This is an optimization exercise on Yosys and OpenROAD, whose aim is small area, a short achievable clock period and few clock cycles per item, not a production implementation. RTL that was checked went through simulation tests only; none was proved equivalent to the original. Some runs may be left out. An edit can pass the tests and still lose a function that they never use. No functional check of the RTL was part of runs 1 to 4. With no activity given, the tool overestimates toggling in this design, so its power and IR-drop figures are unreliable.

==> flow/design.v <==
module wallace_multi (
    input clk,
    input rst,
    input [15:0] a,
    input [15:0] b,
    output reg [31:0] p,
    output reg done
);
    wire c185;
    wire c187;
    wire c189;
    wire c191;
    wire c193;
    wire c197;
    wire c199;
    wire c204;
    wire c207;
    wire c209;
    wire c214;
    wire c216;
    wire c218;
    wire c220;
    wire c225;
    wire c227;
    wire c229;
    wire c234;
    wire c238;
    wire c240;
    wire c242;
    wire c244;
    wire c249;
    wire c252;
    wire c254;
    wire c256;
    wire c258;
    wire c263;
    wire c266;
    wire c268;
    wire c270;
    wire c272;
    wire c277;
    wire c282;
    wire c284;
    wire c286;
    wire c288;
    wire c290;
    wire c295;
    wire c299;
    wire c301;
    wire c303;
    wire c305;
    wire c307;
    wire c309;
    wire c314;
    wire c318;
    wire c320;
    wire c322;
    wire c324;
    wire c326;
    wire c331;
    wire c336;
    wire c339;
    wire c341;
    wire c343;
    wire c345;
    wire c347;
    wire c349;
    wire c354;
    wire c358;
    wire c360;
    wire c365;
    wire c367;
    wire c369;
    wire c371;
    wire c376;
    wire c381;
    wire c383;
    wire c388;
    wire c390;
    wire c392;
    wire c394;
    wire c399;
    wire c404;
    wire c406;
    wire c408;
    wire c410;
    wire c412;
    wire c414;
    wire c419;
    wire c424;
    wire c426;
    wire c428;
    wire c430;
    wire c432;
    wire c437;
    wire c442;
    wire c444;
    wire c446;
    wire c448;
    wire c450;
    wire c452;
    wire c457;
    wire c460;
    wire c462;
    wire c464;
    wire c466;
    wire c471;
    wire c475;
    wire c477;
    wire c479;
    wire c481;
    wire c486;
    wire c490;
    wire c492;
    wire c494;
    wire c496;
    wire c501;
    wire c503;
    wire c505;
    wire c507;
    wire c512;
    wire c515;
    wire c517;
    wire c522;
    wire c525;
    wire c527;
    wire c529;
    wire c533;
    wire c535;
    wire c540;
    wire c542;
    wire c547;
    wire c549;
    wire c551;
    wire n1;
    wire n2;
    wire n3;
    wire n4;
    wire n5;
    wire n6;
    wire n7;
    wire n8;
    wire n9;
    wire n10;
    wire n11;
    wire n12;
    wire n13;
    wire n14;
    wire n15;
    wire n16;
    wire n17;
    wire n18;
    wire n19;
    wire n20;
    wire n21;
    wire n22;
    wire n23;
    wire n24;
    wire n25;
    wire n26;
    wire n27;
    wire n28;
    wire n29;
    wire n30;
    wire n31;
    wire n32;
    wire n33;
    wire n34;
    wire n35;
    wire n36;
    wire n37;
    wire n38;
    wire n39;
    wire n40;
    wire n41;
    wire n42;
    wire n43;
    wire n44;
    wire n45;
    wire n46;
    wire n47;
    wire n48;
    wire n49;
    wire n50;
    wire n51;
    wire n52;
    wire n53;
    wire n54;
    wire n55;
    wire n56;
    wire n57;
    wire n58;
    wire n59;
    wire n60;
    wire n61;
    wire n62;
    wire n63;
    wire n64;
    wire n65;
    wire n66;
    wire n67;
    wire n68;
    wire n69;
    wire n70;
    wire n71;
    wire n72;
    wire n73;
    wire n74;
    wire n75;
    wire n76;
    wire n77;
    wire n78;
    wire n79;
    wire n80;
    wire n81;
    wire n82;
    wire n83;
    wire n84;
    wire n85;
    wire n86;
    wire n87;
    wire n88;
    wire n89;
    wire n90;
    wire n91;
    wire n92;
    wire n93;
    wire n94;
    wire n95;
    wire n96;
    wire n97;
    wire n98;
    wire n99;
    wire n100;
    wire n101;
    wire n102;
    wire n103;
    wire n104;
    wire n105;
    wire n106;
    wire n107;
    wire n108;
    wire n109;
    wire n110;
    wire n111;
    wire n112;
    wire n113;
    wire n114;
    wire n115;
    wire n116;
    wire n117;
    wire n118;
    wire n119;
    wire n120;
    wire n121;
    wire n122;
    wire n123;
    wire n124;
    wire n125;
    wire n126;
    wire n127;
    wire n128;
    wire n129;
    wire n130;
    wire n131;
    wire n132;
    wire n133;
    wire n134;
    wire n135;
    wire n136;
    wire n137;
    wire n138;
    wire n139;
    wire n140;
    wire n141;
    wire n142;
    wire n143;
    wire n144;
    wire n145;
    wire n146;
    wire n147;
    wire n148;
    wire n149;
    wire n150;
    wire n151;
    wire n152;
    wire n153;
    wire n154;
    wire n155;
    wire n156;
    wire n157;
    wire n158;
    wire n159;
    wire n160;
    wire n161;
    wire n162;
    wire n163;
    wire n164;
    wire n165;
    wire n166;
    wire n167;
    wire n168;
    wire n169;
    wire n170;
    wire n171;
    wire n172;
    wire n173;
    wire n174;
    wire n175;
    wire n176;
    wire n177;
    wire n178;
    wire n179;
    wire n180;
    wire n181;
    wire n182;
    wire n183;
    wire n552;
    wire n553;
    wire n554;
    wire n555;
    wire n556;
    wire n557;
    wire n560;
    wire n561;
    wire n563;
    wire n564;
    wire n565;
    wire n566;
    wire n567;
    wire n568;
    wire n569;
    wire n570;
    wire n571;
    wire n572;
    wire n573;
    wire n574;
    wire n575;
    wire n576;
    wire n577;
    wire n578;
    wire n579;
    wire n580;
    wire n583;
    wire n584;
    wire n587;
    wire n588;
    wire n590;
    wire n591;
    wire n592;
    wire n593;
    wire n595;
    wire n596;
    wire n597;
    wire n598;
    wire n599;
    wire n600;
    wire n601;
    wire n602;
    wire n603;
    wire n604;
    wire n605;
    wire n606;
    wire n607;
    wire n608;
    wire n609;
    wire n610;
    wire n611;
    wire n612;
    wire n613;
    wire n614;
    wire n615;
    wire n616;
    wire n617;
    wire n618;
    wire n620;
    wire n621;
    wire n622;
    wire n623;
    wire n624;
    wire n625;
    wire n629;
    wire n631;
    wire n632;
    wire n633;
    wire n634;
    wire n635;
    wire n636;
    wire n637;
    wire n638;
    wire n639;
    wire n643;
    wire n645;
    wire n646;
    wire n647;
    wire n648;
    wire n649;
    wire n652;
    wire n653;
    wire n657;
    wire n659;
    wire n663;
    wire n665;
    wire n666;
    wire n669;
    wire n670;
    wire n671;
    wire n672;
    wire n673;
    wire n676;
    wire n677;
    wire n679;
    wire n681;
    wire n682;
    wire n683;
    wire n684;
    wire n685;
    wire n686;
    wire n687;
    wire n688;
    wire n689;
    wire n693;
    wire n695;
    wire n696;
    wire n697;
    wire n698;
    wire n699;
    wire n700;
    wire n701;
    wire n702;
    wire n703;
    wire n704;
    wire n705;
    wire n706;
    wire n707;
    wire n711;
    wire n712;
    wire n715;
    wire n716;
    wire n717;
    wire n718;
    wire n719;
    wire n720;
    wire n721;
    wire n722;
    wire n723;
    wire n724;
    wire n725;
    wire n726;
    wire n727;
    wire n728;
    wire n729;
    wire n730;
    wire n731;
    wire n732;
    wire n733;
    wire n734;
    wire n735;
    wire n736;
    wire n737;
    wire n738;
    wire n739;
    wire n740;
    wire n741;
    wire n742;
    wire n743;
    wire n744;
    wire n747;
    wire n748;
    wire n751;
    wire n752;
    wire n755;
    wire n756;
    wire n759;
    wire n760;
    wire n764;
    wire n766;
    wire n767;
    wire n768;
    wire n771;
    wire n772;
    wire n773;
    wire n774;
    wire n775;
    wire n776;
    wire n777;
    wire n778;
    wire n779;
    wire n780;
    wire n781;
    wire n782;
    wire n784;
    wire n785;
    wire n786;
    wire n787;
    wire n788;
    wire n789;
    wire n790;
    wire n791;
    wire n792;
    wire n793;
    wire n794;
    wire n795;
    wire n796;
    wire n797;
    wire n798;
    wire n799;
    wire n800;
    wire n801;
    wire n802;
    wire n803;
    wire n804;
    wire n805;
    wire n806;
    wire n807;
    wire n808;
    wire n809;
    wire n810;
    wire n811;
    wire n812;
    wire n813;
    wire n814;
    wire n815;
    wire n819;
    wire n821;
    wire n824;
    wire n825;
    wire n828;
    wire n829;
    wire n832;
    wire n833;
    wire n836;
    wire n837;
    wire n840;
    wire n841;
    wire n844;
    wire n845;
    wire n848;
    wire n849;
    wire n850;
    wire n851;
    wire n852;
    wire n853;
    wire n854;
    wire n855;
    wire n856;
    wire n857;
    wire n859;
    wire n861;
    wire n863;
    wire n864;
    wire n865;
    wire n866;
    wire n867;
    wire n868;
    wire n869;
    wire n870;
    wire n871;
    wire n872;
    wire n875;
    wire n878;
    wire n881;
    wire n884;
    wire n886;
    wire n888;
    wire n891;
    wire n893;
    wire n896;
    wire n899;
    wire n902;
    reg r194;
    reg r195;
    reg r200;
    reg r201;
    reg r202;
    reg r205;
    reg r210;
    reg r211;
    reg r212;
    reg r221;
    reg r222;
    reg r223;
    reg r230;
    reg r231;
    reg r232;
    reg r235;
    reg r236;
    reg r245;
    reg r246;
    reg r247;
    reg r250;
    reg r259;
    reg r260;
    reg r261;
    reg r264;
    reg r273;
    reg r274;
    reg r275;
    reg r278;
    reg r279;
    reg r280;
    reg r291;
    reg r292;
    reg r293;
    reg r296;
    reg r297;
    reg r310;
    reg r311;
    reg r312;
    reg r315;
    reg r316;
    reg r327;
    reg r328;
    reg r329;
    reg r332;
    reg r333;
    reg r334;
    reg r337;
    reg r350;
    reg r351;
    reg r352;
    reg r355;
    reg r356;
    reg r361;
    reg r362;
    reg r363;
    reg r372;
    reg r373;
    reg r374;
    reg r377;
    reg r378;
    reg r379;
    reg r384;
    reg r385;
    reg r386;
    reg r395;
    reg r396;
    reg r397;
    reg r400;
    reg r401;
    reg r402;
    reg r415;
    reg r416;
    reg r417;
    reg r420;
    reg r421;
    reg r422;
    reg r433;
    reg r434;
    reg r435;
    reg r438;
    reg r439;
    reg r440;
    reg r453;
    reg r454;
    reg r455;
    reg r458;
    reg r467;
    reg r468;
    reg r469;
    reg r472;
    reg r473;
    reg r482;
    reg r483;
    reg r484;
    reg r487;
    reg r488;
    reg r497;
    reg r498;
    reg r499;
    reg r508;
    reg r509;
    reg r510;
    reg r513;
    reg r518;
    reg r519;
    reg r520;
    reg r523;
    reg r530;
    reg r531;
    reg r536;
    reg r537;
    reg r538;
    reg r543;
    reg r544;
    reg r545;
    reg r558;
    reg r559;
    reg r562;
    reg r581;
    reg r582;
    reg r585;
    reg r586;
    reg r589;
    reg r594;
    reg r619;
    reg r626;
    reg r627;
    reg r628;
    reg r630;
    reg r640;
    reg r641;
    reg r642;
    reg r644;
    reg r650;
    reg r651;
    reg r654;
    reg r655;
    reg r656;
    reg r658;
    reg r660;
    reg r661;
    reg r662;
    reg r664;
    reg r667;
    reg r668;
    reg r674;
    reg r675;
    reg r678;
    reg r680;
    reg r690;
    reg r691;
    reg r692;
    reg r694;
    reg r708;
    reg r709;
    reg r710;
    reg r713;
    reg r714;
    reg r745;
    reg r746;
    reg r749;
    reg r750;
    reg r753;
    reg r754;
    reg r757;
    reg r758;
    reg r761;
    reg r762;
    reg r763;
    reg r765;
    reg r769;
    reg r770;
    reg r783;
    reg r816;
    reg r817;
    reg r818;
    reg r820;
    reg r822;
    reg r823;
    reg r826;
    reg r827;
    reg r830;
    reg r831;
    reg r834;
    reg r835;
    reg r838;
    reg r839;
    reg r842;
    reg r843;
    reg r846;
    reg r847;
    reg r858;
    reg r860;
    reg r862;
    reg r873;
    reg r874;
    reg r876;
    reg r877;
    reg r879;
    reg r880;
    reg r882;
    reg r883;
    reg r885;
    reg r887;
    reg r889;
    reg r890;
    reg r892;
    reg r894;
    reg r895;
    reg r897;
    reg r898;
    reg r900;
    reg r901;
    reg r903;
    reg r904;
    reg r905;
    reg r906;
    reg r907;
    reg r908;
    reg r909;
    reg r910;
    reg r911;
    reg r912;
    reg r913;
    reg r914;
    reg r915;
    reg r916;
    reg r917;
    reg r918;
    reg r919;
    reg r920;
    reg r921;
    reg r922;
    reg r923;
    reg r924;
    reg r925;
    reg r926;
    reg r927;
    reg r928;
    reg r929;
    reg r930;
    reg r931;
    reg r932;
    reg r933;
    wire s184;
    wire s186;
    wire s188;
    wire s190;
    wire s192;
    wire s196;
    wire s198;
    wire s203;
    wire s206;
    wire s208;
    wire s213;
    wire s215;
    wire s217;
    wire s219;
    wire s224;
    wire s226;
    wire s228;
    wire s233;
    wire s237;
    wire s239;
    wire s241;
    wire s243;
    wire s248;
    wire s251;
    wire s253;
    wire s255;
    wire s257;
    wire s262;
    wire s265;
    wire s267;
    wire s269;
    wire s271;
    wire s276;
    wire s281;
    wire s283;
    wire s285;
    wire s287;
    wire s289;
    wire s294;
    wire s298;
    wire s300;
    wire s302;
    wire s304;
    wire s306;
    wire s308;
    wire s313;
    wire s317;
    wire s319;
    wire s321;
    wire s323;
    wire s325;
    wire s330;
    wire s335;
    wire s338;
    wire s340;
    wire s342;
    wire s344;
    wire s346;
    wire s348;
    wire s353;
    wire s357;
    wire s359;
    wire s364;
    wire s366;
    wire s368;
    wire s370;
    wire s375;
    wire s380;
    wire s382;
    wire s387;
    wire s389;
    wire s391;
    wire s393;
    wire s398;
    wire s403;
    wire s405;
    wire s407;
    wire s409;
    wire s411;
    wire s413;
    wire s418;
    wire s423;
    wire s425;
    wire s427;
    wire s429;
    wire s431;
    wire s436;
    wire s441;
    wire s443;
    wire s445;
    wire s447;
    wire s449;
    wire s451;
    wire s456;
    wire s459;
    wire s461;
    wire s463;
    wire s465;
    wire s470;
    wire s474;
    wire s476;
    wire s478;
    wire s480;
    wire s485;
    wire s489;
    wire s491;
    wire s493;
    wire s495;
    wire s500;
    wire s502;
    wire s504;
    wire s506;
    wire s511;
    wire s514;
    wire s516;
    wire s521;
    wire s524;
    wire s526;
    wire s528;
    wire s532;
    wire s534;
    wire s539;
    wire s541;
    wire s546;
    wire s548;
    wire s550;
    assign n1 = b[1] & ~b[0];
    assign n2 = b[2] ^ b[1];
    assign n3 = (b[3] & ~b[2] & ~b[1]) | (~b[3] & b[2] & b[1]);
    assign n4 = b[4] ^ b[3];
    assign n5 = (b[5] & ~b[4] & ~b[3]) | (~b[5] & b[4] & b[3]);
    assign n6 = b[6] ^ b[5];
    assign n7 = (b[7] & ~b[6] & ~b[5]) | (~b[7] & b[6] & b[5]);
    assign n8 = b[8] ^ b[7];
    assign n9 = (b[9] & ~b[8] & ~b[7]) | (~b[9] & b[8] & b[7]);
    assign n10 = b[10] ^ b[9];
    assign n11 = (b[11] & ~b[10] & ~b[9]) | (~b[11] & b[10] & b[9]);
    assign n12 = b[12] ^ b[11];
    assign n13 = (b[13] & ~b[12] & ~b[11]) | (~b[13] & b[12] & b[11]);
    assign n14 = b[14] ^ b[13];
    assign n15 = (b[15] & ~b[14] & ~b[13]) | (~b[15] & b[14] & b[13]);
    assign n16 = (b[0] & a[0]) ^ b[1];
    mbs un17 (.one(b[0]), .a1(a[1]), .two(n1), .a0(a[0]), .neg(b[1]), .x(n17));
    mbs un18 (.one(b[0]), .a1(a[2]), .two(n1), .a0(a[1]), .neg(b[1]), .x(n18));
    mbs un19 (.one(b[0]), .a1(a[3]), .two(n1), .a0(a[2]), .neg(b[1]), .x(n19));
    mbs un20 (.one(b[0]), .a1(a[4]), .two(n1), .a0(a[3]), .neg(b[1]), .x(n20));
    mbs un21 (.one(b[0]), .a1(a[5]), .two(n1), .a0(a[4]), .neg(b[1]), .x(n21));
    mbs un22 (.one(b[0]), .a1(a[6]), .two(n1), .a0(a[5]), .neg(b[1]), .x(n22));
    mbs un23 (.one(b[0]), .a1(a[7]), .two(n1), .a0(a[6]), .neg(b[1]), .x(n23));
    mbs un24 (.one(b[0]), .a1(a[8]), .two(n1), .a0(a[7]), .neg(b[1]), .x(n24));
    mbs un25 (.one(b[0]), .a1(a[9]), .two(n1), .a0(a[8]), .neg(b[1]), .x(n25));
    mbs un26 (.one(b[0]), .a1(a[10]), .two(n1), .a0(a[9]), .neg(b[1]), .x(n26));
    mbs un27 (.one(b[0]), .a1(a[11]), .two(n1), .a0(a[10]), .neg(b[1]), .x(n27));
    mbs un28 (.one(b[0]), .a1(a[12]), .two(n1), .a0(a[11]), .neg(b[1]), .x(n28));
    mbs un29 (.one(b[0]), .a1(a[13]), .two(n1), .a0(a[12]), .neg(b[1]), .x(n29));
    mbs un30 (.one(b[0]), .a1(a[14]), .two(n1), .a0(a[13]), .neg(b[1]), .x(n30));
    mbs un31 (.one(b[0]), .a1(a[15]), .two(n1), .a0(a[14]), .neg(b[1]), .x(n31));
    assign n32 = (n1 & a[15]) ^ b[1];
    assign n33 = ~b[1];
    assign n34 = (n2 & a[0]) ^ b[3];
    mbs un35 (.one(n2), .a1(a[1]), .two(n3), .a0(a[0]), .neg(b[3]), .x(n35));
    mbs un36 (.one(n2), .a1(a[2]), .two(n3), .a0(a[1]), .neg(b[3]), .x(n36));
    mbs un37 (.one(n2), .a1(a[3]), .two(n3), .a0(a[2]), .neg(b[3]), .x(n37));
    mbs un38 (.one(n2), .a1(a[4]), .two(n3), .a0(a[3]), .neg(b[3]), .x(n38));
    mbs un39 (.one(n2), .a1(a[5]), .two(n3), .a0(a[4]), .neg(b[3]), .x(n39));
    mbs un40 (.one(n2), .a1(a[6]), .two(n3), .a0(a[5]), .neg(b[3]), .x(n40));
    mbs un41 (.one(n2), .a1(a[7]), .two(n3), .a0(a[6]), .neg(b[3]), .x(n41));
    mbs un42 (.one(n2), .a1(a[8]), .two(n3), .a0(a[7]), .neg(b[3]), .x(n42));
    mbs un43 (.one(n2), .a1(a[9]), .two(n3), .a0(a[8]), .neg(b[3]), .x(n43));
    mbs un44 (.one(n2), .a1(a[10]), .two(n3), .a0(a[9]), .neg(b[3]), .x(n44));
    mbs un45 (.one(n2), .a1(a[11]), .two(n3), .a0(a[10]), .neg(b[3]), .x(n45));
    mbs un46 (.one(n2), .a1(a[12]), .two(n3), .a0(a[11]), .neg(b[3]), .x(n46));
    mbs un47 (.one(n2), .a1(a[13]), .two(n3), .a0(a[12]), .neg(b[3]), .x(n47));
    mbs un48 (.one(n2), .a1(a[14]), .two(n3), .a0(a[13]), .neg(b[3]), .x(n48));
    mbs un49 (.one(n2), .a1(a[15]), .two(n3), .a0(a[14]), .neg(b[3]), .x(n49));
    assign n50 = (n3 & a[15]) ^ b[3];
    assign n51 = ~b[3];
    assign n52 = (n4 & a[0]) ^ b[5];
    mbs un53 (.one(n4), .a1(a[1]), .two(n5), .a0(a[0]), .neg(b[5]), .x(n53));
    mbs un54 (.one(n4), .a1(a[2]), .two(n5), .a0(a[1]), .neg(b[5]), .x(n54));
    mbs un55 (.one(n4), .a1(a[3]), .two(n5), .a0(a[2]), .neg(b[5]), .x(n55));
    mbs un56 (.one(n4), .a1(a[4]), .two(n5), .a0(a[3]), .neg(b[5]), .x(n56));
    mbs un57 (.one(n4), .a1(a[5]), .two(n5), .a0(a[4]), .neg(b[5]), .x(n57));
    mbs un58 (.one(n4), .a1(a[6]), .two(n5), .a0(a[5]), .neg(b[5]), .x(n58));
    mbs un59 (.one(n4), .a1(a[7]), .two(n5), .a0(a[6]), .neg(b[5]), .x(n59));
    mbs un60 (.one(n4), .a1(a[8]), .two(n5), .a0(a[7]), .neg(b[5]), .x(n60));
    mbs un61 (.one(n4), .a1(a[9]), .two(n5), .a0(a[8]), .neg(b[5]), .x(n61));
    mbs un62 (.one(n4), .a1(a[10]), .two(n5), .a0(a[9]), .neg(b[5]), .x(n62));
    mbs un63 (.one(n4), .a1(a[11]), .two(n5), .a0(a[10]), .neg(b[5]), .x(n63));
    mbs un64 (.one(n4), .a1(a[12]), .two(n5), .a0(a[11]), .neg(b[5]), .x(n64));
    mbs un65 (.one(n4), .a1(a[13]), .two(n5), .a0(a[12]), .neg(b[5]), .x(n65));
    mbs un66 (.one(n4), .a1(a[14]), .two(n5), .a0(a[13]), .neg(b[5]), .x(n66));
    mbs un67 (.one(n4), .a1(a[15]), .two(n5), .a0(a[14]), .neg(b[5]), .x(n67));
    assign n68 = (n5 & a[15]) ^ b[5];
    assign n69 = ~b[5];
    assign n70 = (n6 & a[0]) ^ b[7];
    mbs un71 (.one(n6), .a1(a[1]), .two(n7), .a0(a[0]), .neg(b[7]), .x(n71));
    mbs un72 (.one(n6), .a1(a[2]), .two(n7), .a0(a[1]), .neg(b[7]), .x(n72));
    mbs un73 (.one(n6), .a1(a[3]), .two(n7), .a0(a[2]), .neg(b[7]), .x(n73));
    mbs un74 (.one(n6), .a1(a[4]), .two(n7), .a0(a[3]), .neg(b[7]), .x(n74));
    mbs un75 (.one(n6), .a1(a[5]), .two(n7), .a0(a[4]), .neg(b[7]), .x(n75));
    mbs un76 (.one(n6), .a1(a[6]), .two(n7), .a0(a[5]), .neg(b[7]), .x(n76));
    mbs un77 (.one(n6), .a1(a[7]), .two(n7), .a0(a[6]), .neg(b[7]), .x(n77));
    mbs un78 (.one(n6), .a1(a[8]), .two(n7), .a0(a[7]), .neg(b[7]), .x(n78));
    mbs un79 (.one(n6), .a1(a[9]), .two(n7), .a0(a[8]), .neg(b[7]), .x(n79));
    mbs un80 (.one(n6), .a1(a[10]), .two(n7), .a0(a[9]), .neg(b[7]), .x(n80));
    mbs un81 (.one(n6), .a1(a[11]), .two(n7), .a0(a[10]), .neg(b[7]), .x(n81));
    mbs un82 (.one(n6), .a1(a[12]), .two(n7), .a0(a[11]), .neg(b[7]), .x(n82));
    mbs un83 (.one(n6), .a1(a[13]), .two(n7), .a0(a[12]), .neg(b[7]), .x(n83));
    mbs un84 (.one(n6), .a1(a[14]), .two(n7), .a0(a[13]), .neg(b[7]), .x(n84));
    mbs un85 (.one(n6), .a1(a[15]), .two(n7), .a0(a[14]), .neg(b[7]), .x(n85));
    assign n86 = (n7 & a[15]) ^ b[7];
    assign n87 = ~b[7];
    assign n88 = (n8 & a[0]) ^ b[9];
    mbs un89 (.one(n8), .a1(a[1]), .two(n9), .a0(a[0]), .neg(b[9]), .x(n89));
    mbs un90 (.one(n8), .a1(a[2]), .two(n9), .a0(a[1]), .neg(b[9]), .x(n90));
    mbs un91 (.one(n8), .a1(a[3]), .two(n9), .a0(a[2]), .neg(b[9]), .x(n91));
    mbs un92 (.one(n8), .a1(a[4]), .two(n9), .a0(a[3]), .neg(b[9]), .x(n92));
    mbs un93 (.one(n8), .a1(a[5]), .two(n9), .a0(a[4]), .neg(b[9]), .x(n93));
    mbs un94 (.one(n8), .a1(a[6]), .two(n9), .a0(a[5]), .neg(b[9]), .x(n94));
    mbs un95 (.one(n8), .a1(a[7]), .two(n9), .a0(a[6]), .neg(b[9]), .x(n95));
    mbs un96 (.one(n8), .a1(a[8]), .two(n9), .a0(a[7]), .neg(b[9]), .x(n96));
    mbs un97 (.one(n8), .a1(a[9]), .two(n9), .a0(a[8]), .neg(b[9]), .x(n97));
    mbs un98 (.one(n8), .a1(a[10]), .two(n9), .a0(a[9]), .neg(b[9]), .x(n98));
    mbs un99 (.one(n8), .a1(a[11]), .two(n9), .a0(a[10]), .neg(b[9]), .x(n99));
    mbs un100 (.one(n8), .a1(a[12]), .two(n9), .a0(a[11]), .neg(b[9]), .x(n100));
    mbs un101 (.one(n8), .a1(a[13]), .two(n9), .a0(a[12]), .neg(b[9]), .x(n101));
    mbs un102 (.one(n8), .a1(a[14]), .two(n9), .a0(a[13]), .neg(b[9]), .x(n102));
    mbs un103 (.one(n8), .a1(a[15]), .two(n9), .a0(a[14]), .neg(b[9]), .x(n103));
    assign n104 = (n9 & a[15]) ^ b[9];
    assign n105 = ~b[9];
    assign n106 = (n10 & a[0]) ^ b[11];
    mbs un107 (.one(n10), .a1(a[1]), .two(n11), .a0(a[0]), .neg(b[11]), .x(n107));
    mbs un108 (.one(n10), .a1(a[2]), .two(n11), .a0(a[1]), .neg(b[11]), .x(n108));
    mbs un109 (.one(n10), .a1(a[3]), .two(n11), .a0(a[2]), .neg(b[11]), .x(n109));
    mbs un110 (.one(n10), .a1(a[4]), .two(n11), .a0(a[3]), .neg(b[11]), .x(n110));
    mbs un111 (.one(n10), .a1(a[5]), .two(n11), .a0(a[4]), .neg(b[11]), .x(n111));
    mbs un112 (.one(n10), .a1(a[6]), .two(n11), .a0(a[5]), .neg(b[11]), .x(n112));
    mbs un113 (.one(n10), .a1(a[7]), .two(n11), .a0(a[6]), .neg(b[11]), .x(n113));
    mbs un114 (.one(n10), .a1(a[8]), .two(n11), .a0(a[7]), .neg(b[11]), .x(n114));
    mbs un115 (.one(n10), .a1(a[9]), .two(n11), .a0(a[8]), .neg(b[11]), .x(n115));
    mbs un116 (.one(n10), .a1(a[10]), .two(n11), .a0(a[9]), .neg(b[11]), .x(n116));
    mbs un117 (.one(n10), .a1(a[11]), .two(n11), .a0(a[10]), .neg(b[11]), .x(n117));
    mbs un118 (.one(n10), .a1(a[12]), .two(n11), .a0(a[11]), .neg(b[11]), .x(n118));
    mbs un119 (.one(n10), .a1(a[13]), .two(n11), .a0(a[12]), .neg(b[11]), .x(n119));
    mbs un120 (.one(n10), .a1(a[14]), .two(n11), .a0(a[13]), .neg(b[11]), .x(n120));
    mbs un121 (.one(n10), .a1(a[15]), .two(n11), .a0(a[14]), .neg(b[11]), .x(n121));
    assign n122 = (n11 & a[15]) ^ b[11];
    assign n123 = ~b[11];
    assign n124 = (n12 & a[0]) ^ b[13];
    mbs un125 (.one(n12), .a1(a[1]), .two(n13), .a0(a[0]), .neg(b[13]), .x(n125));
    mbs un126 (.one(n12), .a1(a[2]), .two(n13), .a0(a[1]), .neg(b[13]), .x(n126));
    mbs un127 (.one(n12), .a1(a[3]), .two(n13), .a0(a[2]), .neg(b[13]), .x(n127));
    mbs un128 (.one(n12), .a1(a[4]), .two(n13), .a0(a[3]), .neg(b[13]), .x(n128));
    mbs un129 (.one(n12), .a1(a[5]), .two(n13), .a0(a[4]), .neg(b[13]), .x(n129));
    mbs un130 (.one(n12), .a1(a[6]), .two(n13), .a0(a[5]), .neg(b[13]), .x(n130));
    mbs un131 (.one(n12), .a1(a[7]), .two(n13), .a0(a[6]), .neg(b[13]), .x(n131));
    mbs un132 (.one(n12), .a1(a[8]), .two(n13), .a0(a[7]), .neg(b[13]), .x(n132));
    mbs un133 (.one(n12), .a1(a[9]), .two(n13), .a0(a[8]), .neg(b[13]), .x(n133));
    mbs un134 (.one(n12), .a1(a[10]), .two(n13), .a0(a[9]), .neg(b[13]), .x(n134));
    mbs un135 (.one(n12), .a1(a[11]), .two(n13), .a0(a[10]), .neg(b[13]), .x(n135));
    mbs un136 (.one(n12), .a1(a[12]), .two(n13), .a0(a[11]), .neg(b[13]), .x(n136));
    mbs un137 (.one(n12), .a1(a[13]), .two(n13), .a0(a[12]), .neg(b[13]), .x(n137));
    mbs un138 (.one(n12), .a1(a[14]), .two(n13), .a0(a[13]), .neg(b[13]), .x(n138));
    mbs un139 (.one(n12), .a1(a[15]), .two(n13), .a0(a[14]), .neg(b[13]), .x(n139));
    assign n140 = (n13 & a[15]) ^ b[13];
    assign n141 = ~b[13];
    assign n142 = (n14 & a[0]) ^ b[15];
    mbs un143 (.one(n14), .a1(a[1]), .two(n15), .a0(a[0]), .neg(b[15]), .x(n143));
    mbs un144 (.one(n14), .a1(a[2]), .two(n15), .a0(a[1]), .neg(b[15]), .x(n144));
    mbs un145 (.one(n14), .a1(a[3]), .two(n15), .a0(a[2]), .neg(b[15]), .x(n145));
    mbs un146 (.one(n14), .a1(a[4]), .two(n15), .a0(a[3]), .neg(b[15]), .x(n146));
    mbs un147 (.one(n14), .a1(a[5]), .two(n15), .a0(a[4]), .neg(b[15]), .x(n147));
    mbs un148 (.one(n14), .a1(a[6]), .two(n15), .a0(a[5]), .neg(b[15]), .x(n148));
    mbs un149 (.one(n14), .a1(a[7]), .two(n15), .a0(a[6]), .neg(b[15]), .x(n149));
    mbs un150 (.one(n14), .a1(a[8]), .two(n15), .a0(a[7]), .neg(b[15]), .x(n150));
    mbs un151 (.one(n14), .a1(a[9]), .two(n15), .a0(a[8]), .neg(b[15]), .x(n151));
    mbs un152 (.one(n14), .a1(a[10]), .two(n15), .a0(a[9]), .neg(b[15]), .x(n152));
    mbs un153 (.one(n14), .a1(a[11]), .two(n15), .a0(a[10]), .neg(b[15]), .x(n153));
    mbs un154 (.one(n14), .a1(a[12]), .two(n15), .a0(a[11]), .neg(b[15]), .x(n154));
    mbs un155 (.one(n14), .a1(a[13]), .two(n15), .a0(a[12]), .neg(b[15]), .x(n155));
    mbs un156 (.one(n14), .a1(a[14]), .two(n15), .a0(a[13]), .neg(b[15]), .x(n156));
    mbs un157 (.one(n14), .a1(a[15]), .two(n15), .a0(a[14]), .neg(b[15]), .x(n157));
    assign n158 = (n15 & a[15]) ^ b[15];
    assign n159 = ~b[15];
    assign n160 = b[15] & a[0];
    assign n161 = b[15] & a[1];
    assign n162 = b[15] & a[2];
    assign n163 = b[15] & a[3];
    assign n164 = b[15] & a[4];
    assign n165 = b[15] & a[5];
    assign n166 = b[15] & a[6];
    assign n167 = b[15] & a[7];
    assign n168 = b[15] & a[8];
    assign n169 = b[15] & a[9];
    assign n170 = b[15] & a[10];
    assign n171 = b[15] & a[11];
    assign n172 = b[15] & a[12];
    assign n173 = b[15] & a[13];
    assign n174 = b[15] & a[14];
    assign n175 = b[15] & a[15];
    assign n176 = ~n161;
    assign n177 = ~n161;
    assign n178 = ~n164;
    assign n179 = ~n166;
    assign n180 = ~n168;
    assign n181 = ~n170;
    assign n182 = ~n172;
    assign n183 = ~n174;
    mha us184 (.a(b[3]), .b(n18), .s(s184), .co(c185));
    mha us186 (.a(n19), .b(n35), .s(s186), .co(c187));
    mfa us188 (.a(b[5]), .b(n20), .c(n36), .s(s188), .co(c189));
    mha us190 (.a(n52), .b(c187), .s(s190), .co(c191));
    mfa us192 (.a(n21), .b(n37), .c(n53), .s(s192), .co(c193));
    mfa us198 (.a(b[7]), .b(n22), .c(n38), .s(s198), .co(c199));
    mfa us208 (.a(n23), .b(n39), .c(n55), .s(s208), .co(c209));
    mfa us217 (.a(b[9]), .b(n24), .c(n40), .s(s217), .co(c218));
    mfa us219 (.a(n56), .b(n72), .c(n88), .s(s219), .co(c220));
    mfa us228 (.a(n25), .b(n41), .c(n57), .s(s228), .co(c229));
    mfa us241 (.a(b[11]), .b(n26), .c(n42), .s(s241), .co(c242));
    mfa us243 (.a(n58), .b(n74), .c(n90), .s(s243), .co(c244));
    mfa us255 (.a(n27), .b(n43), .c(n59), .s(s255), .co(c256));
    mfa us257 (.a(n75), .b(n91), .c(n107), .s(s257), .co(c258));
    mfa us269 (.a(b[13]), .b(n28), .c(n44), .s(s269), .co(c270));
    mfa us271 (.a(n60), .b(n76), .c(n92), .s(s271), .co(c272));
    mfa us287 (.a(n29), .b(n45), .c(n61), .s(s287), .co(c288));
    mfa us289 (.a(n77), .b(n93), .c(n109), .s(s289), .co(c290));
    mfa us304 (.a(b[15]), .b(n30), .c(n46), .s(s304), .co(c305));
    mfa us306 (.a(n62), .b(n78), .c(n94), .s(s306), .co(c307));
    mfa us308 (.a(n110), .b(n126), .c(n142), .s(s308), .co(c309));
    mfa us323 (.a(n31), .b(n47), .c(n63), .s(s323), .co(c324));
    mfa us325 (.a(n79), .b(n95), .c(n111), .s(s325), .co(c326));
    mfa us344 (.a(n160), .b(n32), .c(n48), .s(s344), .co(c345));
    mfa us346 (.a(n64), .b(n80), .c(n96), .s(s346), .co(c347));
    mfa us348 (.a(n112), .b(n128), .c(n144), .s(s348), .co(c349));
    mfa us366 (.a(n33), .b(n176), .c(n49), .s(s366), .co(c367));
    mfa us368 (.a(n65), .b(n81), .c(n97), .s(s368), .co(c369));
    mfa us370 (.a(n113), .b(n129), .c(n145), .s(s370), .co(c371));
    mfa us389 (.a(n162), .b(n177), .c(n50), .s(s389), .co(c390));
    mfa us391 (.a(n66), .b(n82), .c(n98), .s(s391), .co(c392));
    mfa us393 (.a(n114), .b(n130), .c(n146), .s(s393), .co(c394));
    mfa us409 (.a(n51), .b(n163), .c(n161), .s(s409), .co(c410));
    mfa us411 (.a(s409), .b(n67), .c(n83), .s(s411), .co(c412));
    mfa us413 (.a(n99), .b(n115), .c(n131), .s(s413), .co(c414));
    mfa us429 (.a(n178), .b(c410), .c(n68), .s(s429), .co(c430));
    mfa us431 (.a(n84), .b(n100), .c(n116), .s(s431), .co(c432));
    mfa us447 (.a(n69), .b(n165), .c(n164), .s(s447), .co(c448));
    mfa us449 (.a(s447), .b(n85), .c(n101), .s(s449), .co(c450));
    mfa us451 (.a(n117), .b(n133), .c(n149), .s(s451), .co(c452));
    mfa us463 (.a(n179), .b(c448), .c(n86), .s(s463), .co(c464));
    mfa us465 (.a(n102), .b(n118), .c(n134), .s(s465), .co(c466));
    mfa us478 (.a(n87), .b(n167), .c(n166), .s(s478), .co(c479));
    mfa us480 (.a(s478), .b(n103), .c(n119), .s(s480), .co(c481));
    mfa us493 (.a(n180), .b(c479), .c(n104), .s(s493), .co(c494));
    mfa us495 (.a(n120), .b(n136), .c(n152), .s(s495), .co(c496));
    mfa us504 (.a(n105), .b(n169), .c(n168), .s(s504), .co(c505));
    mfa us506 (.a(s504), .b(n121), .c(n137), .s(s506), .co(c507));
    mfa us516 (.a(n181), .b(c505), .c(n122), .s(s516), .co(c517));
    mfa us526 (.a(n123), .b(n171), .c(n170), .s(s526), .co(c527));
    mfa us528 (.a(s526), .b(n139), .c(n155), .s(s528), .co(c529));
    mfa us534 (.a(n182), .b(c527), .c(n140), .s(s534), .co(c535));
    mfa us541 (.a(n141), .b(n173), .c(n172), .s(s541), .co(c542));
    mfa us548 (.a(n183), .b(c542), .c(n158), .s(s548), .co(c549));
    mfa us550 (.a(n159), .b(n175), .c(n174), .s(s550), .co(c551));
    assign n552 = n16 & b[1];
    assign n553 = n16 ^ b[1];
    assign n554 = n34 & s184;
    assign n555 = n34 ^ s184;
    assign n556 = c185 & s186;
    assign n557 = c185 ^ s186;
    assign n622 = c549 & s550;
    assign n623 = c549 ^ s550;
    assign n624 = n17 & n552;
    assign n625 = n17 & n553;
    assign n850 = n17 ^ n552;
    always @(posedge clk) begin
        r194 <= c189;
        r195 <= s192;
        r200 <= n54;
        r201 <= n70;
        r202 <= c193;
        r205 <= s198;
        r210 <= n71;
        r211 <= c199;
        r212 <= s208;
        r221 <= c209;
        r222 <= s217;
        r223 <= s219;
        r230 <= n73;
        r231 <= n89;
        r232 <= c218;
        r235 <= c220;
        r236 <= s228;
        r245 <= n106;
        r246 <= c229;
        r247 <= s241;
        r250 <= s243;
        r259 <= c242;
        r260 <= c244;
        r261 <= s255;
        r264 <= s257;
        r273 <= n108;
        r274 <= n124;
        r275 <= c256;
        r278 <= c258;
        r279 <= s269;
        r280 <= s271;
        r291 <= n125;
        r292 <= c270;
        r293 <= c272;
        r296 <= s287;
        r297 <= s289;
        r310 <= c288;
        r311 <= c290;
        r312 <= s304;
        r315 <= s306;
        r316 <= s308;
        r327 <= n127;
        r328 <= n143;
        r329 <= c305;
        r332 <= c307;
        r333 <= c309;
        r334 <= s323;
        r337 <= s325;
        r350 <= c324;
        r351 <= c326;
        r352 <= s344;
        r355 <= s346;
        r356 <= s348;
        r372 <= c345;
        r373 <= c347;
        r374 <= c349;
        r377 <= s366;
        r378 <= s368;
        r379 <= s370;
        r395 <= c367;
        r396 <= c369;
        r397 <= c371;
        r400 <= s389;
        r401 <= s391;
        r402 <= s393;
        r415 <= n147;
        r416 <= c390;
        r417 <= c392;
        r420 <= c394;
        r421 <= s411;
        r422 <= s413;
        r433 <= n132;
        r434 <= n148;
        r435 <= c412;
        r438 <= c414;
        r439 <= s429;
        r440 <= s431;
        r453 <= c430;
        r454 <= c432;
        r455 <= s449;
        r458 <= s451;
        r467 <= n150;
        r468 <= c450;
        r469 <= c452;
        r472 <= s463;
        r473 <= s465;
        r482 <= n135;
        r483 <= n151;
        r484 <= c464;
        r487 <= c466;
        r488 <= s480;
        r497 <= c481;
        r498 <= s493;
        r499 <= s495;
        r508 <= n153;
        r509 <= c494;
        r510 <= c496;
        r513 <= s506;
        r518 <= n138;
        r519 <= n154;
        r520 <= c507;
        r523 <= s516;
        r530 <= c517;
        r531 <= s528;
        r536 <= n156;
        r537 <= c529;
        r538 <= s534;
        r543 <= s541;
        r544 <= n157;
        r545 <= c535;
        r558 <= s188;
        r559 <= s190;
        r562 <= c191;
        r619 <= s548;
        r626 <= n556;
        r627 <= n557;
        r628 <= n554;
        r630 <= n555;
        r674 <= n622;
        r675 <= n623;
        r678 <= n624;
        r680 <= n625;
        r903 <= n553;
        r906 <= n850;
    end
    mha us196 (.a(r194), .b(r195), .s(s196), .co(c197));
    mfa us203 (.a(r200), .b(r201), .c(r202), .s(s203), .co(c204));
    mha us206 (.a(r205), .b(c197), .s(s206), .co(c207));
    mfa us213 (.a(r210), .b(r211), .c(r212), .s(s213), .co(c214));
    mha us215 (.a(c204), .b(s213), .s(s215), .co(c216));
    mfa us224 (.a(r221), .b(r222), .c(r223), .s(s224), .co(c225));
    mha us226 (.a(c214), .b(s224), .s(s226), .co(c227));
    mfa us233 (.a(r230), .b(r231), .c(r232), .s(s233), .co(c234));
    mfa us237 (.a(r235), .b(r236), .c(c225), .s(s237), .co(c238));
    mha us239 (.a(s233), .b(c227), .s(s239), .co(c240));
    mfa us248 (.a(r245), .b(r246), .c(r247), .s(s248), .co(c249));
    mfa us251 (.a(r250), .b(c234), .c(s248), .s(s251), .co(c252));
    mha us253 (.a(c238), .b(s251), .s(s253), .co(c254));
    mfa us262 (.a(r259), .b(r260), .c(r261), .s(s262), .co(c263));
    mfa us265 (.a(r264), .b(c249), .c(s262), .s(s265), .co(c266));
    mha us267 (.a(c252), .b(s265), .s(s267), .co(c268));
    mfa us276 (.a(r273), .b(r274), .c(r275), .s(s276), .co(c277));
    mfa us281 (.a(r278), .b(r279), .c(r280), .s(s281), .co(c282));
    mfa us283 (.a(c263), .b(s276), .c(s281), .s(s283), .co(c284));
    mha us285 (.a(c266), .b(s283), .s(s285), .co(c286));
    mfa us294 (.a(r291), .b(r292), .c(r293), .s(s294), .co(c295));
    mfa us298 (.a(r296), .b(r297), .c(c277), .s(s298), .co(c299));
    mfa us300 (.a(c282), .b(s294), .c(c284), .s(s300), .co(c301));
    mha us302 (.a(s298), .b(c286), .s(s302), .co(c303));
    mfa us313 (.a(r310), .b(r311), .c(r312), .s(s313), .co(c314));
    mfa us317 (.a(r315), .b(r316), .c(c295), .s(s317), .co(c318));
    mfa us319 (.a(s313), .b(c299), .c(s317), .s(s319), .co(c320));
    mha us321 (.a(c301), .b(s319), .s(s321), .co(c322));
    mfa us330 (.a(r327), .b(r328), .c(r329), .s(s330), .co(c331));
    mfa us335 (.a(r332), .b(r333), .c(r334), .s(s335), .co(c336));
    mfa us338 (.a(r337), .b(c314), .c(s330), .s(s338), .co(c339));
    mfa us340 (.a(s335), .b(c318), .c(s338), .s(s340), .co(c341));
    mha us342 (.a(c320), .b(s340), .s(s342), .co(c343));
    mfa us353 (.a(r350), .b(r351), .c(r352), .s(s353), .co(c354));
    mfa us357 (.a(r355), .b(r356), .c(c331), .s(s357), .co(c358));
    mfa us359 (.a(c336), .b(s353), .c(c339), .s(s359), .co(c360));
    mfa us375 (.a(r372), .b(r373), .c(r374), .s(s375), .co(c376));
    mfa us380 (.a(r377), .b(r378), .c(r379), .s(s380), .co(c381));
    mfa us382 (.a(c354), .b(s375), .c(s380), .s(s382), .co(c383));
    mfa us398 (.a(r395), .b(r396), .c(r397), .s(s398), .co(c399));
    mfa us403 (.a(r400), .b(r401), .c(r402), .s(s403), .co(c404));
    mfa us405 (.a(c376), .b(c381), .c(s398), .s(s405), .co(c406));
    mfa us407 (.a(s403), .b(c383), .c(s405), .s(s407), .co(c408));
    mfa us418 (.a(r415), .b(r416), .c(r417), .s(s418), .co(c419));
    mfa us423 (.a(r420), .b(r421), .c(r422), .s(s423), .co(c424));
    mfa us425 (.a(c399), .b(c404), .c(s418), .s(s425), .co(c426));
    mfa us427 (.a(s423), .b(c406), .c(s425), .s(s427), .co(c428));
    mfa us436 (.a(r433), .b(r434), .c(r435), .s(s436), .co(c437));
    mfa us441 (.a(r438), .b(r439), .c(r440), .s(s441), .co(c442));
    mfa us443 (.a(c419), .b(c424), .c(s436), .s(s443), .co(c444));
    mfa us445 (.a(s441), .b(c426), .c(s443), .s(s445), .co(c446));
    mfa us456 (.a(r453), .b(r454), .c(r455), .s(s456), .co(c457));
    mfa us459 (.a(r458), .b(c437), .c(c442), .s(s459), .co(c460));
    mfa us461 (.a(s456), .b(c444), .c(s459), .s(s461), .co(c462));
    mfa us470 (.a(r467), .b(r468), .c(r469), .s(s470), .co(c471));
    mfa us474 (.a(r472), .b(r473), .c(c457), .s(s474), .co(c475));
    mfa us476 (.a(s470), .b(c460), .c(s474), .s(s476), .co(c477));
    mfa us485 (.a(r482), .b(r483), .c(r484), .s(s485), .co(c486));
    mfa us489 (.a(r487), .b(r488), .c(c471), .s(s489), .co(c490));
    mfa us491 (.a(s485), .b(c475), .c(s489), .s(s491), .co(c492));
    mfa us500 (.a(r497), .b(r498), .c(r499), .s(s500), .co(c501));
    mfa us502 (.a(c486), .b(s500), .c(c490), .s(s502), .co(c503));
    mfa us511 (.a(r508), .b(r509), .c(r510), .s(s511), .co(c512));
    mfa us514 (.a(r513), .b(c501), .c(s511), .s(s514), .co(c515));
    mfa us521 (.a(r518), .b(r519), .c(r520), .s(s521), .co(c522));
    mfa us524 (.a(r523), .b(c512), .c(s521), .s(s524), .co(c525));
    mfa us532 (.a(r530), .b(r531), .c(c522), .s(s532), .co(c533));
    mfa us539 (.a(r536), .b(r537), .c(r538), .s(s539), .co(c540));
    mfa us546 (.a(r543), .b(r544), .c(r545), .s(s546), .co(c547));
    assign n560 = r558 & r559;
    assign n561 = r558 ^ r559;
    assign n563 = r562 & s196;
    assign n564 = r562 ^ s196;
    assign n565 = s203 & s206;
    assign n566 = s203 ^ s206;
    assign n567 = c207 & s215;
    assign n568 = c207 ^ s215;
    assign n569 = c216 & s226;
    assign n570 = c216 ^ s226;
    assign n571 = s237 & s239;
    assign n572 = s237 ^ s239;
    assign n573 = c240 & s253;
    assign n574 = c240 ^ s253;
    assign n575 = c254 & s267;
    assign n576 = c254 ^ s267;
    assign n577 = c268 & s285;
    assign n578 = c268 ^ s285;
    assign n579 = s300 & s302;
    assign n580 = s300 ^ s302;
    assign n597 = c408 & s427;
    assign n598 = c408 ^ s427;
    assign n599 = c428 & s445;
    assign n600 = c428 ^ s445;
    assign n601 = c446 & s461;
    assign n602 = c446 ^ s461;
    assign n603 = c462 & s476;
    assign n604 = c462 ^ s476;
    assign n605 = c477 & s491;
    assign n606 = c477 ^ s491;
    assign n607 = c492 & s502;
    assign n608 = c492 ^ s502;
    assign n609 = c503 & s514;
    assign n610 = c503 ^ s514;
    assign n611 = c515 & s524;
    assign n612 = c515 ^ s524;
    assign n613 = c525 & s532;
    assign n614 = c525 ^ s532;
    assign n615 = c533 & s539;
    assign n616 = c533 ^ s539;
    assign n617 = c540 & s546;
    assign n618 = c540 ^ s546;
    assign n620 = c547 & r619;
    assign n621 = c547 ^ r619;
    assign n629 = r626 | (r627 & r628);
    assign n631 = r627 & r630;
    assign n632 = n563 | (n564 & n560);
    assign n633 = n564 & n561;
    assign n634 = n567 | (n568 & n565);
    assign n635 = n568 & n566;
    assign n636 = n571 | (n572 & n569);
    assign n637 = n572 & n570;
    assign n638 = n575 | (n576 & n573);
    assign n639 = n576 & n574;
    assign n666 = n609 | (n610 & n607);
    assign n670 = n613 | (n614 & n611);
    assign n671 = n614 & n612;
    assign n672 = n617 | (n618 & n615);
    assign n673 = n618 & n616;
    assign n676 = r674 | (r675 & n620);
    assign n677 = r675 & n621;
    assign n679 = r628 | (r630 & r678);
    assign n681 = r630 & r680;
    assign n682 = n629 | (n631 & r678);
    assign n683 = n631 & r680;
    assign n684 = n565 | (n566 & n632);
    assign n685 = n566 & n633;
    assign n686 = n634 | (n635 & n632);
    assign n687 = n635 & n633;
    assign n688 = n573 | (n574 & n636);
    assign n689 = n574 & n637;
    assign n717 = n620 | (n621 & n672);
    assign n718 = n621 & n673;
    assign n719 = n676 | (n677 & n672);
    assign n720 = n677 & n673;
    assign n721 = n560 | (n561 & n682);
    assign n722 = n561 & n683;
    assign n723 = n632 | (n633 & n682);
    assign n724 = n633 & n683;
    assign n725 = n684 | (n685 & n682);
    assign n726 = n685 & n683;
    assign n727 = n686 | (n687 & n682);
    assign n728 = n687 & n683;
    assign n851 = r630 ^ r678;
    assign n852 = r627 ^ n679;
    assign n853 = n561 ^ n682;
    assign n854 = n564 ^ n721;
    assign n855 = n566 ^ n723;
    assign n856 = n568 ^ n725;
    always @(posedge clk) begin
        r361 <= s357;
        r362 <= c341;
        r363 <= s359;
        r384 <= c358;
        r385 <= s382;
        r386 <= c360;
        r581 <= c303;
        r582 <= s321;
        r585 <= c322;
        r586 <= s342;
        r589 <= c343;
        r594 <= s407;
        r640 <= n579;
        r641 <= n580;
        r642 <= n577;
        r644 <= n578;
        r650 <= n597;
        r651 <= n598;
        r654 <= n601;
        r655 <= n602;
        r656 <= n599;
        r658 <= n600;
        r660 <= n605;
        r661 <= n606;
        r662 <= n603;
        r664 <= n604;
        r667 <= n610;
        r668 <= n608;
        r690 <= n638;
        r691 <= n639;
        r692 <= n636;
        r694 <= n637;
        r708 <= n611;
        r709 <= n612;
        r710 <= n666;
        r713 <= n670;
        r714 <= n671;
        r745 <= n615;
        r746 <= n616;
        r749 <= n672;
        r750 <= n673;
        r753 <= n717;
        r754 <= n718;
        r757 <= n719;
        r758 <= n720;
        r761 <= n569;
        r762 <= n570;
        r763 <= n727;
        r765 <= n728;
        r769 <= n688;
        r770 <= n689;
        r783 <= n607;
        r858 <= n572;
        r860 <= n574;
        r862 <= n576;
        r889 <= n614;
        r894 <= n618;
        r897 <= n621;
        r900 <= r675;
        r904 <= r903;
        r907 <= r906;
        r909 <= n851;
        r911 <= n852;
        r913 <= n853;
        r915 <= n854;
        r917 <= n855;
        r919 <= n856;
    end
    mfa us364 (.a(r361), .b(r362), .c(r363), .s(s364), .co(c365));
    mfa us387 (.a(r384), .b(r385), .c(r386), .s(s387), .co(c388));
    assign n583 = r581 & r582;
    assign n584 = r581 ^ r582;
    assign n587 = r585 & r586;
    assign n588 = r585 ^ r586;
    assign n590 = r589 & s364;
    assign n591 = r589 ^ s364;
    assign n592 = c365 & s387;
    assign n593 = c365 ^ s387;
    assign n595 = c388 & r594;
    assign n596 = c388 ^ r594;
    assign n643 = r640 | (r641 & r642);
    assign n645 = r641 & r644;
    assign n646 = n587 | (n588 & n583);
    assign n647 = n588 & n584;
    assign n648 = n592 | (n593 & n590);
    assign n649 = n593 & n591;
    assign n652 = r650 | (r651 & n595);
    assign n653 = r651 & n596;
    assign n657 = r654 | (r655 & r656);
    assign n659 = r655 & r658;
    assign n663 = r660 | (r661 & r662);
    assign n665 = r661 & r664;
    assign n669 = r667 & r668;
    assign n693 = r690 | (r691 & r692);
    assign n695 = r691 & r694;
    assign n696 = n583 | (n584 & n643);
    assign n697 = n584 & n645;
    assign n698 = n646 | (n647 & n643);
    assign n699 = n647 & n645;
    assign n700 = n595 | (n596 & n648);
    assign n701 = n596 & n649;
    assign n702 = n652 | (n653 & n648);
    assign n703 = n653 & n649;
    assign n704 = r662 | (r664 & n657);
    assign n705 = r664 & n659;
    assign n706 = n663 | (n665 & n657);
    assign n707 = n665 & n659;
    assign n711 = r708 | (r709 & r710);
    assign n712 = r709 & n669;
    assign n715 = r713 | (r714 & r710);
    assign n716 = r714 & n669;
    assign n729 = r642 | (r644 & n693);
    assign n730 = r644 & n695;
    assign n731 = n643 | (n645 & n693);
    assign n732 = n645 & n695;
    assign n733 = n696 | (n697 & n693);
    assign n734 = n697 & n695;
    assign n735 = n698 | (n699 & n693);
    assign n736 = n699 & n695;
    assign n737 = r656 | (r658 & n702);
    assign n738 = r658 & n703;
    assign n739 = n657 | (n659 & n702);
    assign n740 = n659 & n703;
    assign n741 = n704 | (n705 & n702);
    assign n742 = n705 & n703;
    assign n743 = n706 | (n707 & n702);
    assign n744 = n707 & n703;
    assign n747 = r745 | (r746 & n715);
    assign n748 = r746 & n716;
    assign n751 = r749 | (r750 & n715);
    assign n752 = r750 & n716;
    assign n755 = r753 | (r754 & n715);
    assign n756 = r754 & n716;
    assign n759 = r757 | (r758 & n715);
    assign n760 = r758 & n716;
    assign n764 = r761 | (r762 & r763);
    assign n766 = r762 & r765;
    assign n767 = r692 | (r694 & r763);
    assign n768 = r694 & r765;
    assign n771 = r769 | (r770 & r763);
    assign n772 = r770 & r765;
    assign n773 = n693 | (n695 & r763);
    assign n774 = n695 & r765;
    assign n775 = n729 | (n730 & r763);
    assign n776 = n730 & r765;
    assign n777 = n731 | (n732 & r763);
    assign n778 = n732 & r765;
    assign n779 = n733 | (n734 & r763);
    assign n780 = n734 & r765;
    assign n781 = n735 | (n736 & r763);
    assign n782 = n736 & r765;
    assign n784 = r783 | (r668 & n743);
    assign n785 = r668 & n744;
    assign n786 = r710 | (n669 & n743);
    assign n787 = n669 & n744;
    assign n788 = n711 | (n712 & n743);
    assign n789 = n712 & n744;
    assign n790 = n715 | (n716 & n743);
    assign n791 = n716 & n744;
    assign n792 = n747 | (n748 & n743);
    assign n793 = n748 & n744;
    assign n794 = n751 | (n752 & n743);
    assign n795 = n752 & n744;
    assign n796 = n755 | (n756 & n743);
    assign n797 = n756 & n744;
    assign n798 = n759 | (n760 & n743);
    assign n799 = n760 & n744;
    assign n800 = n590 | (n591 & n781);
    assign n801 = n591 & n782;
    assign n802 = n648 | (n649 & n781);
    assign n803 = n649 & n782;
    assign n804 = n700 | (n701 & n781);
    assign n805 = n701 & n782;
    assign n806 = n702 | (n703 & n781);
    assign n807 = n703 & n782;
    assign n808 = n737 | (n738 & n781);
    assign n809 = n738 & n782;
    assign n810 = n739 | (n740 & n781);
    assign n811 = n740 & n782;
    assign n812 = n741 | (n742 & n781);
    assign n813 = n742 & n782;
    assign n814 = n743 | (n744 & n781);
    assign n815 = n744 & n782;
    assign n857 = r762 ^ r763;
    assign n859 = r858 ^ n764;
    assign n861 = r860 ^ n767;
    assign n863 = r862 ^ n771;
    assign n864 = r644 ^ n773;
    assign n865 = r641 ^ n775;
    assign n866 = n584 ^ n777;
    assign n867 = n588 ^ n779;
    assign n868 = n591 ^ n781;
    assign n869 = n593 ^ n800;
    assign n870 = n596 ^ n802;
    assign n871 = r651 ^ n804;
    assign n872 = r658 ^ n806;
    always @(posedge clk) begin
        r816 <= n784;
        r817 <= n785;
        r818 <= n781;
        r820 <= n782;
        r822 <= n786;
        r823 <= n787;
        r826 <= n788;
        r827 <= n789;
        r830 <= n790;
        r831 <= n791;
        r834 <= n792;
        r835 <= n793;
        r838 <= n794;
        r839 <= n795;
        r842 <= n796;
        r843 <= n797;
        r846 <= n798;
        r847 <= n799;
        r873 <= r655;
        r874 <= n808;
        r876 <= r664;
        r877 <= n810;
        r879 <= r661;
        r880 <= n812;
        r882 <= r668;
        r883 <= n814;
        r885 <= r667;
        r887 <= r709;
        r890 <= r889;
        r892 <= r746;
        r895 <= r894;
        r898 <= r897;
        r901 <= r900;
        r905 <= r904;
        r908 <= r907;
        r910 <= r909;
        r912 <= r911;
        r914 <= r913;
        r916 <= r915;
        r918 <= r917;
        r920 <= r919;
        r921 <= n857;
        r922 <= n859;
        r923 <= n861;
        r924 <= n863;
        r925 <= n864;
        r926 <= n865;
        r927 <= n866;
        r928 <= n867;
        r929 <= n868;
        r930 <= n869;
        r931 <= n870;
        r932 <= n871;
        r933 <= n872;
    end
    assign n819 = r816 | (r817 & r818);
    assign n821 = r817 & r820;
    assign n824 = r822 | (r823 & r818);
    assign n825 = r823 & r820;
    assign n828 = r826 | (r827 & r818);
    assign n829 = r827 & r820;
    assign n832 = r830 | (r831 & r818);
    assign n833 = r831 & r820;
    assign n836 = r834 | (r835 & r818);
    assign n837 = r835 & r820;
    assign n840 = r838 | (r839 & r818);
    assign n841 = r839 & r820;
    assign n844 = r842 | (r843 & r818);
    assign n845 = r843 & r820;
    assign n848 = r846 | (r847 & r818);
    assign n849 = r847 & r820;
    assign n875 = r873 ^ r874;
    assign n878 = r876 ^ r877;
    assign n881 = r879 ^ r880;
    assign n884 = r882 ^ r883;
    assign n886 = r885 ^ n819;
    assign n888 = r887 ^ n824;
    assign n891 = r890 ^ n828;
    assign n893 = r892 ^ n832;
    assign n896 = r895 ^ n836;
    assign n899 = r898 ^ n840;
    assign n902 = r901 ^ n844;
    always @(*) p = {n902, n899, n896, n893, n891, n888, n886, n884, n881, n878, n875, r933, r932, r931, r930, r929, r928, r927, r926, r925, r924, r923, r922, r921, r920, r918, r916, r914, r912, r910, r908, r905};
    reg [1:0] v;
    always @(posedge clk or negedge rst) begin
        if (!rst) begin
            v <= 2'b0;
            done <= 1'b0;
        end else begin
            v <= {v[0:0], 1'b1};
            done <= v[1];
        end
    end
endmodule
module mfa (input a, input b, input c, output s, output co);
    assign s = a ^ b ^ c;
    assign co = (a & b) | (a & c) | (b & c);
endmodule
module mha (input a, input b, output s, output co);
    assign s = a ^ b;
    assign co = a & b;
endmodule
module mbs (input one, input a1, input two, input a0, input neg, output x);
    wire m;
    ma22o u0 (.a(one), .b(a1), .c(two), .d(a0), .y(m));
    mxor u1 (.a(m), .b(neg), .y(x));
endmodule
module ma22o (input a, input b, input c, input d, output y);
    assign y = (a & b) | (c & d);
endmodule
module mxor (input a, input b, output y);
    assign y = a ^ b;
endmodule
==> flow/flow/run.sh <==
#!/bin/bash
set -euo pipefail
export BUFFER_PORTS_ARGS="-buffer_cell sky130_fd_sc_hd__buf_2"
bash standard.sh finish > orfs_make.log 2>&1
==> flow/standard.sh <==
#!/bin/bash
# synth_recipe.tcl (not shown) runs the flow's synth.tcl, then flattens the netlist and writes it again
# the make line also repeats each setting of config.mk as NAME=value (left out here)
make -C /OpenROAD-flow-scripts/flow DESIGN_CONFIG=/design/flow/config.mk WORK_HOME=/design/flow/orfs CLKGATE_MAP_FILE= SYNTH_SCRIPT=/design/flow/synth_recipe.tcl "${@:-finish}"
==> flow/config.mk <==
export PLATFORM = sky130hd
export DESIGN_NAME = wallace_multi
export DESIGN_NICKNAME = wallace_multi
export VERILOG_FILES = /design/flow/design.v
export SDC_FILE = /design/flow/constraint.sdc
export NUM_CORES = 4
export LEC_CHECK = 0
export CAP_MARGIN = 20
export CORE_MARGIN = 2
export CORE_UTILIZATION = 40
export SETUP_SLACK_MARGIN = 1.6
export SLEW_MARGIN = 20
export SYNTH_HIERARCHICAL = 1
==> flow/constraint.sdc <==
create_clock -name core_clock -period 4.0 [get_ports {clk}]
set_input_delay 0.8000 -clock core_clock [delete_from_list [all_inputs] [get_ports {clk}]]
set_output_delay 0.8000 -clock core_clock [all_outputs]
set_load 0.01 [all_outputs]
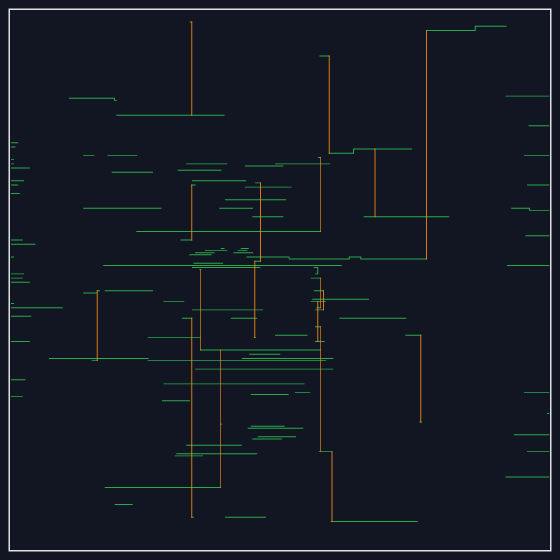
Run 1: metal layers overlaid
Only two layers are drawn.
[green] M3 | wire length: 1,390 µm
[orange] M4 | wire length: 523 µm

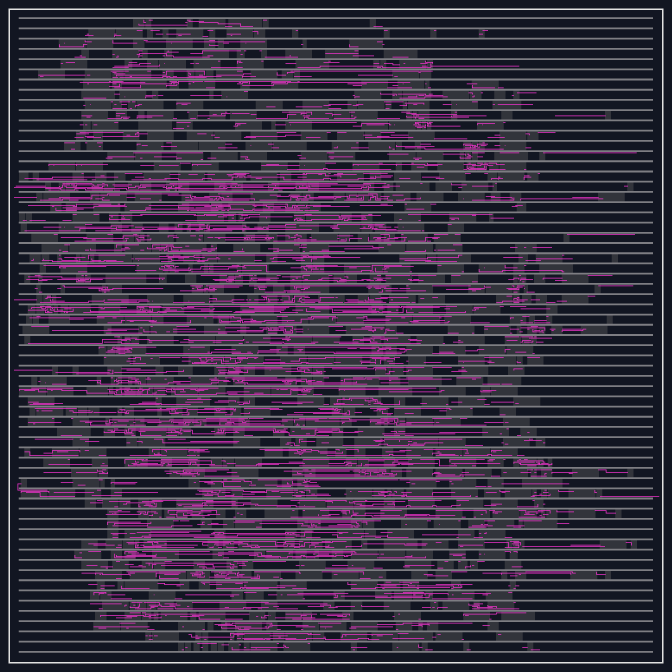
Run 1: signal wires on met1
Supply wires on this layer in gray. Cells faint in the background.
main direction: horizontal
nets with wire on the layer: 1,064
longest straight run: 61.2 µm
wire length on this layer: 11,600 µm
share of all routed wire: 46%

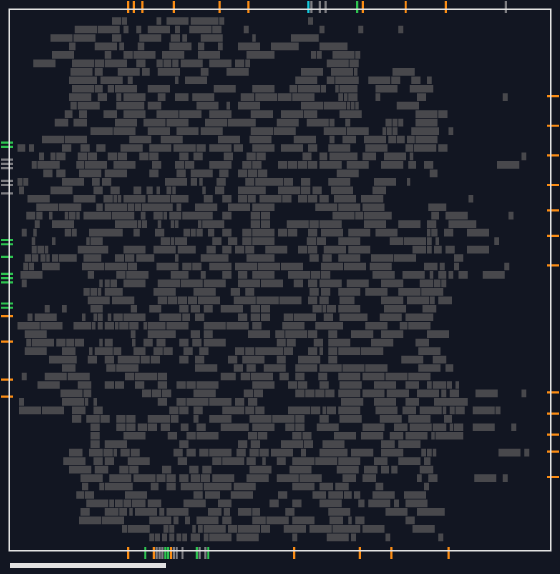
Run 1: I/O pins on the die edge
Bar = 50 µm. Pins as bars across the die edge, other pins in gray.
[green] b | pins: 16 | direction: input | edge: 10 west, 5 south, 1 north
[orange] p | pins: 32 | direction: output | edge: 12 east, 9 north, 7 south, 4 west
[cyan] rst | pins: 1 | direction: input | edge: north
all pins by edge: 20 south, 20 west, 15 north, 12 east

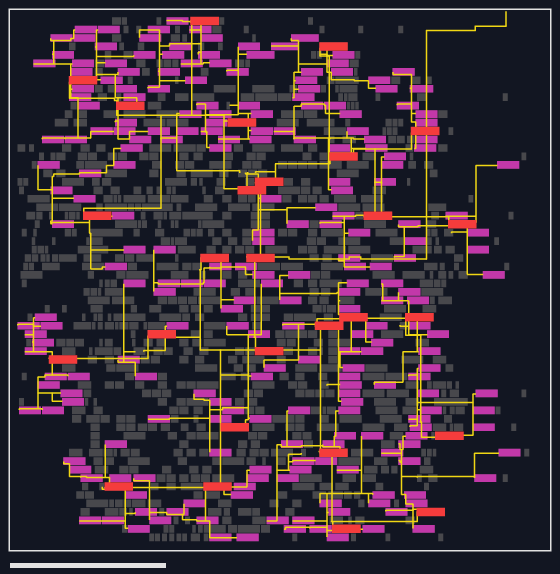
Run 1: clock network drawn from the DEF
Bar = 50 µm.
[magenta] flip-flops | count: 240
[red] clock-net drivers | count: 27
[yellow] clock wires | length: 3,020 µm
flops lie: widely spread
routed clock nets: 28
Worst-Skew Late Latency: 540 ps
clk_skew: 18.5 ps

==> flow_summary.yaml, run 1 <==
run_status:
  status: "complete, no violations"
yosys:
  syn_inst: 917
  syn_area_per_cell_um2: 12.5
  synth_top_area_frac: 0.413
  yosysTopAreaCell: "dfxtp_1"
  ys_warn_count: 7
  synth_edf_count: 0
  ys_ff_latch: 240
  synthTopCellsByArea: "dfxtp_1 (41%), fa_1 (20%), xor2_1 (10%)"
  ys_seq_area_frac: 0.419
sta:
  period_share: 0.577
  period_needed_ps: 2310
  tns_ps: 0
  holdWs_ps: 52.6
  rsz0062_at_grt: "true"
  fmax_mhz: 433
worst_setup_path:
  criticalPathCategory: "input port to register"
  r2r_cells: 7
  startpoint_type: "input port"
  crit_start: "b[9]"
  cp-endpoint: "r378"
  path_cells: "buf_2 -> buf_4 -> o21ai_4 -> a22o_1 -> xor2_1 -> fa_1"
  arrival_ps: 2720
  reg2reg_from: "r384"
  max_stage_delay_ps: 490
  critPathSlowestCell: "o21ai_4"
  cp-end-kind: "register"
  crit_cells: 6
global_route:
  grt-busiest-layer: "met2"
  grtUsageMet2: 0.282
  grt_max_degree: 25
  antenna_found_initial: 1
drt:
  first_iter_violations: 459
  dr_total_vias: 7012
  antenna_left: 0
  wl_met3_mm: 1.39
  wirelength_met1_mm: 11.6
final_layout:
  final-nonclk-buf-share: 0.0332
  nFlopsAndLatches: 240
  signal_buffers: 80
  final_common_cell: "dfxtp_1"
  nClkBuffers: 33
  drive_above_1_share: 0.162
  stdcell_count: 1389
  multi_input_area_mm2: 0.00652
  multi_input_gates: 612
  regArea_mm2: 0.00482
  fillers: 2633
  areaGrowthSynthToFinish_pct: 15.2
  multi_input_area_share: 0.492
  nets: 1177
floorplanning:
  core_mm2: 0.0285
  die_x_um: 174
  start_util: 0.404
  rows: 62
  ioPinCount: 67
  taps: 384
clock_network:
  cts_tree: "yes"
  path_clk_slew_ps: 60
  postCtsSetupBuffers: 1
  h-tree-depth: 1
  clockRootBuffer: "clkbuf_16"
  holdBufCountCts: 0
  clock_sinks: 240
place:
  post-place-ws_ps: 954
  portBuffers: 66
  place_hpwl_mm: 17.6
  gp_congestion: 0.806
job:
  max-cap-violations: 0
==> run 1: kinds of logic after synthesis <==
| family | share of synthesized area |
|---|---|
| XOR/XNOR | 0.123 |
| other | 0.000326 |
| AND/OR/NAND/NOR | 0.0378 |
| AO/OA/AOI/OAI | 0.140 |
| flip-flops | 0.419 |
| adder cells (fa/ha/maj) | 0.248 |
| buffers and inverters | 0.0323 |
==> run 1: synthesized netlist by cell type (2+ instances only) <==
master	number
and2_1	16
nor2b_1	6
a22o_1	121
nand3_1	3
o21a_1	2
xnor2_1	25
buf_4	32
nand2_1	25
o21ai_0	17
ha_1	47
o21bai_1	4
or3_1	6
inv_1	22
nand4_1	2
fa_1	113
a21o_1	18
dfrtp_1	3
nor3_1	5
a31o_2	3
clkbuf_1	10
a211oi_2	3
nand2b_1	2
xor2_1	136
and3_1	5
a21oi_1	24
nor2_1	15
dfxtp_1	237
o22ai_1	5
Run 1, IR drop map:
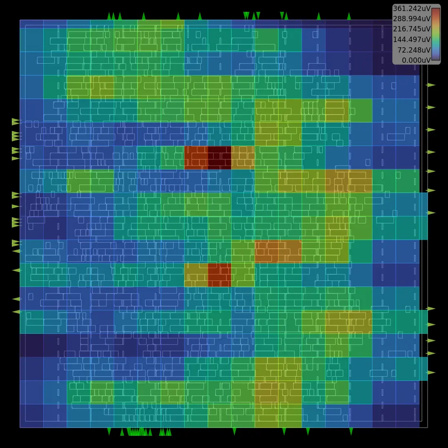

==> run 2: a larger rewrite; changed files in full <==
==> flow/design.v <==
module wallace_multi (
    input clk,
    input rst,
    input [15:0] a,
    input [15:0] b,
    output reg [31:0] p,
    output reg done
);
    wire c185;
    wire c190;
    wire c192;
    wire c196;
    wire c198;
    wire c202;
    wire c204;
    wire c209;
    wire c212;
    wire c214;
    wire c219;
    wire c221;
    wire c223;
    wire c225;
    wire c230;
    wire c232;
    wire c234;
    wire c239;
    wire c243;
    wire c245;
    wire c247;
    wire c249;
    wire c254;
    wire c257;
    wire c259;
    wire c261;
    wire c263;
    wire c268;
    wire c271;
    wire c273;
    wire c275;
    wire c277;
    wire c282;
    wire c287;
    wire c289;
    wire c291;
    wire c293;
    wire c295;
    wire c300;
    wire c304;
    wire c306;
    wire c308;
    wire c310;
    wire c312;
    wire c314;
    wire c319;
    wire c323;
    wire c325;
    wire c330;
    wire c332;
    wire c334;
    wire c339;
    wire c344;
    wire c347;
    wire c349;
    wire c353;
    wire c355;
    wire c357;
    wire c359;
    wire c364;
    wire c368;
    wire c370;
    wire c375;
    wire c377;
    wire c379;
    wire c381;
    wire c386;
    wire c391;
    wire c393;
    wire c398;
    wire c400;
    wire c402;
    wire c404;
    wire c409;
    wire c414;
    wire c416;
    wire c418;
    wire c420;
    wire c422;
    wire c424;
    wire c429;
    wire c434;
    wire c436;
    wire c438;
    wire c440;
    wire c442;
    wire c447;
    wire c452;
    wire c454;
    wire c456;
    wire c458;
    wire c460;
    wire c462;
    wire c467;
    wire c470;
    wire c472;
    wire c474;
    wire c476;
    wire c481;
    wire c485;
    wire c487;
    wire c489;
    wire c491;
    wire c496;
    wire c500;
    wire c502;
    wire c504;
    wire c506;
    wire c511;
    wire c513;
    wire c515;
    wire c517;
    wire c522;
    wire c525;
    wire c527;
    wire c532;
    wire c535;
    wire c537;
    wire c539;
    wire c543;
    wire c545;
    wire c550;
    wire c552;
    wire c557;
    wire c559;
    wire c561;
    wire n1;
    wire n2;
    wire n3;
    wire n4;
    wire n5;
    wire n6;
    wire n7;
    wire n8;
    wire n9;
    wire n10;
    wire n11;
    wire n12;
    wire n13;
    wire n14;
    wire n15;
    wire n16;
    wire n17;
    wire n18;
    wire n19;
    wire n20;
    wire n21;
    wire n22;
    wire n23;
    wire n24;
    wire n25;
    wire n26;
    wire n27;
    wire n28;
    wire n29;
    wire n30;
    wire n31;
    wire n32;
    wire n33;
    wire n34;
    wire n35;
    wire n36;
    wire n37;
    wire n38;
    wire n39;
    wire n40;
    wire n41;
    wire n42;
    wire n43;
    wire n44;
    wire n45;
    wire n46;
    wire n47;
    wire n48;
    wire n49;
    wire n50;
    wire n51;
    wire n52;
    wire n53;
    wire n54;
    wire n55;
    wire n56;
    wire n57;
    wire n58;
    wire n59;
    wire n60;
    wire n61;
    wire n62;
    wire n63;
    wire n64;
    wire n65;
    wire n66;
    wire n67;
    wire n68;
    wire n69;
    wire n70;
    wire n71;
    wire n72;
    wire n73;
    wire n74;
    wire n75;
    wire n76;
    wire n77;
    wire n78;
    wire n79;
    wire n80;
    wire n81;
    wire n82;
    wire n83;
    wire n84;
    wire n85;
    wire n86;
    wire n87;
    wire n88;
    wire n89;
    wire n90;
    wire n91;
    wire n92;
    wire n93;
    wire n94;
    wire n95;
    wire n96;
    wire n97;
    wire n98;
    wire n99;
    wire n100;
    wire n101;
    wire n102;
    wire n103;
    wire n104;
    wire n105;
    wire n106;
    wire n107;
    wire n108;
    wire n109;
    wire n110;
    wire n111;
    wire n112;
    wire n113;
    wire n114;
    wire n115;
    wire n116;
    wire n117;
    wire n118;
    wire n119;
    wire n120;
    wire n121;
    wire n122;
    wire n123;
    wire n124;
    wire n125;
    wire n126;
    wire n127;
    wire n128;
    wire n129;
    wire n130;
    wire n131;
    wire n132;
    wire n133;
    wire n134;
    wire n135;
    wire n136;
    wire n137;
    wire n138;
    wire n139;
    wire n140;
    wire n141;
    wire n142;
    wire n143;
    wire n144;
    wire n145;
    wire n146;
    wire n147;
    wire n148;
    wire n149;
    wire n150;
    wire n151;
    wire n152;
    wire n153;
    wire n154;
    wire n155;
    wire n156;
    wire n157;
    wire n158;
    wire n159;
    wire n160;
    wire n161;
    wire n162;
    wire n163;
    wire n164;
    wire n165;
    wire n166;
    wire n167;
    wire n168;
    wire n169;
    wire n170;
    wire n171;
    wire n172;
    wire n173;
    wire n174;
    wire n175;
    wire n176;
    wire n177;
    wire n178;
    wire n179;
    wire n180;
    wire n181;
    wire n182;
    wire n183;
    wire n562;
    wire n563;
    wire n564;
    wire n567;
    wire n568;
    wire n569;
    wire n570;
    wire n571;
    wire n572;
    wire n573;
    wire n574;
    wire n575;
    wire n576;
    wire n577;
    wire n580;
    wire n581;
    wire n582;
    wire n583;
    wire n586;
    wire n587;
    wire n588;
    wire n589;
    wire n590;
    wire n591;
    wire n592;
    wire n593;
    wire n595;
    wire n596;
    wire n599;
    wire n600;
    wire n603;
    wire n604;
    wire n607;
    wire n608;
    wire n611;
    wire n612;
    wire n615;
    wire n616;
    wire n617;
    wire n620;
    wire n621;
    wire n622;
    wire n623;
    wire n624;
    wire n625;
    wire n626;
    wire n627;
    wire n628;
    wire n629;
    wire n630;
    wire n632;
    wire n633;
    wire n636;
    wire n637;
    wire n638;
    wire n639;
    wire n641;
    wire n642;
    wire n643;
    wire n644;
    wire n645;
    wire n646;
    wire n647;
    wire n648;
    wire n650;
    wire n652;
    wire n654;
    wire n655;
    wire n656;
    wire n657;
    wire n658;
    wire n659;
    wire n660;
    wire n661;
    wire n662;
    wire n663;
    wire n667;
    wire n668;
    wire n669;
    wire n670;
    wire n671;
    wire n672;
    wire n673;
    wire n674;
    wire n676;
    wire n678;
    wire n679;
    wire n680;
    wire n682;
    wire n684;
    wire n685;
    wire n686;
    wire n687;
    wire n688;
    wire n689;
    wire n690;
    wire n693;
    wire n694;
    wire n695;
    wire n698;
    wire n702;
    wire n704;
    wire n705;
    wire n706;
    wire n707;
    wire n708;
    wire n710;
    wire n711;
    wire n715;
    wire n717;
    wire n721;
    wire n723;
    wire n724;
    wire n725;
    wire n726;
    wire n727;
    wire n728;
    wire n729;
    wire n732;
    wire n733;
    wire n736;
    wire n737;
    wire n738;
    wire n739;
    wire n740;
    wire n741;
    wire n742;
    wire n743;
    wire n746;
    wire n747;
    wire n750;
    wire n751;
    wire n754;
    wire n755;
    wire n759;
    wire n760;
    wire n761;
    wire n762;
    wire n763;
    wire n764;
    wire n765;
    wire n766;
    wire n769;
    wire n770;
    wire n771;
    wire n772;
    wire n773;
    wire n774;
    wire n775;
    wire n776;
    wire n779;
    wire n780;
    wire n783;
    wire n784;
    wire n787;
    wire n788;
    wire n791;
    wire n792;
    wire n795;
    wire n796;
    wire n801;
    wire n802;
    wire n807;
    wire n808;
    wire n813;
    wire n814;
    wire n815;
    wire n816;
    wire n817;
    wire n818;
    wire n819;
    wire n820;
    wire n823;
    wire n824;
    wire n826;
    wire n827;
    wire n828;
    wire n829;
    wire n830;
    wire n831;
    wire n834;
    wire n835;
    wire n837;
    wire n838;
    wire n840;
    wire n841;
    wire n843;
    wire n844;
    wire n846;
    wire n847;
    wire n849;
    wire n850;
    wire n853;
    wire n854;
    wire n857;
    wire n858;
    wire n861;
    reg r186;
    reg r187;
    reg r188;
    reg r193;
    reg r194;
    reg r199;
    reg r200;
    reg r205;
    reg r206;
    reg r207;
    reg r210;
    reg r215;
    reg r216;
    reg r217;
    reg r226;
    reg r227;
    reg r228;
    reg r235;
    reg r236;
    reg r237;
    reg r240;
    reg r241;
    reg r250;
    reg r251;
    reg r252;
    reg r255;
    reg r264;
    reg r265;
    reg r266;
    reg r269;
    reg r278;
    reg r279;
    reg r280;
    reg r283;
    reg r284;
    reg r285;
    reg r296;
    reg r297;
    reg r298;
    reg r301;
    reg r302;
    reg r315;
    reg r316;
    reg r317;
    reg r320;
    reg r321;
    reg r326;
    reg r327;
    reg r328;
    reg r335;
    reg r336;
    reg r337;
    reg r340;
    reg r341;
    reg r342;
    reg r345;
    reg r350;
    reg r351;
    reg r360;
    reg r361;
    reg r362;
    reg r365;
    reg r366;
    reg r371;
    reg r372;
    reg r373;
    reg r382;
    reg r383;
    reg r384;
    reg r387;
    reg r388;
    reg r389;
    reg r394;
    reg r395;
    reg r396;
    reg r405;
    reg r406;
    reg r407;
    reg r410;
    reg r411;
    reg r412;
    reg r425;
    reg r426;
    reg r427;
    reg r430;
    reg r431;
    reg r432;
    reg r443;
    reg r444;
    reg r445;
    reg r448;
    reg r449;
    reg r450;
    reg r463;
    reg r464;
    reg r465;
    reg r468;
    reg r477;
    reg r478;
    reg r479;
    reg r482;
    reg r483;
    reg r492;
    reg r493;
    reg r494;
    reg r497;
    reg r498;
    reg r507;
    reg r508;
    reg r509;
    reg r518;
    reg r519;
    reg r520;
    reg r523;
    reg r528;
    reg r529;
    reg r530;
    reg r533;
    reg r540;
    reg r541;
    reg r546;
    reg r547;
    reg r548;
    reg r553;
    reg r554;
    reg r555;
    reg r565;
    reg r566;
    reg r578;
    reg r579;
    reg r584;
    reg r585;
    reg r594;
    reg r597;
    reg r598;
    reg r601;
    reg r602;
    reg r605;
    reg r606;
    reg r609;
    reg r610;
    reg r613;
    reg r614;
    reg r618;
    reg r619;
    reg r631;
    reg r634;
    reg r635;
    reg r640;
    reg r649;
    reg r651;
    reg r653;
    reg r664;
    reg r665;
    reg r666;
    reg r675;
    reg r677;
    reg r681;
    reg r683;
    reg r691;
    reg r692;
    reg r696;
    reg r697;
    reg r699;
    reg r700;
    reg r701;
    reg r703;
    reg r709;
    reg r712;
    reg r713;
    reg r714;
    reg r716;
    reg r718;
    reg r719;
    reg r720;
    reg r722;
    reg r730;
    reg r731;
    reg r734;
    reg r735;
    reg r744;
    reg r745;
    reg r748;
    reg r749;
    reg r752;
    reg r753;
    reg r756;
    reg r757;
    reg r758;
    reg r767;
    reg r768;
    reg r777;
    reg r778;
    reg r781;
    reg r782;
    reg r785;
    reg r786;
    reg r789;
    reg r790;
    reg r793;
    reg r794;
    reg r797;
    reg r798;
    reg r799;
    reg r800;
    reg r803;
    reg r804;
    reg r805;
    reg r806;
    reg r809;
    reg r810;
    reg r811;
    reg r812;
    reg r821;
    reg r822;
    reg r825;
    reg r832;
    reg r833;
    reg r836;
    reg r839;
    reg r842;
    reg r845;
    reg r848;
    reg r851;
    reg r852;
    reg r855;
    reg r856;
    reg r859;
    reg r860;
    reg r862;
    reg r863;
    reg r864;
    reg r865;
    reg r866;
    reg r867;
    reg r868;
    reg r869;
    reg r870;
    reg r871;
    reg r872;
    reg r873;
    reg r874;
    reg r875;
    reg r876;
    reg r877;
    reg r878;
    reg r879;
    reg r880;
    reg r881;
    reg r882;
    reg r883;
    reg r884;
    reg r885;
    wire s184;
    wire s189;
    wire s191;
    wire s195;
    wire s197;
    wire s201;
    wire s203;
    wire s208;
    wire s211;
    wire s213;
    wire s218;
    wire s220;
    wire s222;
    wire s224;
    wire s229;
    wire s231;
    wire s233;
    wire s238;
    wire s242;
    wire s244;
    wire s246;
    wire s248;
    wire s253;
    wire s256;
    wire s258;
    wire s260;
    wire s262;
    wire s267;
    wire s270;
    wire s272;
    wire s274;
    wire s276;
    wire s281;
    wire s286;
    wire s288;
    wire s290;
    wire s292;
    wire s294;
    wire s299;
    wire s303;
    wire s305;
    wire s307;
    wire s309;
    wire s311;
    wire s313;
    wire s318;
    wire s322;
    wire s324;
    wire s329;
    wire s331;
    wire s333;
    wire s338;
    wire s343;
    wire s346;
    wire s348;
    wire s352;
    wire s354;
    wire s356;
    wire s358;
    wire s363;
    wire s367;
    wire s369;
    wire s374;
    wire s376;
    wire s378;
    wire s380;
    wire s385;
    wire s390;
    wire s392;
    wire s397;
    wire s399;
    wire s401;
    wire s403;
    wire s408;
    wire s413;
    wire s415;
    wire s417;
    wire s419;
    wire s421;
    wire s423;
    wire s428;
    wire s433;
    wire s435;
    wire s437;
    wire s439;
    wire s441;
    wire s446;
    wire s451;
    wire s453;
    wire s455;
    wire s457;
    wire s459;
    wire s461;
    wire s466;
    wire s469;
    wire s471;
    wire s473;
    wire s475;
    wire s480;
    wire s484;
    wire s486;
    wire s488;
    wire s490;
    wire s495;
    wire s499;
    wire s501;
    wire s503;
    wire s505;
    wire s510;
    wire s512;
    wire s514;
    wire s516;
    wire s521;
    wire s524;
    wire s526;
    wire s531;
    wire s534;
    wire s536;
    wire s538;
    wire s542;
    wire s544;
    wire s549;
    wire s551;
    wire s556;
    wire s558;
    wire s560;
    assign n1 = b[1] & ~b[0];
    assign n2 = b[2] ^ b[1];
    assign n3 = (b[3] & ~b[2] & ~b[1]) | (~b[3] & b[2] & b[1]);
    assign n4 = b[4] ^ b[3];
    assign n5 = (b[5] & ~b[4] & ~b[3]) | (~b[5] & b[4] & b[3]);
    assign n6 = b[6] ^ b[5];
    assign n7 = (b[7] & ~b[6] & ~b[5]) | (~b[7] & b[6] & b[5]);
    assign n8 = b[8] ^ b[7];
    assign n9 = (b[9] & ~b[8] & ~b[7]) | (~b[9] & b[8] & b[7]);
    assign n10 = b[10] ^ b[9];
    assign n11 = (b[11] & ~b[10] & ~b[9]) | (~b[11] & b[10] & b[9]);
    assign n12 = b[12] ^ b[11];
    assign n13 = (b[13] & ~b[12] & ~b[11]) | (~b[13] & b[12] & b[11]);
    assign n14 = b[14] ^ b[13];
    assign n15 = (b[15] & ~b[14] & ~b[13]) | (~b[15] & b[14] & b[13]);
    assign n16 = (b[0] & a[0]) ^ b[1];
    mbs un17 (.one(b[0]), .a1(a[1]), .two(n1), .a0(a[0]), .neg(b[1]), .x(n17));
    mbs un18 (.one(b[0]), .a1(a[2]), .two(n1), .a0(a[1]), .neg(b[1]), .x(n18));
    mbs un19 (.one(b[0]), .a1(a[3]), .two(n1), .a0(a[2]), .neg(b[1]), .x(n19));
    mbs un20 (.one(b[0]), .a1(a[4]), .two(n1), .a0(a[3]), .neg(b[1]), .x(n20));
    mbs un21 (.one(b[0]), .a1(a[5]), .two(n1), .a0(a[4]), .neg(b[1]), .x(n21));
    mbs un22 (.one(b[0]), .a1(a[6]), .two(n1), .a0(a[5]), .neg(b[1]), .x(n22));
    mbs un23 (.one(b[0]), .a1(a[7]), .two(n1), .a0(a[6]), .neg(b[1]), .x(n23));
    mbs un24 (.one(b[0]), .a1(a[8]), .two(n1), .a0(a[7]), .neg(b[1]), .x(n24));
    mbs un25 (.one(b[0]), .a1(a[9]), .two(n1), .a0(a[8]), .neg(b[1]), .x(n25));
    mbs un26 (.one(b[0]), .a1(a[10]), .two(n1), .a0(a[9]), .neg(b[1]), .x(n26));
    mbs un27 (.one(b[0]), .a1(a[11]), .two(n1), .a0(a[10]), .neg(b[1]), .x(n27));
    mbs un28 (.one(b[0]), .a1(a[12]), .two(n1), .a0(a[11]), .neg(b[1]), .x(n28));
    mbs un29 (.one(b[0]), .a1(a[13]), .two(n1), .a0(a[12]), .neg(b[1]), .x(n29));
    mbs un30 (.one(b[0]), .a1(a[14]), .two(n1), .a0(a[13]), .neg(b[1]), .x(n30));
    mbs un31 (.one(b[0]), .a1(a[15]), .two(n1), .a0(a[14]), .neg(b[1]), .x(n31));
    assign n32 = (n1 & a[15]) ^ b[1];
    assign n33 = ~b[1];
    assign n34 = (n2 & a[0]) ^ b[3];
    mbs un35 (.one(n2), .a1(a[1]), .two(n3), .a0(a[0]), .neg(b[3]), .x(n35));
    mbs un36 (.one(n2), .a1(a[2]), .two(n3), .a0(a[1]), .neg(b[3]), .x(n36));
    mbs un37 (.one(n2), .a1(a[3]), .two(n3), .a0(a[2]), .neg(b[3]), .x(n37));
    mbs un38 (.one(n2), .a1(a[4]), .two(n3), .a0(a[3]), .neg(b[3]), .x(n38));
    mbs un39 (.one(n2), .a1(a[5]), .two(n3), .a0(a[4]), .neg(b[3]), .x(n39));
    mbs un40 (.one(n2), .a1(a[6]), .two(n3), .a0(a[5]), .neg(b[3]), .x(n40));
    mbs un41 (.one(n2), .a1(a[7]), .two(n3), .a0(a[6]), .neg(b[3]), .x(n41));
    mbs un42 (.one(n2), .a1(a[8]), .two(n3), .a0(a[7]), .neg(b[3]), .x(n42));
    mbs un43 (.one(n2), .a1(a[9]), .two(n3), .a0(a[8]), .neg(b[3]), .x(n43));
    mbs un44 (.one(n2), .a1(a[10]), .two(n3), .a0(a[9]), .neg(b[3]), .x(n44));
    mbs un45 (.one(n2), .a1(a[11]), .two(n3), .a0(a[10]), .neg(b[3]), .x(n45));
    mbs un46 (.one(n2), .a1(a[12]), .two(n3), .a0(a[11]), .neg(b[3]), .x(n46));
    mbs un47 (.one(n2), .a1(a[13]), .two(n3), .a0(a[12]), .neg(b[3]), .x(n47));
    mbs un48 (.one(n2), .a1(a[14]), .two(n3), .a0(a[13]), .neg(b[3]), .x(n48));
    mbs un49 (.one(n2), .a1(a[15]), .two(n3), .a0(a[14]), .neg(b[3]), .x(n49));
    assign n50 = (n3 & a[15]) ^ b[3];
    assign n51 = ~b[3];
    assign n52 = (n4 & a[0]) ^ b[5];
    mbs un53 (.one(n4), .a1(a[1]), .two(n5), .a0(a[0]), .neg(b[5]), .x(n53));
    mbs un54 (.one(n4), .a1(a[2]), .two(n5), .a0(a[1]), .neg(b[5]), .x(n54));
    mbs un55 (.one(n4), .a1(a[3]), .two(n5), .a0(a[2]), .neg(b[5]), .x(n55));
    mbs un56 (.one(n4), .a1(a[4]), .two(n5), .a0(a[3]), .neg(b[5]), .x(n56));
    mbs un57 (.one(n4), .a1(a[5]), .two(n5), .a0(a[4]), .neg(b[5]), .x(n57));
    mbs un58 (.one(n4), .a1(a[6]), .two(n5), .a0(a[5]), .neg(b[5]), .x(n58));
    mbs un59 (.one(n4), .a1(a[7]), .two(n5), .a0(a[6]), .neg(b[5]), .x(n59));
    mbs un60 (.one(n4), .a1(a[8]), .two(n5), .a0(a[7]), .neg(b[5]), .x(n60));
    mbs un61 (.one(n4), .a1(a[9]), .two(n5), .a0(a[8]), .neg(b[5]), .x(n61));
    mbs un62 (.one(n4), .a1(a[10]), .two(n5), .a0(a[9]), .neg(b[5]), .x(n62));
    mbs un63 (.one(n4), .a1(a[11]), .two(n5), .a0(a[10]), .neg(b[5]), .x(n63));
    mbs un64 (.one(n4), .a1(a[12]), .two(n5), .a0(a[11]), .neg(b[5]), .x(n64));
    mbs un65 (.one(n4), .a1(a[13]), .two(n5), .a0(a[12]), .neg(b[5]), .x(n65));
    mbs un66 (.one(n4), .a1(a[14]), .two(n5), .a0(a[13]), .neg(b[5]), .x(n66));
    mbs un67 (.one(n4), .a1(a[15]), .two(n5), .a0(a[14]), .neg(b[5]), .x(n67));
    assign n68 = (n5 & a[15]) ^ b[5];
    assign n69 = ~b[5];
    assign n70 = (n6 & a[0]) ^ b[7];
    mbs un71 (.one(n6), .a1(a[1]), .two(n7), .a0(a[0]), .neg(b[7]), .x(n71));
    mbs un72 (.one(n6), .a1(a[2]), .two(n7), .a0(a[1]), .neg(b[7]), .x(n72));
    mbs un73 (.one(n6), .a1(a[3]), .two(n7), .a0(a[2]), .neg(b[7]), .x(n73));
    mbs un74 (.one(n6), .a1(a[4]), .two(n7), .a0(a[3]), .neg(b[7]), .x(n74));
    mbs un75 (.one(n6), .a1(a[5]), .two(n7), .a0(a[4]), .neg(b[7]), .x(n75));
    mbs un76 (.one(n6), .a1(a[6]), .two(n7), .a0(a[5]), .neg(b[7]), .x(n76));
    mbs un77 (.one(n6), .a1(a[7]), .two(n7), .a0(a[6]), .neg(b[7]), .x(n77));
    mbs un78 (.one(n6), .a1(a[8]), .two(n7), .a0(a[7]), .neg(b[7]), .x(n78));
    mbs un79 (.one(n6), .a1(a[9]), .two(n7), .a0(a[8]), .neg(b[7]), .x(n79));
    mbs un80 (.one(n6), .a1(a[10]), .two(n7), .a0(a[9]), .neg(b[7]), .x(n80));
    mbs un81 (.one(n6), .a1(a[11]), .two(n7), .a0(a[10]), .neg(b[7]), .x(n81));
    mbs un82 (.one(n6), .a1(a[12]), .two(n7), .a0(a[11]), .neg(b[7]), .x(n82));
    mbs un83 (.one(n6), .a1(a[13]), .two(n7), .a0(a[12]), .neg(b[7]), .x(n83));
    mbs un84 (.one(n6), .a1(a[14]), .two(n7), .a0(a[13]), .neg(b[7]), .x(n84));
    mbs un85 (.one(n6), .a1(a[15]), .two(n7), .a0(a[14]), .neg(b[7]), .x(n85));
    assign n86 = (n7 & a[15]) ^ b[7];
    assign n87 = ~b[7];
    assign n88 = (n8 & a[0]) ^ b[9];
    mbs un89 (.one(n8), .a1(a[1]), .two(n9), .a0(a[0]), .neg(b[9]), .x(n89));
    mbs un90 (.one(n8), .a1(a[2]), .two(n9), .a0(a[1]), .neg(b[9]), .x(n90));
    mbs un91 (.one(n8), .a1(a[3]), .two(n9), .a0(a[2]), .neg(b[9]), .x(n91));
    mbs un92 (.one(n8), .a1(a[4]), .two(n9), .a0(a[3]), .neg(b[9]), .x(n92));
    mbs un93 (.one(n8), .a1(a[5]), .two(n9), .a0(a[4]), .neg(b[9]), .x(n93));
    mbs un94 (.one(n8), .a1(a[6]), .two(n9), .a0(a[5]), .neg(b[9]), .x(n94));
    mbs un95 (.one(n8), .a1(a[7]), .two(n9), .a0(a[6]), .neg(b[9]), .x(n95));
    mbs un96 (.one(n8), .a1(a[8]), .two(n9), .a0(a[7]), .neg(b[9]), .x(n96));
    mbs un97 (.one(n8), .a1(a[9]), .two(n9), .a0(a[8]), .neg(b[9]), .x(n97));
    mbs un98 (.one(n8), .a1(a[10]), .two(n9), .a0(a[9]), .neg(b[9]), .x(n98));
    mbs un99 (.one(n8), .a1(a[11]), .two(n9), .a0(a[10]), .neg(b[9]), .x(n99));
    mbs un100 (.one(n8), .a1(a[12]), .two(n9), .a0(a[11]), .neg(b[9]), .x(n100));
    mbs un101 (.one(n8), .a1(a[13]), .two(n9), .a0(a[12]), .neg(b[9]), .x(n101));
    mbs un102 (.one(n8), .a1(a[14]), .two(n9), .a0(a[13]), .neg(b[9]), .x(n102));
    mbs un103 (.one(n8), .a1(a[15]), .two(n9), .a0(a[14]), .neg(b[9]), .x(n103));
    assign n104 = (n9 & a[15]) ^ b[9];
    assign n105 = ~b[9];
    assign n106 = (n10 & a[0]) ^ b[11];
    mbs un107 (.one(n10), .a1(a[1]), .two(n11), .a0(a[0]), .neg(b[11]), .x(n107));
    mbs un108 (.one(n10), .a1(a[2]), .two(n11), .a0(a[1]), .neg(b[11]), .x(n108));
    mbs un109 (.one(n10), .a1(a[3]), .two(n11), .a0(a[2]), .neg(b[11]), .x(n109));
    mbs un110 (.one(n10), .a1(a[4]), .two(n11), .a0(a[3]), .neg(b[11]), .x(n110));
    mbs un111 (.one(n10), .a1(a[5]), .two(n11), .a0(a[4]), .neg(b[11]), .x(n111));
    mbs un112 (.one(n10), .a1(a[6]), .two(n11), .a0(a[5]), .neg(b[11]), .x(n112));
    mbs un113 (.one(n10), .a1(a[7]), .two(n11), .a0(a[6]), .neg(b[11]), .x(n113));
    mbs un114 (.one(n10), .a1(a[8]), .two(n11), .a0(a[7]), .neg(b[11]), .x(n114));
    mbs un115 (.one(n10), .a1(a[9]), .two(n11), .a0(a[8]), .neg(b[11]), .x(n115));
    mbs un116 (.one(n10), .a1(a[10]), .two(n11), .a0(a[9]), .neg(b[11]), .x(n116));
    mbs un117 (.one(n10), .a1(a[11]), .two(n11), .a0(a[10]), .neg(b[11]), .x(n117));
    mbs un118 (.one(n10), .a1(a[12]), .two(n11), .a0(a[11]), .neg(b[11]), .x(n118));
    mbs un119 (.one(n10), .a1(a[13]), .two(n11), .a0(a[12]), .neg(b[11]), .x(n119));
    mbs un120 (.one(n10), .a1(a[14]), .two(n11), .a0(a[13]), .neg(b[11]), .x(n120));
    mbs un121 (.one(n10), .a1(a[15]), .two(n11), .a0(a[14]), .neg(b[11]), .x(n121));
    assign n122 = (n11 & a[15]) ^ b[11];
    assign n123 = ~b[11];
    assign n124 = (n12 & a[0]) ^ b[13];
    mbs un125 (.one(n12), .a1(a[1]), .two(n13), .a0(a[0]), .neg(b[13]), .x(n125));
    mbs un126 (.one(n12), .a1(a[2]), .two(n13), .a0(a[1]), .neg(b[13]), .x(n126));
    mbs un127 (.one(n12), .a1(a[3]), .two(n13), .a0(a[2]), .neg(b[13]), .x(n127));
    mbs un128 (.one(n12), .a1(a[4]), .two(n13), .a0(a[3]), .neg(b[13]), .x(n128));
    mbs un129 (.one(n12), .a1(a[5]), .two(n13), .a0(a[4]), .neg(b[13]), .x(n129));
    mbs un130 (.one(n12), .a1(a[6]), .two(n13), .a0(a[5]), .neg(b[13]), .x(n130));
    mbs un131 (.one(n12), .a1(a[7]), .two(n13), .a0(a[6]), .neg(b[13]), .x(n131));
    mbs un132 (.one(n12), .a1(a[8]), .two(n13), .a0(a[7]), .neg(b[13]), .x(n132));
    mbs un133 (.one(n12), .a1(a[9]), .two(n13), .a0(a[8]), .neg(b[13]), .x(n133));
    mbs un134 (.one(n12), .a1(a[10]), .two(n13), .a0(a[9]), .neg(b[13]), .x(n134));
    mbs un135 (.one(n12), .a1(a[11]), .two(n13), .a0(a[10]), .neg(b[13]), .x(n135));
    mbs un136 (.one(n12), .a1(a[12]), .two(n13), .a0(a[11]), .neg(b[13]), .x(n136));
    mbs un137 (.one(n12), .a1(a[13]), .two(n13), .a0(a[12]), .neg(b[13]), .x(n137));
    mbs un138 (.one(n12), .a1(a[14]), .two(n13), .a0(a[13]), .neg(b[13]), .x(n138));
    mbs un139 (.one(n12), .a1(a[15]), .two(n13), .a0(a[14]), .neg(b[13]), .x(n139));
    assign n140 = (n13 & a[15]) ^ b[13];
    assign n141 = ~b[13];
    assign n142 = (n14 & a[0]) ^ b[15];
    mbs un143 (.one(n14), .a1(a[1]), .two(n15), .a0(a[0]), .neg(b[15]), .x(n143));
    mbs un144 (.one(n14), .a1(a[2]), .two(n15), .a0(a[1]), .neg(b[15]), .x(n144));
    mbs un145 (.one(n14), .a1(a[3]), .two(n15), .a0(a[2]), .neg(b[15]), .x(n145));
    mbs un146 (.one(n14), .a1(a[4]), .two(n15), .a0(a[3]), .neg(b[15]), .x(n146));
    mbs un147 (.one(n14), .a1(a[5]), .two(n15), .a0(a[4]), .neg(b[15]), .x(n147));
    mbs un148 (.one(n14), .a1(a[6]), .two(n15), .a0(a[5]), .neg(b[15]), .x(n148));
    mbs un149 (.one(n14), .a1(a[7]), .two(n15), .a0(a[6]), .neg(b[15]), .x(n149));
    mbs un150 (.one(n14), .a1(a[8]), .two(n15), .a0(a[7]), .neg(b[15]), .x(n150));
    mbs un151 (.one(n14), .a1(a[9]), .two(n15), .a0(a[8]), .neg(b[15]), .x(n151));
    mbs un152 (.one(n14), .a1(a[10]), .two(n15), .a0(a[9]), .neg(b[15]), .x(n152));
    mbs un153 (.one(n14), .a1(a[11]), .two(n15), .a0(a[10]), .neg(b[15]), .x(n153));
    mbs un154 (.one(n14), .a1(a[12]), .two(n15), .a0(a[11]), .neg(b[15]), .x(n154));
    mbs un155 (.one(n14), .a1(a[13]), .two(n15), .a0(a[12]), .neg(b[15]), .x(n155));
    mbs un156 (.one(n14), .a1(a[14]), .two(n15), .a0(a[13]), .neg(b[15]), .x(n156));
    mbs un157 (.one(n14), .a1(a[15]), .two(n15), .a0(a[14]), .neg(b[15]), .x(n157));
    assign n158 = (n15 & a[15]) ^ b[15];
    assign n159 = ~b[15];
    assign n160 = b[15] & a[0];
    assign n161 = b[15] & a[1];
    assign n162 = b[15] & a[2];
    assign n163 = b[15] & a[3];
    assign n164 = b[15] & a[4];
    assign n165 = b[15] & a[5];
    assign n166 = b[15] & a[6];
    assign n167 = b[15] & a[7];
    assign n168 = b[15] & a[8];
    assign n169 = b[15] & a[9];
    assign n170 = b[15] & a[10];
    assign n171 = b[15] & a[11];
    assign n172 = b[15] & a[12];
    assign n173 = b[15] & a[13];
    assign n174 = b[15] & a[14];
    assign n175 = b[15] & a[15];
    assign n176 = ~n161;
    assign n177 = ~n161;
    assign n178 = ~n164;
    assign n179 = ~n166;
    assign n180 = ~n168;
    assign n181 = ~n170;
    assign n182 = ~n172;
    assign n183 = ~n174;
    mha us184 (.a(b[3]), .b(n18), .s(s184), .co(c185));
    mfa us191 (.a(b[5]), .b(n20), .c(n36), .s(s191), .co(c192));
    mfa us197 (.a(n21), .b(n37), .c(n53), .s(s197), .co(c198));
    mfa us203 (.a(b[7]), .b(n22), .c(n38), .s(s203), .co(c204));
    mfa us213 (.a(n23), .b(n39), .c(n55), .s(s213), .co(c214));
    mfa us222 (.a(b[9]), .b(n24), .c(n40), .s(s222), .co(c223));
    mfa us224 (.a(n56), .b(n72), .c(n88), .s(s224), .co(c225));
    mfa us233 (.a(n25), .b(n41), .c(n57), .s(s233), .co(c234));
    mfa us246 (.a(b[11]), .b(n26), .c(n42), .s(s246), .co(c247));
    mfa us248 (.a(n58), .b(n74), .c(n90), .s(s248), .co(c249));
    mfa us260 (.a(n27), .b(n43), .c(n59), .s(s260), .co(c261));
    mfa us262 (.a(n75), .b(n91), .c(n107), .s(s262), .co(c263));
    mfa us274 (.a(b[13]), .b(n28), .c(n44), .s(s274), .co(c275));
    mfa us276 (.a(n60), .b(n76), .c(n92), .s(s276), .co(c277));
    mfa us292 (.a(n29), .b(n45), .c(n61), .s(s292), .co(c293));
    mfa us294 (.a(n77), .b(n93), .c(n109), .s(s294), .co(c295));
    mfa us309 (.a(b[15]), .b(n30), .c(n46), .s(s309), .co(c310));
    mfa us311 (.a(n62), .b(n78), .c(n94), .s(s311), .co(c312));
    mfa us313 (.a(n110), .b(n126), .c(n142), .s(s313), .co(c314));
    mfa us331 (.a(n31), .b(n47), .c(n63), .s(s331), .co(c332));
    mfa us333 (.a(n79), .b(n95), .c(n111), .s(s333), .co(c334));
    mfa us354 (.a(n160), .b(n32), .c(n48), .s(s354), .co(c355));
    mfa us356 (.a(n64), .b(n80), .c(n96), .s(s356), .co(c357));
    mfa us358 (.a(n112), .b(n128), .c(n144), .s(s358), .co(c359));
    mfa us376 (.a(n33), .b(n176), .c(n49), .s(s376), .co(c377));
    mfa us378 (.a(n65), .b(n81), .c(n97), .s(s378), .co(c379));
    mfa us380 (.a(n113), .b(n129), .c(n145), .s(s380), .co(c381));
    mfa us399 (.a(n162), .b(n177), .c(n50), .s(s399), .co(c400));
    mfa us401 (.a(n66), .b(n82), .c(n98), .s(s401), .co(c402));
    mfa us403 (.a(n114), .b(n130), .c(n146), .s(s403), .co(c404));
    mfa us419 (.a(n51), .b(n163), .c(n161), .s(s419), .co(c420));
    mfa us421 (.a(s419), .b(n67), .c(n83), .s(s421), .co(c422));
    mfa us423 (.a(n99), .b(n115), .c(n131), .s(s423), .co(c424));
    mfa us439 (.a(n178), .b(c420), .c(n68), .s(s439), .co(c440));
    mfa us441 (.a(n84), .b(n100), .c(n116), .s(s441), .co(c442));
    mfa us457 (.a(n69), .b(n165), .c(n164), .s(s457), .co(c458));
    mfa us459 (.a(s457), .b(n85), .c(n101), .s(s459), .co(c460));
    mfa us461 (.a(n117), .b(n133), .c(n149), .s(s461), .co(c462));
    mfa us473 (.a(n179), .b(c458), .c(n86), .s(s473), .co(c474));
    mfa us475 (.a(n102), .b(n118), .c(n134), .s(s475), .co(c476));
    mfa us488 (.a(n87), .b(n167), .c(n166), .s(s488), .co(c489));
    mfa us490 (.a(s488), .b(n103), .c(n119), .s(s490), .co(c491));
    mfa us503 (.a(n180), .b(c489), .c(n104), .s(s503), .co(c504));
    mfa us505 (.a(n120), .b(n136), .c(n152), .s(s505), .co(c506));
    mfa us514 (.a(n105), .b(n169), .c(n168), .s(s514), .co(c515));
    mfa us516 (.a(s514), .b(n121), .c(n137), .s(s516), .co(c517));
    mfa us526 (.a(n181), .b(c515), .c(n122), .s(s526), .co(c527));
    mfa us536 (.a(n123), .b(n171), .c(n170), .s(s536), .co(c537));
    mfa us538 (.a(s536), .b(n139), .c(n155), .s(s538), .co(c539));
    mfa us544 (.a(n182), .b(c537), .c(n140), .s(s544), .co(c545));
    mfa us551 (.a(n141), .b(n173), .c(n172), .s(s551), .co(c552));
    mfa us558 (.a(n183), .b(c552), .c(n158), .s(s558), .co(c559));
    mfa us560 (.a(n159), .b(n175), .c(n174), .s(s560), .co(c561));
    assign n562 = n16 & b[1];
    assign n563 = n16 ^ b[1];
    assign n564 = n34 & s184;
    assign n638 = n17 & n562;
    assign n639 = n17 & n563;
    assign n815 = n17 ^ n562;
    always @(posedge clk) begin
        r186 <= n19;
        r187 <= n35;
        r188 <= c185;
        r193 <= n52;
        r194 <= s191;
        r199 <= c192;
        r200 <= s197;
        r205 <= n54;
        r206 <= n70;
        r207 <= c198;
        r210 <= s203;
        r215 <= n71;
        r216 <= c204;
        r217 <= s213;
        r226 <= c214;
        r227 <= s222;
        r228 <= s224;
        r235 <= n73;
        r236 <= n89;
        r237 <= c223;
        r240 <= c225;
        r241 <= s233;
        r250 <= n106;
        r251 <= c234;
        r252 <= s246;
        r255 <= s248;
        r264 <= c247;
        r265 <= c249;
        r266 <= s260;
        r269 <= s262;
        r278 <= n108;
        r279 <= n124;
        r280 <= c261;
        r283 <= c263;
        r284 <= s274;
        r285 <= s276;
        r296 <= n125;
        r297 <= c275;
        r298 <= c277;
        r301 <= s292;
        r302 <= s294;
        r315 <= c293;
        r316 <= c295;
        r317 <= s309;
        r320 <= s311;
        r321 <= s313;
        r335 <= n127;
        r336 <= n143;
        r337 <= c310;
        r340 <= c312;
        r341 <= c314;
        r342 <= s331;
        r345 <= s333;
        r360 <= c332;
        r361 <= c334;
        r362 <= s354;
        r365 <= s356;
        r366 <= s358;
        r382 <= c355;
        r383 <= c357;
        r384 <= c359;
        r387 <= s376;
        r388 <= s378;
        r389 <= s380;
        r405 <= c377;
        r406 <= c379;
        r407 <= c381;
        r410 <= s399;
        r411 <= s401;
        r412 <= s403;
        r425 <= n147;
        r426 <= c400;
        r427 <= c402;
        r430 <= c404;
        r431 <= s421;
        r432 <= s423;
        r443 <= n132;
        r444 <= n148;
        r445 <= c422;
        r448 <= c424;
        r449 <= s439;
        r450 <= s441;
        r463 <= c440;
        r464 <= c442;
        r465 <= s459;
        r468 <= s461;
        r477 <= n150;
        r478 <= c460;
        r479 <= c462;
        r482 <= s473;
        r483 <= s475;
        r492 <= n135;
        r493 <= n151;
        r494 <= c474;
        r497 <= c476;
        r498 <= s490;
        r507 <= c491;
        r508 <= s503;
        r509 <= s505;
        r518 <= n153;
        r519 <= c504;
        r520 <= c506;
        r523 <= s516;
        r528 <= n138;
        r529 <= n154;
        r530 <= c517;
        r533 <= s526;
        r540 <= c527;
        r541 <= s538;
        r546 <= n156;
        r547 <= c539;
        r548 <= s544;
        r553 <= s551;
        r554 <= n157;
        r555 <= c545;
        r565 <= n34;
        r566 <= s184;
        r631 <= s558;
        r634 <= c559;
        r635 <= s560;
        r640 <= n564;
        r675 <= n638;
        r677 <= n639;
        r862 <= n563;
        r865 <= n815;
    end
    mfa us189 (.a(r186), .b(r187), .c(r188), .s(s189), .co(c190));
    mha us195 (.a(r193), .b(r194), .s(s195), .co(c196));
    mha us201 (.a(r199), .b(r200), .s(s201), .co(c202));
    mfa us208 (.a(r205), .b(r206), .c(r207), .s(s208), .co(c209));
    mha us211 (.a(r210), .b(c202), .s(s211), .co(c212));
    mfa us218 (.a(r215), .b(r216), .c(r217), .s(s218), .co(c219));
    mfa us220 (.a(c209), .b(s218), .c(c212), .s(s220), .co(c221));
    mfa us229 (.a(r226), .b(r227), .c(r228), .s(s229), .co(c230));
    mha us231 (.a(c219), .b(s229), .s(s231), .co(c232));
    mfa us238 (.a(r235), .b(r236), .c(r237), .s(s238), .co(c239));
    mfa us242 (.a(r240), .b(r241), .c(c230), .s(s242), .co(c243));
    mha us244 (.a(s238), .b(c232), .s(s244), .co(c245));
    mfa us253 (.a(r250), .b(r251), .c(r252), .s(s253), .co(c254));
    mfa us256 (.a(r255), .b(c239), .c(s253), .s(s256), .co(c257));
    mfa us258 (.a(c243), .b(s256), .c(c245), .s(s258), .co(c259));
    mfa us267 (.a(r264), .b(r265), .c(r266), .s(s267), .co(c268));
    mfa us270 (.a(r269), .b(c254), .c(s267), .s(s270), .co(c271));
    mha us272 (.a(c257), .b(s270), .s(s272), .co(c273));
    mfa us281 (.a(r278), .b(r279), .c(r280), .s(s281), .co(c282));
    mfa us286 (.a(r283), .b(r284), .c(r285), .s(s286), .co(c287));
    mfa us288 (.a(c268), .b(s281), .c(s286), .s(s288), .co(c289));
    mha us290 (.a(c271), .b(s288), .s(s290), .co(c291));
    mfa us299 (.a(r296), .b(r297), .c(r298), .s(s299), .co(c300));
    mfa us303 (.a(r301), .b(r302), .c(c282), .s(s303), .co(c304));
    mfa us305 (.a(c287), .b(s299), .c(c289), .s(s305), .co(c306));
    mha us307 (.a(s303), .b(c291), .s(s307), .co(c308));
    mfa us318 (.a(r315), .b(r316), .c(r317), .s(s318), .co(c319));
    mfa us322 (.a(r320), .b(r321), .c(c300), .s(s322), .co(c323));
    mfa us324 (.a(s318), .b(c304), .c(s322), .s(s324), .co(c325));
    mfa us338 (.a(r335), .b(r336), .c(r337), .s(s338), .co(c339));
    mfa us343 (.a(r340), .b(r341), .c(r342), .s(s343), .co(c344));
    mfa us346 (.a(r345), .b(c319), .c(s338), .s(s346), .co(c347));
    mfa us348 (.a(s343), .b(c323), .c(s346), .s(s348), .co(c349));
    mfa us363 (.a(r360), .b(r361), .c(r362), .s(s363), .co(c364));
    mfa us367 (.a(r365), .b(r366), .c(c339), .s(s367), .co(c368));
    mfa us369 (.a(c344), .b(s363), .c(c347), .s(s369), .co(c370));
    mfa us385 (.a(r382), .b(r383), .c(r384), .s(s385), .co(c386));
    mfa us390 (.a(r387), .b(r388), .c(r389), .s(s390), .co(c391));
    mfa us392 (.a(c364), .b(s385), .c(s390), .s(s392), .co(c393));
    mfa us408 (.a(r405), .b(r406), .c(r407), .s(s408), .co(c409));
    mfa us413 (.a(r410), .b(r411), .c(r412), .s(s413), .co(c414));
    mfa us415 (.a(c386), .b(c391), .c(s408), .s(s415), .co(c416));
    mfa us417 (.a(s413), .b(c393), .c(s415), .s(s417), .co(c418));
    mfa us428 (.a(r425), .b(r426), .c(r427), .s(s428), .co(c429));
    mfa us433 (.a(r430), .b(r431), .c(r432), .s(s433), .co(c434));
    mfa us435 (.a(c409), .b(c414), .c(s428), .s(s435), .co(c436));
    mfa us437 (.a(s433), .b(c416), .c(s435), .s(s437), .co(c438));
    mfa us446 (.a(r443), .b(r444), .c(r445), .s(s446), .co(c447));
    mfa us451 (.a(r448), .b(r449), .c(r450), .s(s451), .co(c452));
    mfa us453 (.a(c429), .b(c434), .c(s446), .s(s453), .co(c454));
    mfa us455 (.a(s451), .b(c436), .c(s453), .s(s455), .co(c456));
    mfa us466 (.a(r463), .b(r464), .c(r465), .s(s466), .co(c467));
    mfa us469 (.a(r468), .b(c447), .c(c452), .s(s469), .co(c470));
    mfa us471 (.a(s466), .b(c454), .c(s469), .s(s471), .co(c472));
    mfa us480 (.a(r477), .b(r478), .c(r479), .s(s480), .co(c481));
    mfa us484 (.a(r482), .b(r483), .c(c467), .s(s484), .co(c485));
    mfa us486 (.a(s480), .b(c470), .c(s484), .s(s486), .co(c487));
    mfa us495 (.a(r492), .b(r493), .c(r494), .s(s495), .co(c496));
    mfa us499 (.a(r497), .b(r498), .c(c481), .s(s499), .co(c500));
    mfa us501 (.a(s495), .b(c485), .c(s499), .s(s501), .co(c502));
    mfa us510 (.a(r507), .b(r508), .c(r509), .s(s510), .co(c511));
    mfa us512 (.a(c496), .b(s510), .c(c500), .s(s512), .co(c513));
    mfa us521 (.a(r518), .b(r519), .c(r520), .s(s521), .co(c522));
    mfa us524 (.a(r523), .b(c511), .c(s521), .s(s524), .co(c525));
    mfa us531 (.a(r528), .b(r529), .c(r530), .s(s531), .co(c532));
    mfa us534 (.a(r533), .b(c522), .c(s531), .s(s534), .co(c535));
    mfa us542 (.a(r540), .b(r541), .c(c532), .s(s542), .co(c543));
    mfa us549 (.a(r546), .b(r547), .c(r548), .s(s549), .co(c550));
    mfa us556 (.a(r553), .b(r554), .c(r555), .s(s556), .co(c557));
    assign n567 = r565 ^ r566;
    assign n568 = c190 & s195;
    assign n569 = c190 ^ s195;
    assign n570 = c196 & s201;
    assign n571 = c196 ^ s201;
    assign n572 = s208 & s211;
    assign n573 = s208 ^ s211;
    assign n574 = c221 & s231;
    assign n575 = c221 ^ s231;
    assign n576 = s242 & s244;
    assign n577 = s242 ^ s244;
    assign n582 = c273 & s290;
    assign n583 = c273 ^ s290;
    assign n617 = c502 & s512;
    assign n621 = c513 & s524;
    assign n622 = c513 ^ s524;
    assign n623 = c525 & s534;
    assign n624 = c525 ^ s534;
    assign n625 = c535 & s542;
    assign n626 = c535 ^ s542;
    assign n627 = c543 & s549;
    assign n628 = c543 ^ s549;
    assign n629 = c550 & s556;
    assign n630 = c550 ^ s556;
    assign n632 = c557 & r631;
    assign n633 = c557 ^ r631;
    assign n636 = r634 & r635;
    assign n637 = r634 ^ r635;
    assign n641 = s189 & r640;
    assign n642 = s189 & n567;
    assign n643 = n570 | (n571 & n568);
    assign n644 = n571 & n569;
    assign n645 = s220 & n572;
    assign n646 = s220 & n573;
    assign n647 = n576 | (n577 & n574);
    assign n648 = n577 & n575;
    assign n669 = n625 | (n626 & n623);
    assign n670 = n626 & n624;
    assign n671 = n629 | (n630 & n627);
    assign n672 = n630 & n628;
    assign n673 = n636 | (n637 & n632);
    assign n674 = n637 & n633;
    assign n676 = n641 | (n642 & r675);
    assign n678 = n642 & r677;
    assign n679 = n645 | (n646 & n643);
    assign n680 = n646 & n644;
    assign n695 = n673 | (n674 & n671);
    assign n738 = n643 | (n644 & n676);
    assign n739 = n644 & n678;
    assign n761 = r640 | (n567 & r675);
    assign n762 = n567 & r677;
    assign n763 = n568 | (n569 & n676);
    assign n764 = n569 & n678;
    assign n765 = n572 | (n573 & n738);
    assign n766 = n573 & n739;
    assign n816 = n567 ^ r675;
    assign n817 = s189 ^ n761;
    assign n818 = n569 ^ n676;
    assign n819 = n571 ^ n763;
    assign n820 = n573 ^ n738;
    always @(posedge clk) begin
        r326 <= c306;
        r327 <= s324;
        r328 <= c308;
        r350 <= c325;
        r351 <= s348;
        r371 <= s367;
        r372 <= c349;
        r373 <= s369;
        r394 <= c368;
        r395 <= s392;
        r396 <= c370;
        r578 <= c259;
        r579 <= s272;
        r584 <= s305;
        r585 <= s307;
        r594 <= s417;
        r597 <= c418;
        r598 <= s437;
        r601 <= c438;
        r602 <= s455;
        r605 <= c456;
        r606 <= s471;
        r609 <= c472;
        r610 <= s486;
        r613 <= c487;
        r614 <= s501;
        r618 <= c502;
        r619 <= s512;
        r649 <= s258;
        r651 <= n582;
        r653 <= n583;
        r664 <= n621;
        r665 <= n622;
        r666 <= n617;
        r681 <= n647;
        r683 <= n648;
        r691 <= n669;
        r692 <= n670;
        r696 <= n674;
        r697 <= n672;
        r699 <= n679;
        r700 <= n680;
        r701 <= n676;
        r703 <= n678;
        r709 <= n695;
        r756 <= n671;
        r767 <= n574;
        r768 <= n575;
        r797 <= n623;
        r799 <= n624;
        r803 <= n627;
        r805 <= n628;
        r809 <= n632;
        r811 <= n633;
        r821 <= s220;
        r822 <= n765;
        r825 <= n577;
        r851 <= n626;
        r855 <= n630;
        r859 <= n637;
        r863 <= r862;
        r866 <= r865;
        r868 <= n816;
        r870 <= n817;
        r872 <= n818;
        r874 <= n819;
        r876 <= n820;
    end
    mfa us329 (.a(r326), .b(r327), .c(r328), .s(s329), .co(c330));
    mha us352 (.a(r350), .b(r351), .s(s352), .co(c353));
    mfa us374 (.a(r371), .b(r372), .c(r373), .s(s374), .co(c375));
    mfa us397 (.a(r394), .b(r395), .c(r396), .s(s397), .co(c398));
    assign n580 = r578 & r579;
    assign n581 = r578 ^ r579;
    assign n586 = r584 & r585;
    assign n587 = r584 ^ r585;
    assign n588 = c330 & s352;
    assign n589 = c330 ^ s352;
    assign n590 = c353 & s374;
    assign n591 = c353 ^ s374;
    assign n592 = c375 & s397;
    assign n593 = c375 ^ s397;
    assign n595 = c398 & r594;
    assign n596 = c398 ^ r594;
    assign n599 = r597 & r598;
    assign n600 = r597 ^ r598;
    assign n603 = r601 & r602;
    assign n604 = r601 ^ r602;
    assign n607 = r605 & r606;
    assign n608 = r605 ^ r606;
    assign n611 = r609 & r610;
    assign n612 = r609 ^ r610;
    assign n615 = r613 & r614;
    assign n616 = r613 ^ r614;
    assign n620 = r618 ^ r619;
    assign n650 = n581 & r649;
    assign n652 = n586 | (n587 & r651);
    assign n654 = n587 & r653;
    assign n655 = n589 & s329;
    assign n656 = n592 | (n593 & n590);
    assign n657 = n593 & n591;
    assign n658 = n599 | (n600 & n595);
    assign n659 = n600 & n596;
    assign n660 = n607 | (n608 & n603);
    assign n661 = n608 & n604;
    assign n662 = n615 | (n616 & n611);
    assign n663 = n616 & n612;
    assign n667 = r664 | (r665 & r666);
    assign n668 = r665 & n620;
    assign n682 = n580 | (n650 & r681);
    assign n684 = n650 & r683;
    assign n685 = n588 | (n655 & n652);
    assign n686 = n655 & n654;
    assign n687 = n658 | (n659 & n656);
    assign n688 = n659 & n657;
    assign n689 = n662 | (n663 & n660);
    assign n690 = n663 & n661;
    assign n693 = r691 | (r692 & n667);
    assign n694 = r692 & n668;
    assign n698 = r696 & r697;
    assign n702 = r699 | (r700 & r701);
    assign n704 = r700 & r703;
    assign n705 = n685 | (n686 & n682);
    assign n706 = n686 & n684;
    assign n707 = n689 | (n690 & n687);
    assign n708 = n690 & n688;
    assign n710 = r709 | (n698 & n693);
    assign n711 = n698 & n694;
    assign n728 = n682 | (n684 & n702);
    assign n729 = n684 & n704;
    assign n740 = r681 | (r683 & n702);
    assign n741 = r683 & n704;
    assign n742 = n652 | (n654 & n728);
    assign n743 = n654 & n729;
    assign n769 = r767 | (r768 & n702);
    assign n770 = r768 & n704;
    assign n771 = r649 & n740;
    assign n772 = r649 & n741;
    assign n773 = r651 | (r653 & n728);
    assign n774 = r653 & n729;
    assign n775 = s329 & n742;
    assign n776 = s329 & n743;
    assign n823 = r821 ^ r822;
    assign n824 = r768 ^ n702;
    assign n826 = r825 ^ n769;
    assign n827 = r649 ^ n740;
    assign n828 = n581 ^ n771;
    assign n829 = r653 ^ n728;
    assign n830 = n587 ^ n773;
    assign n831 = s329 ^ n742;
    always @(posedge clk) begin
        r712 <= n705;
        r713 <= n706;
        r714 <= n702;
        r716 <= n704;
        r718 <= n710;
        r719 <= n711;
        r720 <= n707;
        r722 <= n708;
        r730 <= n687;
        r731 <= n688;
        r734 <= n693;
        r735 <= n694;
        r744 <= n656;
        r745 <= n657;
        r748 <= n660;
        r749 <= n661;
        r752 <= n667;
        r753 <= n668;
        r757 <= r756;
        r758 <= r697;
        r777 <= n590;
        r778 <= n591;
        r781 <= n595;
        r782 <= n596;
        r785 <= n603;
        r786 <= n604;
        r789 <= n611;
        r790 <= n612;
        r793 <= r666;
        r794 <= n620;
        r798 <= r797;
        r800 <= r799;
        r804 <= r803;
        r806 <= r805;
        r810 <= r809;
        r812 <= r811;
        r832 <= n589;
        r833 <= n775;
        r836 <= n593;
        r839 <= n600;
        r842 <= n608;
        r845 <= n616;
        r848 <= r665;
        r852 <= r851;
        r856 <= r855;
        r860 <= r859;
        r864 <= r863;
        r867 <= r866;
        r869 <= r868;
        r871 <= r870;
        r873 <= r872;
        r875 <= r874;
        r877 <= r876;
        r878 <= n823;
        r879 <= n824;
        r880 <= n826;
        r881 <= n827;
        r882 <= n828;
        r883 <= n829;
        r884 <= n830;
        r885 <= n831;
    end
    assign n715 = r712 | (r713 & r714);
    assign n717 = r713 & r716;
    assign n721 = r718 | (r719 & r720);
    assign n723 = r719 & r722;
    assign n724 = n721 | (n723 & n715);
    assign n725 = n723 & n717;
    assign n726 = r720 | (r722 & n715);
    assign n727 = r722 & n717;
    assign n732 = r730 | (r731 & n715);
    assign n733 = r731 & n717;
    assign n736 = r734 | (r735 & n726);
    assign n737 = r735 & n727;
    assign n746 = r744 | (r745 & n715);
    assign n747 = r745 & n717;
    assign n750 = r748 | (r749 & n732);
    assign n751 = r749 & n733;
    assign n754 = r752 | (r753 & n726);
    assign n755 = r753 & n727;
    assign n759 = r757 | (r758 & n736);
    assign n760 = r758 & n737;
    assign n779 = r777 | (r778 & n715);
    assign n780 = r778 & n717;
    assign n783 = r781 | (r782 & n746);
    assign n784 = r782 & n747;
    assign n787 = r785 | (r786 & n732);
    assign n788 = r786 & n733;
    assign n791 = r789 | (r790 & n750);
    assign n792 = r790 & n751;
    assign n795 = r793 | (r794 & n726);
    assign n796 = r794 & n727;
    assign n801 = r798 | (r800 & n754);
    assign n802 = r800 & n755;
    assign n807 = r804 | (r806 & n736);
    assign n808 = r806 & n737;
    assign n813 = r810 | (r812 & n759);
    assign n814 = r812 & n760;
    assign n834 = r832 ^ r833;
    assign n835 = r778 ^ n715;
    assign n837 = r836 ^ n779;
    assign n838 = r782 ^ n746;
    assign n840 = r839 ^ n783;
    assign n841 = r786 ^ n732;
    assign n843 = r842 ^ n787;
    assign n844 = r790 ^ n750;
    assign n846 = r845 ^ n791;
    assign n847 = r794 ^ n726;
    assign n849 = r848 ^ n795;
    assign n850 = r800 ^ n754;
    assign n853 = r852 ^ n801;
    assign n854 = r806 ^ n736;
    assign n857 = r856 ^ n807;
    assign n858 = r812 ^ n759;
    assign n861 = r860 ^ n813;
    always @(posedge clk) p <= {n861, n858, n857, n854, n853, n850, n849, n847, n846, n844, n843, n841, n840, n838, n837, n835, n834, r885, r884, r883, r882, r881, r880, r879, r878, r877, r875, r873, r871, r869, r867, r864};
    reg [2:0] v;
    always @(posedge clk or negedge rst) begin
        if (!rst) begin
            v <= 3'b0;
            done <= 1'b0;
        end else begin
            v <= {v[1:0], 1'b1};
            done <= v[2];
        end
    end
endmodule
module mfa (input a, input b, input c, output s, output co);
    assign s = a ^ b ^ c;
    assign co = (a & b) | (a & c) | (b & c);
endmodule
module mha (input a, input b, output s, output co);
    assign s = a ^ b;
    assign co = a & b;
endmodule
module mbs (input one, input a1, input two, input a0, input neg, output x);
    wire m;
    ma22o u0 (.a(one), .b(a1), .c(two), .d(a0), .y(m));
    mxor u1 (.a(m), .b(neg), .y(x));
endmodule
module ma22o (input a, input b, input c, input d, output y);
    assign y = (a & b) | (c & d);
endmodule
module mxor (input a, input b, output y);
    assign y = a ^ b;
endmodule
==> flow/config.mk <==
export PLATFORM = sky130hd
export DESIGN_NAME = wallace_multi
export DESIGN_NICKNAME = wallace_multi
export VERILOG_FILES = /design/flow/design.v
export SDC_FILE = /design/flow/constraint.sdc
export NUM_CORES = 4
export LEC_CHECK = 0
export CAP_MARGIN = 20
export CORE_MARGIN = 2
export CORE_UTILIZATION = 40
export CTS_BUF_LIST = sky130_fd_sc_hd__clkbuf_8
export CTS_CLUSTER_DIAMETER = 80
export CTS_CLUSTER_SIZE = 16
export SETUP_SLACK_MARGIN = 2.0
export SLEW_MARGIN = 20
export SYNTH_HIERARCHICAL = 1
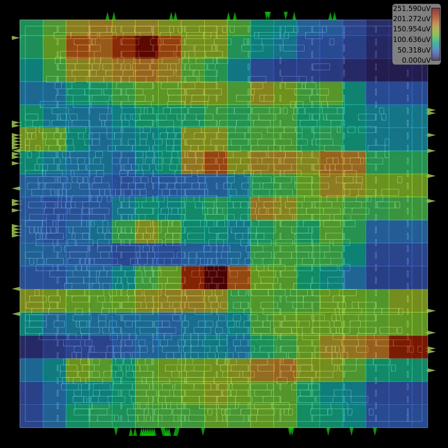
Run 2: IR drop map

==> run 2 against run 1 <==
Against the previous run: still clean; cell count up 1.2%; synthesized area up 3.8%; via count down 0.60%; core utilization up 0.82 points; global-route usage about the same; largest cell class unchanged; highest routed layer unchanged.
==> flow_summary.yaml, run 2 <==
yosys:
  synth_top_area_frac: 0.466
  synth_commonest_cells: "dfxtp_1 (278), xor2_1 (133), a22o_1 (121)"
  synth-simple-area-share: 0.0354
  synth_fa_ha_area_frac: 0.248
  ys_ff_latch: 282
  synth_compound_area_frac: 0.118
  yosysMostFrequentCell: "dfxtp_1"
  yosysTopAreaCell: "dfxtp_1"
  synth_top_family_by_area: "adder cells"
  syn_area_per_cell_um2: 13.4
  synth_edf_count: 0
  synthFlopType: "dfxtp_1"
  syn_inst: 891
  synth_xor_xnor_area_share: 0.112
  ys_seq_area_frac: 0.475
  synth_mux_area_frac: 0
  synthTopCellsByArea: "dfxtp_1 (47%), fa_1 (20%), xor2_1 (9.8%)"
  ys_warn_count: 7
final_layout:
  multi_input_area_share: 0.469
  nClkBuffers: 21
  stdcell_count: 1405
  multi_input_gates: 578
  nFlopsAndLatches: 282
  drive_above_1_share: 0.207
  fillers: 2725
  final_common_cell: "dfxtp_1"
  nets: 1215
  final-nonclk-buf-share: 0.0615
  multi_input_area_mm2: 0.00654
  areaGrowthSynthToFinish_pct: 17.0
  signal_buffers: 111
  regArea_mm2: 0.00567
worst_setup_path:
  criticalPathCategory: "register to register"
  reg2reg_from: "r264"
  arrival_ps: 2510
  r2r_cells: 4
  cp-end-kind: "register"
  startpoint_type: "register"
  max_stage_delay_ps: 600
  critical_path_buf_inv_count: 0
  path_cells: "fa_1 -> fa_1 -> ha_1 -> ha_1"
  critPathSlowestCell: "fa_1"
sta:
  tns_ps: 0
  clock_skew_ps: 29.9
  period_share: 0.520
  fmax_mhz: 481
  setup_slack_ps: 1920
  holdWs_ps: 313
  rsz0062_at_grt: "true"
  period_needed_ps: 2080
global_route:
  grt_max_degree: 27
  grt_usage: 0.171
  antenna_found_initial: 0
  grt_pass1_vias: 7258
clock_network:
  clockRootBuffer: "clkbuf_8"
  insertion_delay_ps: 560
  cts_tree: "yes"
  postCtsSetupBuffers: 26
  path_clk_slew_ps: 120
  holdBufCountCts: 1
  clock_sinks: 282
  h-tree-depth: 1
  cts_resized: 19
floorplanning:
  die_x_um: 177
  start_util: 0.405
  ioPinCount: 67
  taps: 390
  core_mm2: 0.0295
job:
  max-cap-violations: 0
drt:
  antenna_left: 0
  detail_route.wl_per_cell_um: 18.4
  first_iter_violations: 444
run_status:
  status: "complete, no violations"
place:
  placedInstanceArea_mm2: 0.0131
  post-place-ws_ps: 910
  place_hpwl_mm: 17.5
  gp_congestion: 0.807
  portBuffers: 66
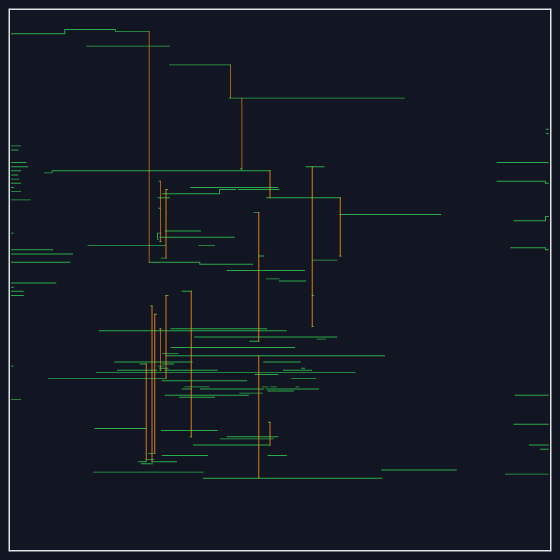
Run 2: metal layers overlaid
Only two layers are drawn.
[orange] M4 | wire length: 538 µm
[green] M3 | wire length: 1,620 µm
final wirelength: 25.8 mm
total number of vias: 6,970

[run 2: changes by cell type in the layout (fill, tap and decap cells not counted), sizes merged, moves of 7 or more]
| cell | before | now |
|---|---|---|
| dfxtp | 237 | 278 |
| buf | 80 | 109 |
| clkbuf | 33 | 22 |
| xnor2 | 25 | 18 |
| clkinv | 10 | 1 |
| o21ai | 17 | 5 |
| a21oi | 24 | 16 |
[run 2: modules after synthesis, one instance, submodules excluded, a selection]
module | flip-flops and latches | area [µm²]
wallace_multi | 282 | 7390
ma22o | 0 | 8.76
mha | 0 | 12.5
mxor | 0 | 8.76
mfa | 0 | 20.0
[run 2: per-layer routing]
layer	vias up	wire, µm	GRT usage
li1	3268	-	-
met1	3474	11800	0.238
met2	187	11800	0.272
met3	41	1620	0.0357
met4	0	537	0.0434
met5	-	0	0
[run 2: worst max-delay path by stage]
stage                      from  endpoint  slack [ps]  depth (start not counted)
after global placement    b[13]      r541         940                          6
after global routing       r278      r653        1890                          4
after floorplan            b[9]      r523        1750                          7
after detailed placement  b[13]      r509         910                          6
after CTS                  r280      r653        1910                          4
final                      r264      r653        1920                          4
## Run 3: files that changed since run 2, shown whole
removed: flow/flow/run.sh
removed: flow/standard.sh
==> flow/design.v <==
module wallace_multi (
    input clk,
    input rst,
    input [15:0] a,
    input [15:0] b,
    output reg [31:0] p,
    output reg done
);
    wire c322;
    wire c324;
    wire c326;
    wire c328;
    wire c330;
    wire c332;
    wire c334;
    wire c336;
    wire c338;
    wire c340;
    wire c342;
    wire c344;
    wire c346;
    wire c348;
    wire c350;
    wire c352;
    wire c354;
    wire c356;
    wire c358;
    wire c360;
    wire c362;
    wire c364;
    wire c366;
    wire c368;
    wire c370;
    wire c372;
    wire c374;
    wire c376;
    wire c378;
    wire c380;
    wire c382;
    wire c384;
    wire c386;
    wire c388;
    wire c390;
    wire c392;
    wire c394;
    wire c396;
    wire c398;
    wire c400;
    wire c402;
    wire c404;
    wire c406;
    wire c408;
    wire c410;
    wire c412;
    wire c414;
    wire c416;
    wire c418;
    wire c420;
    wire c422;
    wire c424;
    wire c426;
    wire c428;
    wire c430;
    wire c432;
    wire c434;
    wire c436;
    wire c438;
    wire c440;
    wire c442;
    wire c444;
    wire c446;
    wire c448;
    wire c450;
    wire c454;
    wire c456;
    wire c458;
    wire c460;
    wire c462;
    wire c464;
    wire c466;
    wire c468;
    wire c470;
    wire c472;
    wire c474;
    wire c476;
    wire c480;
    wire c482;
    wire c484;
    wire c486;
    wire c488;
    wire c490;
    wire c492;
    wire c494;
    wire c496;
    wire c498;
    wire c500;
    wire c502;
    wire c504;
    wire c508;
    wire c510;
    wire c512;
    wire c514;
    wire c516;
    wire c518;
    wire c520;
    wire c522;
    wire c524;
    wire c526;
    wire c528;
    wire c530;
    wire c532;
    wire c534;
    wire c538;
    wire c540;
    wire c542;
    wire c544;
    wire c546;
    wire c548;
    wire c550;
    wire c552;
    wire c554;
    wire c556;
    wire c558;
    wire c560;
    wire c562;
    wire c567;
    wire c570;
    wire c572;
    wire c574;
    wire c576;
    wire c578;
    wire c580;
    wire c582;
    wire c584;
    wire c586;
    wire c588;
    wire c590;
    wire c592;
    wire c594;
    wire c598;
    wire c600;
    wire c602;
    wire c604;
    wire c606;
    wire c608;
    wire c610;
    wire c612;
    wire c614;
    wire c616;
    wire c618;
    wire c620;
    wire c625;
    wire c627;
    wire c629;
    wire c631;
    wire c633;
    wire c635;
    wire c637;
    wire c639;
    wire c641;
    wire c643;
    wire c645;
    wire c650;
    wire c652;
    wire c654;
    wire c656;
    wire c658;
    wire c660;
    wire c662;
    wire c664;
    wire c666;
    wire c668;
    wire c673;
    wire c675;
    wire c677;
    wire c679;
    wire c681;
    wire c683;
    wire c685;
    wire c687;
    wire c689;
    wire c694;
    wire c696;
    wire c698;
    wire c700;
    wire c702;
    wire c704;
    wire c706;
    wire c708;
    wire c710;
    wire c712;
    wire c714;
    wire c716;
    wire c718;
    wire c720;
    wire c722;
    wire c724;
    wire c726;
    wire c728;
    wire c730;
    wire c732;
    wire c734;
    wire c736;
    wire c738;
    wire c740;
    wire c742;
    wire c744;
    wire c746;
    wire c748;
    wire c750;
    wire c752;
    wire c754;
    wire c756;
    wire c758;
    wire c760;
    wire c762;
    wire c764;
    wire c766;
    wire n1;
    wire n2;
    wire n3;
    wire n4;
    wire n5;
    wire n6;
    wire n7;
    wire n8;
    wire n9;
    wire n10;
    wire n11;
    wire n12;
    wire n13;
    wire n14;
    wire n15;
    wire n16;
    wire n17;
    wire n18;
    wire n19;
    wire n20;
    wire n21;
    wire n22;
    wire n23;
    wire n24;
    wire n25;
    wire n26;
    wire n27;
    wire n28;
    wire n29;
    wire n30;
    wire n31;
    wire n32;
    wire n35;
    wire n37;
    wire n39;
    wire n41;
    wire n43;
    wire n45;
    wire n47;
    wire n49;
    wire n51;
    wire n53;
    wire n55;
    wire n57;
    wire n59;
    wire n61;
    wire n63;
    wire n65;
    wire n67;
    wire n68;
    wire n69;
    wire n70;
    wire n71;
    wire n72;
    wire n73;
    wire n74;
    wire n75;
    wire n76;
    wire n77;
    wire n78;
    wire n79;
    wire n80;
    wire n81;
    wire n82;
    wire n84;
    wire n85;
    wire n86;
    wire n87;
    wire n88;
    wire n89;
    wire n90;
    wire n91;
    wire n92;
    wire n93;
    wire n94;
    wire n95;
    wire n96;
    wire n97;
    wire n98;
    wire n99;
    wire n101;
    wire n102;
    wire n103;
    wire n104;
    wire n105;
    wire n106;
    wire n107;
    wire n108;
    wire n109;
    wire n110;
    wire n111;
    wire n112;
    wire n113;
    wire n114;
    wire n115;
    wire n116;
    wire n118;
    wire n119;
    wire n120;
    wire n121;
    wire n122;
    wire n123;
    wire n124;
    wire n125;
    wire n126;
    wire n127;
    wire n128;
    wire n129;
    wire n130;
    wire n131;
    wire n132;
    wire n133;
    wire n135;
    wire n136;
    wire n137;
    wire n138;
    wire n139;
    wire n140;
    wire n141;
    wire n142;
    wire n143;
    wire n144;
    wire n145;
    wire n146;
    wire n147;
    wire n148;
    wire n149;
    wire n150;
    wire n152;
    wire n153;
    wire n154;
    wire n155;
    wire n156;
    wire n157;
    wire n158;
    wire n159;
    wire n160;
    wire n161;
    wire n162;
    wire n163;
    wire n164;
    wire n165;
    wire n166;
    wire n167;
    wire n169;
    wire n170;
    wire n171;
    wire n172;
    wire n173;
    wire n174;
    wire n175;
    wire n176;
    wire n177;
    wire n178;
    wire n179;
    wire n180;
    wire n181;
    wire n182;
    wire n183;
    wire n184;
    wire n186;
    wire n187;
    wire n188;
    wire n189;
    wire n190;
    wire n191;
    wire n192;
    wire n193;
    wire n194;
    wire n195;
    wire n196;
    wire n197;
    wire n198;
    wire n199;
    wire n200;
    wire n201;
    wire n203;
    wire n204;
    wire n205;
    wire n206;
    wire n207;
    wire n208;
    wire n209;
    wire n210;
    wire n211;
    wire n212;
    wire n213;
    wire n214;
    wire n215;
    wire n216;
    wire n217;
    wire n218;
    wire n220;
    wire n221;
    wire n222;
    wire n223;
    wire n224;
    wire n225;
    wire n226;
    wire n227;
    wire n228;
    wire n229;
    wire n230;
    wire n231;
    wire n232;
    wire n233;
    wire n234;
    wire n235;
    wire n237;
    wire n238;
    wire n239;
    wire n240;
    wire n241;
    wire n242;
    wire n243;
    wire n244;
    wire n245;
    wire n246;
    wire n247;
    wire n248;
    wire n249;
    wire n250;
    wire n251;
    wire n252;
    wire n254;
    wire n255;
    wire n256;
    wire n257;
    wire n258;
    wire n259;
    wire n260;
    wire n261;
    wire n262;
    wire n263;
    wire n264;
    wire n265;
    wire n266;
    wire n267;
    wire n268;
    wire n269;
    wire n271;
    wire n272;
    wire n273;
    wire n274;
    wire n275;
    wire n276;
    wire n277;
    wire n278;
    wire n279;
    wire n280;
    wire n281;
    wire n282;
    wire n283;
    wire n284;
    wire n285;
    wire n286;
    wire n288;
    wire n289;
    wire n290;
    wire n291;
    wire n292;
    wire n293;
    wire n294;
    wire n295;
    wire n296;
    wire n297;
    wire n298;
    wire n299;
    wire n300;
    wire n301;
    wire n302;
    wire n303;
    wire n305;
    wire n306;
    wire n307;
    wire n308;
    wire n309;
    wire n310;
    wire n311;
    wire n312;
    wire n313;
    wire n314;
    wire n315;
    wire n316;
    wire n317;
    wire n318;
    wire n319;
    wire n320;
    wire n767;
    wire n768;
    wire n769;
    wire n770;
    wire n771;
    wire n772;
    wire n773;
    wire n774;
    wire n775;
    wire n776;
    wire n777;
    wire n778;
    wire n779;
    wire n780;
    wire n781;
    wire n782;
    wire n783;
    wire n784;
    wire n785;
    wire n786;
    wire n789;
    wire n790;
    wire n792;
    wire n793;
    wire n794;
    wire n795;
    wire n796;
    wire n797;
    wire n798;
    wire n799;
    wire n800;
    wire n801;
    wire n802;
    wire n803;
    wire n804;
    wire n805;
    wire n806;
    wire n807;
    wire n808;
    wire n809;
    wire n810;
    wire n811;
    wire n813;
    wire n814;
    wire n815;
    wire n818;
    wire n819;
    wire n822;
    wire n823;
    wire n824;
    wire n825;
    wire n826;
    wire n827;
    wire n828;
    wire n829;
    wire n830;
    wire n831;
    wire n832;
    wire n833;
    wire n834;
    wire n835;
    wire n836;
    wire n837;
    wire n838;
    wire n839;
    wire n840;
    wire n841;
    wire n845;
    wire n847;
    wire n849;
    wire n851;
    wire n852;
    wire n853;
    wire n854;
    wire n855;
    wire n856;
    wire n857;
    wire n858;
    wire n859;
    wire n860;
    wire n861;
    wire n863;
    wire n864;
    wire n868;
    wire n869;
    wire n873;
    wire n875;
    wire n876;
    wire n877;
    wire n878;
    wire n879;
    wire n880;
    wire n881;
    wire n882;
    wire n883;
    wire n884;
    wire n885;
    wire n886;
    wire n887;
    wire n888;
    wire n889;
    wire n890;
    wire n891;
    wire n892;
    wire n893;
    wire n894;
    wire n895;
    wire n896;
    wire n897;
    wire n898;
    wire n899;
    wire n900;
    wire n901;
    wire n902;
    wire n903;
    wire n904;
    wire n905;
    wire n906;
    wire n907;
    wire n908;
    wire n909;
    wire n910;
    wire n911;
    wire n912;
    wire n913;
    wire n917;
    wire n919;
    wire n920;
    wire n921;
    wire n922;
    wire n923;
    wire n924;
    wire n925;
    wire n926;
    wire n927;
    wire n928;
    wire n929;
    wire n930;
    wire n931;
    wire n932;
    wire n933;
    wire n934;
    wire n935;
    wire n938;
    wire n939;
    wire n942;
    wire n943;
    wire n946;
    wire n947;
    wire n948;
    wire n949;
    wire n950;
    wire n951;
    wire n952;
    wire n953;
    wire n954;
    wire n955;
    wire n956;
    wire n957;
    wire n958;
    wire n959;
    wire n960;
    wire n961;
    wire n962;
    wire n963;
    wire n964;
    wire n965;
    wire n966;
    wire n967;
    wire n968;
    wire n969;
    wire n970;
    wire n971;
    wire n972;
    wire n973;
    wire n974;
    wire n975;
    wire n976;
    wire n977;
    wire n978;
    wire n979;
    wire n980;
    wire n981;
    wire n982;
    wire n983;
    wire n984;
    wire n985;
    wire n986;
    wire n987;
    wire n988;
    wire n989;
    wire n990;
    wire n991;
    wire n992;
    wire n993;
    wire n994;
    wire n995;
    wire n996;
    wire n997;
    wire n998;
    wire n999;
    wire n1000;
    wire n1001;
    wire n1002;
    wire n1003;
    wire n1004;
    wire n1005;
    wire n1006;
    wire n1007;
    wire n1008;
    wire n1009;
    wire n1010;
    wire n1011;
    wire n1012;
    wire n1013;
    wire n1014;
    wire n1015;
    wire n1016;
    wire n1017;
    wire n1018;
    wire n1019;
    wire n1020;
    wire n1021;
    wire n1022;
    wire n1023;
    wire n1024;
    wire n1025;
    wire n1026;
    wire n1027;
    wire n1028;
    wire n1029;
    wire n1030;
    wire n1031;
    wire n1032;
    wire n1033;
    wire n1034;
    wire n1036;
    wire n1038;
    reg r33;
    reg r34;
    reg r36;
    reg r38;
    reg r40;
    reg r42;
    reg r44;
    reg r46;
    reg r48;
    reg r50;
    reg r52;
    reg r54;
    reg r56;
    reg r58;
    reg r60;
    reg r62;
    reg r64;
    reg r66;
    reg r83;
    reg r100;
    reg r117;
    reg r134;
    reg r151;
    reg r168;
    reg r185;
    reg r202;
    reg r219;
    reg r236;
    reg r253;
    reg r270;
    reg r287;
    reg r304;
    reg r451;
    reg r452;
    reg r477;
    reg r478;
    reg r505;
    reg r506;
    reg r535;
    reg r536;
    reg r563;
    reg r564;
    reg r565;
    reg r568;
    reg r595;
    reg r596;
    reg r621;
    reg r622;
    reg r623;
    reg r646;
    reg r647;
    reg r648;
    reg r669;
    reg r670;
    reg r671;
    reg r690;
    reg r691;
    reg r692;
    reg r787;
    reg r788;
    reg r791;
    reg r812;
    reg r816;
    reg r817;
    reg r820;
    reg r821;
    reg r842;
    reg r843;
    reg r844;
    reg r846;
    reg r848;
    reg r850;
    reg r862;
    reg r865;
    reg r866;
    reg r867;
    reg r870;
    reg r871;
    reg r872;
    reg r874;
    reg r914;
    reg r915;
    reg r916;
    reg r918;
    reg r936;
    reg r937;
    reg r940;
    reg r941;
    reg r944;
    reg r945;
    reg r1035;
    reg r1037;
    reg r1039;
    reg r1040;
    reg r1041;
    reg r1042;
    reg r1043;
    reg r1044;
    reg r1045;
    reg r1046;
    wire s321;
    wire s323;
    wire s325;
    wire s327;
    wire s329;
    wire s331;
    wire s333;
    wire s335;
    wire s337;
    wire s339;
    wire s341;
    wire s343;
    wire s345;
    wire s347;
    wire s349;
    wire s351;
    wire s353;
    wire s355;
    wire s357;
    wire s359;
    wire s361;
    wire s363;
    wire s365;
    wire s367;
    wire s369;
    wire s371;
    wire s373;
    wire s375;
    wire s377;
    wire s379;
    wire s381;
    wire s383;
    wire s385;
    wire s387;
    wire s389;
    wire s391;
    wire s393;
    wire s395;
    wire s397;
    wire s399;
    wire s401;
    wire s403;
    wire s405;
    wire s407;
    wire s409;
    wire s411;
    wire s413;
    wire s415;
    wire s417;
    wire s419;
    wire s421;
    wire s423;
    wire s425;
    wire s427;
    wire s429;
    wire s431;
    wire s433;
    wire s435;
    wire s437;
    wire s439;
    wire s441;
    wire s443;
    wire s445;
    wire s447;
    wire s449;
    wire s453;
    wire s455;
    wire s457;
    wire s459;
    wire s461;
    wire s463;
    wire s465;
    wire s467;
    wire s469;
    wire s471;
    wire s473;
    wire s475;
    wire s479;
    wire s481;
    wire s483;
    wire s485;
    wire s487;
    wire s489;
    wire s491;
    wire s493;
    wire s495;
    wire s497;
    wire s499;
    wire s501;
    wire s503;
    wire s507;
    wire s509;
    wire s511;
    wire s513;
    wire s515;
    wire s517;
    wire s519;
    wire s521;
    wire s523;
    wire s525;
    wire s527;
    wire s529;
    wire s531;
    wire s533;
    wire s537;
    wire s539;
    wire s541;
    wire s543;
    wire s545;
    wire s547;
    wire s549;
    wire s551;
    wire s553;
    wire s555;
    wire s557;
    wire s559;
    wire s561;
    wire s566;
    wire s569;
    wire s571;
    wire s573;
    wire s575;
    wire s577;
    wire s579;
    wire s581;
    wire s583;
    wire s585;
    wire s587;
    wire s589;
    wire s591;
    wire s593;
    wire s597;
    wire s599;
    wire s601;
    wire s603;
    wire s605;
    wire s607;
    wire s609;
    wire s611;
    wire s613;
    wire s615;
    wire s617;
    wire s619;
    wire s624;
    wire s626;
    wire s628;
    wire s630;
    wire s632;
    wire s634;
    wire s636;
    wire s638;
    wire s640;
    wire s642;
    wire s644;
    wire s649;
    wire s651;
    wire s653;
    wire s655;
    wire s657;
    wire s659;
    wire s661;
    wire s663;
    wire s665;
    wire s667;
    wire s672;
    wire s674;
    wire s676;
    wire s678;
    wire s680;
    wire s682;
    wire s684;
    wire s686;
    wire s688;
    wire s693;
    wire s695;
    wire s697;
    wire s699;
    wire s701;
    wire s703;
    wire s705;
    wire s707;
    wire s709;
    wire s711;
    wire s713;
    wire s715;
    wire s717;
    wire s719;
    wire s721;
    wire s723;
    wire s725;
    wire s727;
    wire s729;
    wire s731;
    wire s733;
    wire s735;
    wire s737;
    wire s739;
    wire s741;
    wire s743;
    wire s745;
    wire s747;
    wire s749;
    wire s751;
    wire s753;
    wire s755;
    wire s757;
    wire s759;
    wire s761;
    wire s763;
    wire s765;
    assign n1 = ~a[0];
    assign n2 = ~a[1];
    assign n3 = ~a[2];
    assign n4 = ~a[3];
    assign n5 = ~a[4];
    assign n6 = ~a[5];
    assign n7 = ~a[6];
    assign n8 = ~a[7];
    assign n9 = ~a[8];
    assign n10 = ~a[9];
    assign n11 = ~a[10];
    assign n12 = ~a[11];
    assign n13 = ~a[12];
    assign n14 = ~a[13];
    assign n15 = ~a[14];
    assign n16 = ~a[15];
    assign n17 = ~b[0];
    assign n18 = ~b[1];
    assign n19 = ~b[2];
    assign n20 = ~b[3];
    assign n21 = ~b[4];
    assign n22 = ~b[5];
    assign n23 = ~b[6];
    assign n24 = ~b[7];
    assign n25 = ~b[8];
    assign n26 = ~b[9];
    assign n27 = ~b[10];
    assign n28 = ~b[11];
    assign n29 = ~b[12];
    assign n30 = ~b[13];
    assign n31 = ~b[14];
    assign n32 = ~b[15];
    always @(posedge clk) begin
        r33 <= n1;
        r34 <= n17;
        r36 <= n2;
        r38 <= n3;
        r40 <= n4;
        r42 <= n5;
        r44 <= n6;
        r46 <= n7;
        r48 <= n8;
        r50 <= n9;
        r52 <= n10;
        r54 <= n11;
        r56 <= n12;
        r58 <= n13;
        r60 <= n14;
        r62 <= n15;
        r64 <= n16;
        r66 <= n18;
        r83 <= n19;
        r100 <= n20;
        r117 <= n21;
        r134 <= n22;
        r151 <= n23;
        r168 <= n24;
        r185 <= n25;
        r202 <= n26;
        r219 <= n27;
        r236 <= n28;
        r253 <= n29;
        r270 <= n30;
        r287 <= n31;
        r304 <= n32;
    end
    assign n35 = ~(r33 | r34);
    assign n37 = ~(r36 | r34);
    assign n39 = ~(r38 | r34);
    assign n41 = ~(r40 | r34);
    assign n43 = ~(r42 | r34);
    assign n45 = ~(r44 | r34);
    assign n47 = ~(r46 | r34);
    assign n49 = ~(r48 | r34);
    assign n51 = ~(r50 | r34);
    assign n53 = ~(r52 | r34);
    assign n55 = ~(r54 | r34);
    assign n57 = ~(r56 | r34);
    assign n59 = ~(r58 | r34);
    assign n61 = ~(r60 | r34);
    assign n63 = ~(r62 | r34);
    assign n65 = ~(r64 | r34);
    assign n67 = ~(r33 | r66);
    assign n68 = ~(r36 | r66);
    assign n69 = ~(r38 | r66);
    assign n70 = ~(r40 | r66);
    assign n71 = ~(r42 | r66);
    assign n72 = ~(r44 | r66);
    assign n73 = ~(r46 | r66);
    assign n74 = ~(r48 | r66);
    assign n75 = ~(r50 | r66);
    assign n76 = ~(r52 | r66);
    assign n77 = ~(r54 | r66);
    assign n78 = ~(r56 | r66);
    assign n79 = ~(r58 | r66);
    assign n80 = ~(r60 | r66);
    assign n81 = ~(r62 | r66);
    assign n82 = ~(r64 | r66);
    assign n84 = ~(r33 | r83);
    assign n85 = ~(r36 | r83);
    assign n86 = ~(r38 | r83);
    assign n87 = ~(r40 | r83);
    assign n88 = ~(r42 | r83);
    assign n89 = ~(r44 | r83);
    assign n90 = ~(r46 | r83);
    assign n91 = ~(r48 | r83);
    assign n92 = ~(r50 | r83);
    assign n93 = ~(r52 | r83);
    assign n94 = ~(r54 | r83);
    assign n95 = ~(r56 | r83);
    assign n96 = ~(r58 | r83);
    assign n97 = ~(r60 | r83);
    assign n98 = ~(r62 | r83);
    assign n99 = ~(r64 | r83);
    assign n101 = ~(r33 | r100);
    assign n102 = ~(r36 | r100);
    assign n103 = ~(r38 | r100);
    assign n104 = ~(r40 | r100);
    assign n105 = ~(r42 | r100);
    assign n106 = ~(r44 | r100);
    assign n107 = ~(r46 | r100);
    assign n108 = ~(r48 | r100);
    assign n109 = ~(r50 | r100);
    assign n110 = ~(r52 | r100);
    assign n111 = ~(r54 | r100);
    assign n112 = ~(r56 | r100);
    assign n113 = ~(r58 | r100);
    assign n114 = ~(r60 | r100);
    assign n115 = ~(r62 | r100);
    assign n116 = ~(r64 | r100);
    assign n118 = ~(r33 | r117);
    assign n119 = ~(r36 | r117);
    assign n120 = ~(r38 | r117);
    assign n121 = ~(r40 | r117);
    assign n122 = ~(r42 | r117);
    assign n123 = ~(r44 | r117);
    assign n124 = ~(r46 | r117);
    assign n125 = ~(r48 | r117);
    assign n126 = ~(r50 | r117);
    assign n127 = ~(r52 | r117);
    assign n128 = ~(r54 | r117);
    assign n129 = ~(r56 | r117);
    assign n130 = ~(r58 | r117);
    assign n131 = ~(r60 | r117);
    assign n132 = ~(r62 | r117);
    assign n133 = ~(r64 | r117);
    assign n135 = ~(r33 | r134);
    assign n136 = ~(r36 | r134);
    assign n137 = ~(r38 | r134);
    assign n138 = ~(r40 | r134);
    assign n139 = ~(r42 | r134);
    assign n140 = ~(r44 | r134);
    assign n141 = ~(r46 | r134);
    assign n142 = ~(r48 | r134);
    assign n143 = ~(r50 | r134);
    assign n144 = ~(r52 | r134);
    assign n145 = ~(r54 | r134);
    assign n146 = ~(r56 | r134);
    assign n147 = ~(r58 | r134);
    assign n148 = ~(r60 | r134);
    assign n149 = ~(r62 | r134);
    assign n150 = ~(r64 | r134);
    assign n152 = ~(r33 | r151);
    assign n153 = ~(r36 | r151);
    assign n154 = ~(r38 | r151);
    assign n155 = ~(r40 | r151);
    assign n156 = ~(r42 | r151);
    assign n157 = ~(r44 | r151);
    assign n158 = ~(r46 | r151);
    assign n159 = ~(r48 | r151);
    assign n160 = ~(r50 | r151);
    assign n161 = ~(r52 | r151);
    assign n162 = ~(r54 | r151);
    assign n163 = ~(r56 | r151);
    assign n164 = ~(r58 | r151);
    assign n165 = ~(r60 | r151);
    assign n166 = ~(r62 | r151);
    assign n167 = ~(r64 | r151);
    assign n169 = ~(r33 | r168);
    assign n170 = ~(r36 | r168);
    assign n171 = ~(r38 | r168);
    assign n172 = ~(r40 | r168);
    assign n173 = ~(r42 | r168);
    assign n174 = ~(r44 | r168);
    assign n175 = ~(r46 | r168);
    assign n176 = ~(r48 | r168);
    assign n177 = ~(r50 | r168);
    assign n178 = ~(r52 | r168);
    assign n179 = ~(r54 | r168);
    assign n180 = ~(r56 | r168);
    assign n181 = ~(r58 | r168);
    assign n182 = ~(r60 | r168);
    assign n183 = ~(r62 | r168);
    assign n184 = ~(r64 | r168);
    assign n186 = ~(r33 | r185);
    assign n187 = ~(r36 | r185);
    assign n188 = ~(r38 | r185);
    assign n189 = ~(r40 | r185);
    assign n190 = ~(r42 | r185);
    assign n191 = ~(r44 | r185);
    assign n192 = ~(r46 | r185);
    assign n193 = ~(r48 | r185);
    assign n194 = ~(r50 | r185);
    assign n195 = ~(r52 | r185);
    assign n196 = ~(r54 | r185);
    assign n197 = ~(r56 | r185);
    assign n198 = ~(r58 | r185);
    assign n199 = ~(r60 | r185);
    assign n200 = ~(r62 | r185);
    assign n201 = ~(r64 | r185);
    assign n203 = ~(r33 | r202);
    assign n204 = ~(r36 | r202);
    assign n205 = ~(r38 | r202);
    assign n206 = ~(r40 | r202);
    assign n207 = ~(r42 | r202);
    assign n208 = ~(r44 | r202);
    assign n209 = ~(r46 | r202);
    assign n210 = ~(r48 | r202);
    assign n211 = ~(r50 | r202);
    assign n212 = ~(r52 | r202);
    assign n213 = ~(r54 | r202);
    assign n214 = ~(r56 | r202);
    assign n215 = ~(r58 | r202);
    assign n216 = ~(r60 | r202);
    assign n217 = ~(r62 | r202);
    assign n218 = ~(r64 | r202);
    assign n220 = ~(r33 | r219);
    assign n221 = ~(r36 | r219);
    assign n222 = ~(r38 | r219);
    assign n223 = ~(r40 | r219);
    assign n224 = ~(r42 | r219);
    assign n225 = ~(r44 | r219);
    assign n226 = ~(r46 | r219);
    assign n227 = ~(r48 | r219);
    assign n228 = ~(r50 | r219);
    assign n229 = ~(r52 | r219);
    assign n230 = ~(r54 | r219);
    assign n231 = ~(r56 | r219);
    assign n232 = ~(r58 | r219);
    assign n233 = ~(r60 | r219);
    assign n234 = ~(r62 | r219);
    assign n235 = ~(r64 | r219);
    assign n237 = ~(r33 | r236);
    assign n238 = ~(r36 | r236);
    assign n239 = ~(r38 | r236);
    assign n240 = ~(r40 | r236);
    assign n241 = ~(r42 | r236);
    assign n242 = ~(r44 | r236);
    assign n243 = ~(r46 | r236);
    assign n244 = ~(r48 | r236);
    assign n245 = ~(r50 | r236);
    assign n246 = ~(r52 | r236);
    assign n247 = ~(r54 | r236);
    assign n248 = ~(r56 | r236);
    assign n249 = ~(r58 | r236);
    assign n250 = ~(r60 | r236);
    assign n251 = ~(r62 | r236);
    assign n252 = ~(r64 | r236);
    assign n254 = ~(r33 | r253);
    assign n255 = ~(r36 | r253);
    assign n256 = ~(r38 | r253);
    assign n257 = ~(r40 | r253);
    assign n258 = ~(r42 | r253);
    assign n259 = ~(r44 | r253);
    assign n260 = ~(r46 | r253);
    assign n261 = ~(r48 | r253);
    assign n262 = ~(r50 | r253);
    assign n263 = ~(r52 | r253);
    assign n264 = ~(r54 | r253);
    assign n265 = ~(r56 | r253);
    assign n266 = ~(r58 | r253);
    assign n267 = ~(r60 | r253);
    assign n268 = ~(r62 | r253);
    assign n269 = ~(r64 | r253);
    assign n271 = ~(r33 | r270);
    assign n272 = ~(r36 | r270);
    assign n273 = ~(r38 | r270);
    assign n274 = ~(r40 | r270);
    assign n275 = ~(r42 | r270);
    assign n276 = ~(r44 | r270);
    assign n277 = ~(r46 | r270);
    assign n278 = ~(r48 | r270);
    assign n279 = ~(r50 | r270);
    assign n280 = ~(r52 | r270);
    assign n281 = ~(r54 | r270);
    assign n282 = ~(r56 | r270);
    assign n283 = ~(r58 | r270);
    assign n284 = ~(r60 | r270);
    assign n285 = ~(r62 | r270);
    assign n286 = ~(r64 | r270);
    assign n288 = ~(r33 | r287);
    assign n289 = ~(r36 | r287);
    assign n290 = ~(r38 | r287);
    assign n291 = ~(r40 | r287);
    assign n292 = ~(r42 | r287);
    assign n293 = ~(r44 | r287);
    assign n294 = ~(r46 | r287);
    assign n295 = ~(r48 | r287);
    assign n296 = ~(r50 | r287);
    assign n297 = ~(r52 | r287);
    assign n298 = ~(r54 | r287);
    assign n299 = ~(r56 | r287);
    assign n300 = ~(r58 | r287);
    assign n301 = ~(r60 | r287);
    assign n302 = ~(r62 | r287);
    assign n303 = ~(r64 | r287);
    assign n305 = ~(r33 | r304);
    assign n306 = ~(r36 | r304);
    assign n307 = ~(r38 | r304);
    assign n308 = ~(r40 | r304);
    assign n309 = ~(r42 | r304);
    assign n310 = ~(r44 | r304);
    assign n311 = ~(r46 | r304);
    assign n312 = ~(r48 | r304);
    assign n313 = ~(r50 | r304);
    assign n314 = ~(r52 | r304);
    assign n315 = ~(r54 | r304);
    assign n316 = ~(r56 | r304);
    assign n317 = ~(r58 | r304);
    assign n318 = ~(r60 | r304);
    assign n319 = ~(r62 | r304);
    assign n320 = ~(r64 | r304);
    mha us321 (.a(n39), .b(n68), .s(s321), .co(c322));
    mfa us323 (.a(n41), .b(n69), .c(n85), .s(s323), .co(c324));
    mha us325 (.a(n101), .b(c322), .s(s325), .co(c326));
    mfa us327 (.a(n43), .b(n70), .c(n86), .s(s327), .co(c328));
    mfa us329 (.a(n102), .b(n118), .c(c324), .s(s329), .co(c330));
    mha us331 (.a(s327), .b(c326), .s(s331), .co(c332));
    mfa us333 (.a(n45), .b(n71), .c(n87), .s(s333), .co(c334));
    mfa us335 (.a(n103), .b(n119), .c(n135), .s(s335), .co(c336));
    mfa us337 (.a(c328), .b(s333), .c(s335), .s(s337), .co(c338));
    mha us339 (.a(c330), .b(c332), .s(s339), .co(c340));
    mfa us341 (.a(n47), .b(n72), .c(n88), .s(s341), .co(c342));
    mfa us343 (.a(n104), .b(n120), .c(n136), .s(s343), .co(c344));
    mfa us345 (.a(n152), .b(c334), .c(c336), .s(s345), .co(c346));
    mfa us347 (.a(s341), .b(s343), .c(c338), .s(s347), .co(c348));
    mha us349 (.a(s345), .b(c340), .s(s349), .co(c350));
    mfa us351 (.a(n49), .b(n73), .c(n89), .s(s351), .co(c352));
    mfa us353 (.a(n105), .b(n121), .c(n137), .s(s353), .co(c354));
    mfa us355 (.a(n153), .b(n169), .c(c342), .s(s355), .co(c356));
    mfa us357 (.a(c344), .b(s351), .c(s353), .s(s357), .co(c358));
    mfa us359 (.a(c346), .b(s355), .c(s357), .s(s359), .co(c360));
    mha us361 (.a(c348), .b(s359), .s(s361), .co(c362));
    mfa us363 (.a(n51), .b(n74), .c(n90), .s(s363), .co(c364));
    mfa us365 (.a(n106), .b(n122), .c(n138), .s(s365), .co(c366));
    mfa us367 (.a(n154), .b(n170), .c(n186), .s(s367), .co(c368));
    mfa us369 (.a(c352), .b(c354), .c(s363), .s(s369), .co(c370));
    mfa us371 (.a(s365), .b(s367), .c(c356), .s(s371), .co(c372));
    mfa us373 (.a(c358), .b(s369), .c(s371), .s(s373), .co(c374));
    mha us375 (.a(c360), .b(c362), .s(s375), .co(c376));
    mfa us377 (.a(n53), .b(n75), .c(n91), .s(s377), .co(c378));
    mfa us379 (.a(n107), .b(n123), .c(n139), .s(s379), .co(c380));
    mfa us381 (.a(n155), .b(n171), .c(n187), .s(s381), .co(c382));
    mfa us383 (.a(n203), .b(c364), .c(c366), .s(s383), .co(c384));
    mfa us385 (.a(c368), .b(s377), .c(s379), .s(s385), .co(c386));
    mfa us387 (.a(s381), .b(c370), .c(s383), .s(s387), .co(c388));
    mfa us389 (.a(s385), .b(c372), .c(s387), .s(s389), .co(c390));
    mha us391 (.a(c374), .b(s389), .s(s391), .co(c392));
    mfa us393 (.a(n55), .b(n76), .c(n92), .s(s393), .co(c394));
    mfa us395 (.a(n108), .b(n124), .c(n140), .s(s395), .co(c396));
    mfa us397 (.a(n156), .b(n172), .c(n188), .s(s397), .co(c398));
    mfa us399 (.a(n204), .b(n220), .c(c378), .s(s399), .co(c400));
    mfa us401 (.a(c380), .b(c382), .c(s393), .s(s401), .co(c402));
    mfa us403 (.a(s395), .b(s397), .c(c384), .s(s403), .co(c404));
    mfa us405 (.a(c386), .b(s399), .c(s401), .s(s405), .co(c406));
    mfa us407 (.a(c388), .b(s403), .c(s405), .s(s407), .co(c408));
    mha us409 (.a(c390), .b(s407), .s(s409), .co(c410));
    mfa us411 (.a(n57), .b(n77), .c(n93), .s(s411), .co(c412));
    mfa us413 (.a(n109), .b(n125), .c(n141), .s(s413), .co(c414));
    mfa us415 (.a(n157), .b(n173), .c(n189), .s(s415), .co(c416));
    mfa us417 (.a(n205), .b(n221), .c(n237), .s(s417), .co(c418));
    mfa us419 (.a(c394), .b(c396), .c(c398), .s(s419), .co(c420));
    mfa us421 (.a(s411), .b(s413), .c(s415), .s(s421), .co(c422));
    mfa us423 (.a(s417), .b(c400), .c(c402), .s(s423), .co(c424));
    mfa us425 (.a(s419), .b(s421), .c(c404), .s(s425), .co(c426));
    mfa us427 (.a(c406), .b(s423), .c(s425), .s(s427), .co(c428));
    mha us429 (.a(c408), .b(c410), .s(s429), .co(c430));
    mfa us431 (.a(n59), .b(n78), .c(n94), .s(s431), .co(c432));
    mfa us433 (.a(n110), .b(n126), .c(n142), .s(s433), .co(c434));
    mfa us435 (.a(n158), .b(n174), .c(n190), .s(s435), .co(c436));
    mfa us437 (.a(n206), .b(n222), .c(n238), .s(s437), .co(c438));
    mfa us439 (.a(n254), .b(c412), .c(c414), .s(s439), .co(c440));
    mfa us441 (.a(c416), .b(c418), .c(s431), .s(s441), .co(c442));
    mfa us443 (.a(s433), .b(s435), .c(s437), .s(s443), .co(c444));
    mfa us445 (.a(c420), .b(c422), .c(s439), .s(s445), .co(c446));
    mfa us447 (.a(s441), .b(s443), .c(c424), .s(s447), .co(c448));
    mfa us449 (.a(s445), .b(c426), .c(s447), .s(s449), .co(c450));
    mfa us455 (.a(n61), .b(n79), .c(n95), .s(s455), .co(c456));
    mfa us457 (.a(n111), .b(n127), .c(n143), .s(s457), .co(c458));
    mfa us459 (.a(n159), .b(n175), .c(n191), .s(s459), .co(c460));
    mfa us461 (.a(n207), .b(n223), .c(n239), .s(s461), .co(c462));
    mfa us463 (.a(n255), .b(n271), .c(c432), .s(s463), .co(c464));
    mfa us465 (.a(c434), .b(c436), .c(c438), .s(s465), .co(c466));
    mfa us467 (.a(s455), .b(s457), .c(s459), .s(s467), .co(c468));
    mfa us469 (.a(s461), .b(c440), .c(c442), .s(s469), .co(c470));
    mfa us471 (.a(c444), .b(s463), .c(s465), .s(s471), .co(c472));
    mfa us473 (.a(s467), .b(c446), .c(s469), .s(s473), .co(c474));
    mfa us475 (.a(s471), .b(c448), .c(s473), .s(s475), .co(c476));
    mfa us481 (.a(n63), .b(n80), .c(n96), .s(s481), .co(c482));
    mfa us483 (.a(n112), .b(n128), .c(n144), .s(s483), .co(c484));
    mfa us485 (.a(n160), .b(n176), .c(n192), .s(s485), .co(c486));
    mfa us487 (.a(n208), .b(n224), .c(n240), .s(s487), .co(c488));
    mfa us489 (.a(n256), .b(n272), .c(n288), .s(s489), .co(c490));
    mfa us491 (.a(c456), .b(c458), .c(c460), .s(s491), .co(c492));
    mfa us493 (.a(c462), .b(s481), .c(s483), .s(s493), .co(c494));
    mfa us495 (.a(s485), .b(s487), .c(s489), .s(s495), .co(c496));
    mfa us497 (.a(c464), .b(c466), .c(c468), .s(s497), .co(c498));
    mfa us499 (.a(s491), .b(s493), .c(s495), .s(s499), .co(c500));
    mfa us501 (.a(c470), .b(c472), .c(s497), .s(s501), .co(c502));
    mfa us503 (.a(s499), .b(c474), .c(s501), .s(s503), .co(c504));
    mfa us509 (.a(n65), .b(n81), .c(n97), .s(s509), .co(c510));
    mfa us511 (.a(n113), .b(n129), .c(n145), .s(s511), .co(c512));
    mfa us513 (.a(n161), .b(n177), .c(n193), .s(s513), .co(c514));
    mfa us515 (.a(n209), .b(n225), .c(n241), .s(s515), .co(c516));
    mfa us517 (.a(n257), .b(n273), .c(n289), .s(s517), .co(c518));
    mfa us519 (.a(n305), .b(c482), .c(c484), .s(s519), .co(c520));
    mfa us521 (.a(c486), .b(c488), .c(c490), .s(s521), .co(c522));
    mfa us523 (.a(s509), .b(s511), .c(s513), .s(s523), .co(c524));
    mfa us525 (.a(s515), .b(s517), .c(c492), .s(s525), .co(c526));
    mfa us527 (.a(c494), .b(c496), .c(s519), .s(s527), .co(c528));
    mfa us529 (.a(s521), .b(s523), .c(c498), .s(s529), .co(c530));
    mfa us531 (.a(s525), .b(c500), .c(s527), .s(s531), .co(c532));
    mfa us533 (.a(s529), .b(c502), .c(s531), .s(s533), .co(c534));
    mfa us539 (.a(n82), .b(n98), .c(n114), .s(s539), .co(c540));
    mfa us541 (.a(n130), .b(n146), .c(n162), .s(s541), .co(c542));
    mfa us543 (.a(n178), .b(n194), .c(n210), .s(s543), .co(c544));
    mfa us545 (.a(n226), .b(n242), .c(n258), .s(s545), .co(c546));
    mfa us547 (.a(n274), .b(n290), .c(n306), .s(s547), .co(c548));
    mfa us549 (.a(c510), .b(c512), .c(c514), .s(s549), .co(c550));
    mfa us551 (.a(c516), .b(c518), .c(s539), .s(s551), .co(c552));
    mfa us553 (.a(s541), .b(s543), .c(s545), .s(s553), .co(c554));
    mfa us555 (.a(s547), .b(c520), .c(c522), .s(s555), .co(c556));
    mfa us557 (.a(c524), .b(s549), .c(s551), .s(s557), .co(c558));
    mfa us559 (.a(s553), .b(c526), .c(c528), .s(s559), .co(c560));
    mfa us561 (.a(s555), .b(s557), .c(c530), .s(s561), .co(c562));
    mfa us571 (.a(n99), .b(n115), .c(n131), .s(s571), .co(c572));
    mfa us573 (.a(n147), .b(n163), .c(n179), .s(s573), .co(c574));
    mfa us575 (.a(n195), .b(n211), .c(n227), .s(s575), .co(c576));
    mfa us577 (.a(n243), .b(n259), .c(n275), .s(s577), .co(c578));
    mfa us579 (.a(n291), .b(n307), .c(c540), .s(s579), .co(c580));
    mfa us581 (.a(c542), .b(c544), .c(c546), .s(s581), .co(c582));
    mfa us583 (.a(c548), .b(s571), .c(s573), .s(s583), .co(c584));
    mfa us585 (.a(s575), .b(s577), .c(c550), .s(s585), .co(c586));
    mfa us587 (.a(c552), .b(c554), .c(s579), .s(s587), .co(c588));
    mfa us589 (.a(s581), .b(s583), .c(c556), .s(s589), .co(c590));
    mfa us591 (.a(s585), .b(c558), .c(s587), .s(s591), .co(c592));
    mfa us593 (.a(c560), .b(s589), .c(s591), .s(s593), .co(c594));
    mfa us599 (.a(n116), .b(n132), .c(n148), .s(s599), .co(c600));
    mfa us601 (.a(n164), .b(n180), .c(n196), .s(s601), .co(c602));
    mfa us603 (.a(n212), .b(n228), .c(n244), .s(s603), .co(c604));
    mfa us605 (.a(n260), .b(n276), .c(n292), .s(s605), .co(c606));
    mfa us607 (.a(n308), .b(c572), .c(c574), .s(s607), .co(c608));
    mfa us609 (.a(c576), .b(c578), .c(s599), .s(s609), .co(c610));
    mfa us611 (.a(s601), .b(s603), .c(s605), .s(s611), .co(c612));
    mfa us613 (.a(c580), .b(c582), .c(c584), .s(s613), .co(c614));
    mfa us615 (.a(s607), .b(s609), .c(s611), .s(s615), .co(c616));
    mfa us617 (.a(c586), .b(c588), .c(s613), .s(s617), .co(c618));
    mfa us619 (.a(s615), .b(c590), .c(c592), .s(s619), .co(c620));
    mfa us626 (.a(n133), .b(n149), .c(n165), .s(s626), .co(c627));
    mfa us628 (.a(n181), .b(n197), .c(n213), .s(s628), .co(c629));
    mfa us630 (.a(n229), .b(n245), .c(n261), .s(s630), .co(c631));
    mfa us632 (.a(n277), .b(n293), .c(n309), .s(s632), .co(c633));
    mfa us634 (.a(c600), .b(c602), .c(c604), .s(s634), .co(c635));
    mfa us636 (.a(c606), .b(s626), .c(s628), .s(s636), .co(c637));
    mfa us638 (.a(s630), .b(s632), .c(c608), .s(s638), .co(c639));
    mfa us640 (.a(c610), .b(c612), .c(s634), .s(s640), .co(c641));
    mfa us642 (.a(s636), .b(c614), .c(s638), .s(s642), .co(c643));
    mfa us644 (.a(c616), .b(s640), .c(c618), .s(s644), .co(c645));
    mfa us651 (.a(n150), .b(n166), .c(n182), .s(s651), .co(c652));
    mfa us653 (.a(n198), .b(n214), .c(n230), .s(s653), .co(c654));
    mfa us655 (.a(n246), .b(n262), .c(n278), .s(s655), .co(c656));
    mfa us657 (.a(n294), .b(n310), .c(c627), .s(s657), .co(c658));
    mfa us659 (.a(c629), .b(c631), .c(c633), .s(s659), .co(c660));
    mfa us661 (.a(s651), .b(s653), .c(s655), .s(s661), .co(c662));
    mfa us663 (.a(c635), .b(c637), .c(s657), .s(s663), .co(c664));
    mfa us665 (.a(s659), .b(s661), .c(c639), .s(s665), .co(c666));
    mfa us667 (.a(c641), .b(s663), .c(s665), .s(s667), .co(c668));
    mfa us674 (.a(n167), .b(n183), .c(n199), .s(s674), .co(c675));
    mfa us676 (.a(n215), .b(n231), .c(n247), .s(s676), .co(c677));
    mfa us678 (.a(n263), .b(n279), .c(n295), .s(s678), .co(c679));
    mfa us680 (.a(n311), .b(c652), .c(c654), .s(s680), .co(c681));
    mfa us682 (.a(c656), .b(s674), .c(s676), .s(s682), .co(c683));
    mfa us684 (.a(s678), .b(c658), .c(c660), .s(s684), .co(c685));
    mfa us686 (.a(c662), .b(s680), .c(s682), .s(s686), .co(c687));
    mfa us688 (.a(c664), .b(s684), .c(s686), .s(s688), .co(c689));
    mfa us695 (.a(n184), .b(n200), .c(n216), .s(s695), .co(c696));
    mfa us697 (.a(n232), .b(n248), .c(n264), .s(s697), .co(c698));
    mfa us699 (.a(n280), .b(n296), .c(n312), .s(s699), .co(c700));
    mfa us701 (.a(c675), .b(c677), .c(c679), .s(s701), .co(c702));
    mfa us703 (.a(s695), .b(s697), .c(s699), .s(s703), .co(c704));
    mfa us705 (.a(c681), .b(c683), .c(s701), .s(s705), .co(c706));
    mfa us707 (.a(s703), .b(c685), .c(c687), .s(s707), .co(c708));
    mfa us709 (.a(s705), .b(c689), .c(s707), .s(s709), .co(c710));
    mfa us711 (.a(n201), .b(n217), .c(n233), .s(s711), .co(c712));
    mfa us713 (.a(n249), .b(n265), .c(n281), .s(s713), .co(c714));
    mfa us715 (.a(n297), .b(n313), .c(c696), .s(s715), .co(c716));
    mfa us717 (.a(c698), .b(c700), .c(s711), .s(s717), .co(c718));
    mfa us719 (.a(s713), .b(c702), .c(c704), .s(s719), .co(c720));
    mfa us721 (.a(s715), .b(s717), .c(c706), .s(s721), .co(c722));
    mfa us723 (.a(s719), .b(s721), .c(c708), .s(s723), .co(c724));
    mfa us725 (.a(n218), .b(n234), .c(n250), .s(s725), .co(c726));
    mfa us727 (.a(n266), .b(n282), .c(n298), .s(s727), .co(c728));
    mfa us729 (.a(n314), .b(c712), .c(c714), .s(s729), .co(c730));
    mfa us731 (.a(s725), .b(s727), .c(c716), .s(s731), .co(c732));
    mfa us733 (.a(c718), .b(s729), .c(c720), .s(s733), .co(c734));
    mfa us735 (.a(s731), .b(c722), .c(s733), .s(s735), .co(c736));
    mfa us737 (.a(n235), .b(n251), .c(n267), .s(s737), .co(c738));
    mfa us739 (.a(n283), .b(n299), .c(n315), .s(s739), .co(c740));
    mfa us741 (.a(c726), .b(c728), .c(s737), .s(s741), .co(c742));
    mfa us743 (.a(s739), .b(c730), .c(s741), .s(s743), .co(c744));
    mfa us745 (.a(c732), .b(s743), .c(c734), .s(s745), .co(c746));
    mfa us747 (.a(n252), .b(n268), .c(n284), .s(s747), .co(c748));
    mfa us749 (.a(n300), .b(n316), .c(c738), .s(s749), .co(c750));
    mfa us751 (.a(c740), .b(s747), .c(c742), .s(s751), .co(c752));
    mfa us753 (.a(s749), .b(c744), .c(s751), .s(s753), .co(c754));
    mfa us755 (.a(n269), .b(n285), .c(n301), .s(s755), .co(c756));
    mfa us757 (.a(n317), .b(c748), .c(s755), .s(s757), .co(c758));
    mfa us759 (.a(c750), .b(s757), .c(c752), .s(s759), .co(c760));
    mfa us761 (.a(n286), .b(n302), .c(n318), .s(s761), .co(c762));
    mfa us763 (.a(c756), .b(s761), .c(c758), .s(s763), .co(c764));
    mfa us765 (.a(n303), .b(n319), .c(c762), .s(s765), .co(c766));
    assign n767 = n37 & n67;
    assign n768 = n37 ^ n67;
    assign n769 = n84 & s321;
    assign n770 = n84 ^ s321;
    assign n771 = s323 & s325;
    assign n772 = s323 ^ s325;
    assign n773 = s329 & s331;
    assign n774 = s329 ^ s331;
    assign n775 = s337 & s339;
    assign n776 = s337 ^ s339;
    assign n777 = s347 & s349;
    assign n778 = s347 ^ s349;
    assign n779 = c350 & s361;
    assign n780 = c350 ^ s361;
    assign n781 = s373 & s375;
    assign n782 = s373 ^ s375;
    assign n783 = c376 & s391;
    assign n784 = c376 ^ s391;
    assign n785 = c392 & s409;
    assign n786 = c392 ^ s409;
    assign n815 = c710 & s723;
    assign n819 = c724 & s735;
    assign n823 = c736 & s745;
    assign n824 = c736 ^ s745;
    assign n825 = c746 & s753;
    assign n826 = c746 ^ s753;
    assign n827 = c754 & s759;
    assign n828 = c754 ^ s759;
    assign n829 = c760 & s763;
    assign n830 = c760 ^ s763;
    assign n831 = c764 & s765;
    assign n832 = c764 ^ s765;
    assign n833 = n320 & c766;
    assign n834 = n320 ^ c766;
    assign n835 = n768 & n35;
    assign n836 = n771 | (n772 & n769);
    assign n837 = n772 & n770;
    assign n838 = n775 | (n776 & n773);
    assign n839 = n776 & n774;
    assign n840 = n779 | (n780 & n777);
    assign n841 = n780 & n778;
    assign n876 = n831 | (n832 & n829);
    assign n877 = n832 & n830;
    assign n878 = n769 | (n770 & n767);
    assign n879 = n770 & n835;
    assign n880 = n836 | (n837 & n767);
    assign n881 = n837 & n835;
    assign n882 = n777 | (n778 & n838);
    assign n883 = n778 & n839;
    assign n884 = n840 | (n841 & n838);
    assign n885 = n841 & n839;
    assign n906 = n833 | (n834 & n876);
    assign n907 = n834 & n877;
    assign n908 = n773 | (n774 & n880);
    assign n909 = n774 & n881;
    assign n910 = n838 | (n839 & n880);
    assign n911 = n839 & n881;
    assign n912 = n882 | (n883 & n880);
    assign n913 = n883 & n881;
    assign n1008 = n770 ^ n767;
    assign n1009 = n772 ^ n878;
    assign n1010 = n774 ^ n880;
    assign n1011 = n776 ^ n908;
    assign n1012 = n778 ^ n910;
    assign n1013 = n780 ^ n912;
    always @(posedge clk) begin
        r451 <= c428;
        r452 <= s449;
        r477 <= c450;
        r478 <= s475;
        r505 <= c476;
        r506 <= s503;
        r535 <= c504;
        r536 <= s533;
        r563 <= s559;
        r564 <= c532;
        r565 <= s561;
        r568 <= c534;
        r595 <= c562;
        r596 <= s593;
        r621 <= s617;
        r622 <= c594;
        r623 <= s619;
        r646 <= s642;
        r647 <= c620;
        r648 <= s644;
        r669 <= c643;
        r670 <= s667;
        r671 <= c645;
        r690 <= c666;
        r691 <= s688;
        r692 <= c668;
        r787 <= s427;
        r788 <= s429;
        r791 <= c430;
        r812 <= s709;
        r816 <= c710;
        r817 <= s723;
        r820 <= c724;
        r821 <= s735;
        r842 <= n783;
        r843 <= n784;
        r844 <= n781;
        r846 <= n782;
        r848 <= n785;
        r850 <= n786;
        r862 <= n815;
        r865 <= n823;
        r866 <= n824;
        r867 <= n819;
        r870 <= n827;
        r871 <= n828;
        r872 <= n825;
        r874 <= n826;
        r914 <= n884;
        r915 <= n885;
        r916 <= n880;
        r918 <= n881;
        r936 <= n829;
        r937 <= n830;
        r940 <= n876;
        r941 <= n877;
        r944 <= n906;
        r945 <= n907;
        r1035 <= n832;
        r1037 <= n834;
        r1039 <= n35;
        r1040 <= n768;
        r1041 <= n1008;
        r1042 <= n1009;
        r1043 <= n1010;
        r1044 <= n1011;
        r1045 <= n1012;
        r1046 <= n1013;
    end
    mha us453 (.a(r451), .b(r452), .s(s453), .co(c454));
    mha us479 (.a(r477), .b(r478), .s(s479), .co(c480));
    mha us507 (.a(r505), .b(r506), .s(s507), .co(c508));
    mha us537 (.a(r535), .b(r536), .s(s537), .co(c538));
    mfa us566 (.a(r563), .b(r564), .c(r565), .s(s566), .co(c567));
    mha us569 (.a(r568), .b(c538), .s(s569), .co(c570));
    mfa us597 (.a(r595), .b(r596), .c(c567), .s(s597), .co(c598));
    mfa us624 (.a(r621), .b(r622), .c(r623), .s(s624), .co(c625));
    mfa us649 (.a(r646), .b(r647), .c(r648), .s(s649), .co(c650));
    mfa us672 (.a(r669), .b(r670), .c(r671), .s(s672), .co(c673));
    mfa us693 (.a(r690), .b(r691), .c(r692), .s(s693), .co(c694));
    assign n789 = r787 & r788;
    assign n790 = r787 ^ r788;
    assign n792 = r791 & s453;
    assign n793 = r791 ^ s453;
    assign n794 = c454 & s479;
    assign n795 = c454 ^ s479;
    assign n796 = c480 & s507;
    assign n797 = c480 ^ s507;
    assign n798 = c508 & s537;
    assign n799 = c508 ^ s537;
    assign n800 = s566 & s569;
    assign n801 = s566 ^ s569;
    assign n802 = c570 & s597;
    assign n803 = c570 ^ s597;
    assign n804 = c598 & s624;
    assign n805 = c598 ^ s624;
    assign n806 = c625 & s649;
    assign n807 = c625 ^ s649;
    assign n808 = c650 & s672;
    assign n809 = c650 ^ s672;
    assign n810 = c673 & s693;
    assign n811 = c673 ^ s693;
    assign n813 = c694 & r812;
    assign n814 = c694 ^ r812;
    assign n818 = r816 ^ r817;
    assign n822 = r820 ^ r821;
    assign n845 = r842 | (r843 & r844);
    assign n847 = r843 & r846;
    assign n849 = n789 | (n790 & r848);
    assign n851 = n790 & r850;
    assign n852 = n794 | (n795 & n792);
    assign n853 = n795 & n793;
    assign n854 = n798 | (n799 & n796);
    assign n855 = n799 & n797;
    assign n856 = n802 | (n803 & n800);
    assign n857 = n803 & n801;
    assign n858 = n806 | (n807 & n804);
    assign n859 = n807 & n805;
    assign n860 = n810 | (n811 & n808);
    assign n861 = n811 & n809;
    assign n863 = r862 | (n818 & n813);
    assign n864 = n818 & n814;
    assign n868 = r865 | (r866 & r867);
    assign n869 = r866 & n822;
    assign n873 = r870 | (r871 & r872);
    assign n875 = r871 & r874;
    assign n886 = r848 | (r850 & n845);
    assign n887 = r850 & n847;
    assign n888 = n849 | (n851 & n845);
    assign n889 = n851 & n847;
    assign n890 = n796 | (n797 & n852);
    assign n891 = n797 & n853;
    assign n892 = n854 | (n855 & n852);
    assign n893 = n855 & n853;
    assign n894 = n804 | (n805 & n856);
    assign n895 = n805 & n857;
    assign n896 = n858 | (n859 & n856);
    assign n897 = n859 & n857;
    assign n898 = n813 | (n814 & n860);
    assign n899 = n814 & n861;
    assign n900 = n863 | (n864 & n860);
    assign n901 = n864 & n861;
    assign n902 = r872 | (r874 & n868);
    assign n903 = r874 & n869;
    assign n904 = n873 | (n875 & n868);
    assign n905 = n875 & n869;
    assign n917 = r914 | (r915 & r916);
    assign n919 = r915 & r918;
    assign n920 = n792 | (n793 & n888);
    assign n921 = n793 & n889;
    assign n922 = n852 | (n853 & n888);
    assign n923 = n853 & n889;
    assign n924 = n890 | (n891 & n888);
    assign n925 = n891 & n889;
    assign n926 = n892 | (n893 & n888);
    assign n927 = n893 & n889;
    assign n928 = n808 | (n809 & n896);
    assign n929 = n809 & n897;
    assign n930 = n860 | (n861 & n896);
    assign n931 = n861 & n897;
    assign n932 = n898 | (n899 & n896);
    assign n933 = n899 & n897;
    assign n934 = n900 | (n901 & n896);
    assign n935 = n901 & n897;
    assign n938 = r936 | (r937 & n904);
    assign n939 = r937 & n905;
    assign n942 = r940 | (r941 & n904);
    assign n943 = r941 & n905;
    assign n946 = r944 | (r945 & n904);
    assign n947 = r945 & n905;
    assign n948 = r844 | (r846 & n917);
    assign n949 = r846 & n919;
    assign n950 = n845 | (n847 & n917);
    assign n951 = n847 & n919;
    assign n952 = n886 | (n887 & n917);
    assign n953 = n887 & n919;
    assign n954 = n888 | (n889 & n917);
    assign n955 = n889 & n919;
    assign n956 = n920 | (n921 & n917);
    assign n957 = n921 & n919;
    assign n958 = n922 | (n923 & n917);
    assign n959 = n923 & n919;
    assign n960 = n924 | (n925 & n917);
    assign n961 = n925 & n919;
    assign n962 = n926 | (n927 & n917);
    assign n963 = n927 & n919;
    assign n964 = r867 | (n822 & n934);
    assign n965 = n822 & n935;
    assign n966 = n868 | (n869 & n934);
    assign n967 = n869 & n935;
    assign n968 = n902 | (n903 & n934);
    assign n969 = n903 & n935;
    assign n970 = n904 | (n905 & n934);
    assign n971 = n905 & n935;
    assign n972 = n938 | (n939 & n934);
    assign n973 = n939 & n935;
    assign n974 = n942 | (n943 & n934);
    assign n975 = n943 & n935;
    assign n976 = n946 | (n947 & n934);
    assign n977 = n947 & n935;
    assign n978 = n800 | (n801 & n962);
    assign n979 = n801 & n963;
    assign n980 = n856 | (n857 & n962);
    assign n981 = n857 & n963;
    assign n982 = n894 | (n895 & n962);
    assign n983 = n895 & n963;
    assign n984 = n896 | (n897 & n962);
    assign n985 = n897 & n963;
    assign n986 = n928 | (n929 & n962);
    assign n987 = n929 & n963;
    assign n988 = n930 | (n931 & n962);
    assign n989 = n931 & n963;
    assign n990 = n932 | (n933 & n962);
    assign n991 = n933 & n963;
    assign n992 = n934 | (n935 & n962);
    assign n993 = n935 & n963;
    assign n994 = n964 | (n965 & n962);
    assign n995 = n965 & n963;
    assign n996 = n966 | (n967 & n962);
    assign n997 = n967 & n963;
    assign n998 = n968 | (n969 & n962);
    assign n999 = n969 & n963;
    assign n1000 = n970 | (n971 & n962);
    assign n1001 = n971 & n963;
    assign n1002 = n972 | (n973 & n962);
    assign n1003 = n973 & n963;
    assign n1004 = n974 | (n975 & n962);
    assign n1005 = n975 & n963;
    assign n1006 = n976 | (n977 & n962);
    assign n1007 = n977 & n963;
    assign n1014 = r846 ^ n917;
    assign n1015 = r843 ^ n948;
    assign n1016 = r850 ^ n950;
    assign n1017 = n790 ^ n952;
    assign n1018 = n793 ^ n954;
    assign n1019 = n795 ^ n956;
    assign n1020 = n797 ^ n958;
    assign n1021 = n799 ^ n960;
    assign n1022 = n801 ^ n962;
    assign n1023 = n803 ^ n978;
    assign n1024 = n805 ^ n980;
    assign n1025 = n807 ^ n982;
    assign n1026 = n809 ^ n984;
    assign n1027 = n811 ^ n986;
    assign n1028 = n814 ^ n988;
    assign n1029 = n818 ^ n990;
    assign n1030 = n822 ^ n992;
    assign n1031 = r866 ^ n994;
    assign n1032 = r874 ^ n996;
    assign n1033 = r871 ^ n998;
    assign n1034 = r937 ^ n1000;
    assign n1036 = r1035 ^ n1002;
    assign n1038 = r1037 ^ n1004;
    always @(posedge clk) p <= {n1006, n1038, n1036, n1034, n1033, n1032, n1031, n1030, n1029, n1028, n1027, n1026, n1025, n1024, n1023, n1022, n1021, n1020, n1019, n1018, n1017, n1016, n1015, n1014, r1046, r1045, r1044, r1043, r1042, r1041, r1040, r1039};
    reg [1:0] v;
    always @(posedge clk or negedge rst) begin
        if (!rst) begin
            v <= 2'b0;
            done <= 1'b0;
        end else begin
            v <= {v[0:0], 1'b1};
            done <= v[1];
        end
    end
endmodule
module mfa (input a, input b, input c, output s, output co);
    assign s = a ^ b ^ c;
    assign co = (a & b) | (a & c) | (b & c);
endmodule
module mha (input a, input b, output s, output co);
    assign s = a ^ b;
    assign co = a & b;
endmodule
==> flow/run.sh <==
#!/bin/bash
# synth_recipe.tcl (not shown) runs the flow's synth.tcl, then flattens the netlist and writes it again
# the make line also repeats each setting of config.mk as NAME=value (left out here)
make -C /OpenROAD-flow-scripts/flow DESIGN_CONFIG=/design/flow/config.mk WORK_HOME=/design/flow/orfs CLKGATE_MAP_FILE= SYNTH_SCRIPT=/design/flow/synth_recipe.tcl finish
==> flow/config.mk <==
export PLATFORM = sky130hd
export DESIGN_NAME = wallace_multi
export DESIGN_NICKNAME = wallace_multi
export VERILOG_FILES = /design/flow/design.v
export SDC_FILE = /design/flow/constraint.sdc
export NUM_CORES = 4
export LEC_CHECK = 0
export CAP_MARGIN = 20
export CORE_MARGIN = 2
export CORE_UTILIZATION = 40
export SLEW_MARGIN = 20
export SYNTH_HIERARCHICAL = 1
==> run 3 against run 2 <==
Against the previous run: global-route usage up 1.4 points; worst hold slack better by 15 ps; fmax shrank 41%.
==> flow_summary.yaml, run 3 <==
drt:
  wirelength_met1_mm: 9.77
  antenna_left: 0
  first_iter_violations: 343
  routed-wl-met2_mm: 9.41
  wl_met3_mm: 1.52
  topRoutingLayerUsed: "met4"
  detail_route.wl_per_cell_um: 16.8
final_layout:
  regArea_mm2: 0.00270
  multi_input_area_share: 0.567
  antenna_cells: 0
  final-nonclk-buf-share: 0.0829
  nClkBuffers: 17
  multi_input_gates: 618
  nets: 1196
  signal_buffers: 101
  fillers: 2135
  final_common_cell: "nor2_1"
  nFlopsAndLatches: 134
  biggestCellCategory: "multi-input gates"
  areaGrowthSynthToFinish_pct: 18.1
  multi_input_area_mm2: 0.00632
  final_area_mm2: 0.0111
  drive_above_1_share: 0.0847
sta:
  fmax_mhz: 283
  period_needed_ps: 3530
  period_share: 0.882
  tns_ps: 0
  rsz0062_at_grt: "false"
yosys:
  syn_inst: 862
  ys_ff_latch: 134
  syn_area_per_cell_um2: 10.9
  synth_top_family_by_area: "adder cells"
  synth_xor_xnor_area_share: 0.0232
  synth_edf_count: 0
  synth_commonest_cells: "nor2_1 (267), fa_1 (198), dfxtp_1 (131)"
  synth_top_area_frac: 0.420
  ys_warn_count: 7
  synth_fa_ha_area_frac: 0.479
  synth_mux_area_frac: 0
  yosysTopAreaCell: "fa_1"
  synthFlopType: "dfxtp_1"
  synth_area_mm2: 0.00943
  yosysMostFrequentCell: "nor2_1"
  ys_seq_area_frac: 0.286
  synth_compound_area_frac: 0.0422
  synthTopCellsByArea: "fa_1 (42%), dfxtp_1 (28%), nor2_1 (11%)"
  synth-simple-area-share: 0.126
clock_network:
  cts-buffers-inserted: 17
  cts_tree: "yes"
  cts_resized: 0
  holdBufCountCts: 0
  clockRootBuffer: "clkbuf_16"
  h-tree-depth: 4
  postCtsSetupBuffers: 0
  path_clk_slew_ps: 60
  clock_sinks: 134
global_route:
  grt_pass1_vias: 6540
  grt_usage: 0.185
  grt_max_degree: 17
  grt-busiest-layer: "met2"
  grtUsageMet3: 0.0468
  antenna_found_initial: 0
  grtUsageMet2: 0.286
floorplanning:
  start_util: 0.404
  die_x_um: 158
  taps: 319
  ioPinCount: 67
  rows: 56
  core_mm2: 0.0233
worst_setup_path:
  arrival_ps: 3830
  crit_start: "r83"
  startpoint_type: "register"
  cp-end-kind: "register"
  r2r_cells: 7
  reg2reg_from: "r83"
  criticalPathCategory: "register to register"
worst_hold_path:
  worstHoldStart: "r1040"
  whs_endpoint: "p[1]"
  hold_path_depth: 0
place:
  placedInstanceArea_mm2: 0.0105
  gp_congestion: 0.888
  place_hpwl_mm: 16.2
  portBuffers: 66
run_status:
  status: "complete, no violations"
job:
  max-cap-violations: 0
run 3: cell count changes in the layout (fill, tap and decap cells not counted), sizes merged, moves of 32 or more:
cell,change
dfxtp,-147
a22o,-121
fa,+80
inv,+32
buf,-74
nor2,+251
xor2,-123
clkdlybuf4s50,+66
run 3: how the worst max path moves through the flow:
| stage | depth (start not counted) | slack [ps] | to |
|---|---|---|---|
| floorplan | 9 | 580 | r866 |
| global placement | 7 | 510 | r850 |
| detailed placement | 7 | 510 | r850 |
| CTS | 7 | 480 | r850 |
| global route | 7 | 360 | r850 |
| finish | 7 | 470 | r850 |
run 3: metrics by stage:
step                      setup WS [ps]  instances  hold WS (ps)
after floorplan                     579        862           310
after global placement              512       1220           310
after detailed placement            508       1220           312
after CTS                           485       1252           330
after global routing                356       1252           331
final                               472       1252           328
run 3: critical path: stages (launching register included):
cell and delay [ps]:
dfxtp_1 750, nor2_1 140, fa_1 500, fa_1 440, fa_1 570, fa_1 450
ha_1 300, ha_1 270
run 3: Yosys stat by module (local to each module, per instance):
module         cells  area, µm²
wallace_multi    652       5340
mfa                1       20.0
mha                1       12.5
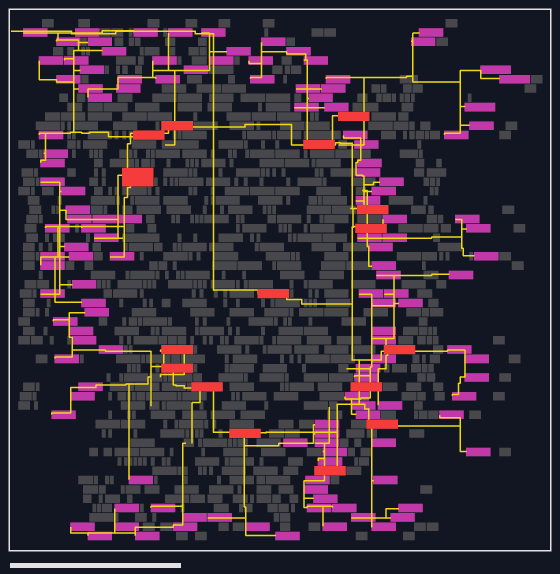
Run 3: clock network drawn from the DEF
Bar = 50 µm.
Worst-Skew Late Latency: 430 ps
clk_skew: 18.2 ps

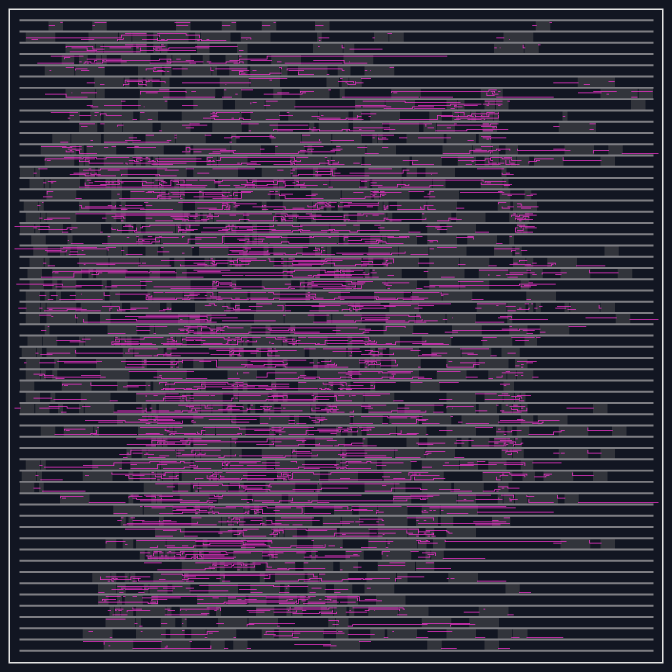
Run 3: signal wires on met1
Supply wires on this layer in gray. Cells faint in the background.
GR Util met1: 0.258
final wirelength: 21.0 mm
total number of vias: 6,067

==> run 4: too many edits to list; what changed since run 3 <==
flow/design.v: 1914 -> 1695 lines; modules unchanged: 2
  wallace_multi: edited, 1906 -> 1684 lines
  mbs: new, 3 lines
==> module mbs as of run 4 <==
module mbs (input one, input a1, input two, input a0, input neg, output x);
    assign x = ((one & a1) | (two & a0)) ^ neg;
endmodule
==> flow/flow/run.sh (new file) <==
#!/bin/bash
set -euo pipefail
export BUFFER_PORTS_ARGS="-buffer_cell sky130_fd_sc_hd__buf_2"
bash standard.sh finish > orfs_make.log 2>&1
==> flow/standard.sh (new file) <==
#!/bin/bash
# synth_recipe.tcl (not shown) runs the flow's synth.tcl, then flattens the netlist and writes it again
# the make line also repeats each setting of config.mk as NAME=value (left out here)
make -C /OpenROAD-flow-scripts/flow DESIGN_CONFIG=/design/flow/config.mk WORK_HOME=/design/flow/orfs CLKGATE_MAP_FILE= SYNTH_SCRIPT=/design/flow/synth_recipe.tcl "${@:-finish}"
--- a/flow/config.mk
+++ b/flow/config.mk
@@ -9,4 +9,5 @@
 export CORE_MARGIN = 2
 export CORE_UTILIZATION = 40
+export SETUP_SLACK_MARGIN = 1.6
 export SLEW_MARGIN = 20
 export SYNTH_HIERARCHICAL = 1
removed: flow/run.sh
==> run 4 against run 3 <==
Against the previous run: highest routed layer unchanged; core utilization is 0.48 points higher; synthesized area is 21% higher; clock skew is 10 ps lower; critical endpoint is now r787; register-to-register slack better by 1100 ps; sequential share of layout area is 11 points higher; cell area is 21% higher; cell count is 7.7% higher; via count is 8.7% higher; worst hold slack worse by 250 ps; still clean on timing, DRC and antenna.
==> flow_summary.yaml, run 4 <==
run_status:
  status: "complete, no violations"
global_route:
  grtUsageMet3: 0.0286
  use_met1: 0.238
  antenna_found_initial: 0
  grtUsageMet2: 0.278
final_layout:
  fillers: 2571
  final_common_cell: "dfxtp_1"
  stdcell_count: 1348
  final_area_mm2: 0.0135
  nets: 1145
worst_setup_path:
  reg2reg_from: "r491"
  crit_cells: 8
  r2r_cells: 8
  critical_path_buf_inv_count: 0
  critPathSlowestCell: "fa_2"
  cp_common_cell: "a21o_1"
  cp-endpoint: "r787"
  arrival_ps: 2870
clock_network:
  insertion_delay_ps: 520
  cts-buffers-inserted: 27
  clock_sinks: 235
  cts_resized: 29
  postCtsSetupBuffers: 2
  clockRootBuffer: "clkbuf_16"
  cts_tree: "yes"
sta:
  tns_ps: 0
  period_share: 0.614
  holdWs_ps: 76.1
  fmax_mhz: 407
  period_needed_ps: 2450
  rsz0062_at_grt: "true"
floorplanning:
  ioPinCount: 67
  start_util: 0.409
  rows: 61
yosys:
  ys_seq_area_frac: 0.413
  synth-simple-area-share: 0.0347
  synthTopCellsByArea: "dfxtp_1 (40%), fa_1 (20%), a22oi_2 (13%)"
  yosysMostFrequentCell: "dfxtp_1"
  synth_top_family_by_area: "adder cells"
  synth_top_area_frac: 0.404
  synth_area_mm2: 0.0115
  synth_xor_xnor_area_share: 0.129
drt:
  dr_total_vias: 6596
  antenna_left: 0
  detail_route.wl_per_cell_um: 18.3
  first_iter_violations: 255
  wl_mm: 24.7
place:
  placedInstanceArea_mm2: 0.0124
  gp_congestion: 0.787
-- run 4: changes by cell type in the layout (fill, tap and decap cells not counted), moves of 28 or more --
cell / delta
a22oi_2: +119
inv_1: -31
fa_1: -94
xnor2_1: +142
buf_2: +66
dfxtp_1: +61
clkdlybuf4s50_1: -66
nor2_1: -260
dfxtp_2: +28
-- run 4: metal layers --
metal / wire (µm) / up-vias
li1: - / 3126
met1: 11500 / 3278
met2: 11400 / 159
met3: 1320 / 33
met4: 435 / 0
met5: 0 / -
-- run 4: cell type report --
class / instances / area [µm²] / area share
Inverter: 20 / 75.1 / 0.00556
Clock buffer: 39 / 801 / 0.0593
Tap cell: 378 / 473 / 0.0350
Sequential cell: 235 / 4800 / 0.356
Multi-Input combinational cell: 584 / 6720 / 0.498
Timing Repair Buffer: 82 / 475 / 0.0352
Clock inverter: 10 / 159 / 0.0118
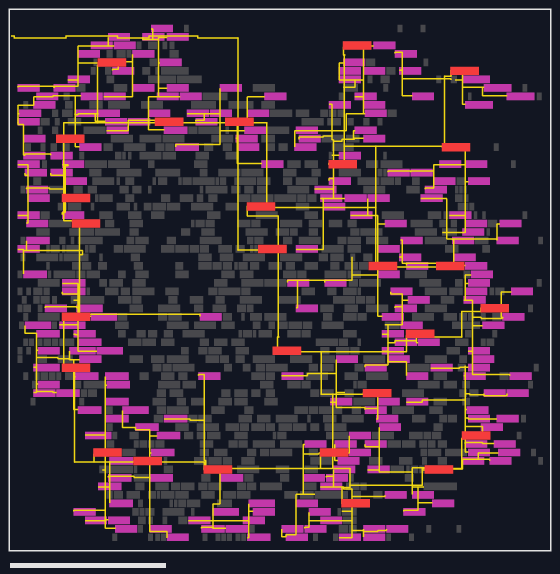
Run 4: clock network drawn from the DEF
Bar = 50 µm.
[red] clock-net drivers | count: 27
[yellow] clock wires | length: 2,940 µm
[magenta] flip-flops | count: 235
routed clock nets: 28
flops lie: widely spread
clk_skew: 8.08 ps

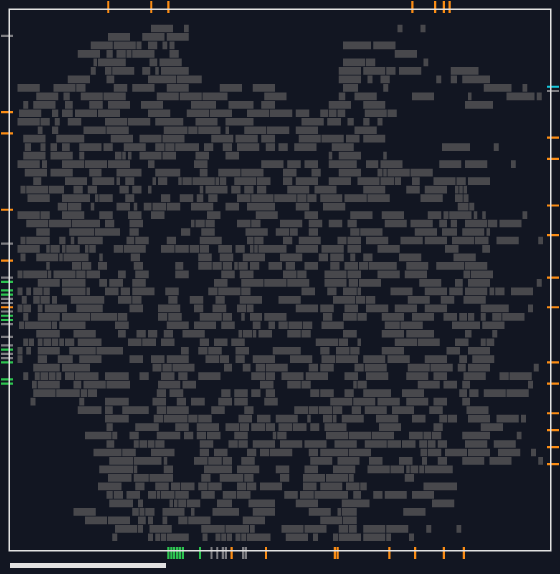
Run 4: I/O pins on the die edge
Bar = 50 µm. Pins as bars across the die edge, other pins in gray.
[cyan] rst | pins: 1 | direction: input | edge: east
[orange] p | pins: 32 | direction: output | edge: 12 east, 8 south, 7 north, 5 west
[green] b | pins: 16 | direction: input | edge: 9 west, 7 south
all pins by edge: 25 west, 21 south, 14 east, 7 north
IO Port Bufs: 66
die width: 173 µm

==> inputs of run 5 (changes only) <==
--- a/flow/design.v
+++ b/flow/design.v
@@ -1691,5 +1691,13 @@
     assign co = a & b;
 endmodule
 module mbs (input one, input a1, input two, input a0, input neg, output x);
-    assign x = ((one & a1) | (two & a0)) ^ neg;
+    wire m;
+    ma22o u0 (.a(one), .b(a1), .c(two), .d(a0), .y(m));
+    mxor u1 (.a(m), .b(neg), .y(x));
+endmodule
+module ma22o (input a, input b, input c, input d, output y);
+    assign y = (a & b) | (c & d);
+endmodule
+module mxor (input a, input b, output y);
+    assign y = a ^ b;
 endmodule
--- a/flow/config.mk
+++ b/flow/config.mk
@@ -7,7 +7,7 @@
 export LEC_CHECK = 0
 export CAP_MARGIN = 20
 export CORE_MARGIN = 2
-export CORE_UTILIZATION = 40
+export CORE_UTILIZATION = 60
 export SETUP_SLACK_MARGIN = 1.6
 export SLEW_MARGIN = 20
 export SYNTH_HIERARCHICAL = 1
==> run 5 against run 4 <==
Against the previous run: fmax fell by 0.84%; sequential cell count stayed put.
==> flow_summary.yaml, run 5 <==
run_status:
  status: "complete, no violations"
drt:
  wl_mm: 22.5
  drc_errors: 0
  detail_route.wl_per_cell_um: 19.0
  antenna_left: 0
  dr_total_vias: 6717
  first_iter_violations: 328
final_layout:
  fillers: 1334
  multi_input_area_share: 0.496
  biggestCellCategory: "multi-input gates"
  final_area_mm2: 0.0126
  nFlopsAndLatches: 235
  multi_input_area_mm2: 0.00626
  seq_share: 0.378
  multi_input_gates: 584
  antenna_cells: 0
  final-nonclk-buf-share: 0.0355
  largest_reg_flops: 32
  inverters: 20
  stdcell_count: 1189
  nClkBuffers: 34
  final_common_cell: "dfxtp_1"
  regArea_mm2: 0.00478
  drive_above_1_share: 0.174
  areaGrowthSynthToFinish_pct: 14.8
  clkCellAreaFrac: 0.0619
  final_cell_mix: "dfxtp_1 (198), xor2_1 (133), a22o_1 (120), fa_1 (105), buf_2 (66)"
  nets: 1140
  signal_buffers: 79
yosys:
  synth_edf_count: 0
  synthFlopType: "dfxtp_1"
  synth_fa_ha_area_frac: 0.261
  synth_top_family_by_area: "adder cells"
  ys_ff_latch: 235
  syn_nets: 1038
  synth_compound_area_frac: 0.130
  synth_commonest_cells: "dfxtp_1 (231), xor2_1 (133), a22o_1 (120)"
  synth_area_mm2: 0.0110
  yosysMostFrequentCell: "dfxtp_1"
  syn_area_per_cell_um2: 13.1
  ys_warn_count: 7
  synth_mux_area_frac: 0
  synth_top_area_frac: 0.420
  async_flop_share: 0.0170
  ys_seq_area_frac: 0.429
  synth_xor_xnor_area_share: 0.135
  synth-simple-area-share: 0.0362
  yosysTopAreaCell: "dfxtp_1"
  synthTopCellsByArea: "dfxtp_1 (42%), fa_1 (21%), xor2_1 (11%)"
  syn_inst: 843
worst_setup_path:
  arrival_ps: 2890
  startpoint_type: "register"
  cp-end-kind: "register"
  critPathSlowestCell: "fa_2"
  path_cells: "fa_2 -> fa_2 -> ha_4 -> a21o_1 -> a21o_1 -> a221o_1 -> a21o_1 -> a21o_1"
  max_stage_delay_ps: 460
  cp-endpoint: "r787"
  cp_common_cell: "a21o_1"
  criticalPathCategory: "register to register"
  r2r_cells: 8
  r2r-end: "r787"
  crit_start: "r492"
  reg2reg_from: "r492"
floorplanning:
  taps: 229
  rows: 49
  core_mm2: 0.0180
  start_util: 0.612
  ioPinCount: 67
sta:
  clock_skew_ps: 10.9
  tns_ps: 0
  holdWs_ps: 81.0
  period_share: 0.619
  rsz0062_at_grt: "true"
  period_needed_ps: 2480
  fmax_mhz: 404
  setup_slack_ps: 1520
  worst_pin_slew_ps: 703
global_route:
  grt_pass1_vias: 7169
  grt_max_degree: 20
  antenna_found_initial: 0
  grt_usage: 0.238
  globalRoute.totalOverflow: 0
worst_hold_path:
  hp-class: "input port to asynchronous set/reset pin"
place:
  dp.cells: 1141
  gp_congestion: 0.902
  post-place-ws_ps: 1430
  place_hpwl_mm: 16.1
  portBuffers: 66
  placedInstanceArea_mm2: 0.0117
clock_network:
  cts-buffers-inserted: 25
  path_clk_slew_ps: 60
  cts_tree: "yes"
  clockRootBuffer: "clkbuf_16"
  h-tree-depth: 1
  clock_sinks: 235
  insertion_delay_ps: 520
job:
  max-cap-violations: 0
Testbench counts for the RTL of run 5, summed over its fixed seeds: cycles 16,024, items 16,000.
## run 5: layer usage
| layer | vias to the layer above | global-route usage | part of all wire | wire (µm) |
|---|---|---|---|---|
| li1 | 3108 | - | - | - |
| met4 | 0 | 0.0601 | 0.017 | 390 |
| met2 | 253 | 0.380 | 0.47 | 10500 |
| met5 | - | 0 | 0 | 0 |
| met3 | 35 | 0.0568 | 0.086 | 1950 |
| met1 | 3321 | 0.332 | 0.43 | 9690 |
## run 5: worst max-delay path: cells and delay by family, from the launching register on
family,cells,cell delay (ps)
adder cells (fa/ha/maj),3,1040
AO/OA/AOI/OAI,5,1020
flip-flops,1,320
## run 5: timing repair
item                       4_1_cts  5_1_grt
gates resized for setup         15       18
hold buffers                     0        0
cloned                           0        0
buffers inserted                 4        2
setup endpoints to repair       17       26
pin swaps                        6        1
## run 5: cell families after synthesis
| logic type | count (synthesis) |
|---|---|
| AOI/OAI and AO/OA | 178 |
| xor gates and xnor gates | 169 |
| buffers and inverters | 24 |
| DFF | 235 |
| other | 1 |
| and+or+nand+nor | 75 |
| adders and majority gates | 161 |
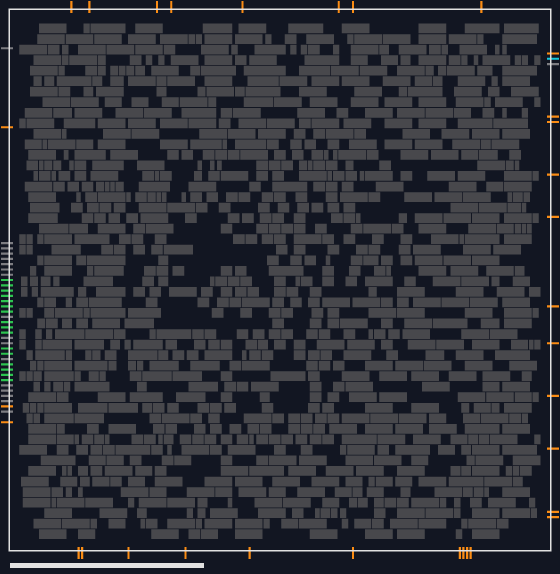
Run 5: I/O pins on the die edge
Bar = 50 µm. Pins as bars across the die edge, other pins in gray.
die width: 139 µm
Die Ht: 139 µm

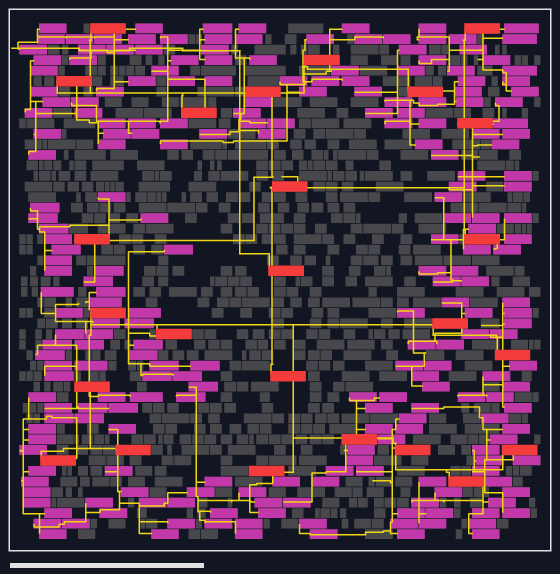
Run 5: clock network drawn from the DEF
Bar = 50 µm.
[red] clock-net drivers | count: 25
[magenta] flip-flops | count: 235
[yellow] clock wires | length: 2,540 µm
routed clock nets: 26
flops lie: widely spread

==> inputs of run 6 (changes only) <==
--- a/flow/config.mk
+++ b/flow/config.mk
@@ -7,7 +7,8 @@
 export LEC_CHECK = 0
 export CAP_MARGIN = 20
 export CORE_MARGIN = 2
-export CORE_UTILIZATION = 60
+export CORE_UTILIZATION = 40
+export CTS_BUF_LIST = sky130_fd_sc_hd__clkbuf_4
 export SETUP_SLACK_MARGIN = 1.6
 export SLEW_MARGIN = 20
 export SYNTH_HIERARCHICAL = 1
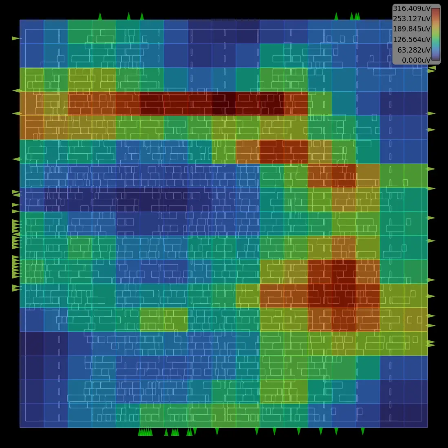
Run 6: IR drop map

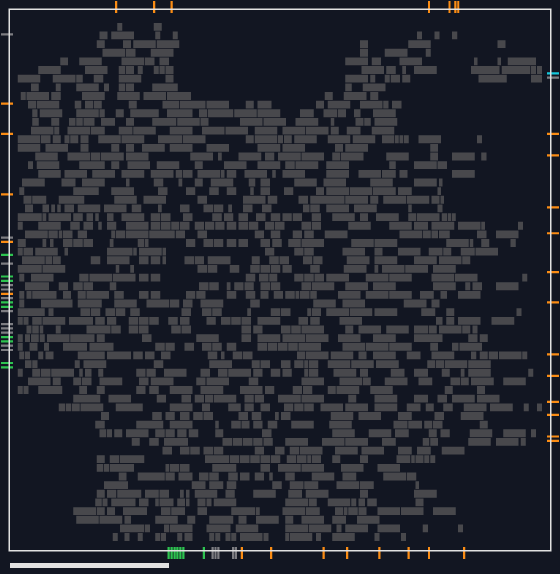
Run 6: I/O pins on the die edge
Bar = 50 µm. Pins as bars across the die edge, other pins in gray.
[orange] p | pins: 32 | direction: output | edge: 12 east, 8 south, 7 north, 5 west
[cyan] rst | pins: 1 | direction: input | edge: east
[green] b | pins: 16 | direction: input | edge: 9 west, 7 south
Die Ht: 170 µm
die width: 170 µm

==> run 6 against run 5 <==
Against the previous run: still clean; non-clock buffer count down 3; highest routed layer unchanged; fmax up 2.6%; largest cell class unchanged; synthesized cell count did not move; clock-buffer cell count is 51 higher; critical endpoint unchanged; clock skew increased by 22 ps; wire length is 4.2% higher; setup slack better by 63 ps.
==> flow_summary.yaml, run 6 <==
run_status:
  status: "complete, no violations"
global_route:
  grt_max_degree: 20
  antenna_found_initial: 1
  grt_pass1_vias: 7332
  globalRoute.totalOverflow: 0
  grt_usage: 0.169
sta:
  rsz0062_at_grt: "true"
  hold_viol: 0
  holdWs_ps: 217
  fmax_mhz: 414
  worst_pin_slew_ps: 741
  period_needed_ps: 2410
  tns_ps: 0
  period_share: 0.603
  clock_skew_ps: 32.9
yosys:
  ys_warn_count: 7
  synth_commonest_cells: "dfxtp_1 (231), xor2_1 (133), a22o_1 (120)"
  syn_inst: 843
  synth_mux_area_frac: 0
  ys_seq_area_frac: 0.429
  synth_compound_area_frac: 0.130
  yosysTopAreaCell: "dfxtp_1"
  synth_top_family_by_area: "adder cells"
  synth_xor_xnor_area_share: 0.135
  syn_area_per_cell_um2: 13.1
  ys_ff_latch: 235
  async_flop_share: 0.0170
  synth-simple-area-share: 0.0362
  synth_fa_ha_area_frac: 0.261
  synth_edf_count: 0
  syn_nets: 1038
place:
  placedInstanceArea_mm2: 0.0119
  dp.cells: 1253
  post-place-ws_ps: 1420
  place_hpwl_mm: 16.1
final_layout:
  largest_reg_flops: 32
  biggestCellCategory: "multi-input gates"
  final_cell_mix: "dfxtp_1 (197), xor2_1 (133), a22o_1 (120), fa_1 (105), clkbuf_4 (85)"
  nFlopsAndLatches: 235
  multi_input_area_mm2: 0.00625
  final_common_cell: "dfxtp_1"
  areaGrowthSynthToFinish_pct: 15.5
  regArea_mm2: 0.00478
  final-nonclk-buf-share: 0.0340
  drive_above_1_share: 0.212
  signal_buffers: 76
  multi_input_area_share: 0.492
  multi_input_gates: 584
  nClkBuffers: 85
  inverters: 20
  seq_share: 0.376
  clkCellAreaFrac: 0.0582
  fillers: 2462
  stdcell_count: 1360
worst_setup_path:
  r2r-end: "r787"
  startpoint_type: "register"
  r2r_cells: 8
  critical_path_buf_inv_count: 0
  reg2reg_from: "r490"
  max_stage_delay_ps: 460
  cp-end-kind: "register"
  crit_cells: 8
  cp_common_cell: "a21o_1"
  path_delay_family: "compound AO/OA/AOI/OAI gates"
  path_cells: "fa_2 -> fa_2 -> ha_2 -> a21o_1 -> a21o_1 -> a221o_1 -> a21o_1 -> a21o_1"
  criticalPathCategory: "register to register"
  crit_start: "r490"
clock_network:
  clockRootBuffer: "clkbuf_4"
  clock_sinks: 235
  cts-buffers-inserted: 61
  h-tree-depth: 2
  insertion_delay_ps: 680
floorplanning:
  taps: 341
  ioPinCount: 67
  start_util: 0.408
  rows: 60
drt:
  topRoutingLayerUsed: "met4"
  wl_met3_mm: 1.36
  antenna_left: 0
  dr_total_vias: 6802
  wl_mm: 23.5
  wirelength_met1_mm: 10.8
  routed-wl-met2_mm: 10.8
  first_iter_violations: 387
job:
  max-cap-violations: 0
worst_hold_path:
  worstHoldStart: "a[14]"
  hp-class: "input port to register"
  whs_endpoint: "r47"
  hold_path_depth: 1
==> run 6: changes by cell type in the layout (fill, tap and decap cells not counted), moves of 2 or more <==
| cell | previous run | this run |
|---|---|---|
| buf_4 | 12 | 7 |
| clkbuf_8 | 5 | 0 |
| clkbuf_1 | 4 | 0 |
| clkbuf_16 | 25 | 0 |
| clkinv_1 | 0 | 13 |
| clkbuf_4 | 0 | 85 |
| clkinv_2 | 5 | 3 |
==> run 6: timing repair <==
item,4_1_cts,5_1_grt
hold buffers,1,0
setup buffers,2,0
hold endpoints to repair,4,0
pin swaps,3,3
setup endpoints to repair,16,23
resized for setup,12,23
==> run 6: per-layer routing <==
| layer | GRT usage | vias up |
|---|---|---|
| met4 | 0.0628 | 0 |
| met2 | 0.271 | 220 |
| met1 | 0.226 | 3328 |
| met3 | 0.0370 | 36 |
| li1 | - | 3218 |
| met5 | 0 | - |
Run 6, metal layers overlaid:
Only two layers are drawn.
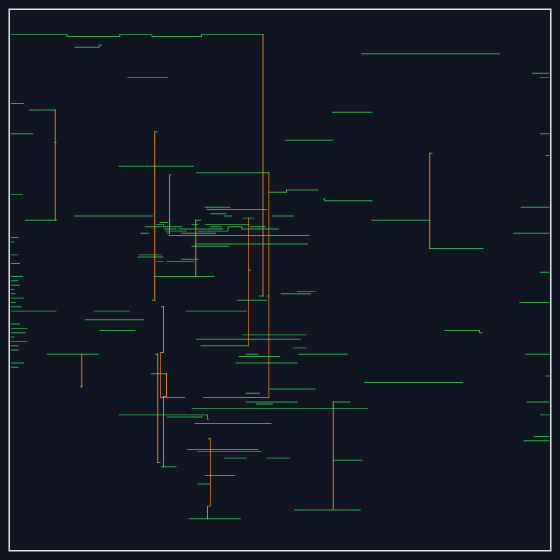

==> inputs of run 7 (changes only) <==
--- a/flow/config.mk
+++ b/flow/config.mk
@@ -9,6 +9,8 @@
 export CORE_MARGIN = 2
 export CORE_UTILIZATION = 40
 export CTS_BUF_LIST = sky130_fd_sc_hd__clkbuf_4
+export CTS_CLUSTER_DIAMETER = 60
+export CTS_CLUSTER_SIZE = 10
 export SETUP_SLACK_MARGIN = 1.6
 export SLEW_MARGIN = 20
 export SYNTH_HIERARCHICAL = 1
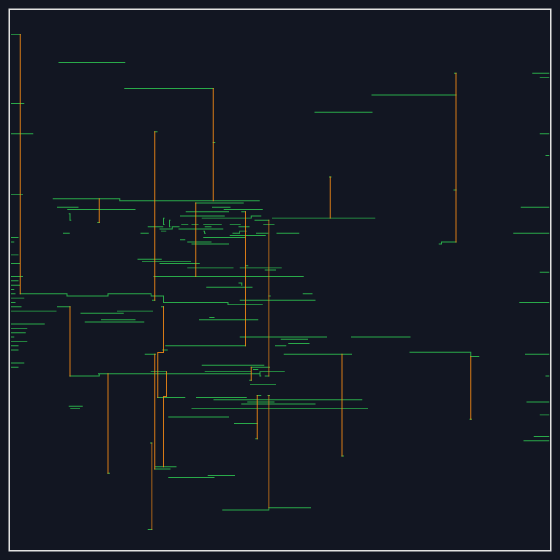
Run 7: metal layers overlaid
Only two layers are drawn.
[orange] M4 | wire length: 640 µm
[green] M3 | wire length: 1,430 µm
final wirelength: 23.3 mm
Global Route Usage Sum: 0.167
Avg WL per Cell: 17.8 µm
total number of vias: 6,640

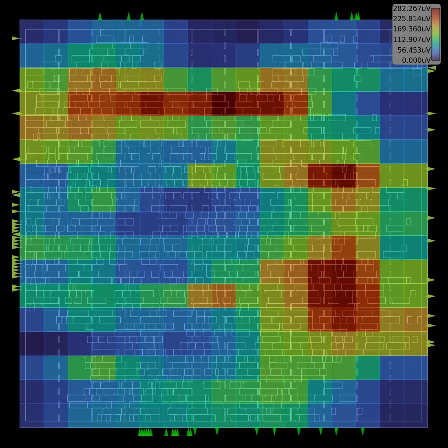
Run 7: IR drop map

==> run 7 against run 6 <==
Against the previous run: still clean; synthesized area stayed put; synthesized cell count stayed put; sequential cell count stayed put; critical path depth unchanged; non-clock buffer count grew 6; wire length decreased by 0.82%; first-iteration DRC count shrank 13%; core utilization down 1.2 points; fmax down 0.60%.
==> flow_summary.yaml, run 7 <==
worst_hold_path:
  hp-class: "input port to register"
yosys:
  yosysMostFrequentCell: "dfxtp_1"
  synth_top_area_frac: 0.420
  ys_ff_latch: 235
  synth_compound_area_frac: 0.130
  synthFlopType: "dfxtp_1"
  ys_seq_area_frac: 0.429
  synth_area_mm2: 0.0110
  syn_inst: 843
  synth_mux_area_frac: 0
  ys_warn_count: 7
  async_flop_share: 0.0170
  yosysTopAreaCell: "dfxtp_1"
  syn_nets: 1038
  synth_xor_xnor_area_share: 0.135
  synth_commonest_cells: "dfxtp_1 (231), xor2_1 (133), a22o_1 (120)"
  syn_area_per_cell_um2: 13.1
  synth_edf_count: 0
  synth_top_family_by_area: "adder cells"
  synth-simple-area-share: 0.0362
  synthTopCellsByArea: "dfxtp_1 (42%), fa_1 (21%), xor2_1 (11%)"
global_route:
  grt_max_degree: 20
  globalRoute.totalOverflow: 0
  grt_pass1_vias: 7080
clock_network:
  cts-buffers-inserted: 31
  path_clk_slew_ps: 110
  cts_resized: 12
  clock_sinks: 235
  holdBufCountCts: 1
  postCtsSetupBuffers: 2
  h-tree-depth: 1
  clockRootBuffer: "clkbuf_4"
  cts_tree: "yes"
  insertion_delay_ps: 700
floorplanning:
  die_x_um: 170
  die_h_um: 170
  ioPinCount: 67
  start_util: 0.408
  rows: 60
  core_mm2: 0.0270
place:
  placedInstanceArea_mm2: 0.0119
  gp_congestion: 0.847
  dp.cells: 1253
  portBuffers: 66
  post-place-ws_ps: 1420
sta:
  period_share: 0.607
  hold_viol: 0
  period_needed_ps: 2430
  fmax_mhz: 412
  rsz0062_at_grt: "true"
  holdWs_ps: 202
  tns_ps: 0
  clock_skew_ps: 28.3
  setup_slack_ps: 1570
  worst_pin_slew_ps: 737
final_layout:
  nets: 1149
  multi_input_area_mm2: 0.00623
  final_area_mm2: 0.0124
  fillers: 2456
  final_common_cell: "dfxtp_1"
  final_cell_mix: "dfxtp_1 (192), xor2_1 (133), a22o_1 (120), fa_1 (105), buf_2 (66)"
  areaGrowthSynthToFinish_pct: 12.7
  stdcell_count: 1307
  regArea_mm2: 0.00479
  drive_above_1_share: 0.184
worst_setup_path:
  path_delay_family: "compound AO/OA/AOI/OAI gates"
  criticalPathCategory: "register to register"
  startpoint_type: "register"
  critical_path_buf_inv_count: 0
  cp-end-kind: "register"
  max_stage_delay_ps: 460
  path_cells: "fa_2 -> fa_2 -> ha_2 -> a21o_1 -> a21o_1 -> a221o_1 -> a21o_1 -> a21o_1"
job:
  max-cap-violations: 0
drt:
  first_iter_violations: 337
  drc_errors: 0
  avgViaCountPerCell: 5.08
  antenna_left: 0
run_status:
  status: "complete, no violations"
==> run 7: routing by layer <==
| layer | vias up | global-route usage | share of wire |
|---|---|---|---|
| li1 | 3127 | - | - |
| met5 | - | 0 | 0 |
| met3 | 46 | 0.0277 | 0.061 |
| met1 | 3214 | 0.232 | 0.47 |
| met4 | 0 | 0.0572 | 0.027 |
| met2 | 253 | 0.267 | 0.45 |
==> run 7: worst paths after layout <==
check / startpoint / end / slack (ps) / cells past startpoint
max in group asynchronous: rst / v[1] / 3470 / 2
min: a[13] / r45 / 200 / 1
min in group asynchronous: rst / v[2] / 420 / 2
min reg2reg: r652 / r874 / 330 / 0
max: r490 / r787 / 1570 / 8
max reg2reg: r490 / r787 / 1570 / 8
==> run 7: layout make-up <==
type / instances / area share
Antenna cell: 1 / 0.000202
Clock buffer: 35 / 0.0212
Clock inverter: 9 / 0.0106
Inverter: 20 / 0.00606
Multi-Input combinational cell: 584 / 0.503
Sequential cell: 235 / 0.386
Tap cell: 341 / 0.0344
Timing Repair Buffer: 82 / 0.0382
==> inputs of run 8 (changes only) <==
--- a/flow/config.mk
+++ b/flow/config.mk
@@ -8,9 +8,8 @@
 export CAP_MARGIN = 20
 export CORE_MARGIN = 2
 export CORE_UTILIZATION = 40
-export CTS_BUF_LIST = sky130_fd_sc_hd__clkbuf_4
-export CTS_CLUSTER_DIAMETER = 60
-export CTS_CLUSTER_SIZE = 10
+export CTS_BUF_LIST = sky130_fd_sc_hd__clkbuf_8
+export CTS_CLUSTER_SIZE = 30
 export SETUP_SLACK_MARGIN = 1.6
 export SLEW_MARGIN = 20
 export SYNTH_HIERARCHICAL = 1
==> run 8 against run 7 <==
Against the previous run: still clean; clock skew shrank 12 ps; sequential cell count stayed put; worst hold slack got worse by 120 ps; wire length up 0.97%; fmax grew 0.79%; synthesized area did not move; global-route usage rose by 0.27 points; setup slack better by 19 ps; critical path type unchanged.
==> flow_summary.yaml, run 8 <==
place:
  gp_congestion: 0.847
  post-place-ws_ps: 1420
  placedInstanceArea_mm2: 0.0119
  place_hpwl_mm: 16.1
  portBuffers: 66
worst_setup_path:
  criticalPathCategory: "register to register"
  startpoint_type: "register"
  max_stage_delay_ps: 460
  critPathSlowestCell: "fa_2"
  r2r-end: "r787"
  reg2reg_from: "r490"
yosys:
  syn_nets: 1038
  synthTopCellsByArea: "dfxtp_1 (42%), fa_1 (21%), xor2_1 (11%)"
  synth_fa_ha_area_frac: 0.261
  synthFlopType: "dfxtp_1"
  syn_area_per_cell_um2: 13.1
  syn_inst: 843
  ys_warn_count: 7
  synth_compound_area_frac: 0.130
  yosysTopAreaCell: "dfxtp_1"
  synth_area_mm2: 0.0110
  synth_mux_area_frac: 0
  synth_top_area_frac: 0.420
  ys_ff_latch: 235
sta:
  setup_slack_ps: 1590
  hold_viol: 0
  period_needed_ps: 2410
  period_share: 0.602
  fmax_mhz: 415
  worst_pin_slew_ps: 712
floorplanning:
  rows: 60
  core_mm2: 0.0270
  die_h_um: 170
clock_network:
  clockRootBuffer: "clkbuf_8"
  holdBufCountCts: 0
  cts_tree: "yes"
  path_clk_slew_ps: 60
  h-tree-depth: 2
  cts-buffers-inserted: 41
  clock_sinks: 235
run_status:
  status: "complete, no violations"
job:
  max-cap-violations: 0
final_layout:
  final_area_mm2: 0.0129
  final_cell_mix: "dfxtp_1 (193), xor2_1 (133), a22o_1 (120), fa_1 (105), buf_2 (66)"
  antenna_cells: 0
  largest_reg_flops: 32
  nets: 1152
  stdcell_count: 1325
drt:
  drc_errors: 0
  dr_total_vias: 6676
  avgViaCountPerCell: 5.04
  antenna_left: 0
global_route:
  grt_max_degree: 20
## run 8: cell counts after synthesis
Identical to the previous run, type by type.
## run 8: layout make-up
class | count | area [µm²]
clock buffers | 51 | 702
clock inverters | 19 | 215
fillers | 2424 | 14100
inverters | 20 | 75.1
multi-input cells | 584 | 6230
flip-flops and latches | 235 | 4790
well taps | 341 | 427
repair buffers | 75 | 422
## run 8: worst max path at each step
stage               start   end  slack [ps]  depth (start not counted)
CTS                   r43  r648        1550                          5
finish               r490  r787        1590                          8
floorplan            r180  r648        1520                          8
global placement     r138  r648        1460                          5
detailed placement   r138  r648        1420                          5
global route         r490  r787        1530                          8
## run 8: per-layer routing
| layer | share of wire | up-vias | global-route usage |
|---|---|---|---|
| li1 | - | 3142 | - |
| met1 | 0.46 | 3247 | 0.231 |
| met2 | 0.45 | 231 | 0.267 |
| met3 | 0.063 | 56 | 0.0330 |
| met4 | 0.031 | 0 | 0.0706 |
| met5 | 0 | - | 0 |
## run 8: what timing repair did
item | 4_1_cts | 5_1_grt
setup endpoints to repair | 27 | 25
cloned | 0 | 0
buffers inserted | 2 | 0
resized for setup | 14 | 24
pin swaps | 3 | 1
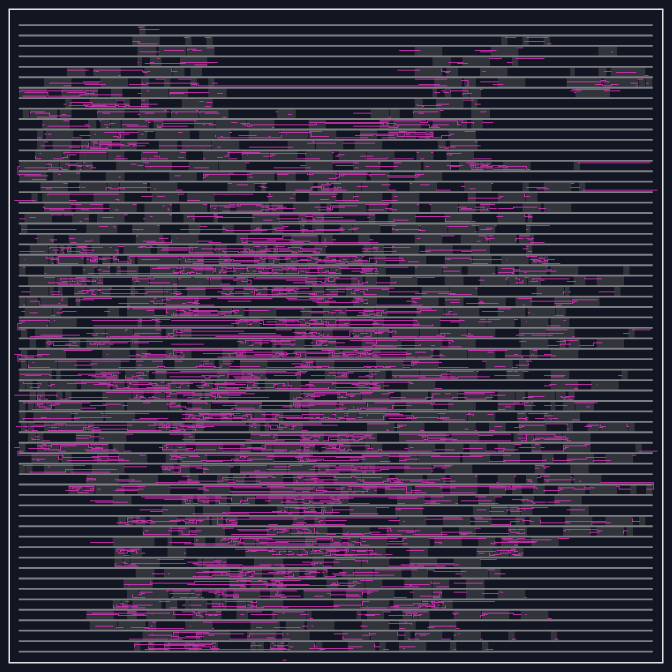
Run 8: signal wires on met1
Supply wires on this layer in gray. Cells faint in the background.
share of all routed wire: 46%
longest straight run: 64.9 µm
wire length on this layer: 10,700 µm
main direction: horizontal
nets with wire on the layer: 1,056

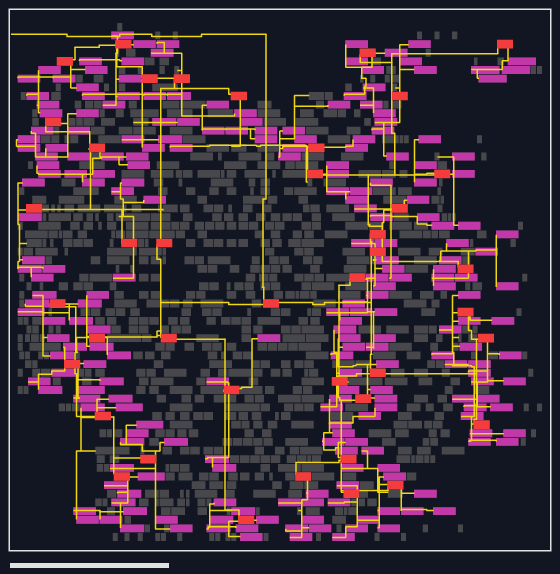
Run 8: clock network drawn from the DEF
Bar = 50 µm.
clk_skew: 16.5 ps
Worst-Skew Late Latency: 530 ps

Run 8, metal layers overlaid:
Only two layers are drawn.
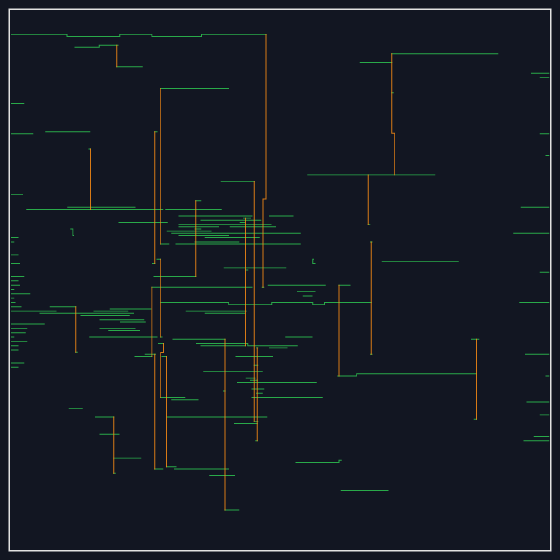

==> inputs of run 9 (changes only) <==
--- a/flow/config.mk
+++ b/flow/config.mk
@@ -9,7 +9,8 @@
 export CORE_MARGIN = 2
 export CORE_UTILIZATION = 40
 export CTS_BUF_LIST = sky130_fd_sc_hd__clkbuf_8
-export CTS_CLUSTER_SIZE = 30
+export CTS_CLUSTER_DIAMETER = 80
+export CTS_CLUSTER_SIZE = 16
 export SETUP_SLACK_MARGIN = 1.6
 export SLEW_MARGIN = 20
 export SYNTH_HIERARCHICAL = 1
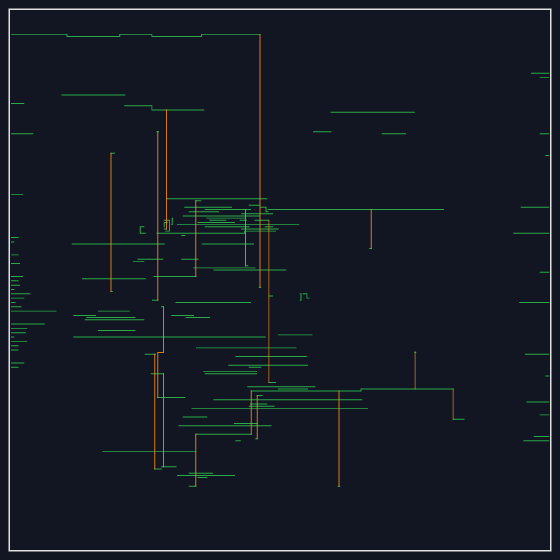
Run 9: metal layers overlaid
Only two layers are drawn.
Avg WL per Cell: 18.1 µm
total number of vias: 6,554

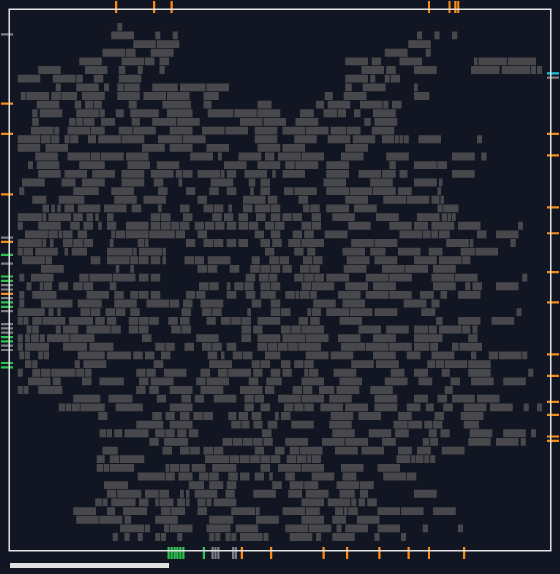
Run 9: I/O pins on the die edge
Bar = 50 µm. Pins as bars across the die edge, other pins in gray.

==> run 9 against run 8 <==
Against the previous run: sequential share of layout area rose by 1.8 points; via count fell by 1.8%; fmax about the same; highest routed layer unchanged.
==> flow_summary.yaml, run 9 <==
run_status:
  status: "complete, no violations"
sta:
  period_share: 0.602
  holdWs_ps: 45.9
  tns_ps: 0
  period_needed_ps: 2410
  clock_skew_ps: 11.7
  worst_pin_slew_ps: 678
  fmax_mhz: 415
  rsz0062_at_grt: "true"
worst_setup_path:
  cp-end-kind: "register"
  r2r-end: "r787"
  r2r_cells: 8
  reg2reg_slack_ps: 1590
  critical_path_buf_inv_count: 0
  crit_cells: 8
  cp_common_cell: "a21o_1"
  max_stage_delay_ps: 440
  path_delay_family: "adder cells"
  criticalPathCategory: "register to register"
  critPathSlowestCell: "fa_2"
  reg2reg_from: "r491"
  path_cells: "fa_2 -> fa_2 -> ha_4 -> a21o_1 -> a21o_1 -> a221o_1 -> a21o_1 -> a21o_1"
drt:
  avgViaCountPerCell: 5.11
  routed-wl-met2_mm: 10.3
  wl_mm: 23.2
  first_iter_violations: 401
  wirelength_met1_mm: 10.9
  drc_errors: 0
  topRoutingLayerUsed: "met4"
  antenna_left: 0
  wl_met3_mm: 1.45
floorplanning:
  core_mm2: 0.0270
  die_x_um: 170
  start_util: 0.408
  rows: 60
  ioPinCount: 67
  die_h_um: 170
yosys:
  ys_warn_count: 7
  synth_edf_count: 0
  synth_area_mm2: 0.0110
  yosysMostFrequentCell: "dfxtp_1"
  ys_seq_area_frac: 0.429
  synth_top_family_by_area: "adder cells"
  synth_compound_area_frac: 0.130
  synth-simple-area-share: 0.0362
  synth_xor_xnor_area_share: 0.135
  async_flop_share: 0.0170
  yosysTopAreaCell: "dfxtp_1"
  syn_nets: 1038
  syn_area_per_cell_um2: 13.1
  synth_fa_ha_area_frac: 0.261
  synth_mux_area_frac: 0
  synthFlopType: "dfxtp_1"
  ys_ff_latch: 235
  syn_inst: 843
  synthTopCellsByArea: "dfxtp_1 (42%), fa_1 (21%), xor2_1 (11%)"
clock_network:
  path_clk_slew_ps: 100
  clock_sinks: 235
  clockRootBuffer: "clkbuf_8"
  cts_tree: "yes"
  cts-buffers-inserted: 18
  insertion_delay_ps: 530
  holdBufCountCts: 0
  h-tree-depth: 1
final_layout:
  regArea_mm2: 0.00479
  stdcell_count: 1283
  multi_input_area_mm2: 0.00626
  areaGrowthSynthToFinish_pct: 11.7
  final_cell_mix: "dfxtp_1 (192), xor2_1 (133), a22o_1 (120), fa_1 (105), buf_2 (66)"
  final_area_mm2: 0.0123
  fillers: 2441
  antenna_cells: 0
  final_common_cell: "dfxtp_1"
  largest_reg_flops: 32
global_route:
  grtUsageMet3: 0.0281
  grt_pass1_vias: 6946
  grt_usage: 0.166
  globalRoute.totalOverflow: 0
  use_met1: 0.232
  grt-busiest-layer: "met2"
  antenna_found_initial: 0
  grtUsageMet2: 0.266
place:
  post-place-ws_ps: 1420
  portBuffers: 66
  dp.cells: 1253
  gp_congestion: 0.847
  placedInstanceArea_mm2: 0.0119
  place_hpwl_mm: 16.1
worst_hold_path:
  hp-class: "input port to asynchronous set/reset pin"
job:
  max-cap-violations: 0
==> run 9: cell counts after synthesis <==
No cell type changed its count.
==> run 9: per-module statistics from Yosys, one instance, submodules excluded, excerpt <==
module / cells / flops+latches / copies in the design / area (µm²)
mha: 1 / 0 / 14 / 12.5
mxor: 1 / 0 / 120 / 8.76
wallace_multi: 477 / 235 / 1 / 6480
ma22o: 1 / 0 / 120 / 8.76
mfa: 1 / 0 / 112 / 20.0
==> run 9: repair_timing <==
item                                    CTS  global route
gates resized for setup                  16            24
pin swaps                                 8             3
endpoints found under the setup margin   27            27
buffers inserted                          2             6
==> run 9: worst max-delay path by stage <==
stage / from / end / slack [ps]
after floorplan: r180 / r648 / 1520
final: r491 / r787 / 1590
after detailed placement: r138 / r648 / 1420
after global placement: r138 / r648 / 1460
after CTS: r491 / r787 / 1550
after global routing: r491 / r787 / 1520
==> run 9: cell type report <==
type                    instances  share of cell area
well taps                     341              0.0347
clock buffers                  19              0.0213
multi-input cells             584               0.509
flip-flops and latches        235               0.390
inverters                      20             0.00611
clock inverters                 3             0.00122
repair buffers                 81              0.0377
==> inputs of run 10 (changes only) <==
--- a/flow/config.mk
+++ b/flow/config.mk
@@ -8,9 +8,6 @@
 export CAP_MARGIN = 20
 export CORE_MARGIN = 2
 export CORE_UTILIZATION = 40
-export CTS_BUF_LIST = sky130_fd_sc_hd__clkbuf_8
-export CTS_CLUSTER_DIAMETER = 80
-export CTS_CLUSTER_SIZE = 16
 export SETUP_SLACK_MARGIN = 1.6
 export SLEW_MARGIN = 20
 export SYNTH_HIERARCHICAL = 1
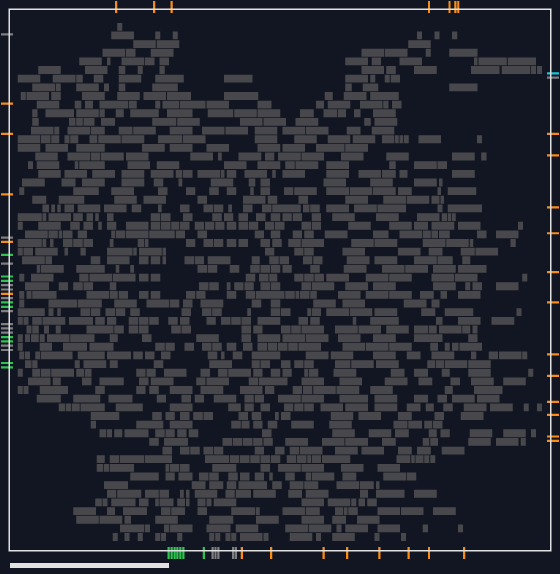
Run 10: I/O pins on the die edge
Bar = 50 µm. Pins as bars across the die edge, other pins in gray.
[cyan] rst | pins: 1 | direction: input | edge: east
[orange] p | pins: 32 | direction: output | edge: 12 east, 8 south, 7 north, 5 west
[green] b | pins: 16 | direction: input | edge: 9 west, 7 south

==> run 10 against run 9 <==
Against the previous run: still clean on timing, DRC and antenna; worst hold slack gained 30 ps; sequential share of layout area shrank 1.7 points; fmax grew 0.18%; global-route usage grew 0.095 points; sequential cell count is the same; largest cell class unchanged.
==> flow_summary.yaml, run 10 <==
run_status:
  status: "complete, no violations"
global_route:
  grtUsageMet2: 0.266
  grt_max_degree: 20
  antenna_found_initial: 0
  grt-busiest-layer: "met2"
  grt_pass1_vias: 7075
  grtUsageMet3: 0.0256
drt:
  routed-wl-met2_mm: 10.5
  first_iter_violations: 374
  dr_total_vias: 6589
  detail_route.wl_per_cell_um: 17.8
  wl_met3_mm: 1.29
  drc_errors: 0
  antenna_left: 0
worst_setup_path:
  critPathSlowestCell: "fa_2"
  cp_common_cell: "a21o_1"
  cp-end-kind: "register"
  criticalPathCategory: "register to register"
  r2r-end: "r787"
  path_cells: "fa_2 -> fa_2 -> ha_2 -> a21o_1 -> a21o_1 -> a221o_1 -> a21o_1 -> a21o_1"
  reg2reg_from: "r490"
  r2r_cells: 8
  startpoint_type: "register"
  path_delay_family: "adder cells"
  reg2reg_slack_ps: 1600
  arrival_ps: 2820
sta:
  rsz0062_at_grt: "true"
  setup_slack_ps: 1600
  tns_ps: 0
  fmax_mhz: 416
  hold_viol: 0
  period_share: 0.601
  worst_pin_slew_ps: 708
  holdWs_ps: 75.7
place:
  portBuffers: 66
  place_hpwl_mm: 16.1
  dp.cells: 1253
  post-place-ws_ps: 1420
  gp_congestion: 0.847
yosys:
  synth_fa_ha_area_frac: 0.261
  ys_seq_area_frac: 0.429
  synth_edf_count: 0
  synth_xor_xnor_area_share: 0.135
  async_flop_share: 0.0170
  synth_top_area_frac: 0.420
  synth_area_mm2: 0.0110
  synth_top_family_by_area: "adder cells"
  synthTopCellsByArea: "dfxtp_1 (42%), fa_1 (21%), xor2_1 (11%)"
  synth-simple-area-share: 0.0362
  yosysTopAreaCell: "dfxtp_1"
  syn_inst: 843
  yosysMostFrequentCell: "dfxtp_1"
  syn_area_per_cell_um2: 13.1
  synth_mux_area_frac: 0
  syn_nets: 1038
final_layout:
  final_cell_mix: "dfxtp_1 (193), xor2_1 (133), a22o_1 (120), fa_1 (105), buf_2 (66)"
  clkCellAreaFrac: 0.0687
  drive_above_1_share: 0.181
  signal_buffers: 78
  multi_input_area_mm2: 0.00625
  nFlopsAndLatches: 235
  multi_input_area_share: 0.486
  inverters: 20
  nets: 1140
  biggestCellCategory: "multi-input gates"
  areaGrowthSynthToFinish_pct: 17.0
  antenna_cells: 0
  regArea_mm2: 0.00479
  multi_input_gates: 584
  largest_reg_flops: 32
floorplanning:
  core_mm2: 0.0270
  start_util: 0.408
  die_h_um: 170
clock_network:
  path_clk_slew_ps: 60
  cts_tree: "yes"
  clock_sinks: 235
  insertion_delay_ps: 520
  clockRootBuffer: "clkbuf_16"
job:
  max-cap-violations: 0
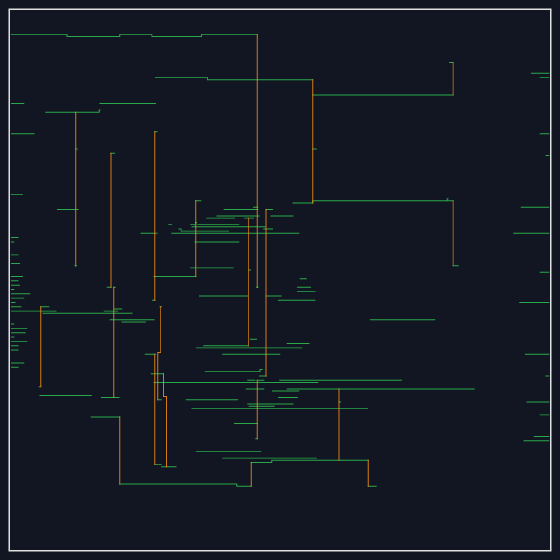
Run 10: metal layers overlaid
Only two layers are drawn.
final wirelength: 23.2 mm
Global Route Usage Sum: 0.167

[run 10: worst register-to-register path: stages, from the launching register on]
cell,delay [ps]
dfxtp_2,320
fa_2,460
fa_2,340
ha_2,190
a21o_1,180
a21o_1,170
a221o_1,310
a21o_1,170
a21o_1,160
[run 10: cells by family after synthesis]
| kind of cell | Yosys count |
|---|---|
| compound gates | 178 |
| xor+xnor | 169 |
| fa+ha+maj | 161 |
| buf+inv | 24 |
| flops | 235 |
| other cells | 1 |
| simple gates | 75 |
[run 10: modules after synthesis (local to each module, per instance), excerpt]
module         cells inside  times used
mfa                       1         112
wallace_multi           477           1
ma22o                     1         120
mha                       1          14
mxor                      1         120
[run 10: worst max path at each step]
stage          start   end  cells past startpoint
2_1_floorplan   r180  r648                      8
3_3_place_gp    r138  r648                      5
3_5_place_dp    r138  r648                      5
4_1_cts         r490  r787                      8
5_1_grt         r490  r787                      8
6_report        r490  r787                      8
[run 10: repair_timing]
item	in CTS	in global routing
hold buffers	0	0
buffers inserted	2	3
setup endpoints to repair	28	25
resized for setup	16	24
pin swaps	3	3
## Run 11: large edit since run 10, in outline
flow/design.v: 1703 -> 1585 lines; modules unchanged: 5
  wallace_multi: edited, 1684 -> 1566 lines
--- a/flow/config.mk
+++ b/flow/config.mk
@@ -9,4 +9,7 @@
 export CORE_MARGIN = 2
 export CORE_UTILIZATION = 40
+export CTS_BUF_LIST = sky130_fd_sc_hd__clkbuf_8
+export CTS_CLUSTER_DIAMETER = 80
+export CTS_CLUSTER_SIZE = 16
 export SETUP_SLACK_MARGIN = 1.6
 export SLEW_MARGIN = 20
==> run 11 against run 10 <==
Against the previous run: highest routed layer unchanged; core utilization down 2.7 points; critical path depth down 4; critical endpoint is now r397; synthesized cell count decreased by 3.2%; still clean on timing, DRC and antenna.
==> flow_summary.yaml, run 11 <==
yosys:
  syn_nets: 1019
  synthFlopType: "dfxtp_1"
  synthTopCellsByArea: "dfxtp_1 (42%), fa_1 (22%), xor2_1 (11%)"
  synth_compound_area_frac: 0.122
  yosysMostFrequentCell: "dfxtp_1"
  synth_edf_count: 0
  syn_area_per_cell_um2: 13.2
  synth_fa_ha_area_frac: 0.278
  ys_seq_area_frac: 0.427
  ys_warn_count: 7
  ys_ff_latch: 229
  synth_top_area_frac: 0.417
  async_flop_share: 0.0175
  synth-simple-area-share: 0.0367
global_route:
  globalRoute.totalOverflow: 0
  grt_max_degree: 20
  grtUsageMet3: 0.0244
clock_network:
  insertion_delay_ps: 530
  clock_sinks: 229
  cts_tree: "yes"
  path_clk_slew_ps: 100
  clockRootBuffer: "clkbuf_8"
final_layout:
  biggestCellCategory: "multi-input gates"
  antenna_cells: 0
  multi_input_gates: 566
  final_common_cell: "dfxtp_1"
  nFlopsAndLatches: 229
  seq_share: 0.387
  nets: 1118
  drive_above_1_share: 0.149
  signal_buffers: 83
  fillers: 2513
  inverters: 17
  stdcell_count: 1259
  nClkBuffers: 19
place:
  place_hpwl_mm: 15.9
  portBuffers: 66
  gp_congestion: 0.867
  dp.cells: 1231
  post-place-ws_ps: 1410
sta:
  fmax_mhz: 420
  hold_viol: 0
  period_needed_ps: 2380
  setup_slack_ps: 1620
floorplanning:
  ioPinCount: 67
  core_mm2: 0.0267
  taps: 341
worst_setup_path:
  cp-end-kind: "register"
  arrival_ps: 2850
drt:
  first_iter_violations: 354
  drc_errors: 0
  wl_met3_mm: 1.32
  topRoutingLayerUsed: "met4"
  avgViaCountPerCell: 4.99
  dr_total_vias: 6282
worst_hold_path:
  hp-class: "register to register"
job:
  max-cap-violations: 0
run_status:
  status: "complete, no violations"
Testbench counts for the RTL of run 11, summed over its fixed seeds: cycles 16,024, items 16,000.
[run 11: cell types whose count changed after synthesis, moves of 6 or more]
cell / delta
xnor2_1: -10
dfxtp_1: -6
a21o_1: -9
a21oi_1: -8
[run 11: final timing paths]
kind | end | slack, ps | startpoint | cells after the start
max in group asynchronous | v[1] | 3290 | rst | 2
worst min-delay path | r821 | 310 | r820 | 0
worst max-delay path | r397 | 1620 | r56 | 4
worst min register to register | r821 | 310 | r820 | 0
min in group asynchronous | v[0] | 600 | rst | 2
worst max register to register | r397 | 1620 | r56 | 4
[run 11: repair_timing]
| item | in CTS | in global routing |
|---|---|---|
| hold buffers | 0 | 1 |
| gates resized for setup | 9 | 19 |
| setup buffers | 1 | 3 |
| endpoints found under the hold margin | 0 | 3 |
| endpoints found under the setup margin | 13 | 24 |
[run 11: critical path, cell delays in order, from the launching register on]
cell,delay (ps)
dfxtp_1,770
a22o_1,240
xor2_1,270
fa_1,510
fa_1,540
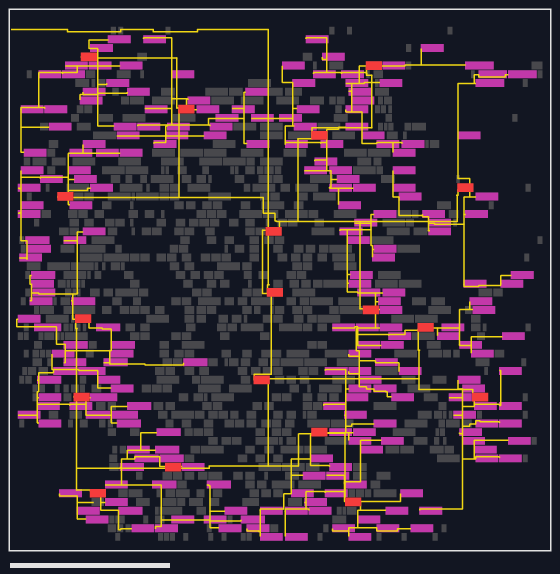
Run 11: clock network drawn from the DEF
Bar = 50 µm.
clk_skew: 29.0 ps

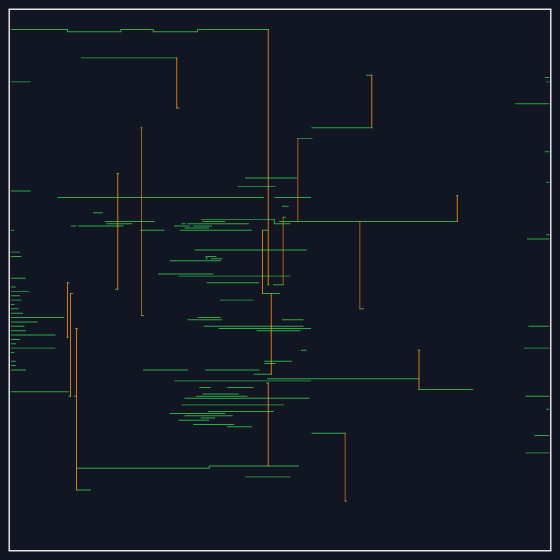
Run 11: metal layers overlaid
Only two layers are drawn.
[orange] M4 | wire length: 492 µm
[green] M3 | wire length: 1,320 µm
Avg WL per Cell: 17.7 µm
Global Route Usage Sum: 0.167
final wirelength: 22.3 mm

==> inputs of run 12 (changes only) <==
--- a/flow/config.mk
+++ b/flow/config.mk
@@ -11,6 +11,6 @@
 export CTS_BUF_LIST = sky130_fd_sc_hd__clkbuf_8
 export CTS_CLUSTER_DIAMETER = 80
 export CTS_CLUSTER_SIZE = 16
-export SETUP_SLACK_MARGIN = 1.6
+export SETUP_SLACK_MARGIN = 2.0
 export SLEW_MARGIN = 20
 export SYNTH_HIERARCHICAL = 1
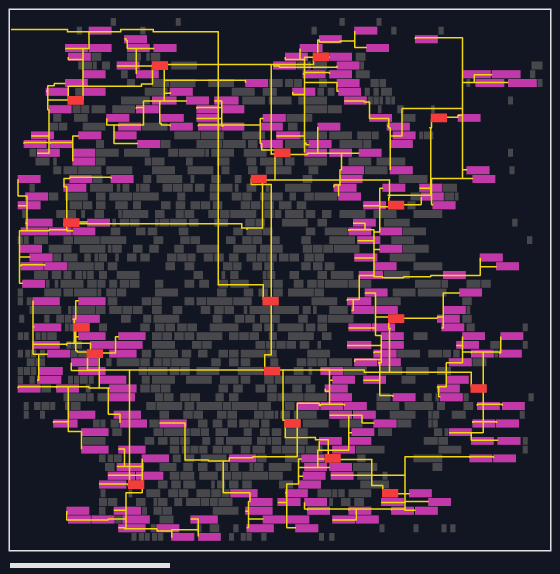
Run 12: clock network drawn from the DEF
Bar = 50 µm.
[magenta] flip-flops | count: 229
[yellow] clock wires | length: 2,620 µm
[red] clock-net drivers | count: 18
routed clock nets: 19

==> run 12 against run 11 <==
Against the previous run: register-to-register slack better by 190 ps; fmax increased by 8.8%; setup slack gained 190 ps; highest routed layer unchanged; critical path depth up 2; still clean.
==> flow_summary.yaml, run 12 <==
worst_setup_path:
  critPathSlowestCell: "fa_1"
  startpoint_type: "register"
  cp_common_cell: "fa_1"
  path_cells: "buf_8 -> buf_4 -> and2_1 -> fa_1 -> fa_2 -> fa_1"
  path_delay_family: "adder cells"
  critical_path_buf_inv_count: 2
  cp-end-kind: "register"
floorplanning:
  die_x_um: 168
  start_util: 0.404
  ioPinCount: 67
clock_network:
  path_clk_slew_ps: 90
  insertion_delay_ps: 530
  h-tree-depth: 1
yosys:
  synth_top_family_by_area: "adder cells"
  yosysTopAreaCell: "dfxtp_1"
  synthTopCellsByArea: "dfxtp_1 (42%), fa_1 (22%), xor2_1 (11%)"
  synth_fa_ha_area_frac: 0.278
  synth_commonest_cells: "dfxtp_1 (225), xor2_1 (133), a22o_1 (120)"
  synthFlopType: "dfxtp_1"
  async_flop_share: 0.0175
  synth_area_mm2: 0.0108
  ys_seq_area_frac: 0.427
  synth_top_area_frac: 0.417
  ys_warn_count: 7
  synth_mux_area_frac: 0
  synth_edf_count: 0
  yosysMostFrequentCell: "dfxtp_1"
  syn_area_per_cell_um2: 13.2
global_route:
  grt_pass1_vias: 7059
  grt_max_degree: 20
  grtUsageMet2: 0.284
  grt_usage: 0.176
  grtUsageMet3: 0.0252
  globalRoute.totalOverflow: 0
final_layout:
  antenna_cells: 0
  largest_reg_flops: 32
  multi_input_area_share: 0.499
  nets: 1167
  nFlopsAndLatches: 229
  areaGrowthSynthToFinish_pct: 20.9
  fillers: 2364
  final_common_cell: "dfxtp_1"
  final-nonclk-buf-share: 0.0766
  multi_input_gates: 566
  biggestCellCategory: "multi-input gates"
  regArea_mm2: 0.00475
  stdcell_count: 1310
run_status:
  status: "complete, no violations"
drt:
  routed-wl-met2_mm: 11.3
  topRoutingLayerUsed: "met4"
  drc_errors: 0
  detail_route.wl_per_cell_um: 18.4
  wl_met3_mm: 1.31
  dr_total_vias: 6610
  wirelength_met1_mm: 10.7
place:
  dp.cells: 1221
  place_hpwl_mm: 15.6
  gp_congestion: 0.814
  post-place-ws_ps: 1450
worst_hold_path:
  hp-class: "register to register"
sta:
  period_share: 0.547
  hold_viol: 0
  fmax_mhz: 457
  setup_slack_ps: 1810
  tns_ps: 0
job:
  max-cap-violations: 0
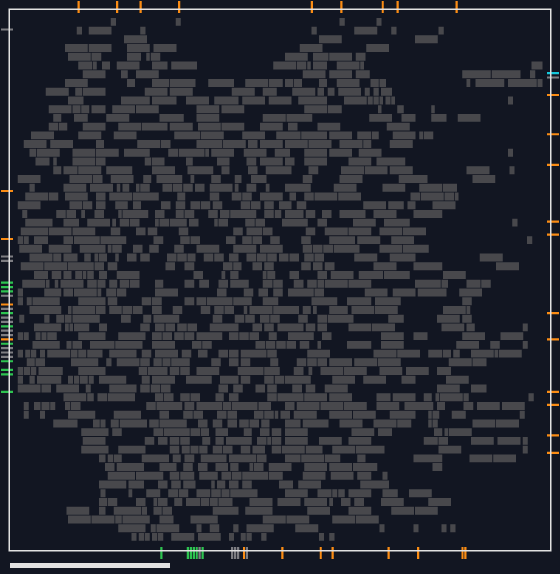
Run 12: I/O pins on the die edge
Bar = 50 µm. Pins as bars across the die edge, other pins in gray.
[cyan] rst | pins: 1 | direction: input | edge: east
[orange] p | pins: 32 | direction: output | edge: 11 east, 9 north, 8 south, 4 west
[green] b | pins: 16 | direction: input | edge: 10 west, 6 south

run 12: repair_timing:
| item | in CTS | in global routing |
|---|---|---|
| resized for setup | 99 | 50 |
| buffers inserted | 56 | 6 |
| gates cloned | 0 | 1 |
| endpoints found under the hold margin | 4 | 0 |
| setup endpoints to repair | 79 | 64 |
| hold buffers | 1 | 0 |
| pin swaps | 23 | 28 |
run 12: metrics by stage:
step / cell area, µm² / util
4_1_cts: 12800 / 0.478
2_1_floorplan: 10900 / -
5_1_grt: 13100 / 0.488
3_3_place_gp: 11700 / 0.436
3_5_place_dp: 11700 / 0.436
6_report: 13100 / 0.488
run 12: final timing paths:
| path | start | end | slack (ps) | depth (start not counted) |
|---|---|---|---|---|
| max in group asynchronous | rst | done | 3310 | 2 |
| worst min register to register | r823 | p[2] | 330 | 0 |
| min in group asynchronous | rst | v[2] | 580 | 2 |
| worst max-delay path | r180 | r525 | 1810 | 6 |
| worst max register to register | r180 | r525 | 1810 | 6 |
| worst min-delay path | r823 | p[2] | 330 | 0 |
==> inputs of run 13 (changes only) <==
--- a/flow/config.mk
+++ b/flow/config.mk
@@ -11,6 +11,6 @@
 export CTS_BUF_LIST = sky130_fd_sc_hd__clkbuf_8
 export CTS_CLUSTER_DIAMETER = 80
 export CTS_CLUSTER_SIZE = 16
-export SETUP_SLACK_MARGIN = 2.0
+export SETUP_SLACK_MARGIN = 1.8
 export SLEW_MARGIN = 20
 export SYNTH_HIERARCHICAL = 1
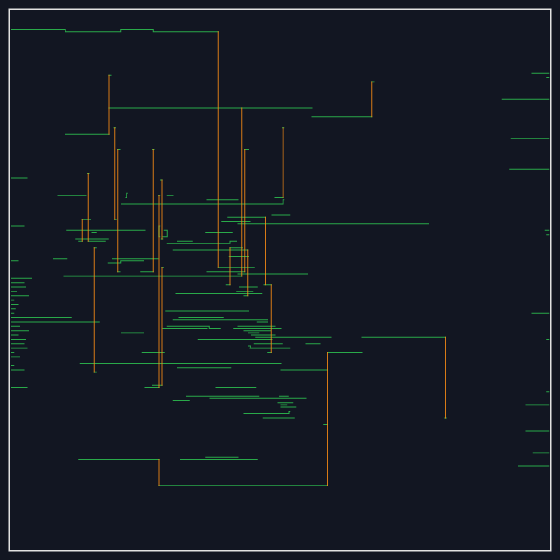
Run 13: metal layers overlaid
Only two layers are drawn.
[green] M3 | wire length: 1,420 µm
[orange] M4 | wire length: 644 µm

==> run 13 against run 12 <==
Against the previous run: largest cell class unchanged; core utilization fell by 2.6 points; synthesized cell count did not move; critical endpoint is now r435; die area unchanged; still clean on timing, DRC and antenna; first-iteration DRC count up 13%.
==> flow_summary.yaml, run 13 <==
yosys:
  ys_ff_latch: 229
  ys_seq_area_frac: 0.427
  synth_xor_xnor_area_share: 0.129
  yosysMostFrequentCell: "dfxtp_1"
  synth_commonest_cells: "dfxtp_1 (225), xor2_1 (133), a22o_1 (120)"
  synth_top_area_frac: 0.417
  yosysTopAreaCell: "dfxtp_1"
  synthFlopType: "dfxtp_1"
  synthTopCellsByArea: "dfxtp_1 (42%), fa_1 (22%), xor2_1 (11%)"
  syn_nets: 1019
  synth_fa_ha_area_frac: 0.278
  synth_area_mm2: 0.0108
  synth_compound_area_frac: 0.122
  syn_inst: 816
worst_hold_path:
  hold_path_depth: 0
  hp-class: "register to register"
  whs_endpoint: "p[0]"
  worstHoldStart: "r819"
clock_network:
  holdBufCountCts: 1
  cts-buffers-inserted: 18
  cts_resized: 58
  cts_tree: "yes"
  postCtsSetupBuffers: 10
  clockRootBuffer: "clkbuf_8"
  path_clk_slew_ps: 110
worst_setup_path:
  startpoint_type: "register"
  path_delay_family: "adder cells"
  r2r_cells: 5
  max_stage_delay_ps: 550
  critPathSlowestCell: "fa_2"
  critical_path_buf_inv_count: 1
  path_cells: "buf_12 -> and2_1 -> fa_2 -> fa_1 -> fa_1"
  reg2reg_from: "r180"
  r2r-end: "r435"
drt:
  dr_total_vias: 6517
  wl_mm: 23.5
  drc_errors: 0
  antenna_left: 0
final_layout:
  signal_buffers: 100
  nFlopsAndLatches: 229
  multi_input_area_share: 0.501
  areaGrowthSynthToFinish_pct: 14.5
  nClkBuffers: 20
  fillers: 2449
  final_common_cell: "dfxtp_1"
  final_cell_mix: "dfxtp_1 (182), xor2_1 (133), a22o_1 (120), fa_1 (105), buf_2 (66)"
  biggestCellCategory: "multi-input gates"
  drive_above_1_share: 0.206
  multi_input_gates: 566
  nets: 1135
  regArea_mm2: 0.00471
floorplanning:
  die_h_um: 168
  die_x_um: 168
  ioPinCount: 67
global_route:
  grt_pass1_vias: 7095
  globalRoute.totalOverflow: 0
  grt_max_degree: 20
run_status:
  status: "complete, no violations"
sta:
  period_share: 0.553
  rsz0062_at_grt: "true"
  fmax_mhz: 452
  period_needed_ps: 2210
  hold_viol: 0
  tns_ps: 0
place:
  gp_congestion: 0.838
job:
  max-cap-violations: 0
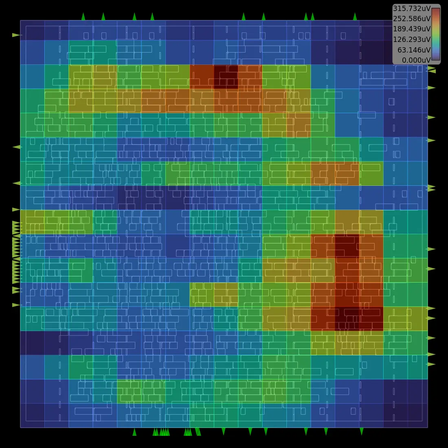
Run 13: IR drop map

-- run 13: worst max-delay path by stage --
stage / end / cells past startpoint / slack (ps) / startpoint
detailed placement: r639 / 5 / 1450 / r138
global route: r467 / 6 / 1730 / r27
CTS: r435 / 6 / 1760 / r20
finish: r435 / 5 / 1790 / r180
global placement: r639 / 5 / 1500 / r138
floorplan: r435 / 7 / 1620 / r180
-- run 13: per-layer routing --
layer  global-route usage  vias to the layer above  share of wire
li1                     -                     3011              -
met1                0.241                     3245           0.46
met2                0.274                      213           0.45
met3               0.0284                       48          0.061
met4               0.0577                        0          0.027
met5                    0                        -              0
-- run 13: stage by stage --
step	cells	cell area, µm²	hold slack [ps]	worst slack, ps
after detailed placement	1224	11600	312	1450
final	1277	12400	314	1790
after global routing	1277	12400	319	1730
after floorplan	816	10900	310	1620
after global placement	1224	11600	312	1500
after CTS	1259	12200	317	1760
-- run 13: logic make-up (layout without fill, tap and decap cells) --
| kind of cell | after synthesis | count (layout) |
|---|---|---|
| buf+inv | 21 | 141 |
| other cells | 1 | 1 |
| flops | 229 | 229 |
| xor+xnor | 159 | 159 |
| fa+ha+maj | 169 | 169 |
| compound gates | 159 | 159 |
| simple gates | 78 | 78 |

## Gallery

Signal wires on met1.
Supply wires on this layer in gray. Cells faint in the background.
shot_01.png
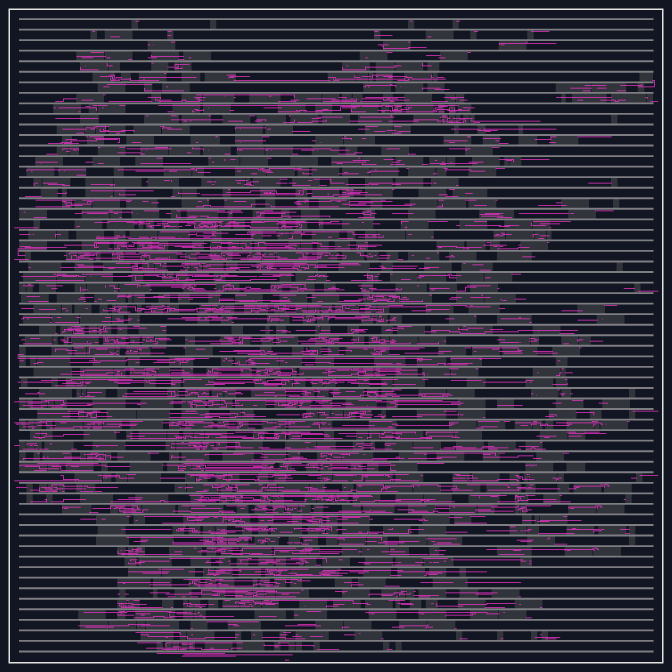
shot_02.png
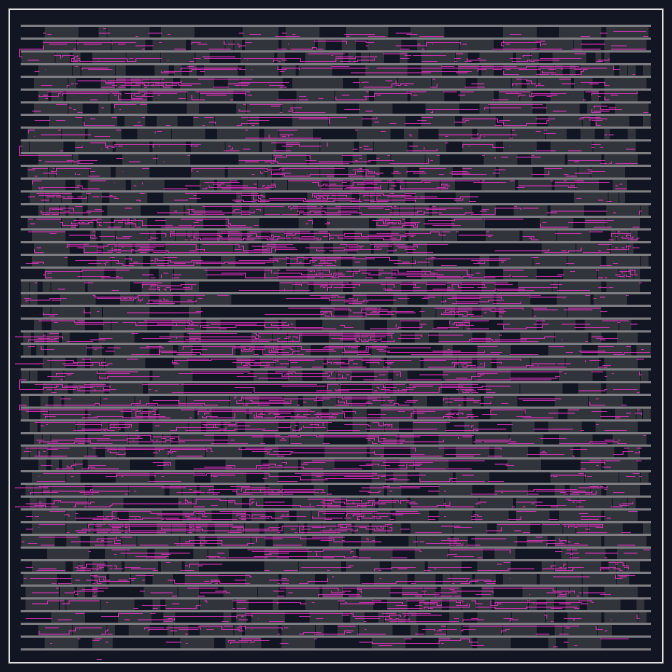
shot_03.png
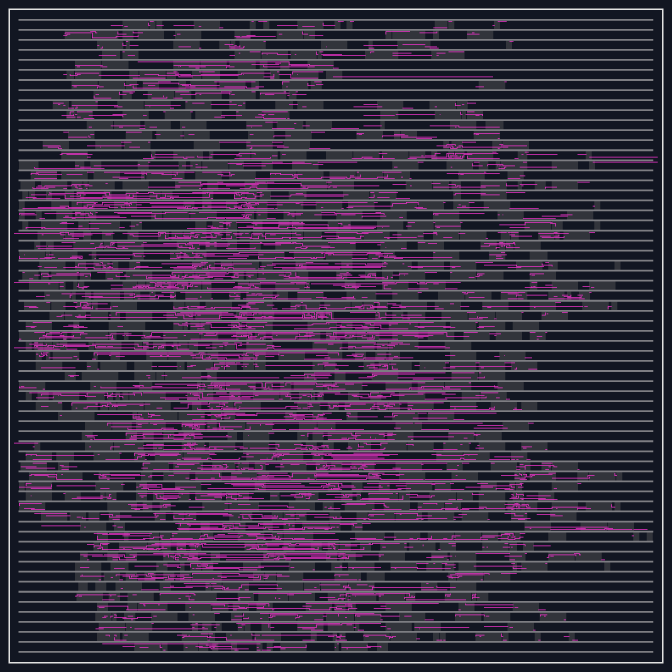
| picture | from |
|---|---|
| shot_01.png | run 12 |
| shot_03.png | run 2 |
| shot_02.png | run 5 |

Key to shot_01.png:
longest straight run: 77.3 µm
nets with wire on the layer: 1,063
share of all routed wire: 44%
wire length on this layer: 10,700 µm


==> notes/layouts.md <==
Pictures saved along the way, in no particular order.

I/O pins on the die edge.
Bar = 50 µm. Pins as bars across the die edge, other pins in gray.
(a)
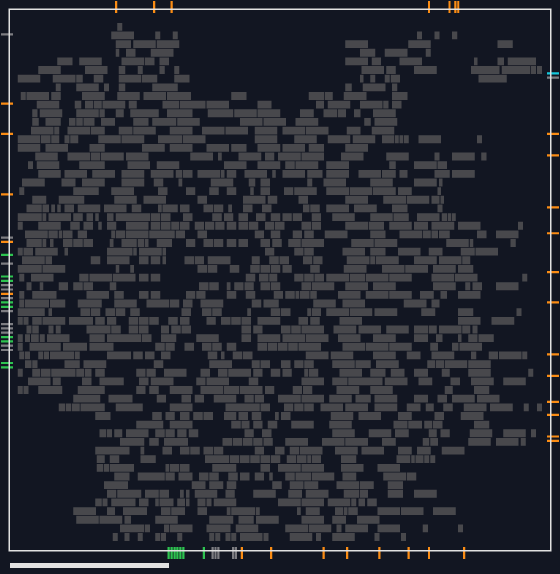
(b)
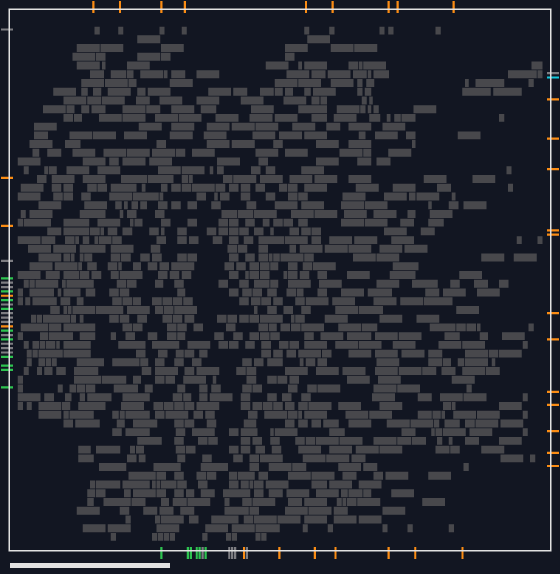
(c)
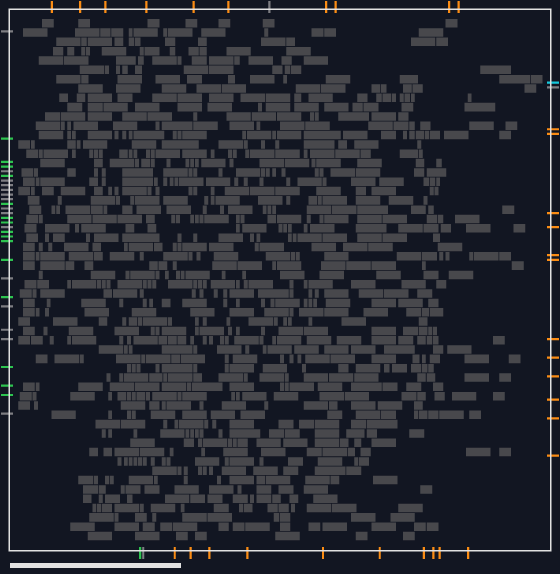
(d)
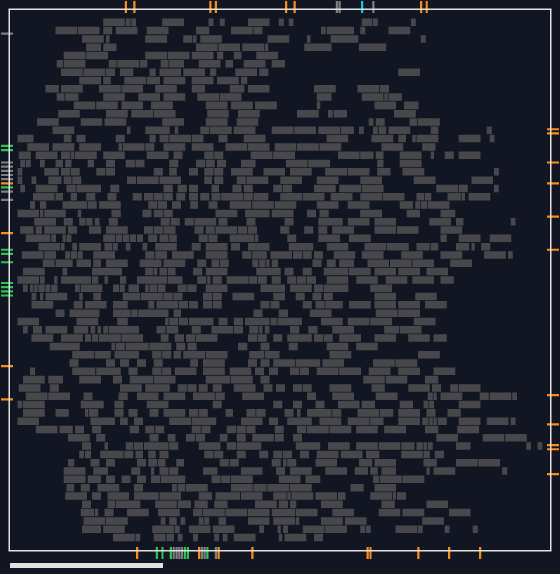
- run 8 = (a)
- run 3 = (c)
- run 2 = (d)
- run 13 = (b)

Key to (c):
[orange] p | pins: 32 | direction: output | edge: 12 east, 10 south, 10 north
[green] b | pins: 16 | direction: input | edge: 15 west, 1 south
[cyan] rst | pins: 1 | direction: input | edge: east
all pins by edge: 30 west, 14 east, 12 south, 11 north

afterwards: timing with drivers on the ports:
The flow's constraints put no driver on any port. The routed layouts listed below were extracted and timed again, unchanged, in two steps. Step 1 (the two cells are an assumption about what drives the block):
set clk [get_ports {clk}]
set_driving_cell -lib_cell sky130_fd_sc_hd__clkbuf_16 $clk
set_driving_cell -lib_cell sky130_fd_sc_hd__buf_2 [delete_from_list [all_inputs] $clk]
Step 2 adds t to the input delays and takes it off the output delays; t is the mean of the earliest and latest rising clock arrival at the registers after step 1. Input paths then give back, and output paths get back, about the clock's delay inside the block. a / b / c = ideal ports / drivers / drivers and shift; a / b = the first two.
run | t (ns) | slack for setup (ns) | worst hold slack (ns)
run 1 | 0.581 | 1.692 / 1.714 / 1.133 | 0.053 / 0.022 / 0.326
run 2 | 0.589 | 1.919 / 1.919 / 1.448 | 0.313 / 0.313 / 0.313
run 3 | 0.467 | 0.472 / 0.472 / 0.472 | 0.328 / 0.328 / 0.328
run 4 | 0.564 | 1.545 / 1.545 / 1.545 | 0.076 / 0.053 / 0.322
run 5 | 0.558 | 1.525 / 1.525 / 1.525 | 0.081 / 0.060 / 0.321
run 6 | 0.704 | 1.587 / 1.587 / 1.587 | 0.217 / 0.198 / 0.316
run 7 | 0.728 | 1.573 / 1.573 / 1.573 | 0.202 / 0.177 / 0.331
run 8 | 0.561 | 1.592 / 1.592 / 1.592 | 0.079 / 0.061 / 0.324
run 9 | 0.569 | 1.591 / 1.591 / 1.591 | 0.046 / 0.027 / 0.330
run 10 | 0.563 | 1.595 / 1.595 / 1.595 | 0.076 / 0.053 / 0.325
run 11 | 0.559 | 1.621 / 1.621 / 1.621 | 0.314 / 0.314 / 0.314
run 12 | 0.566 | 1.814 / 1.814 / 1.814 | 0.326 / 0.326 / 0.326
run 13 | 0.571 | 1.788 / 1.788 / 1.788 | 0.314 / 0.314 / 0.314
After both steps setup and hold are still met in every run listed. The setup slack of run 1, which loses most, moves by +0.022 ns with the drivers and by -0.559 ns with both steps.
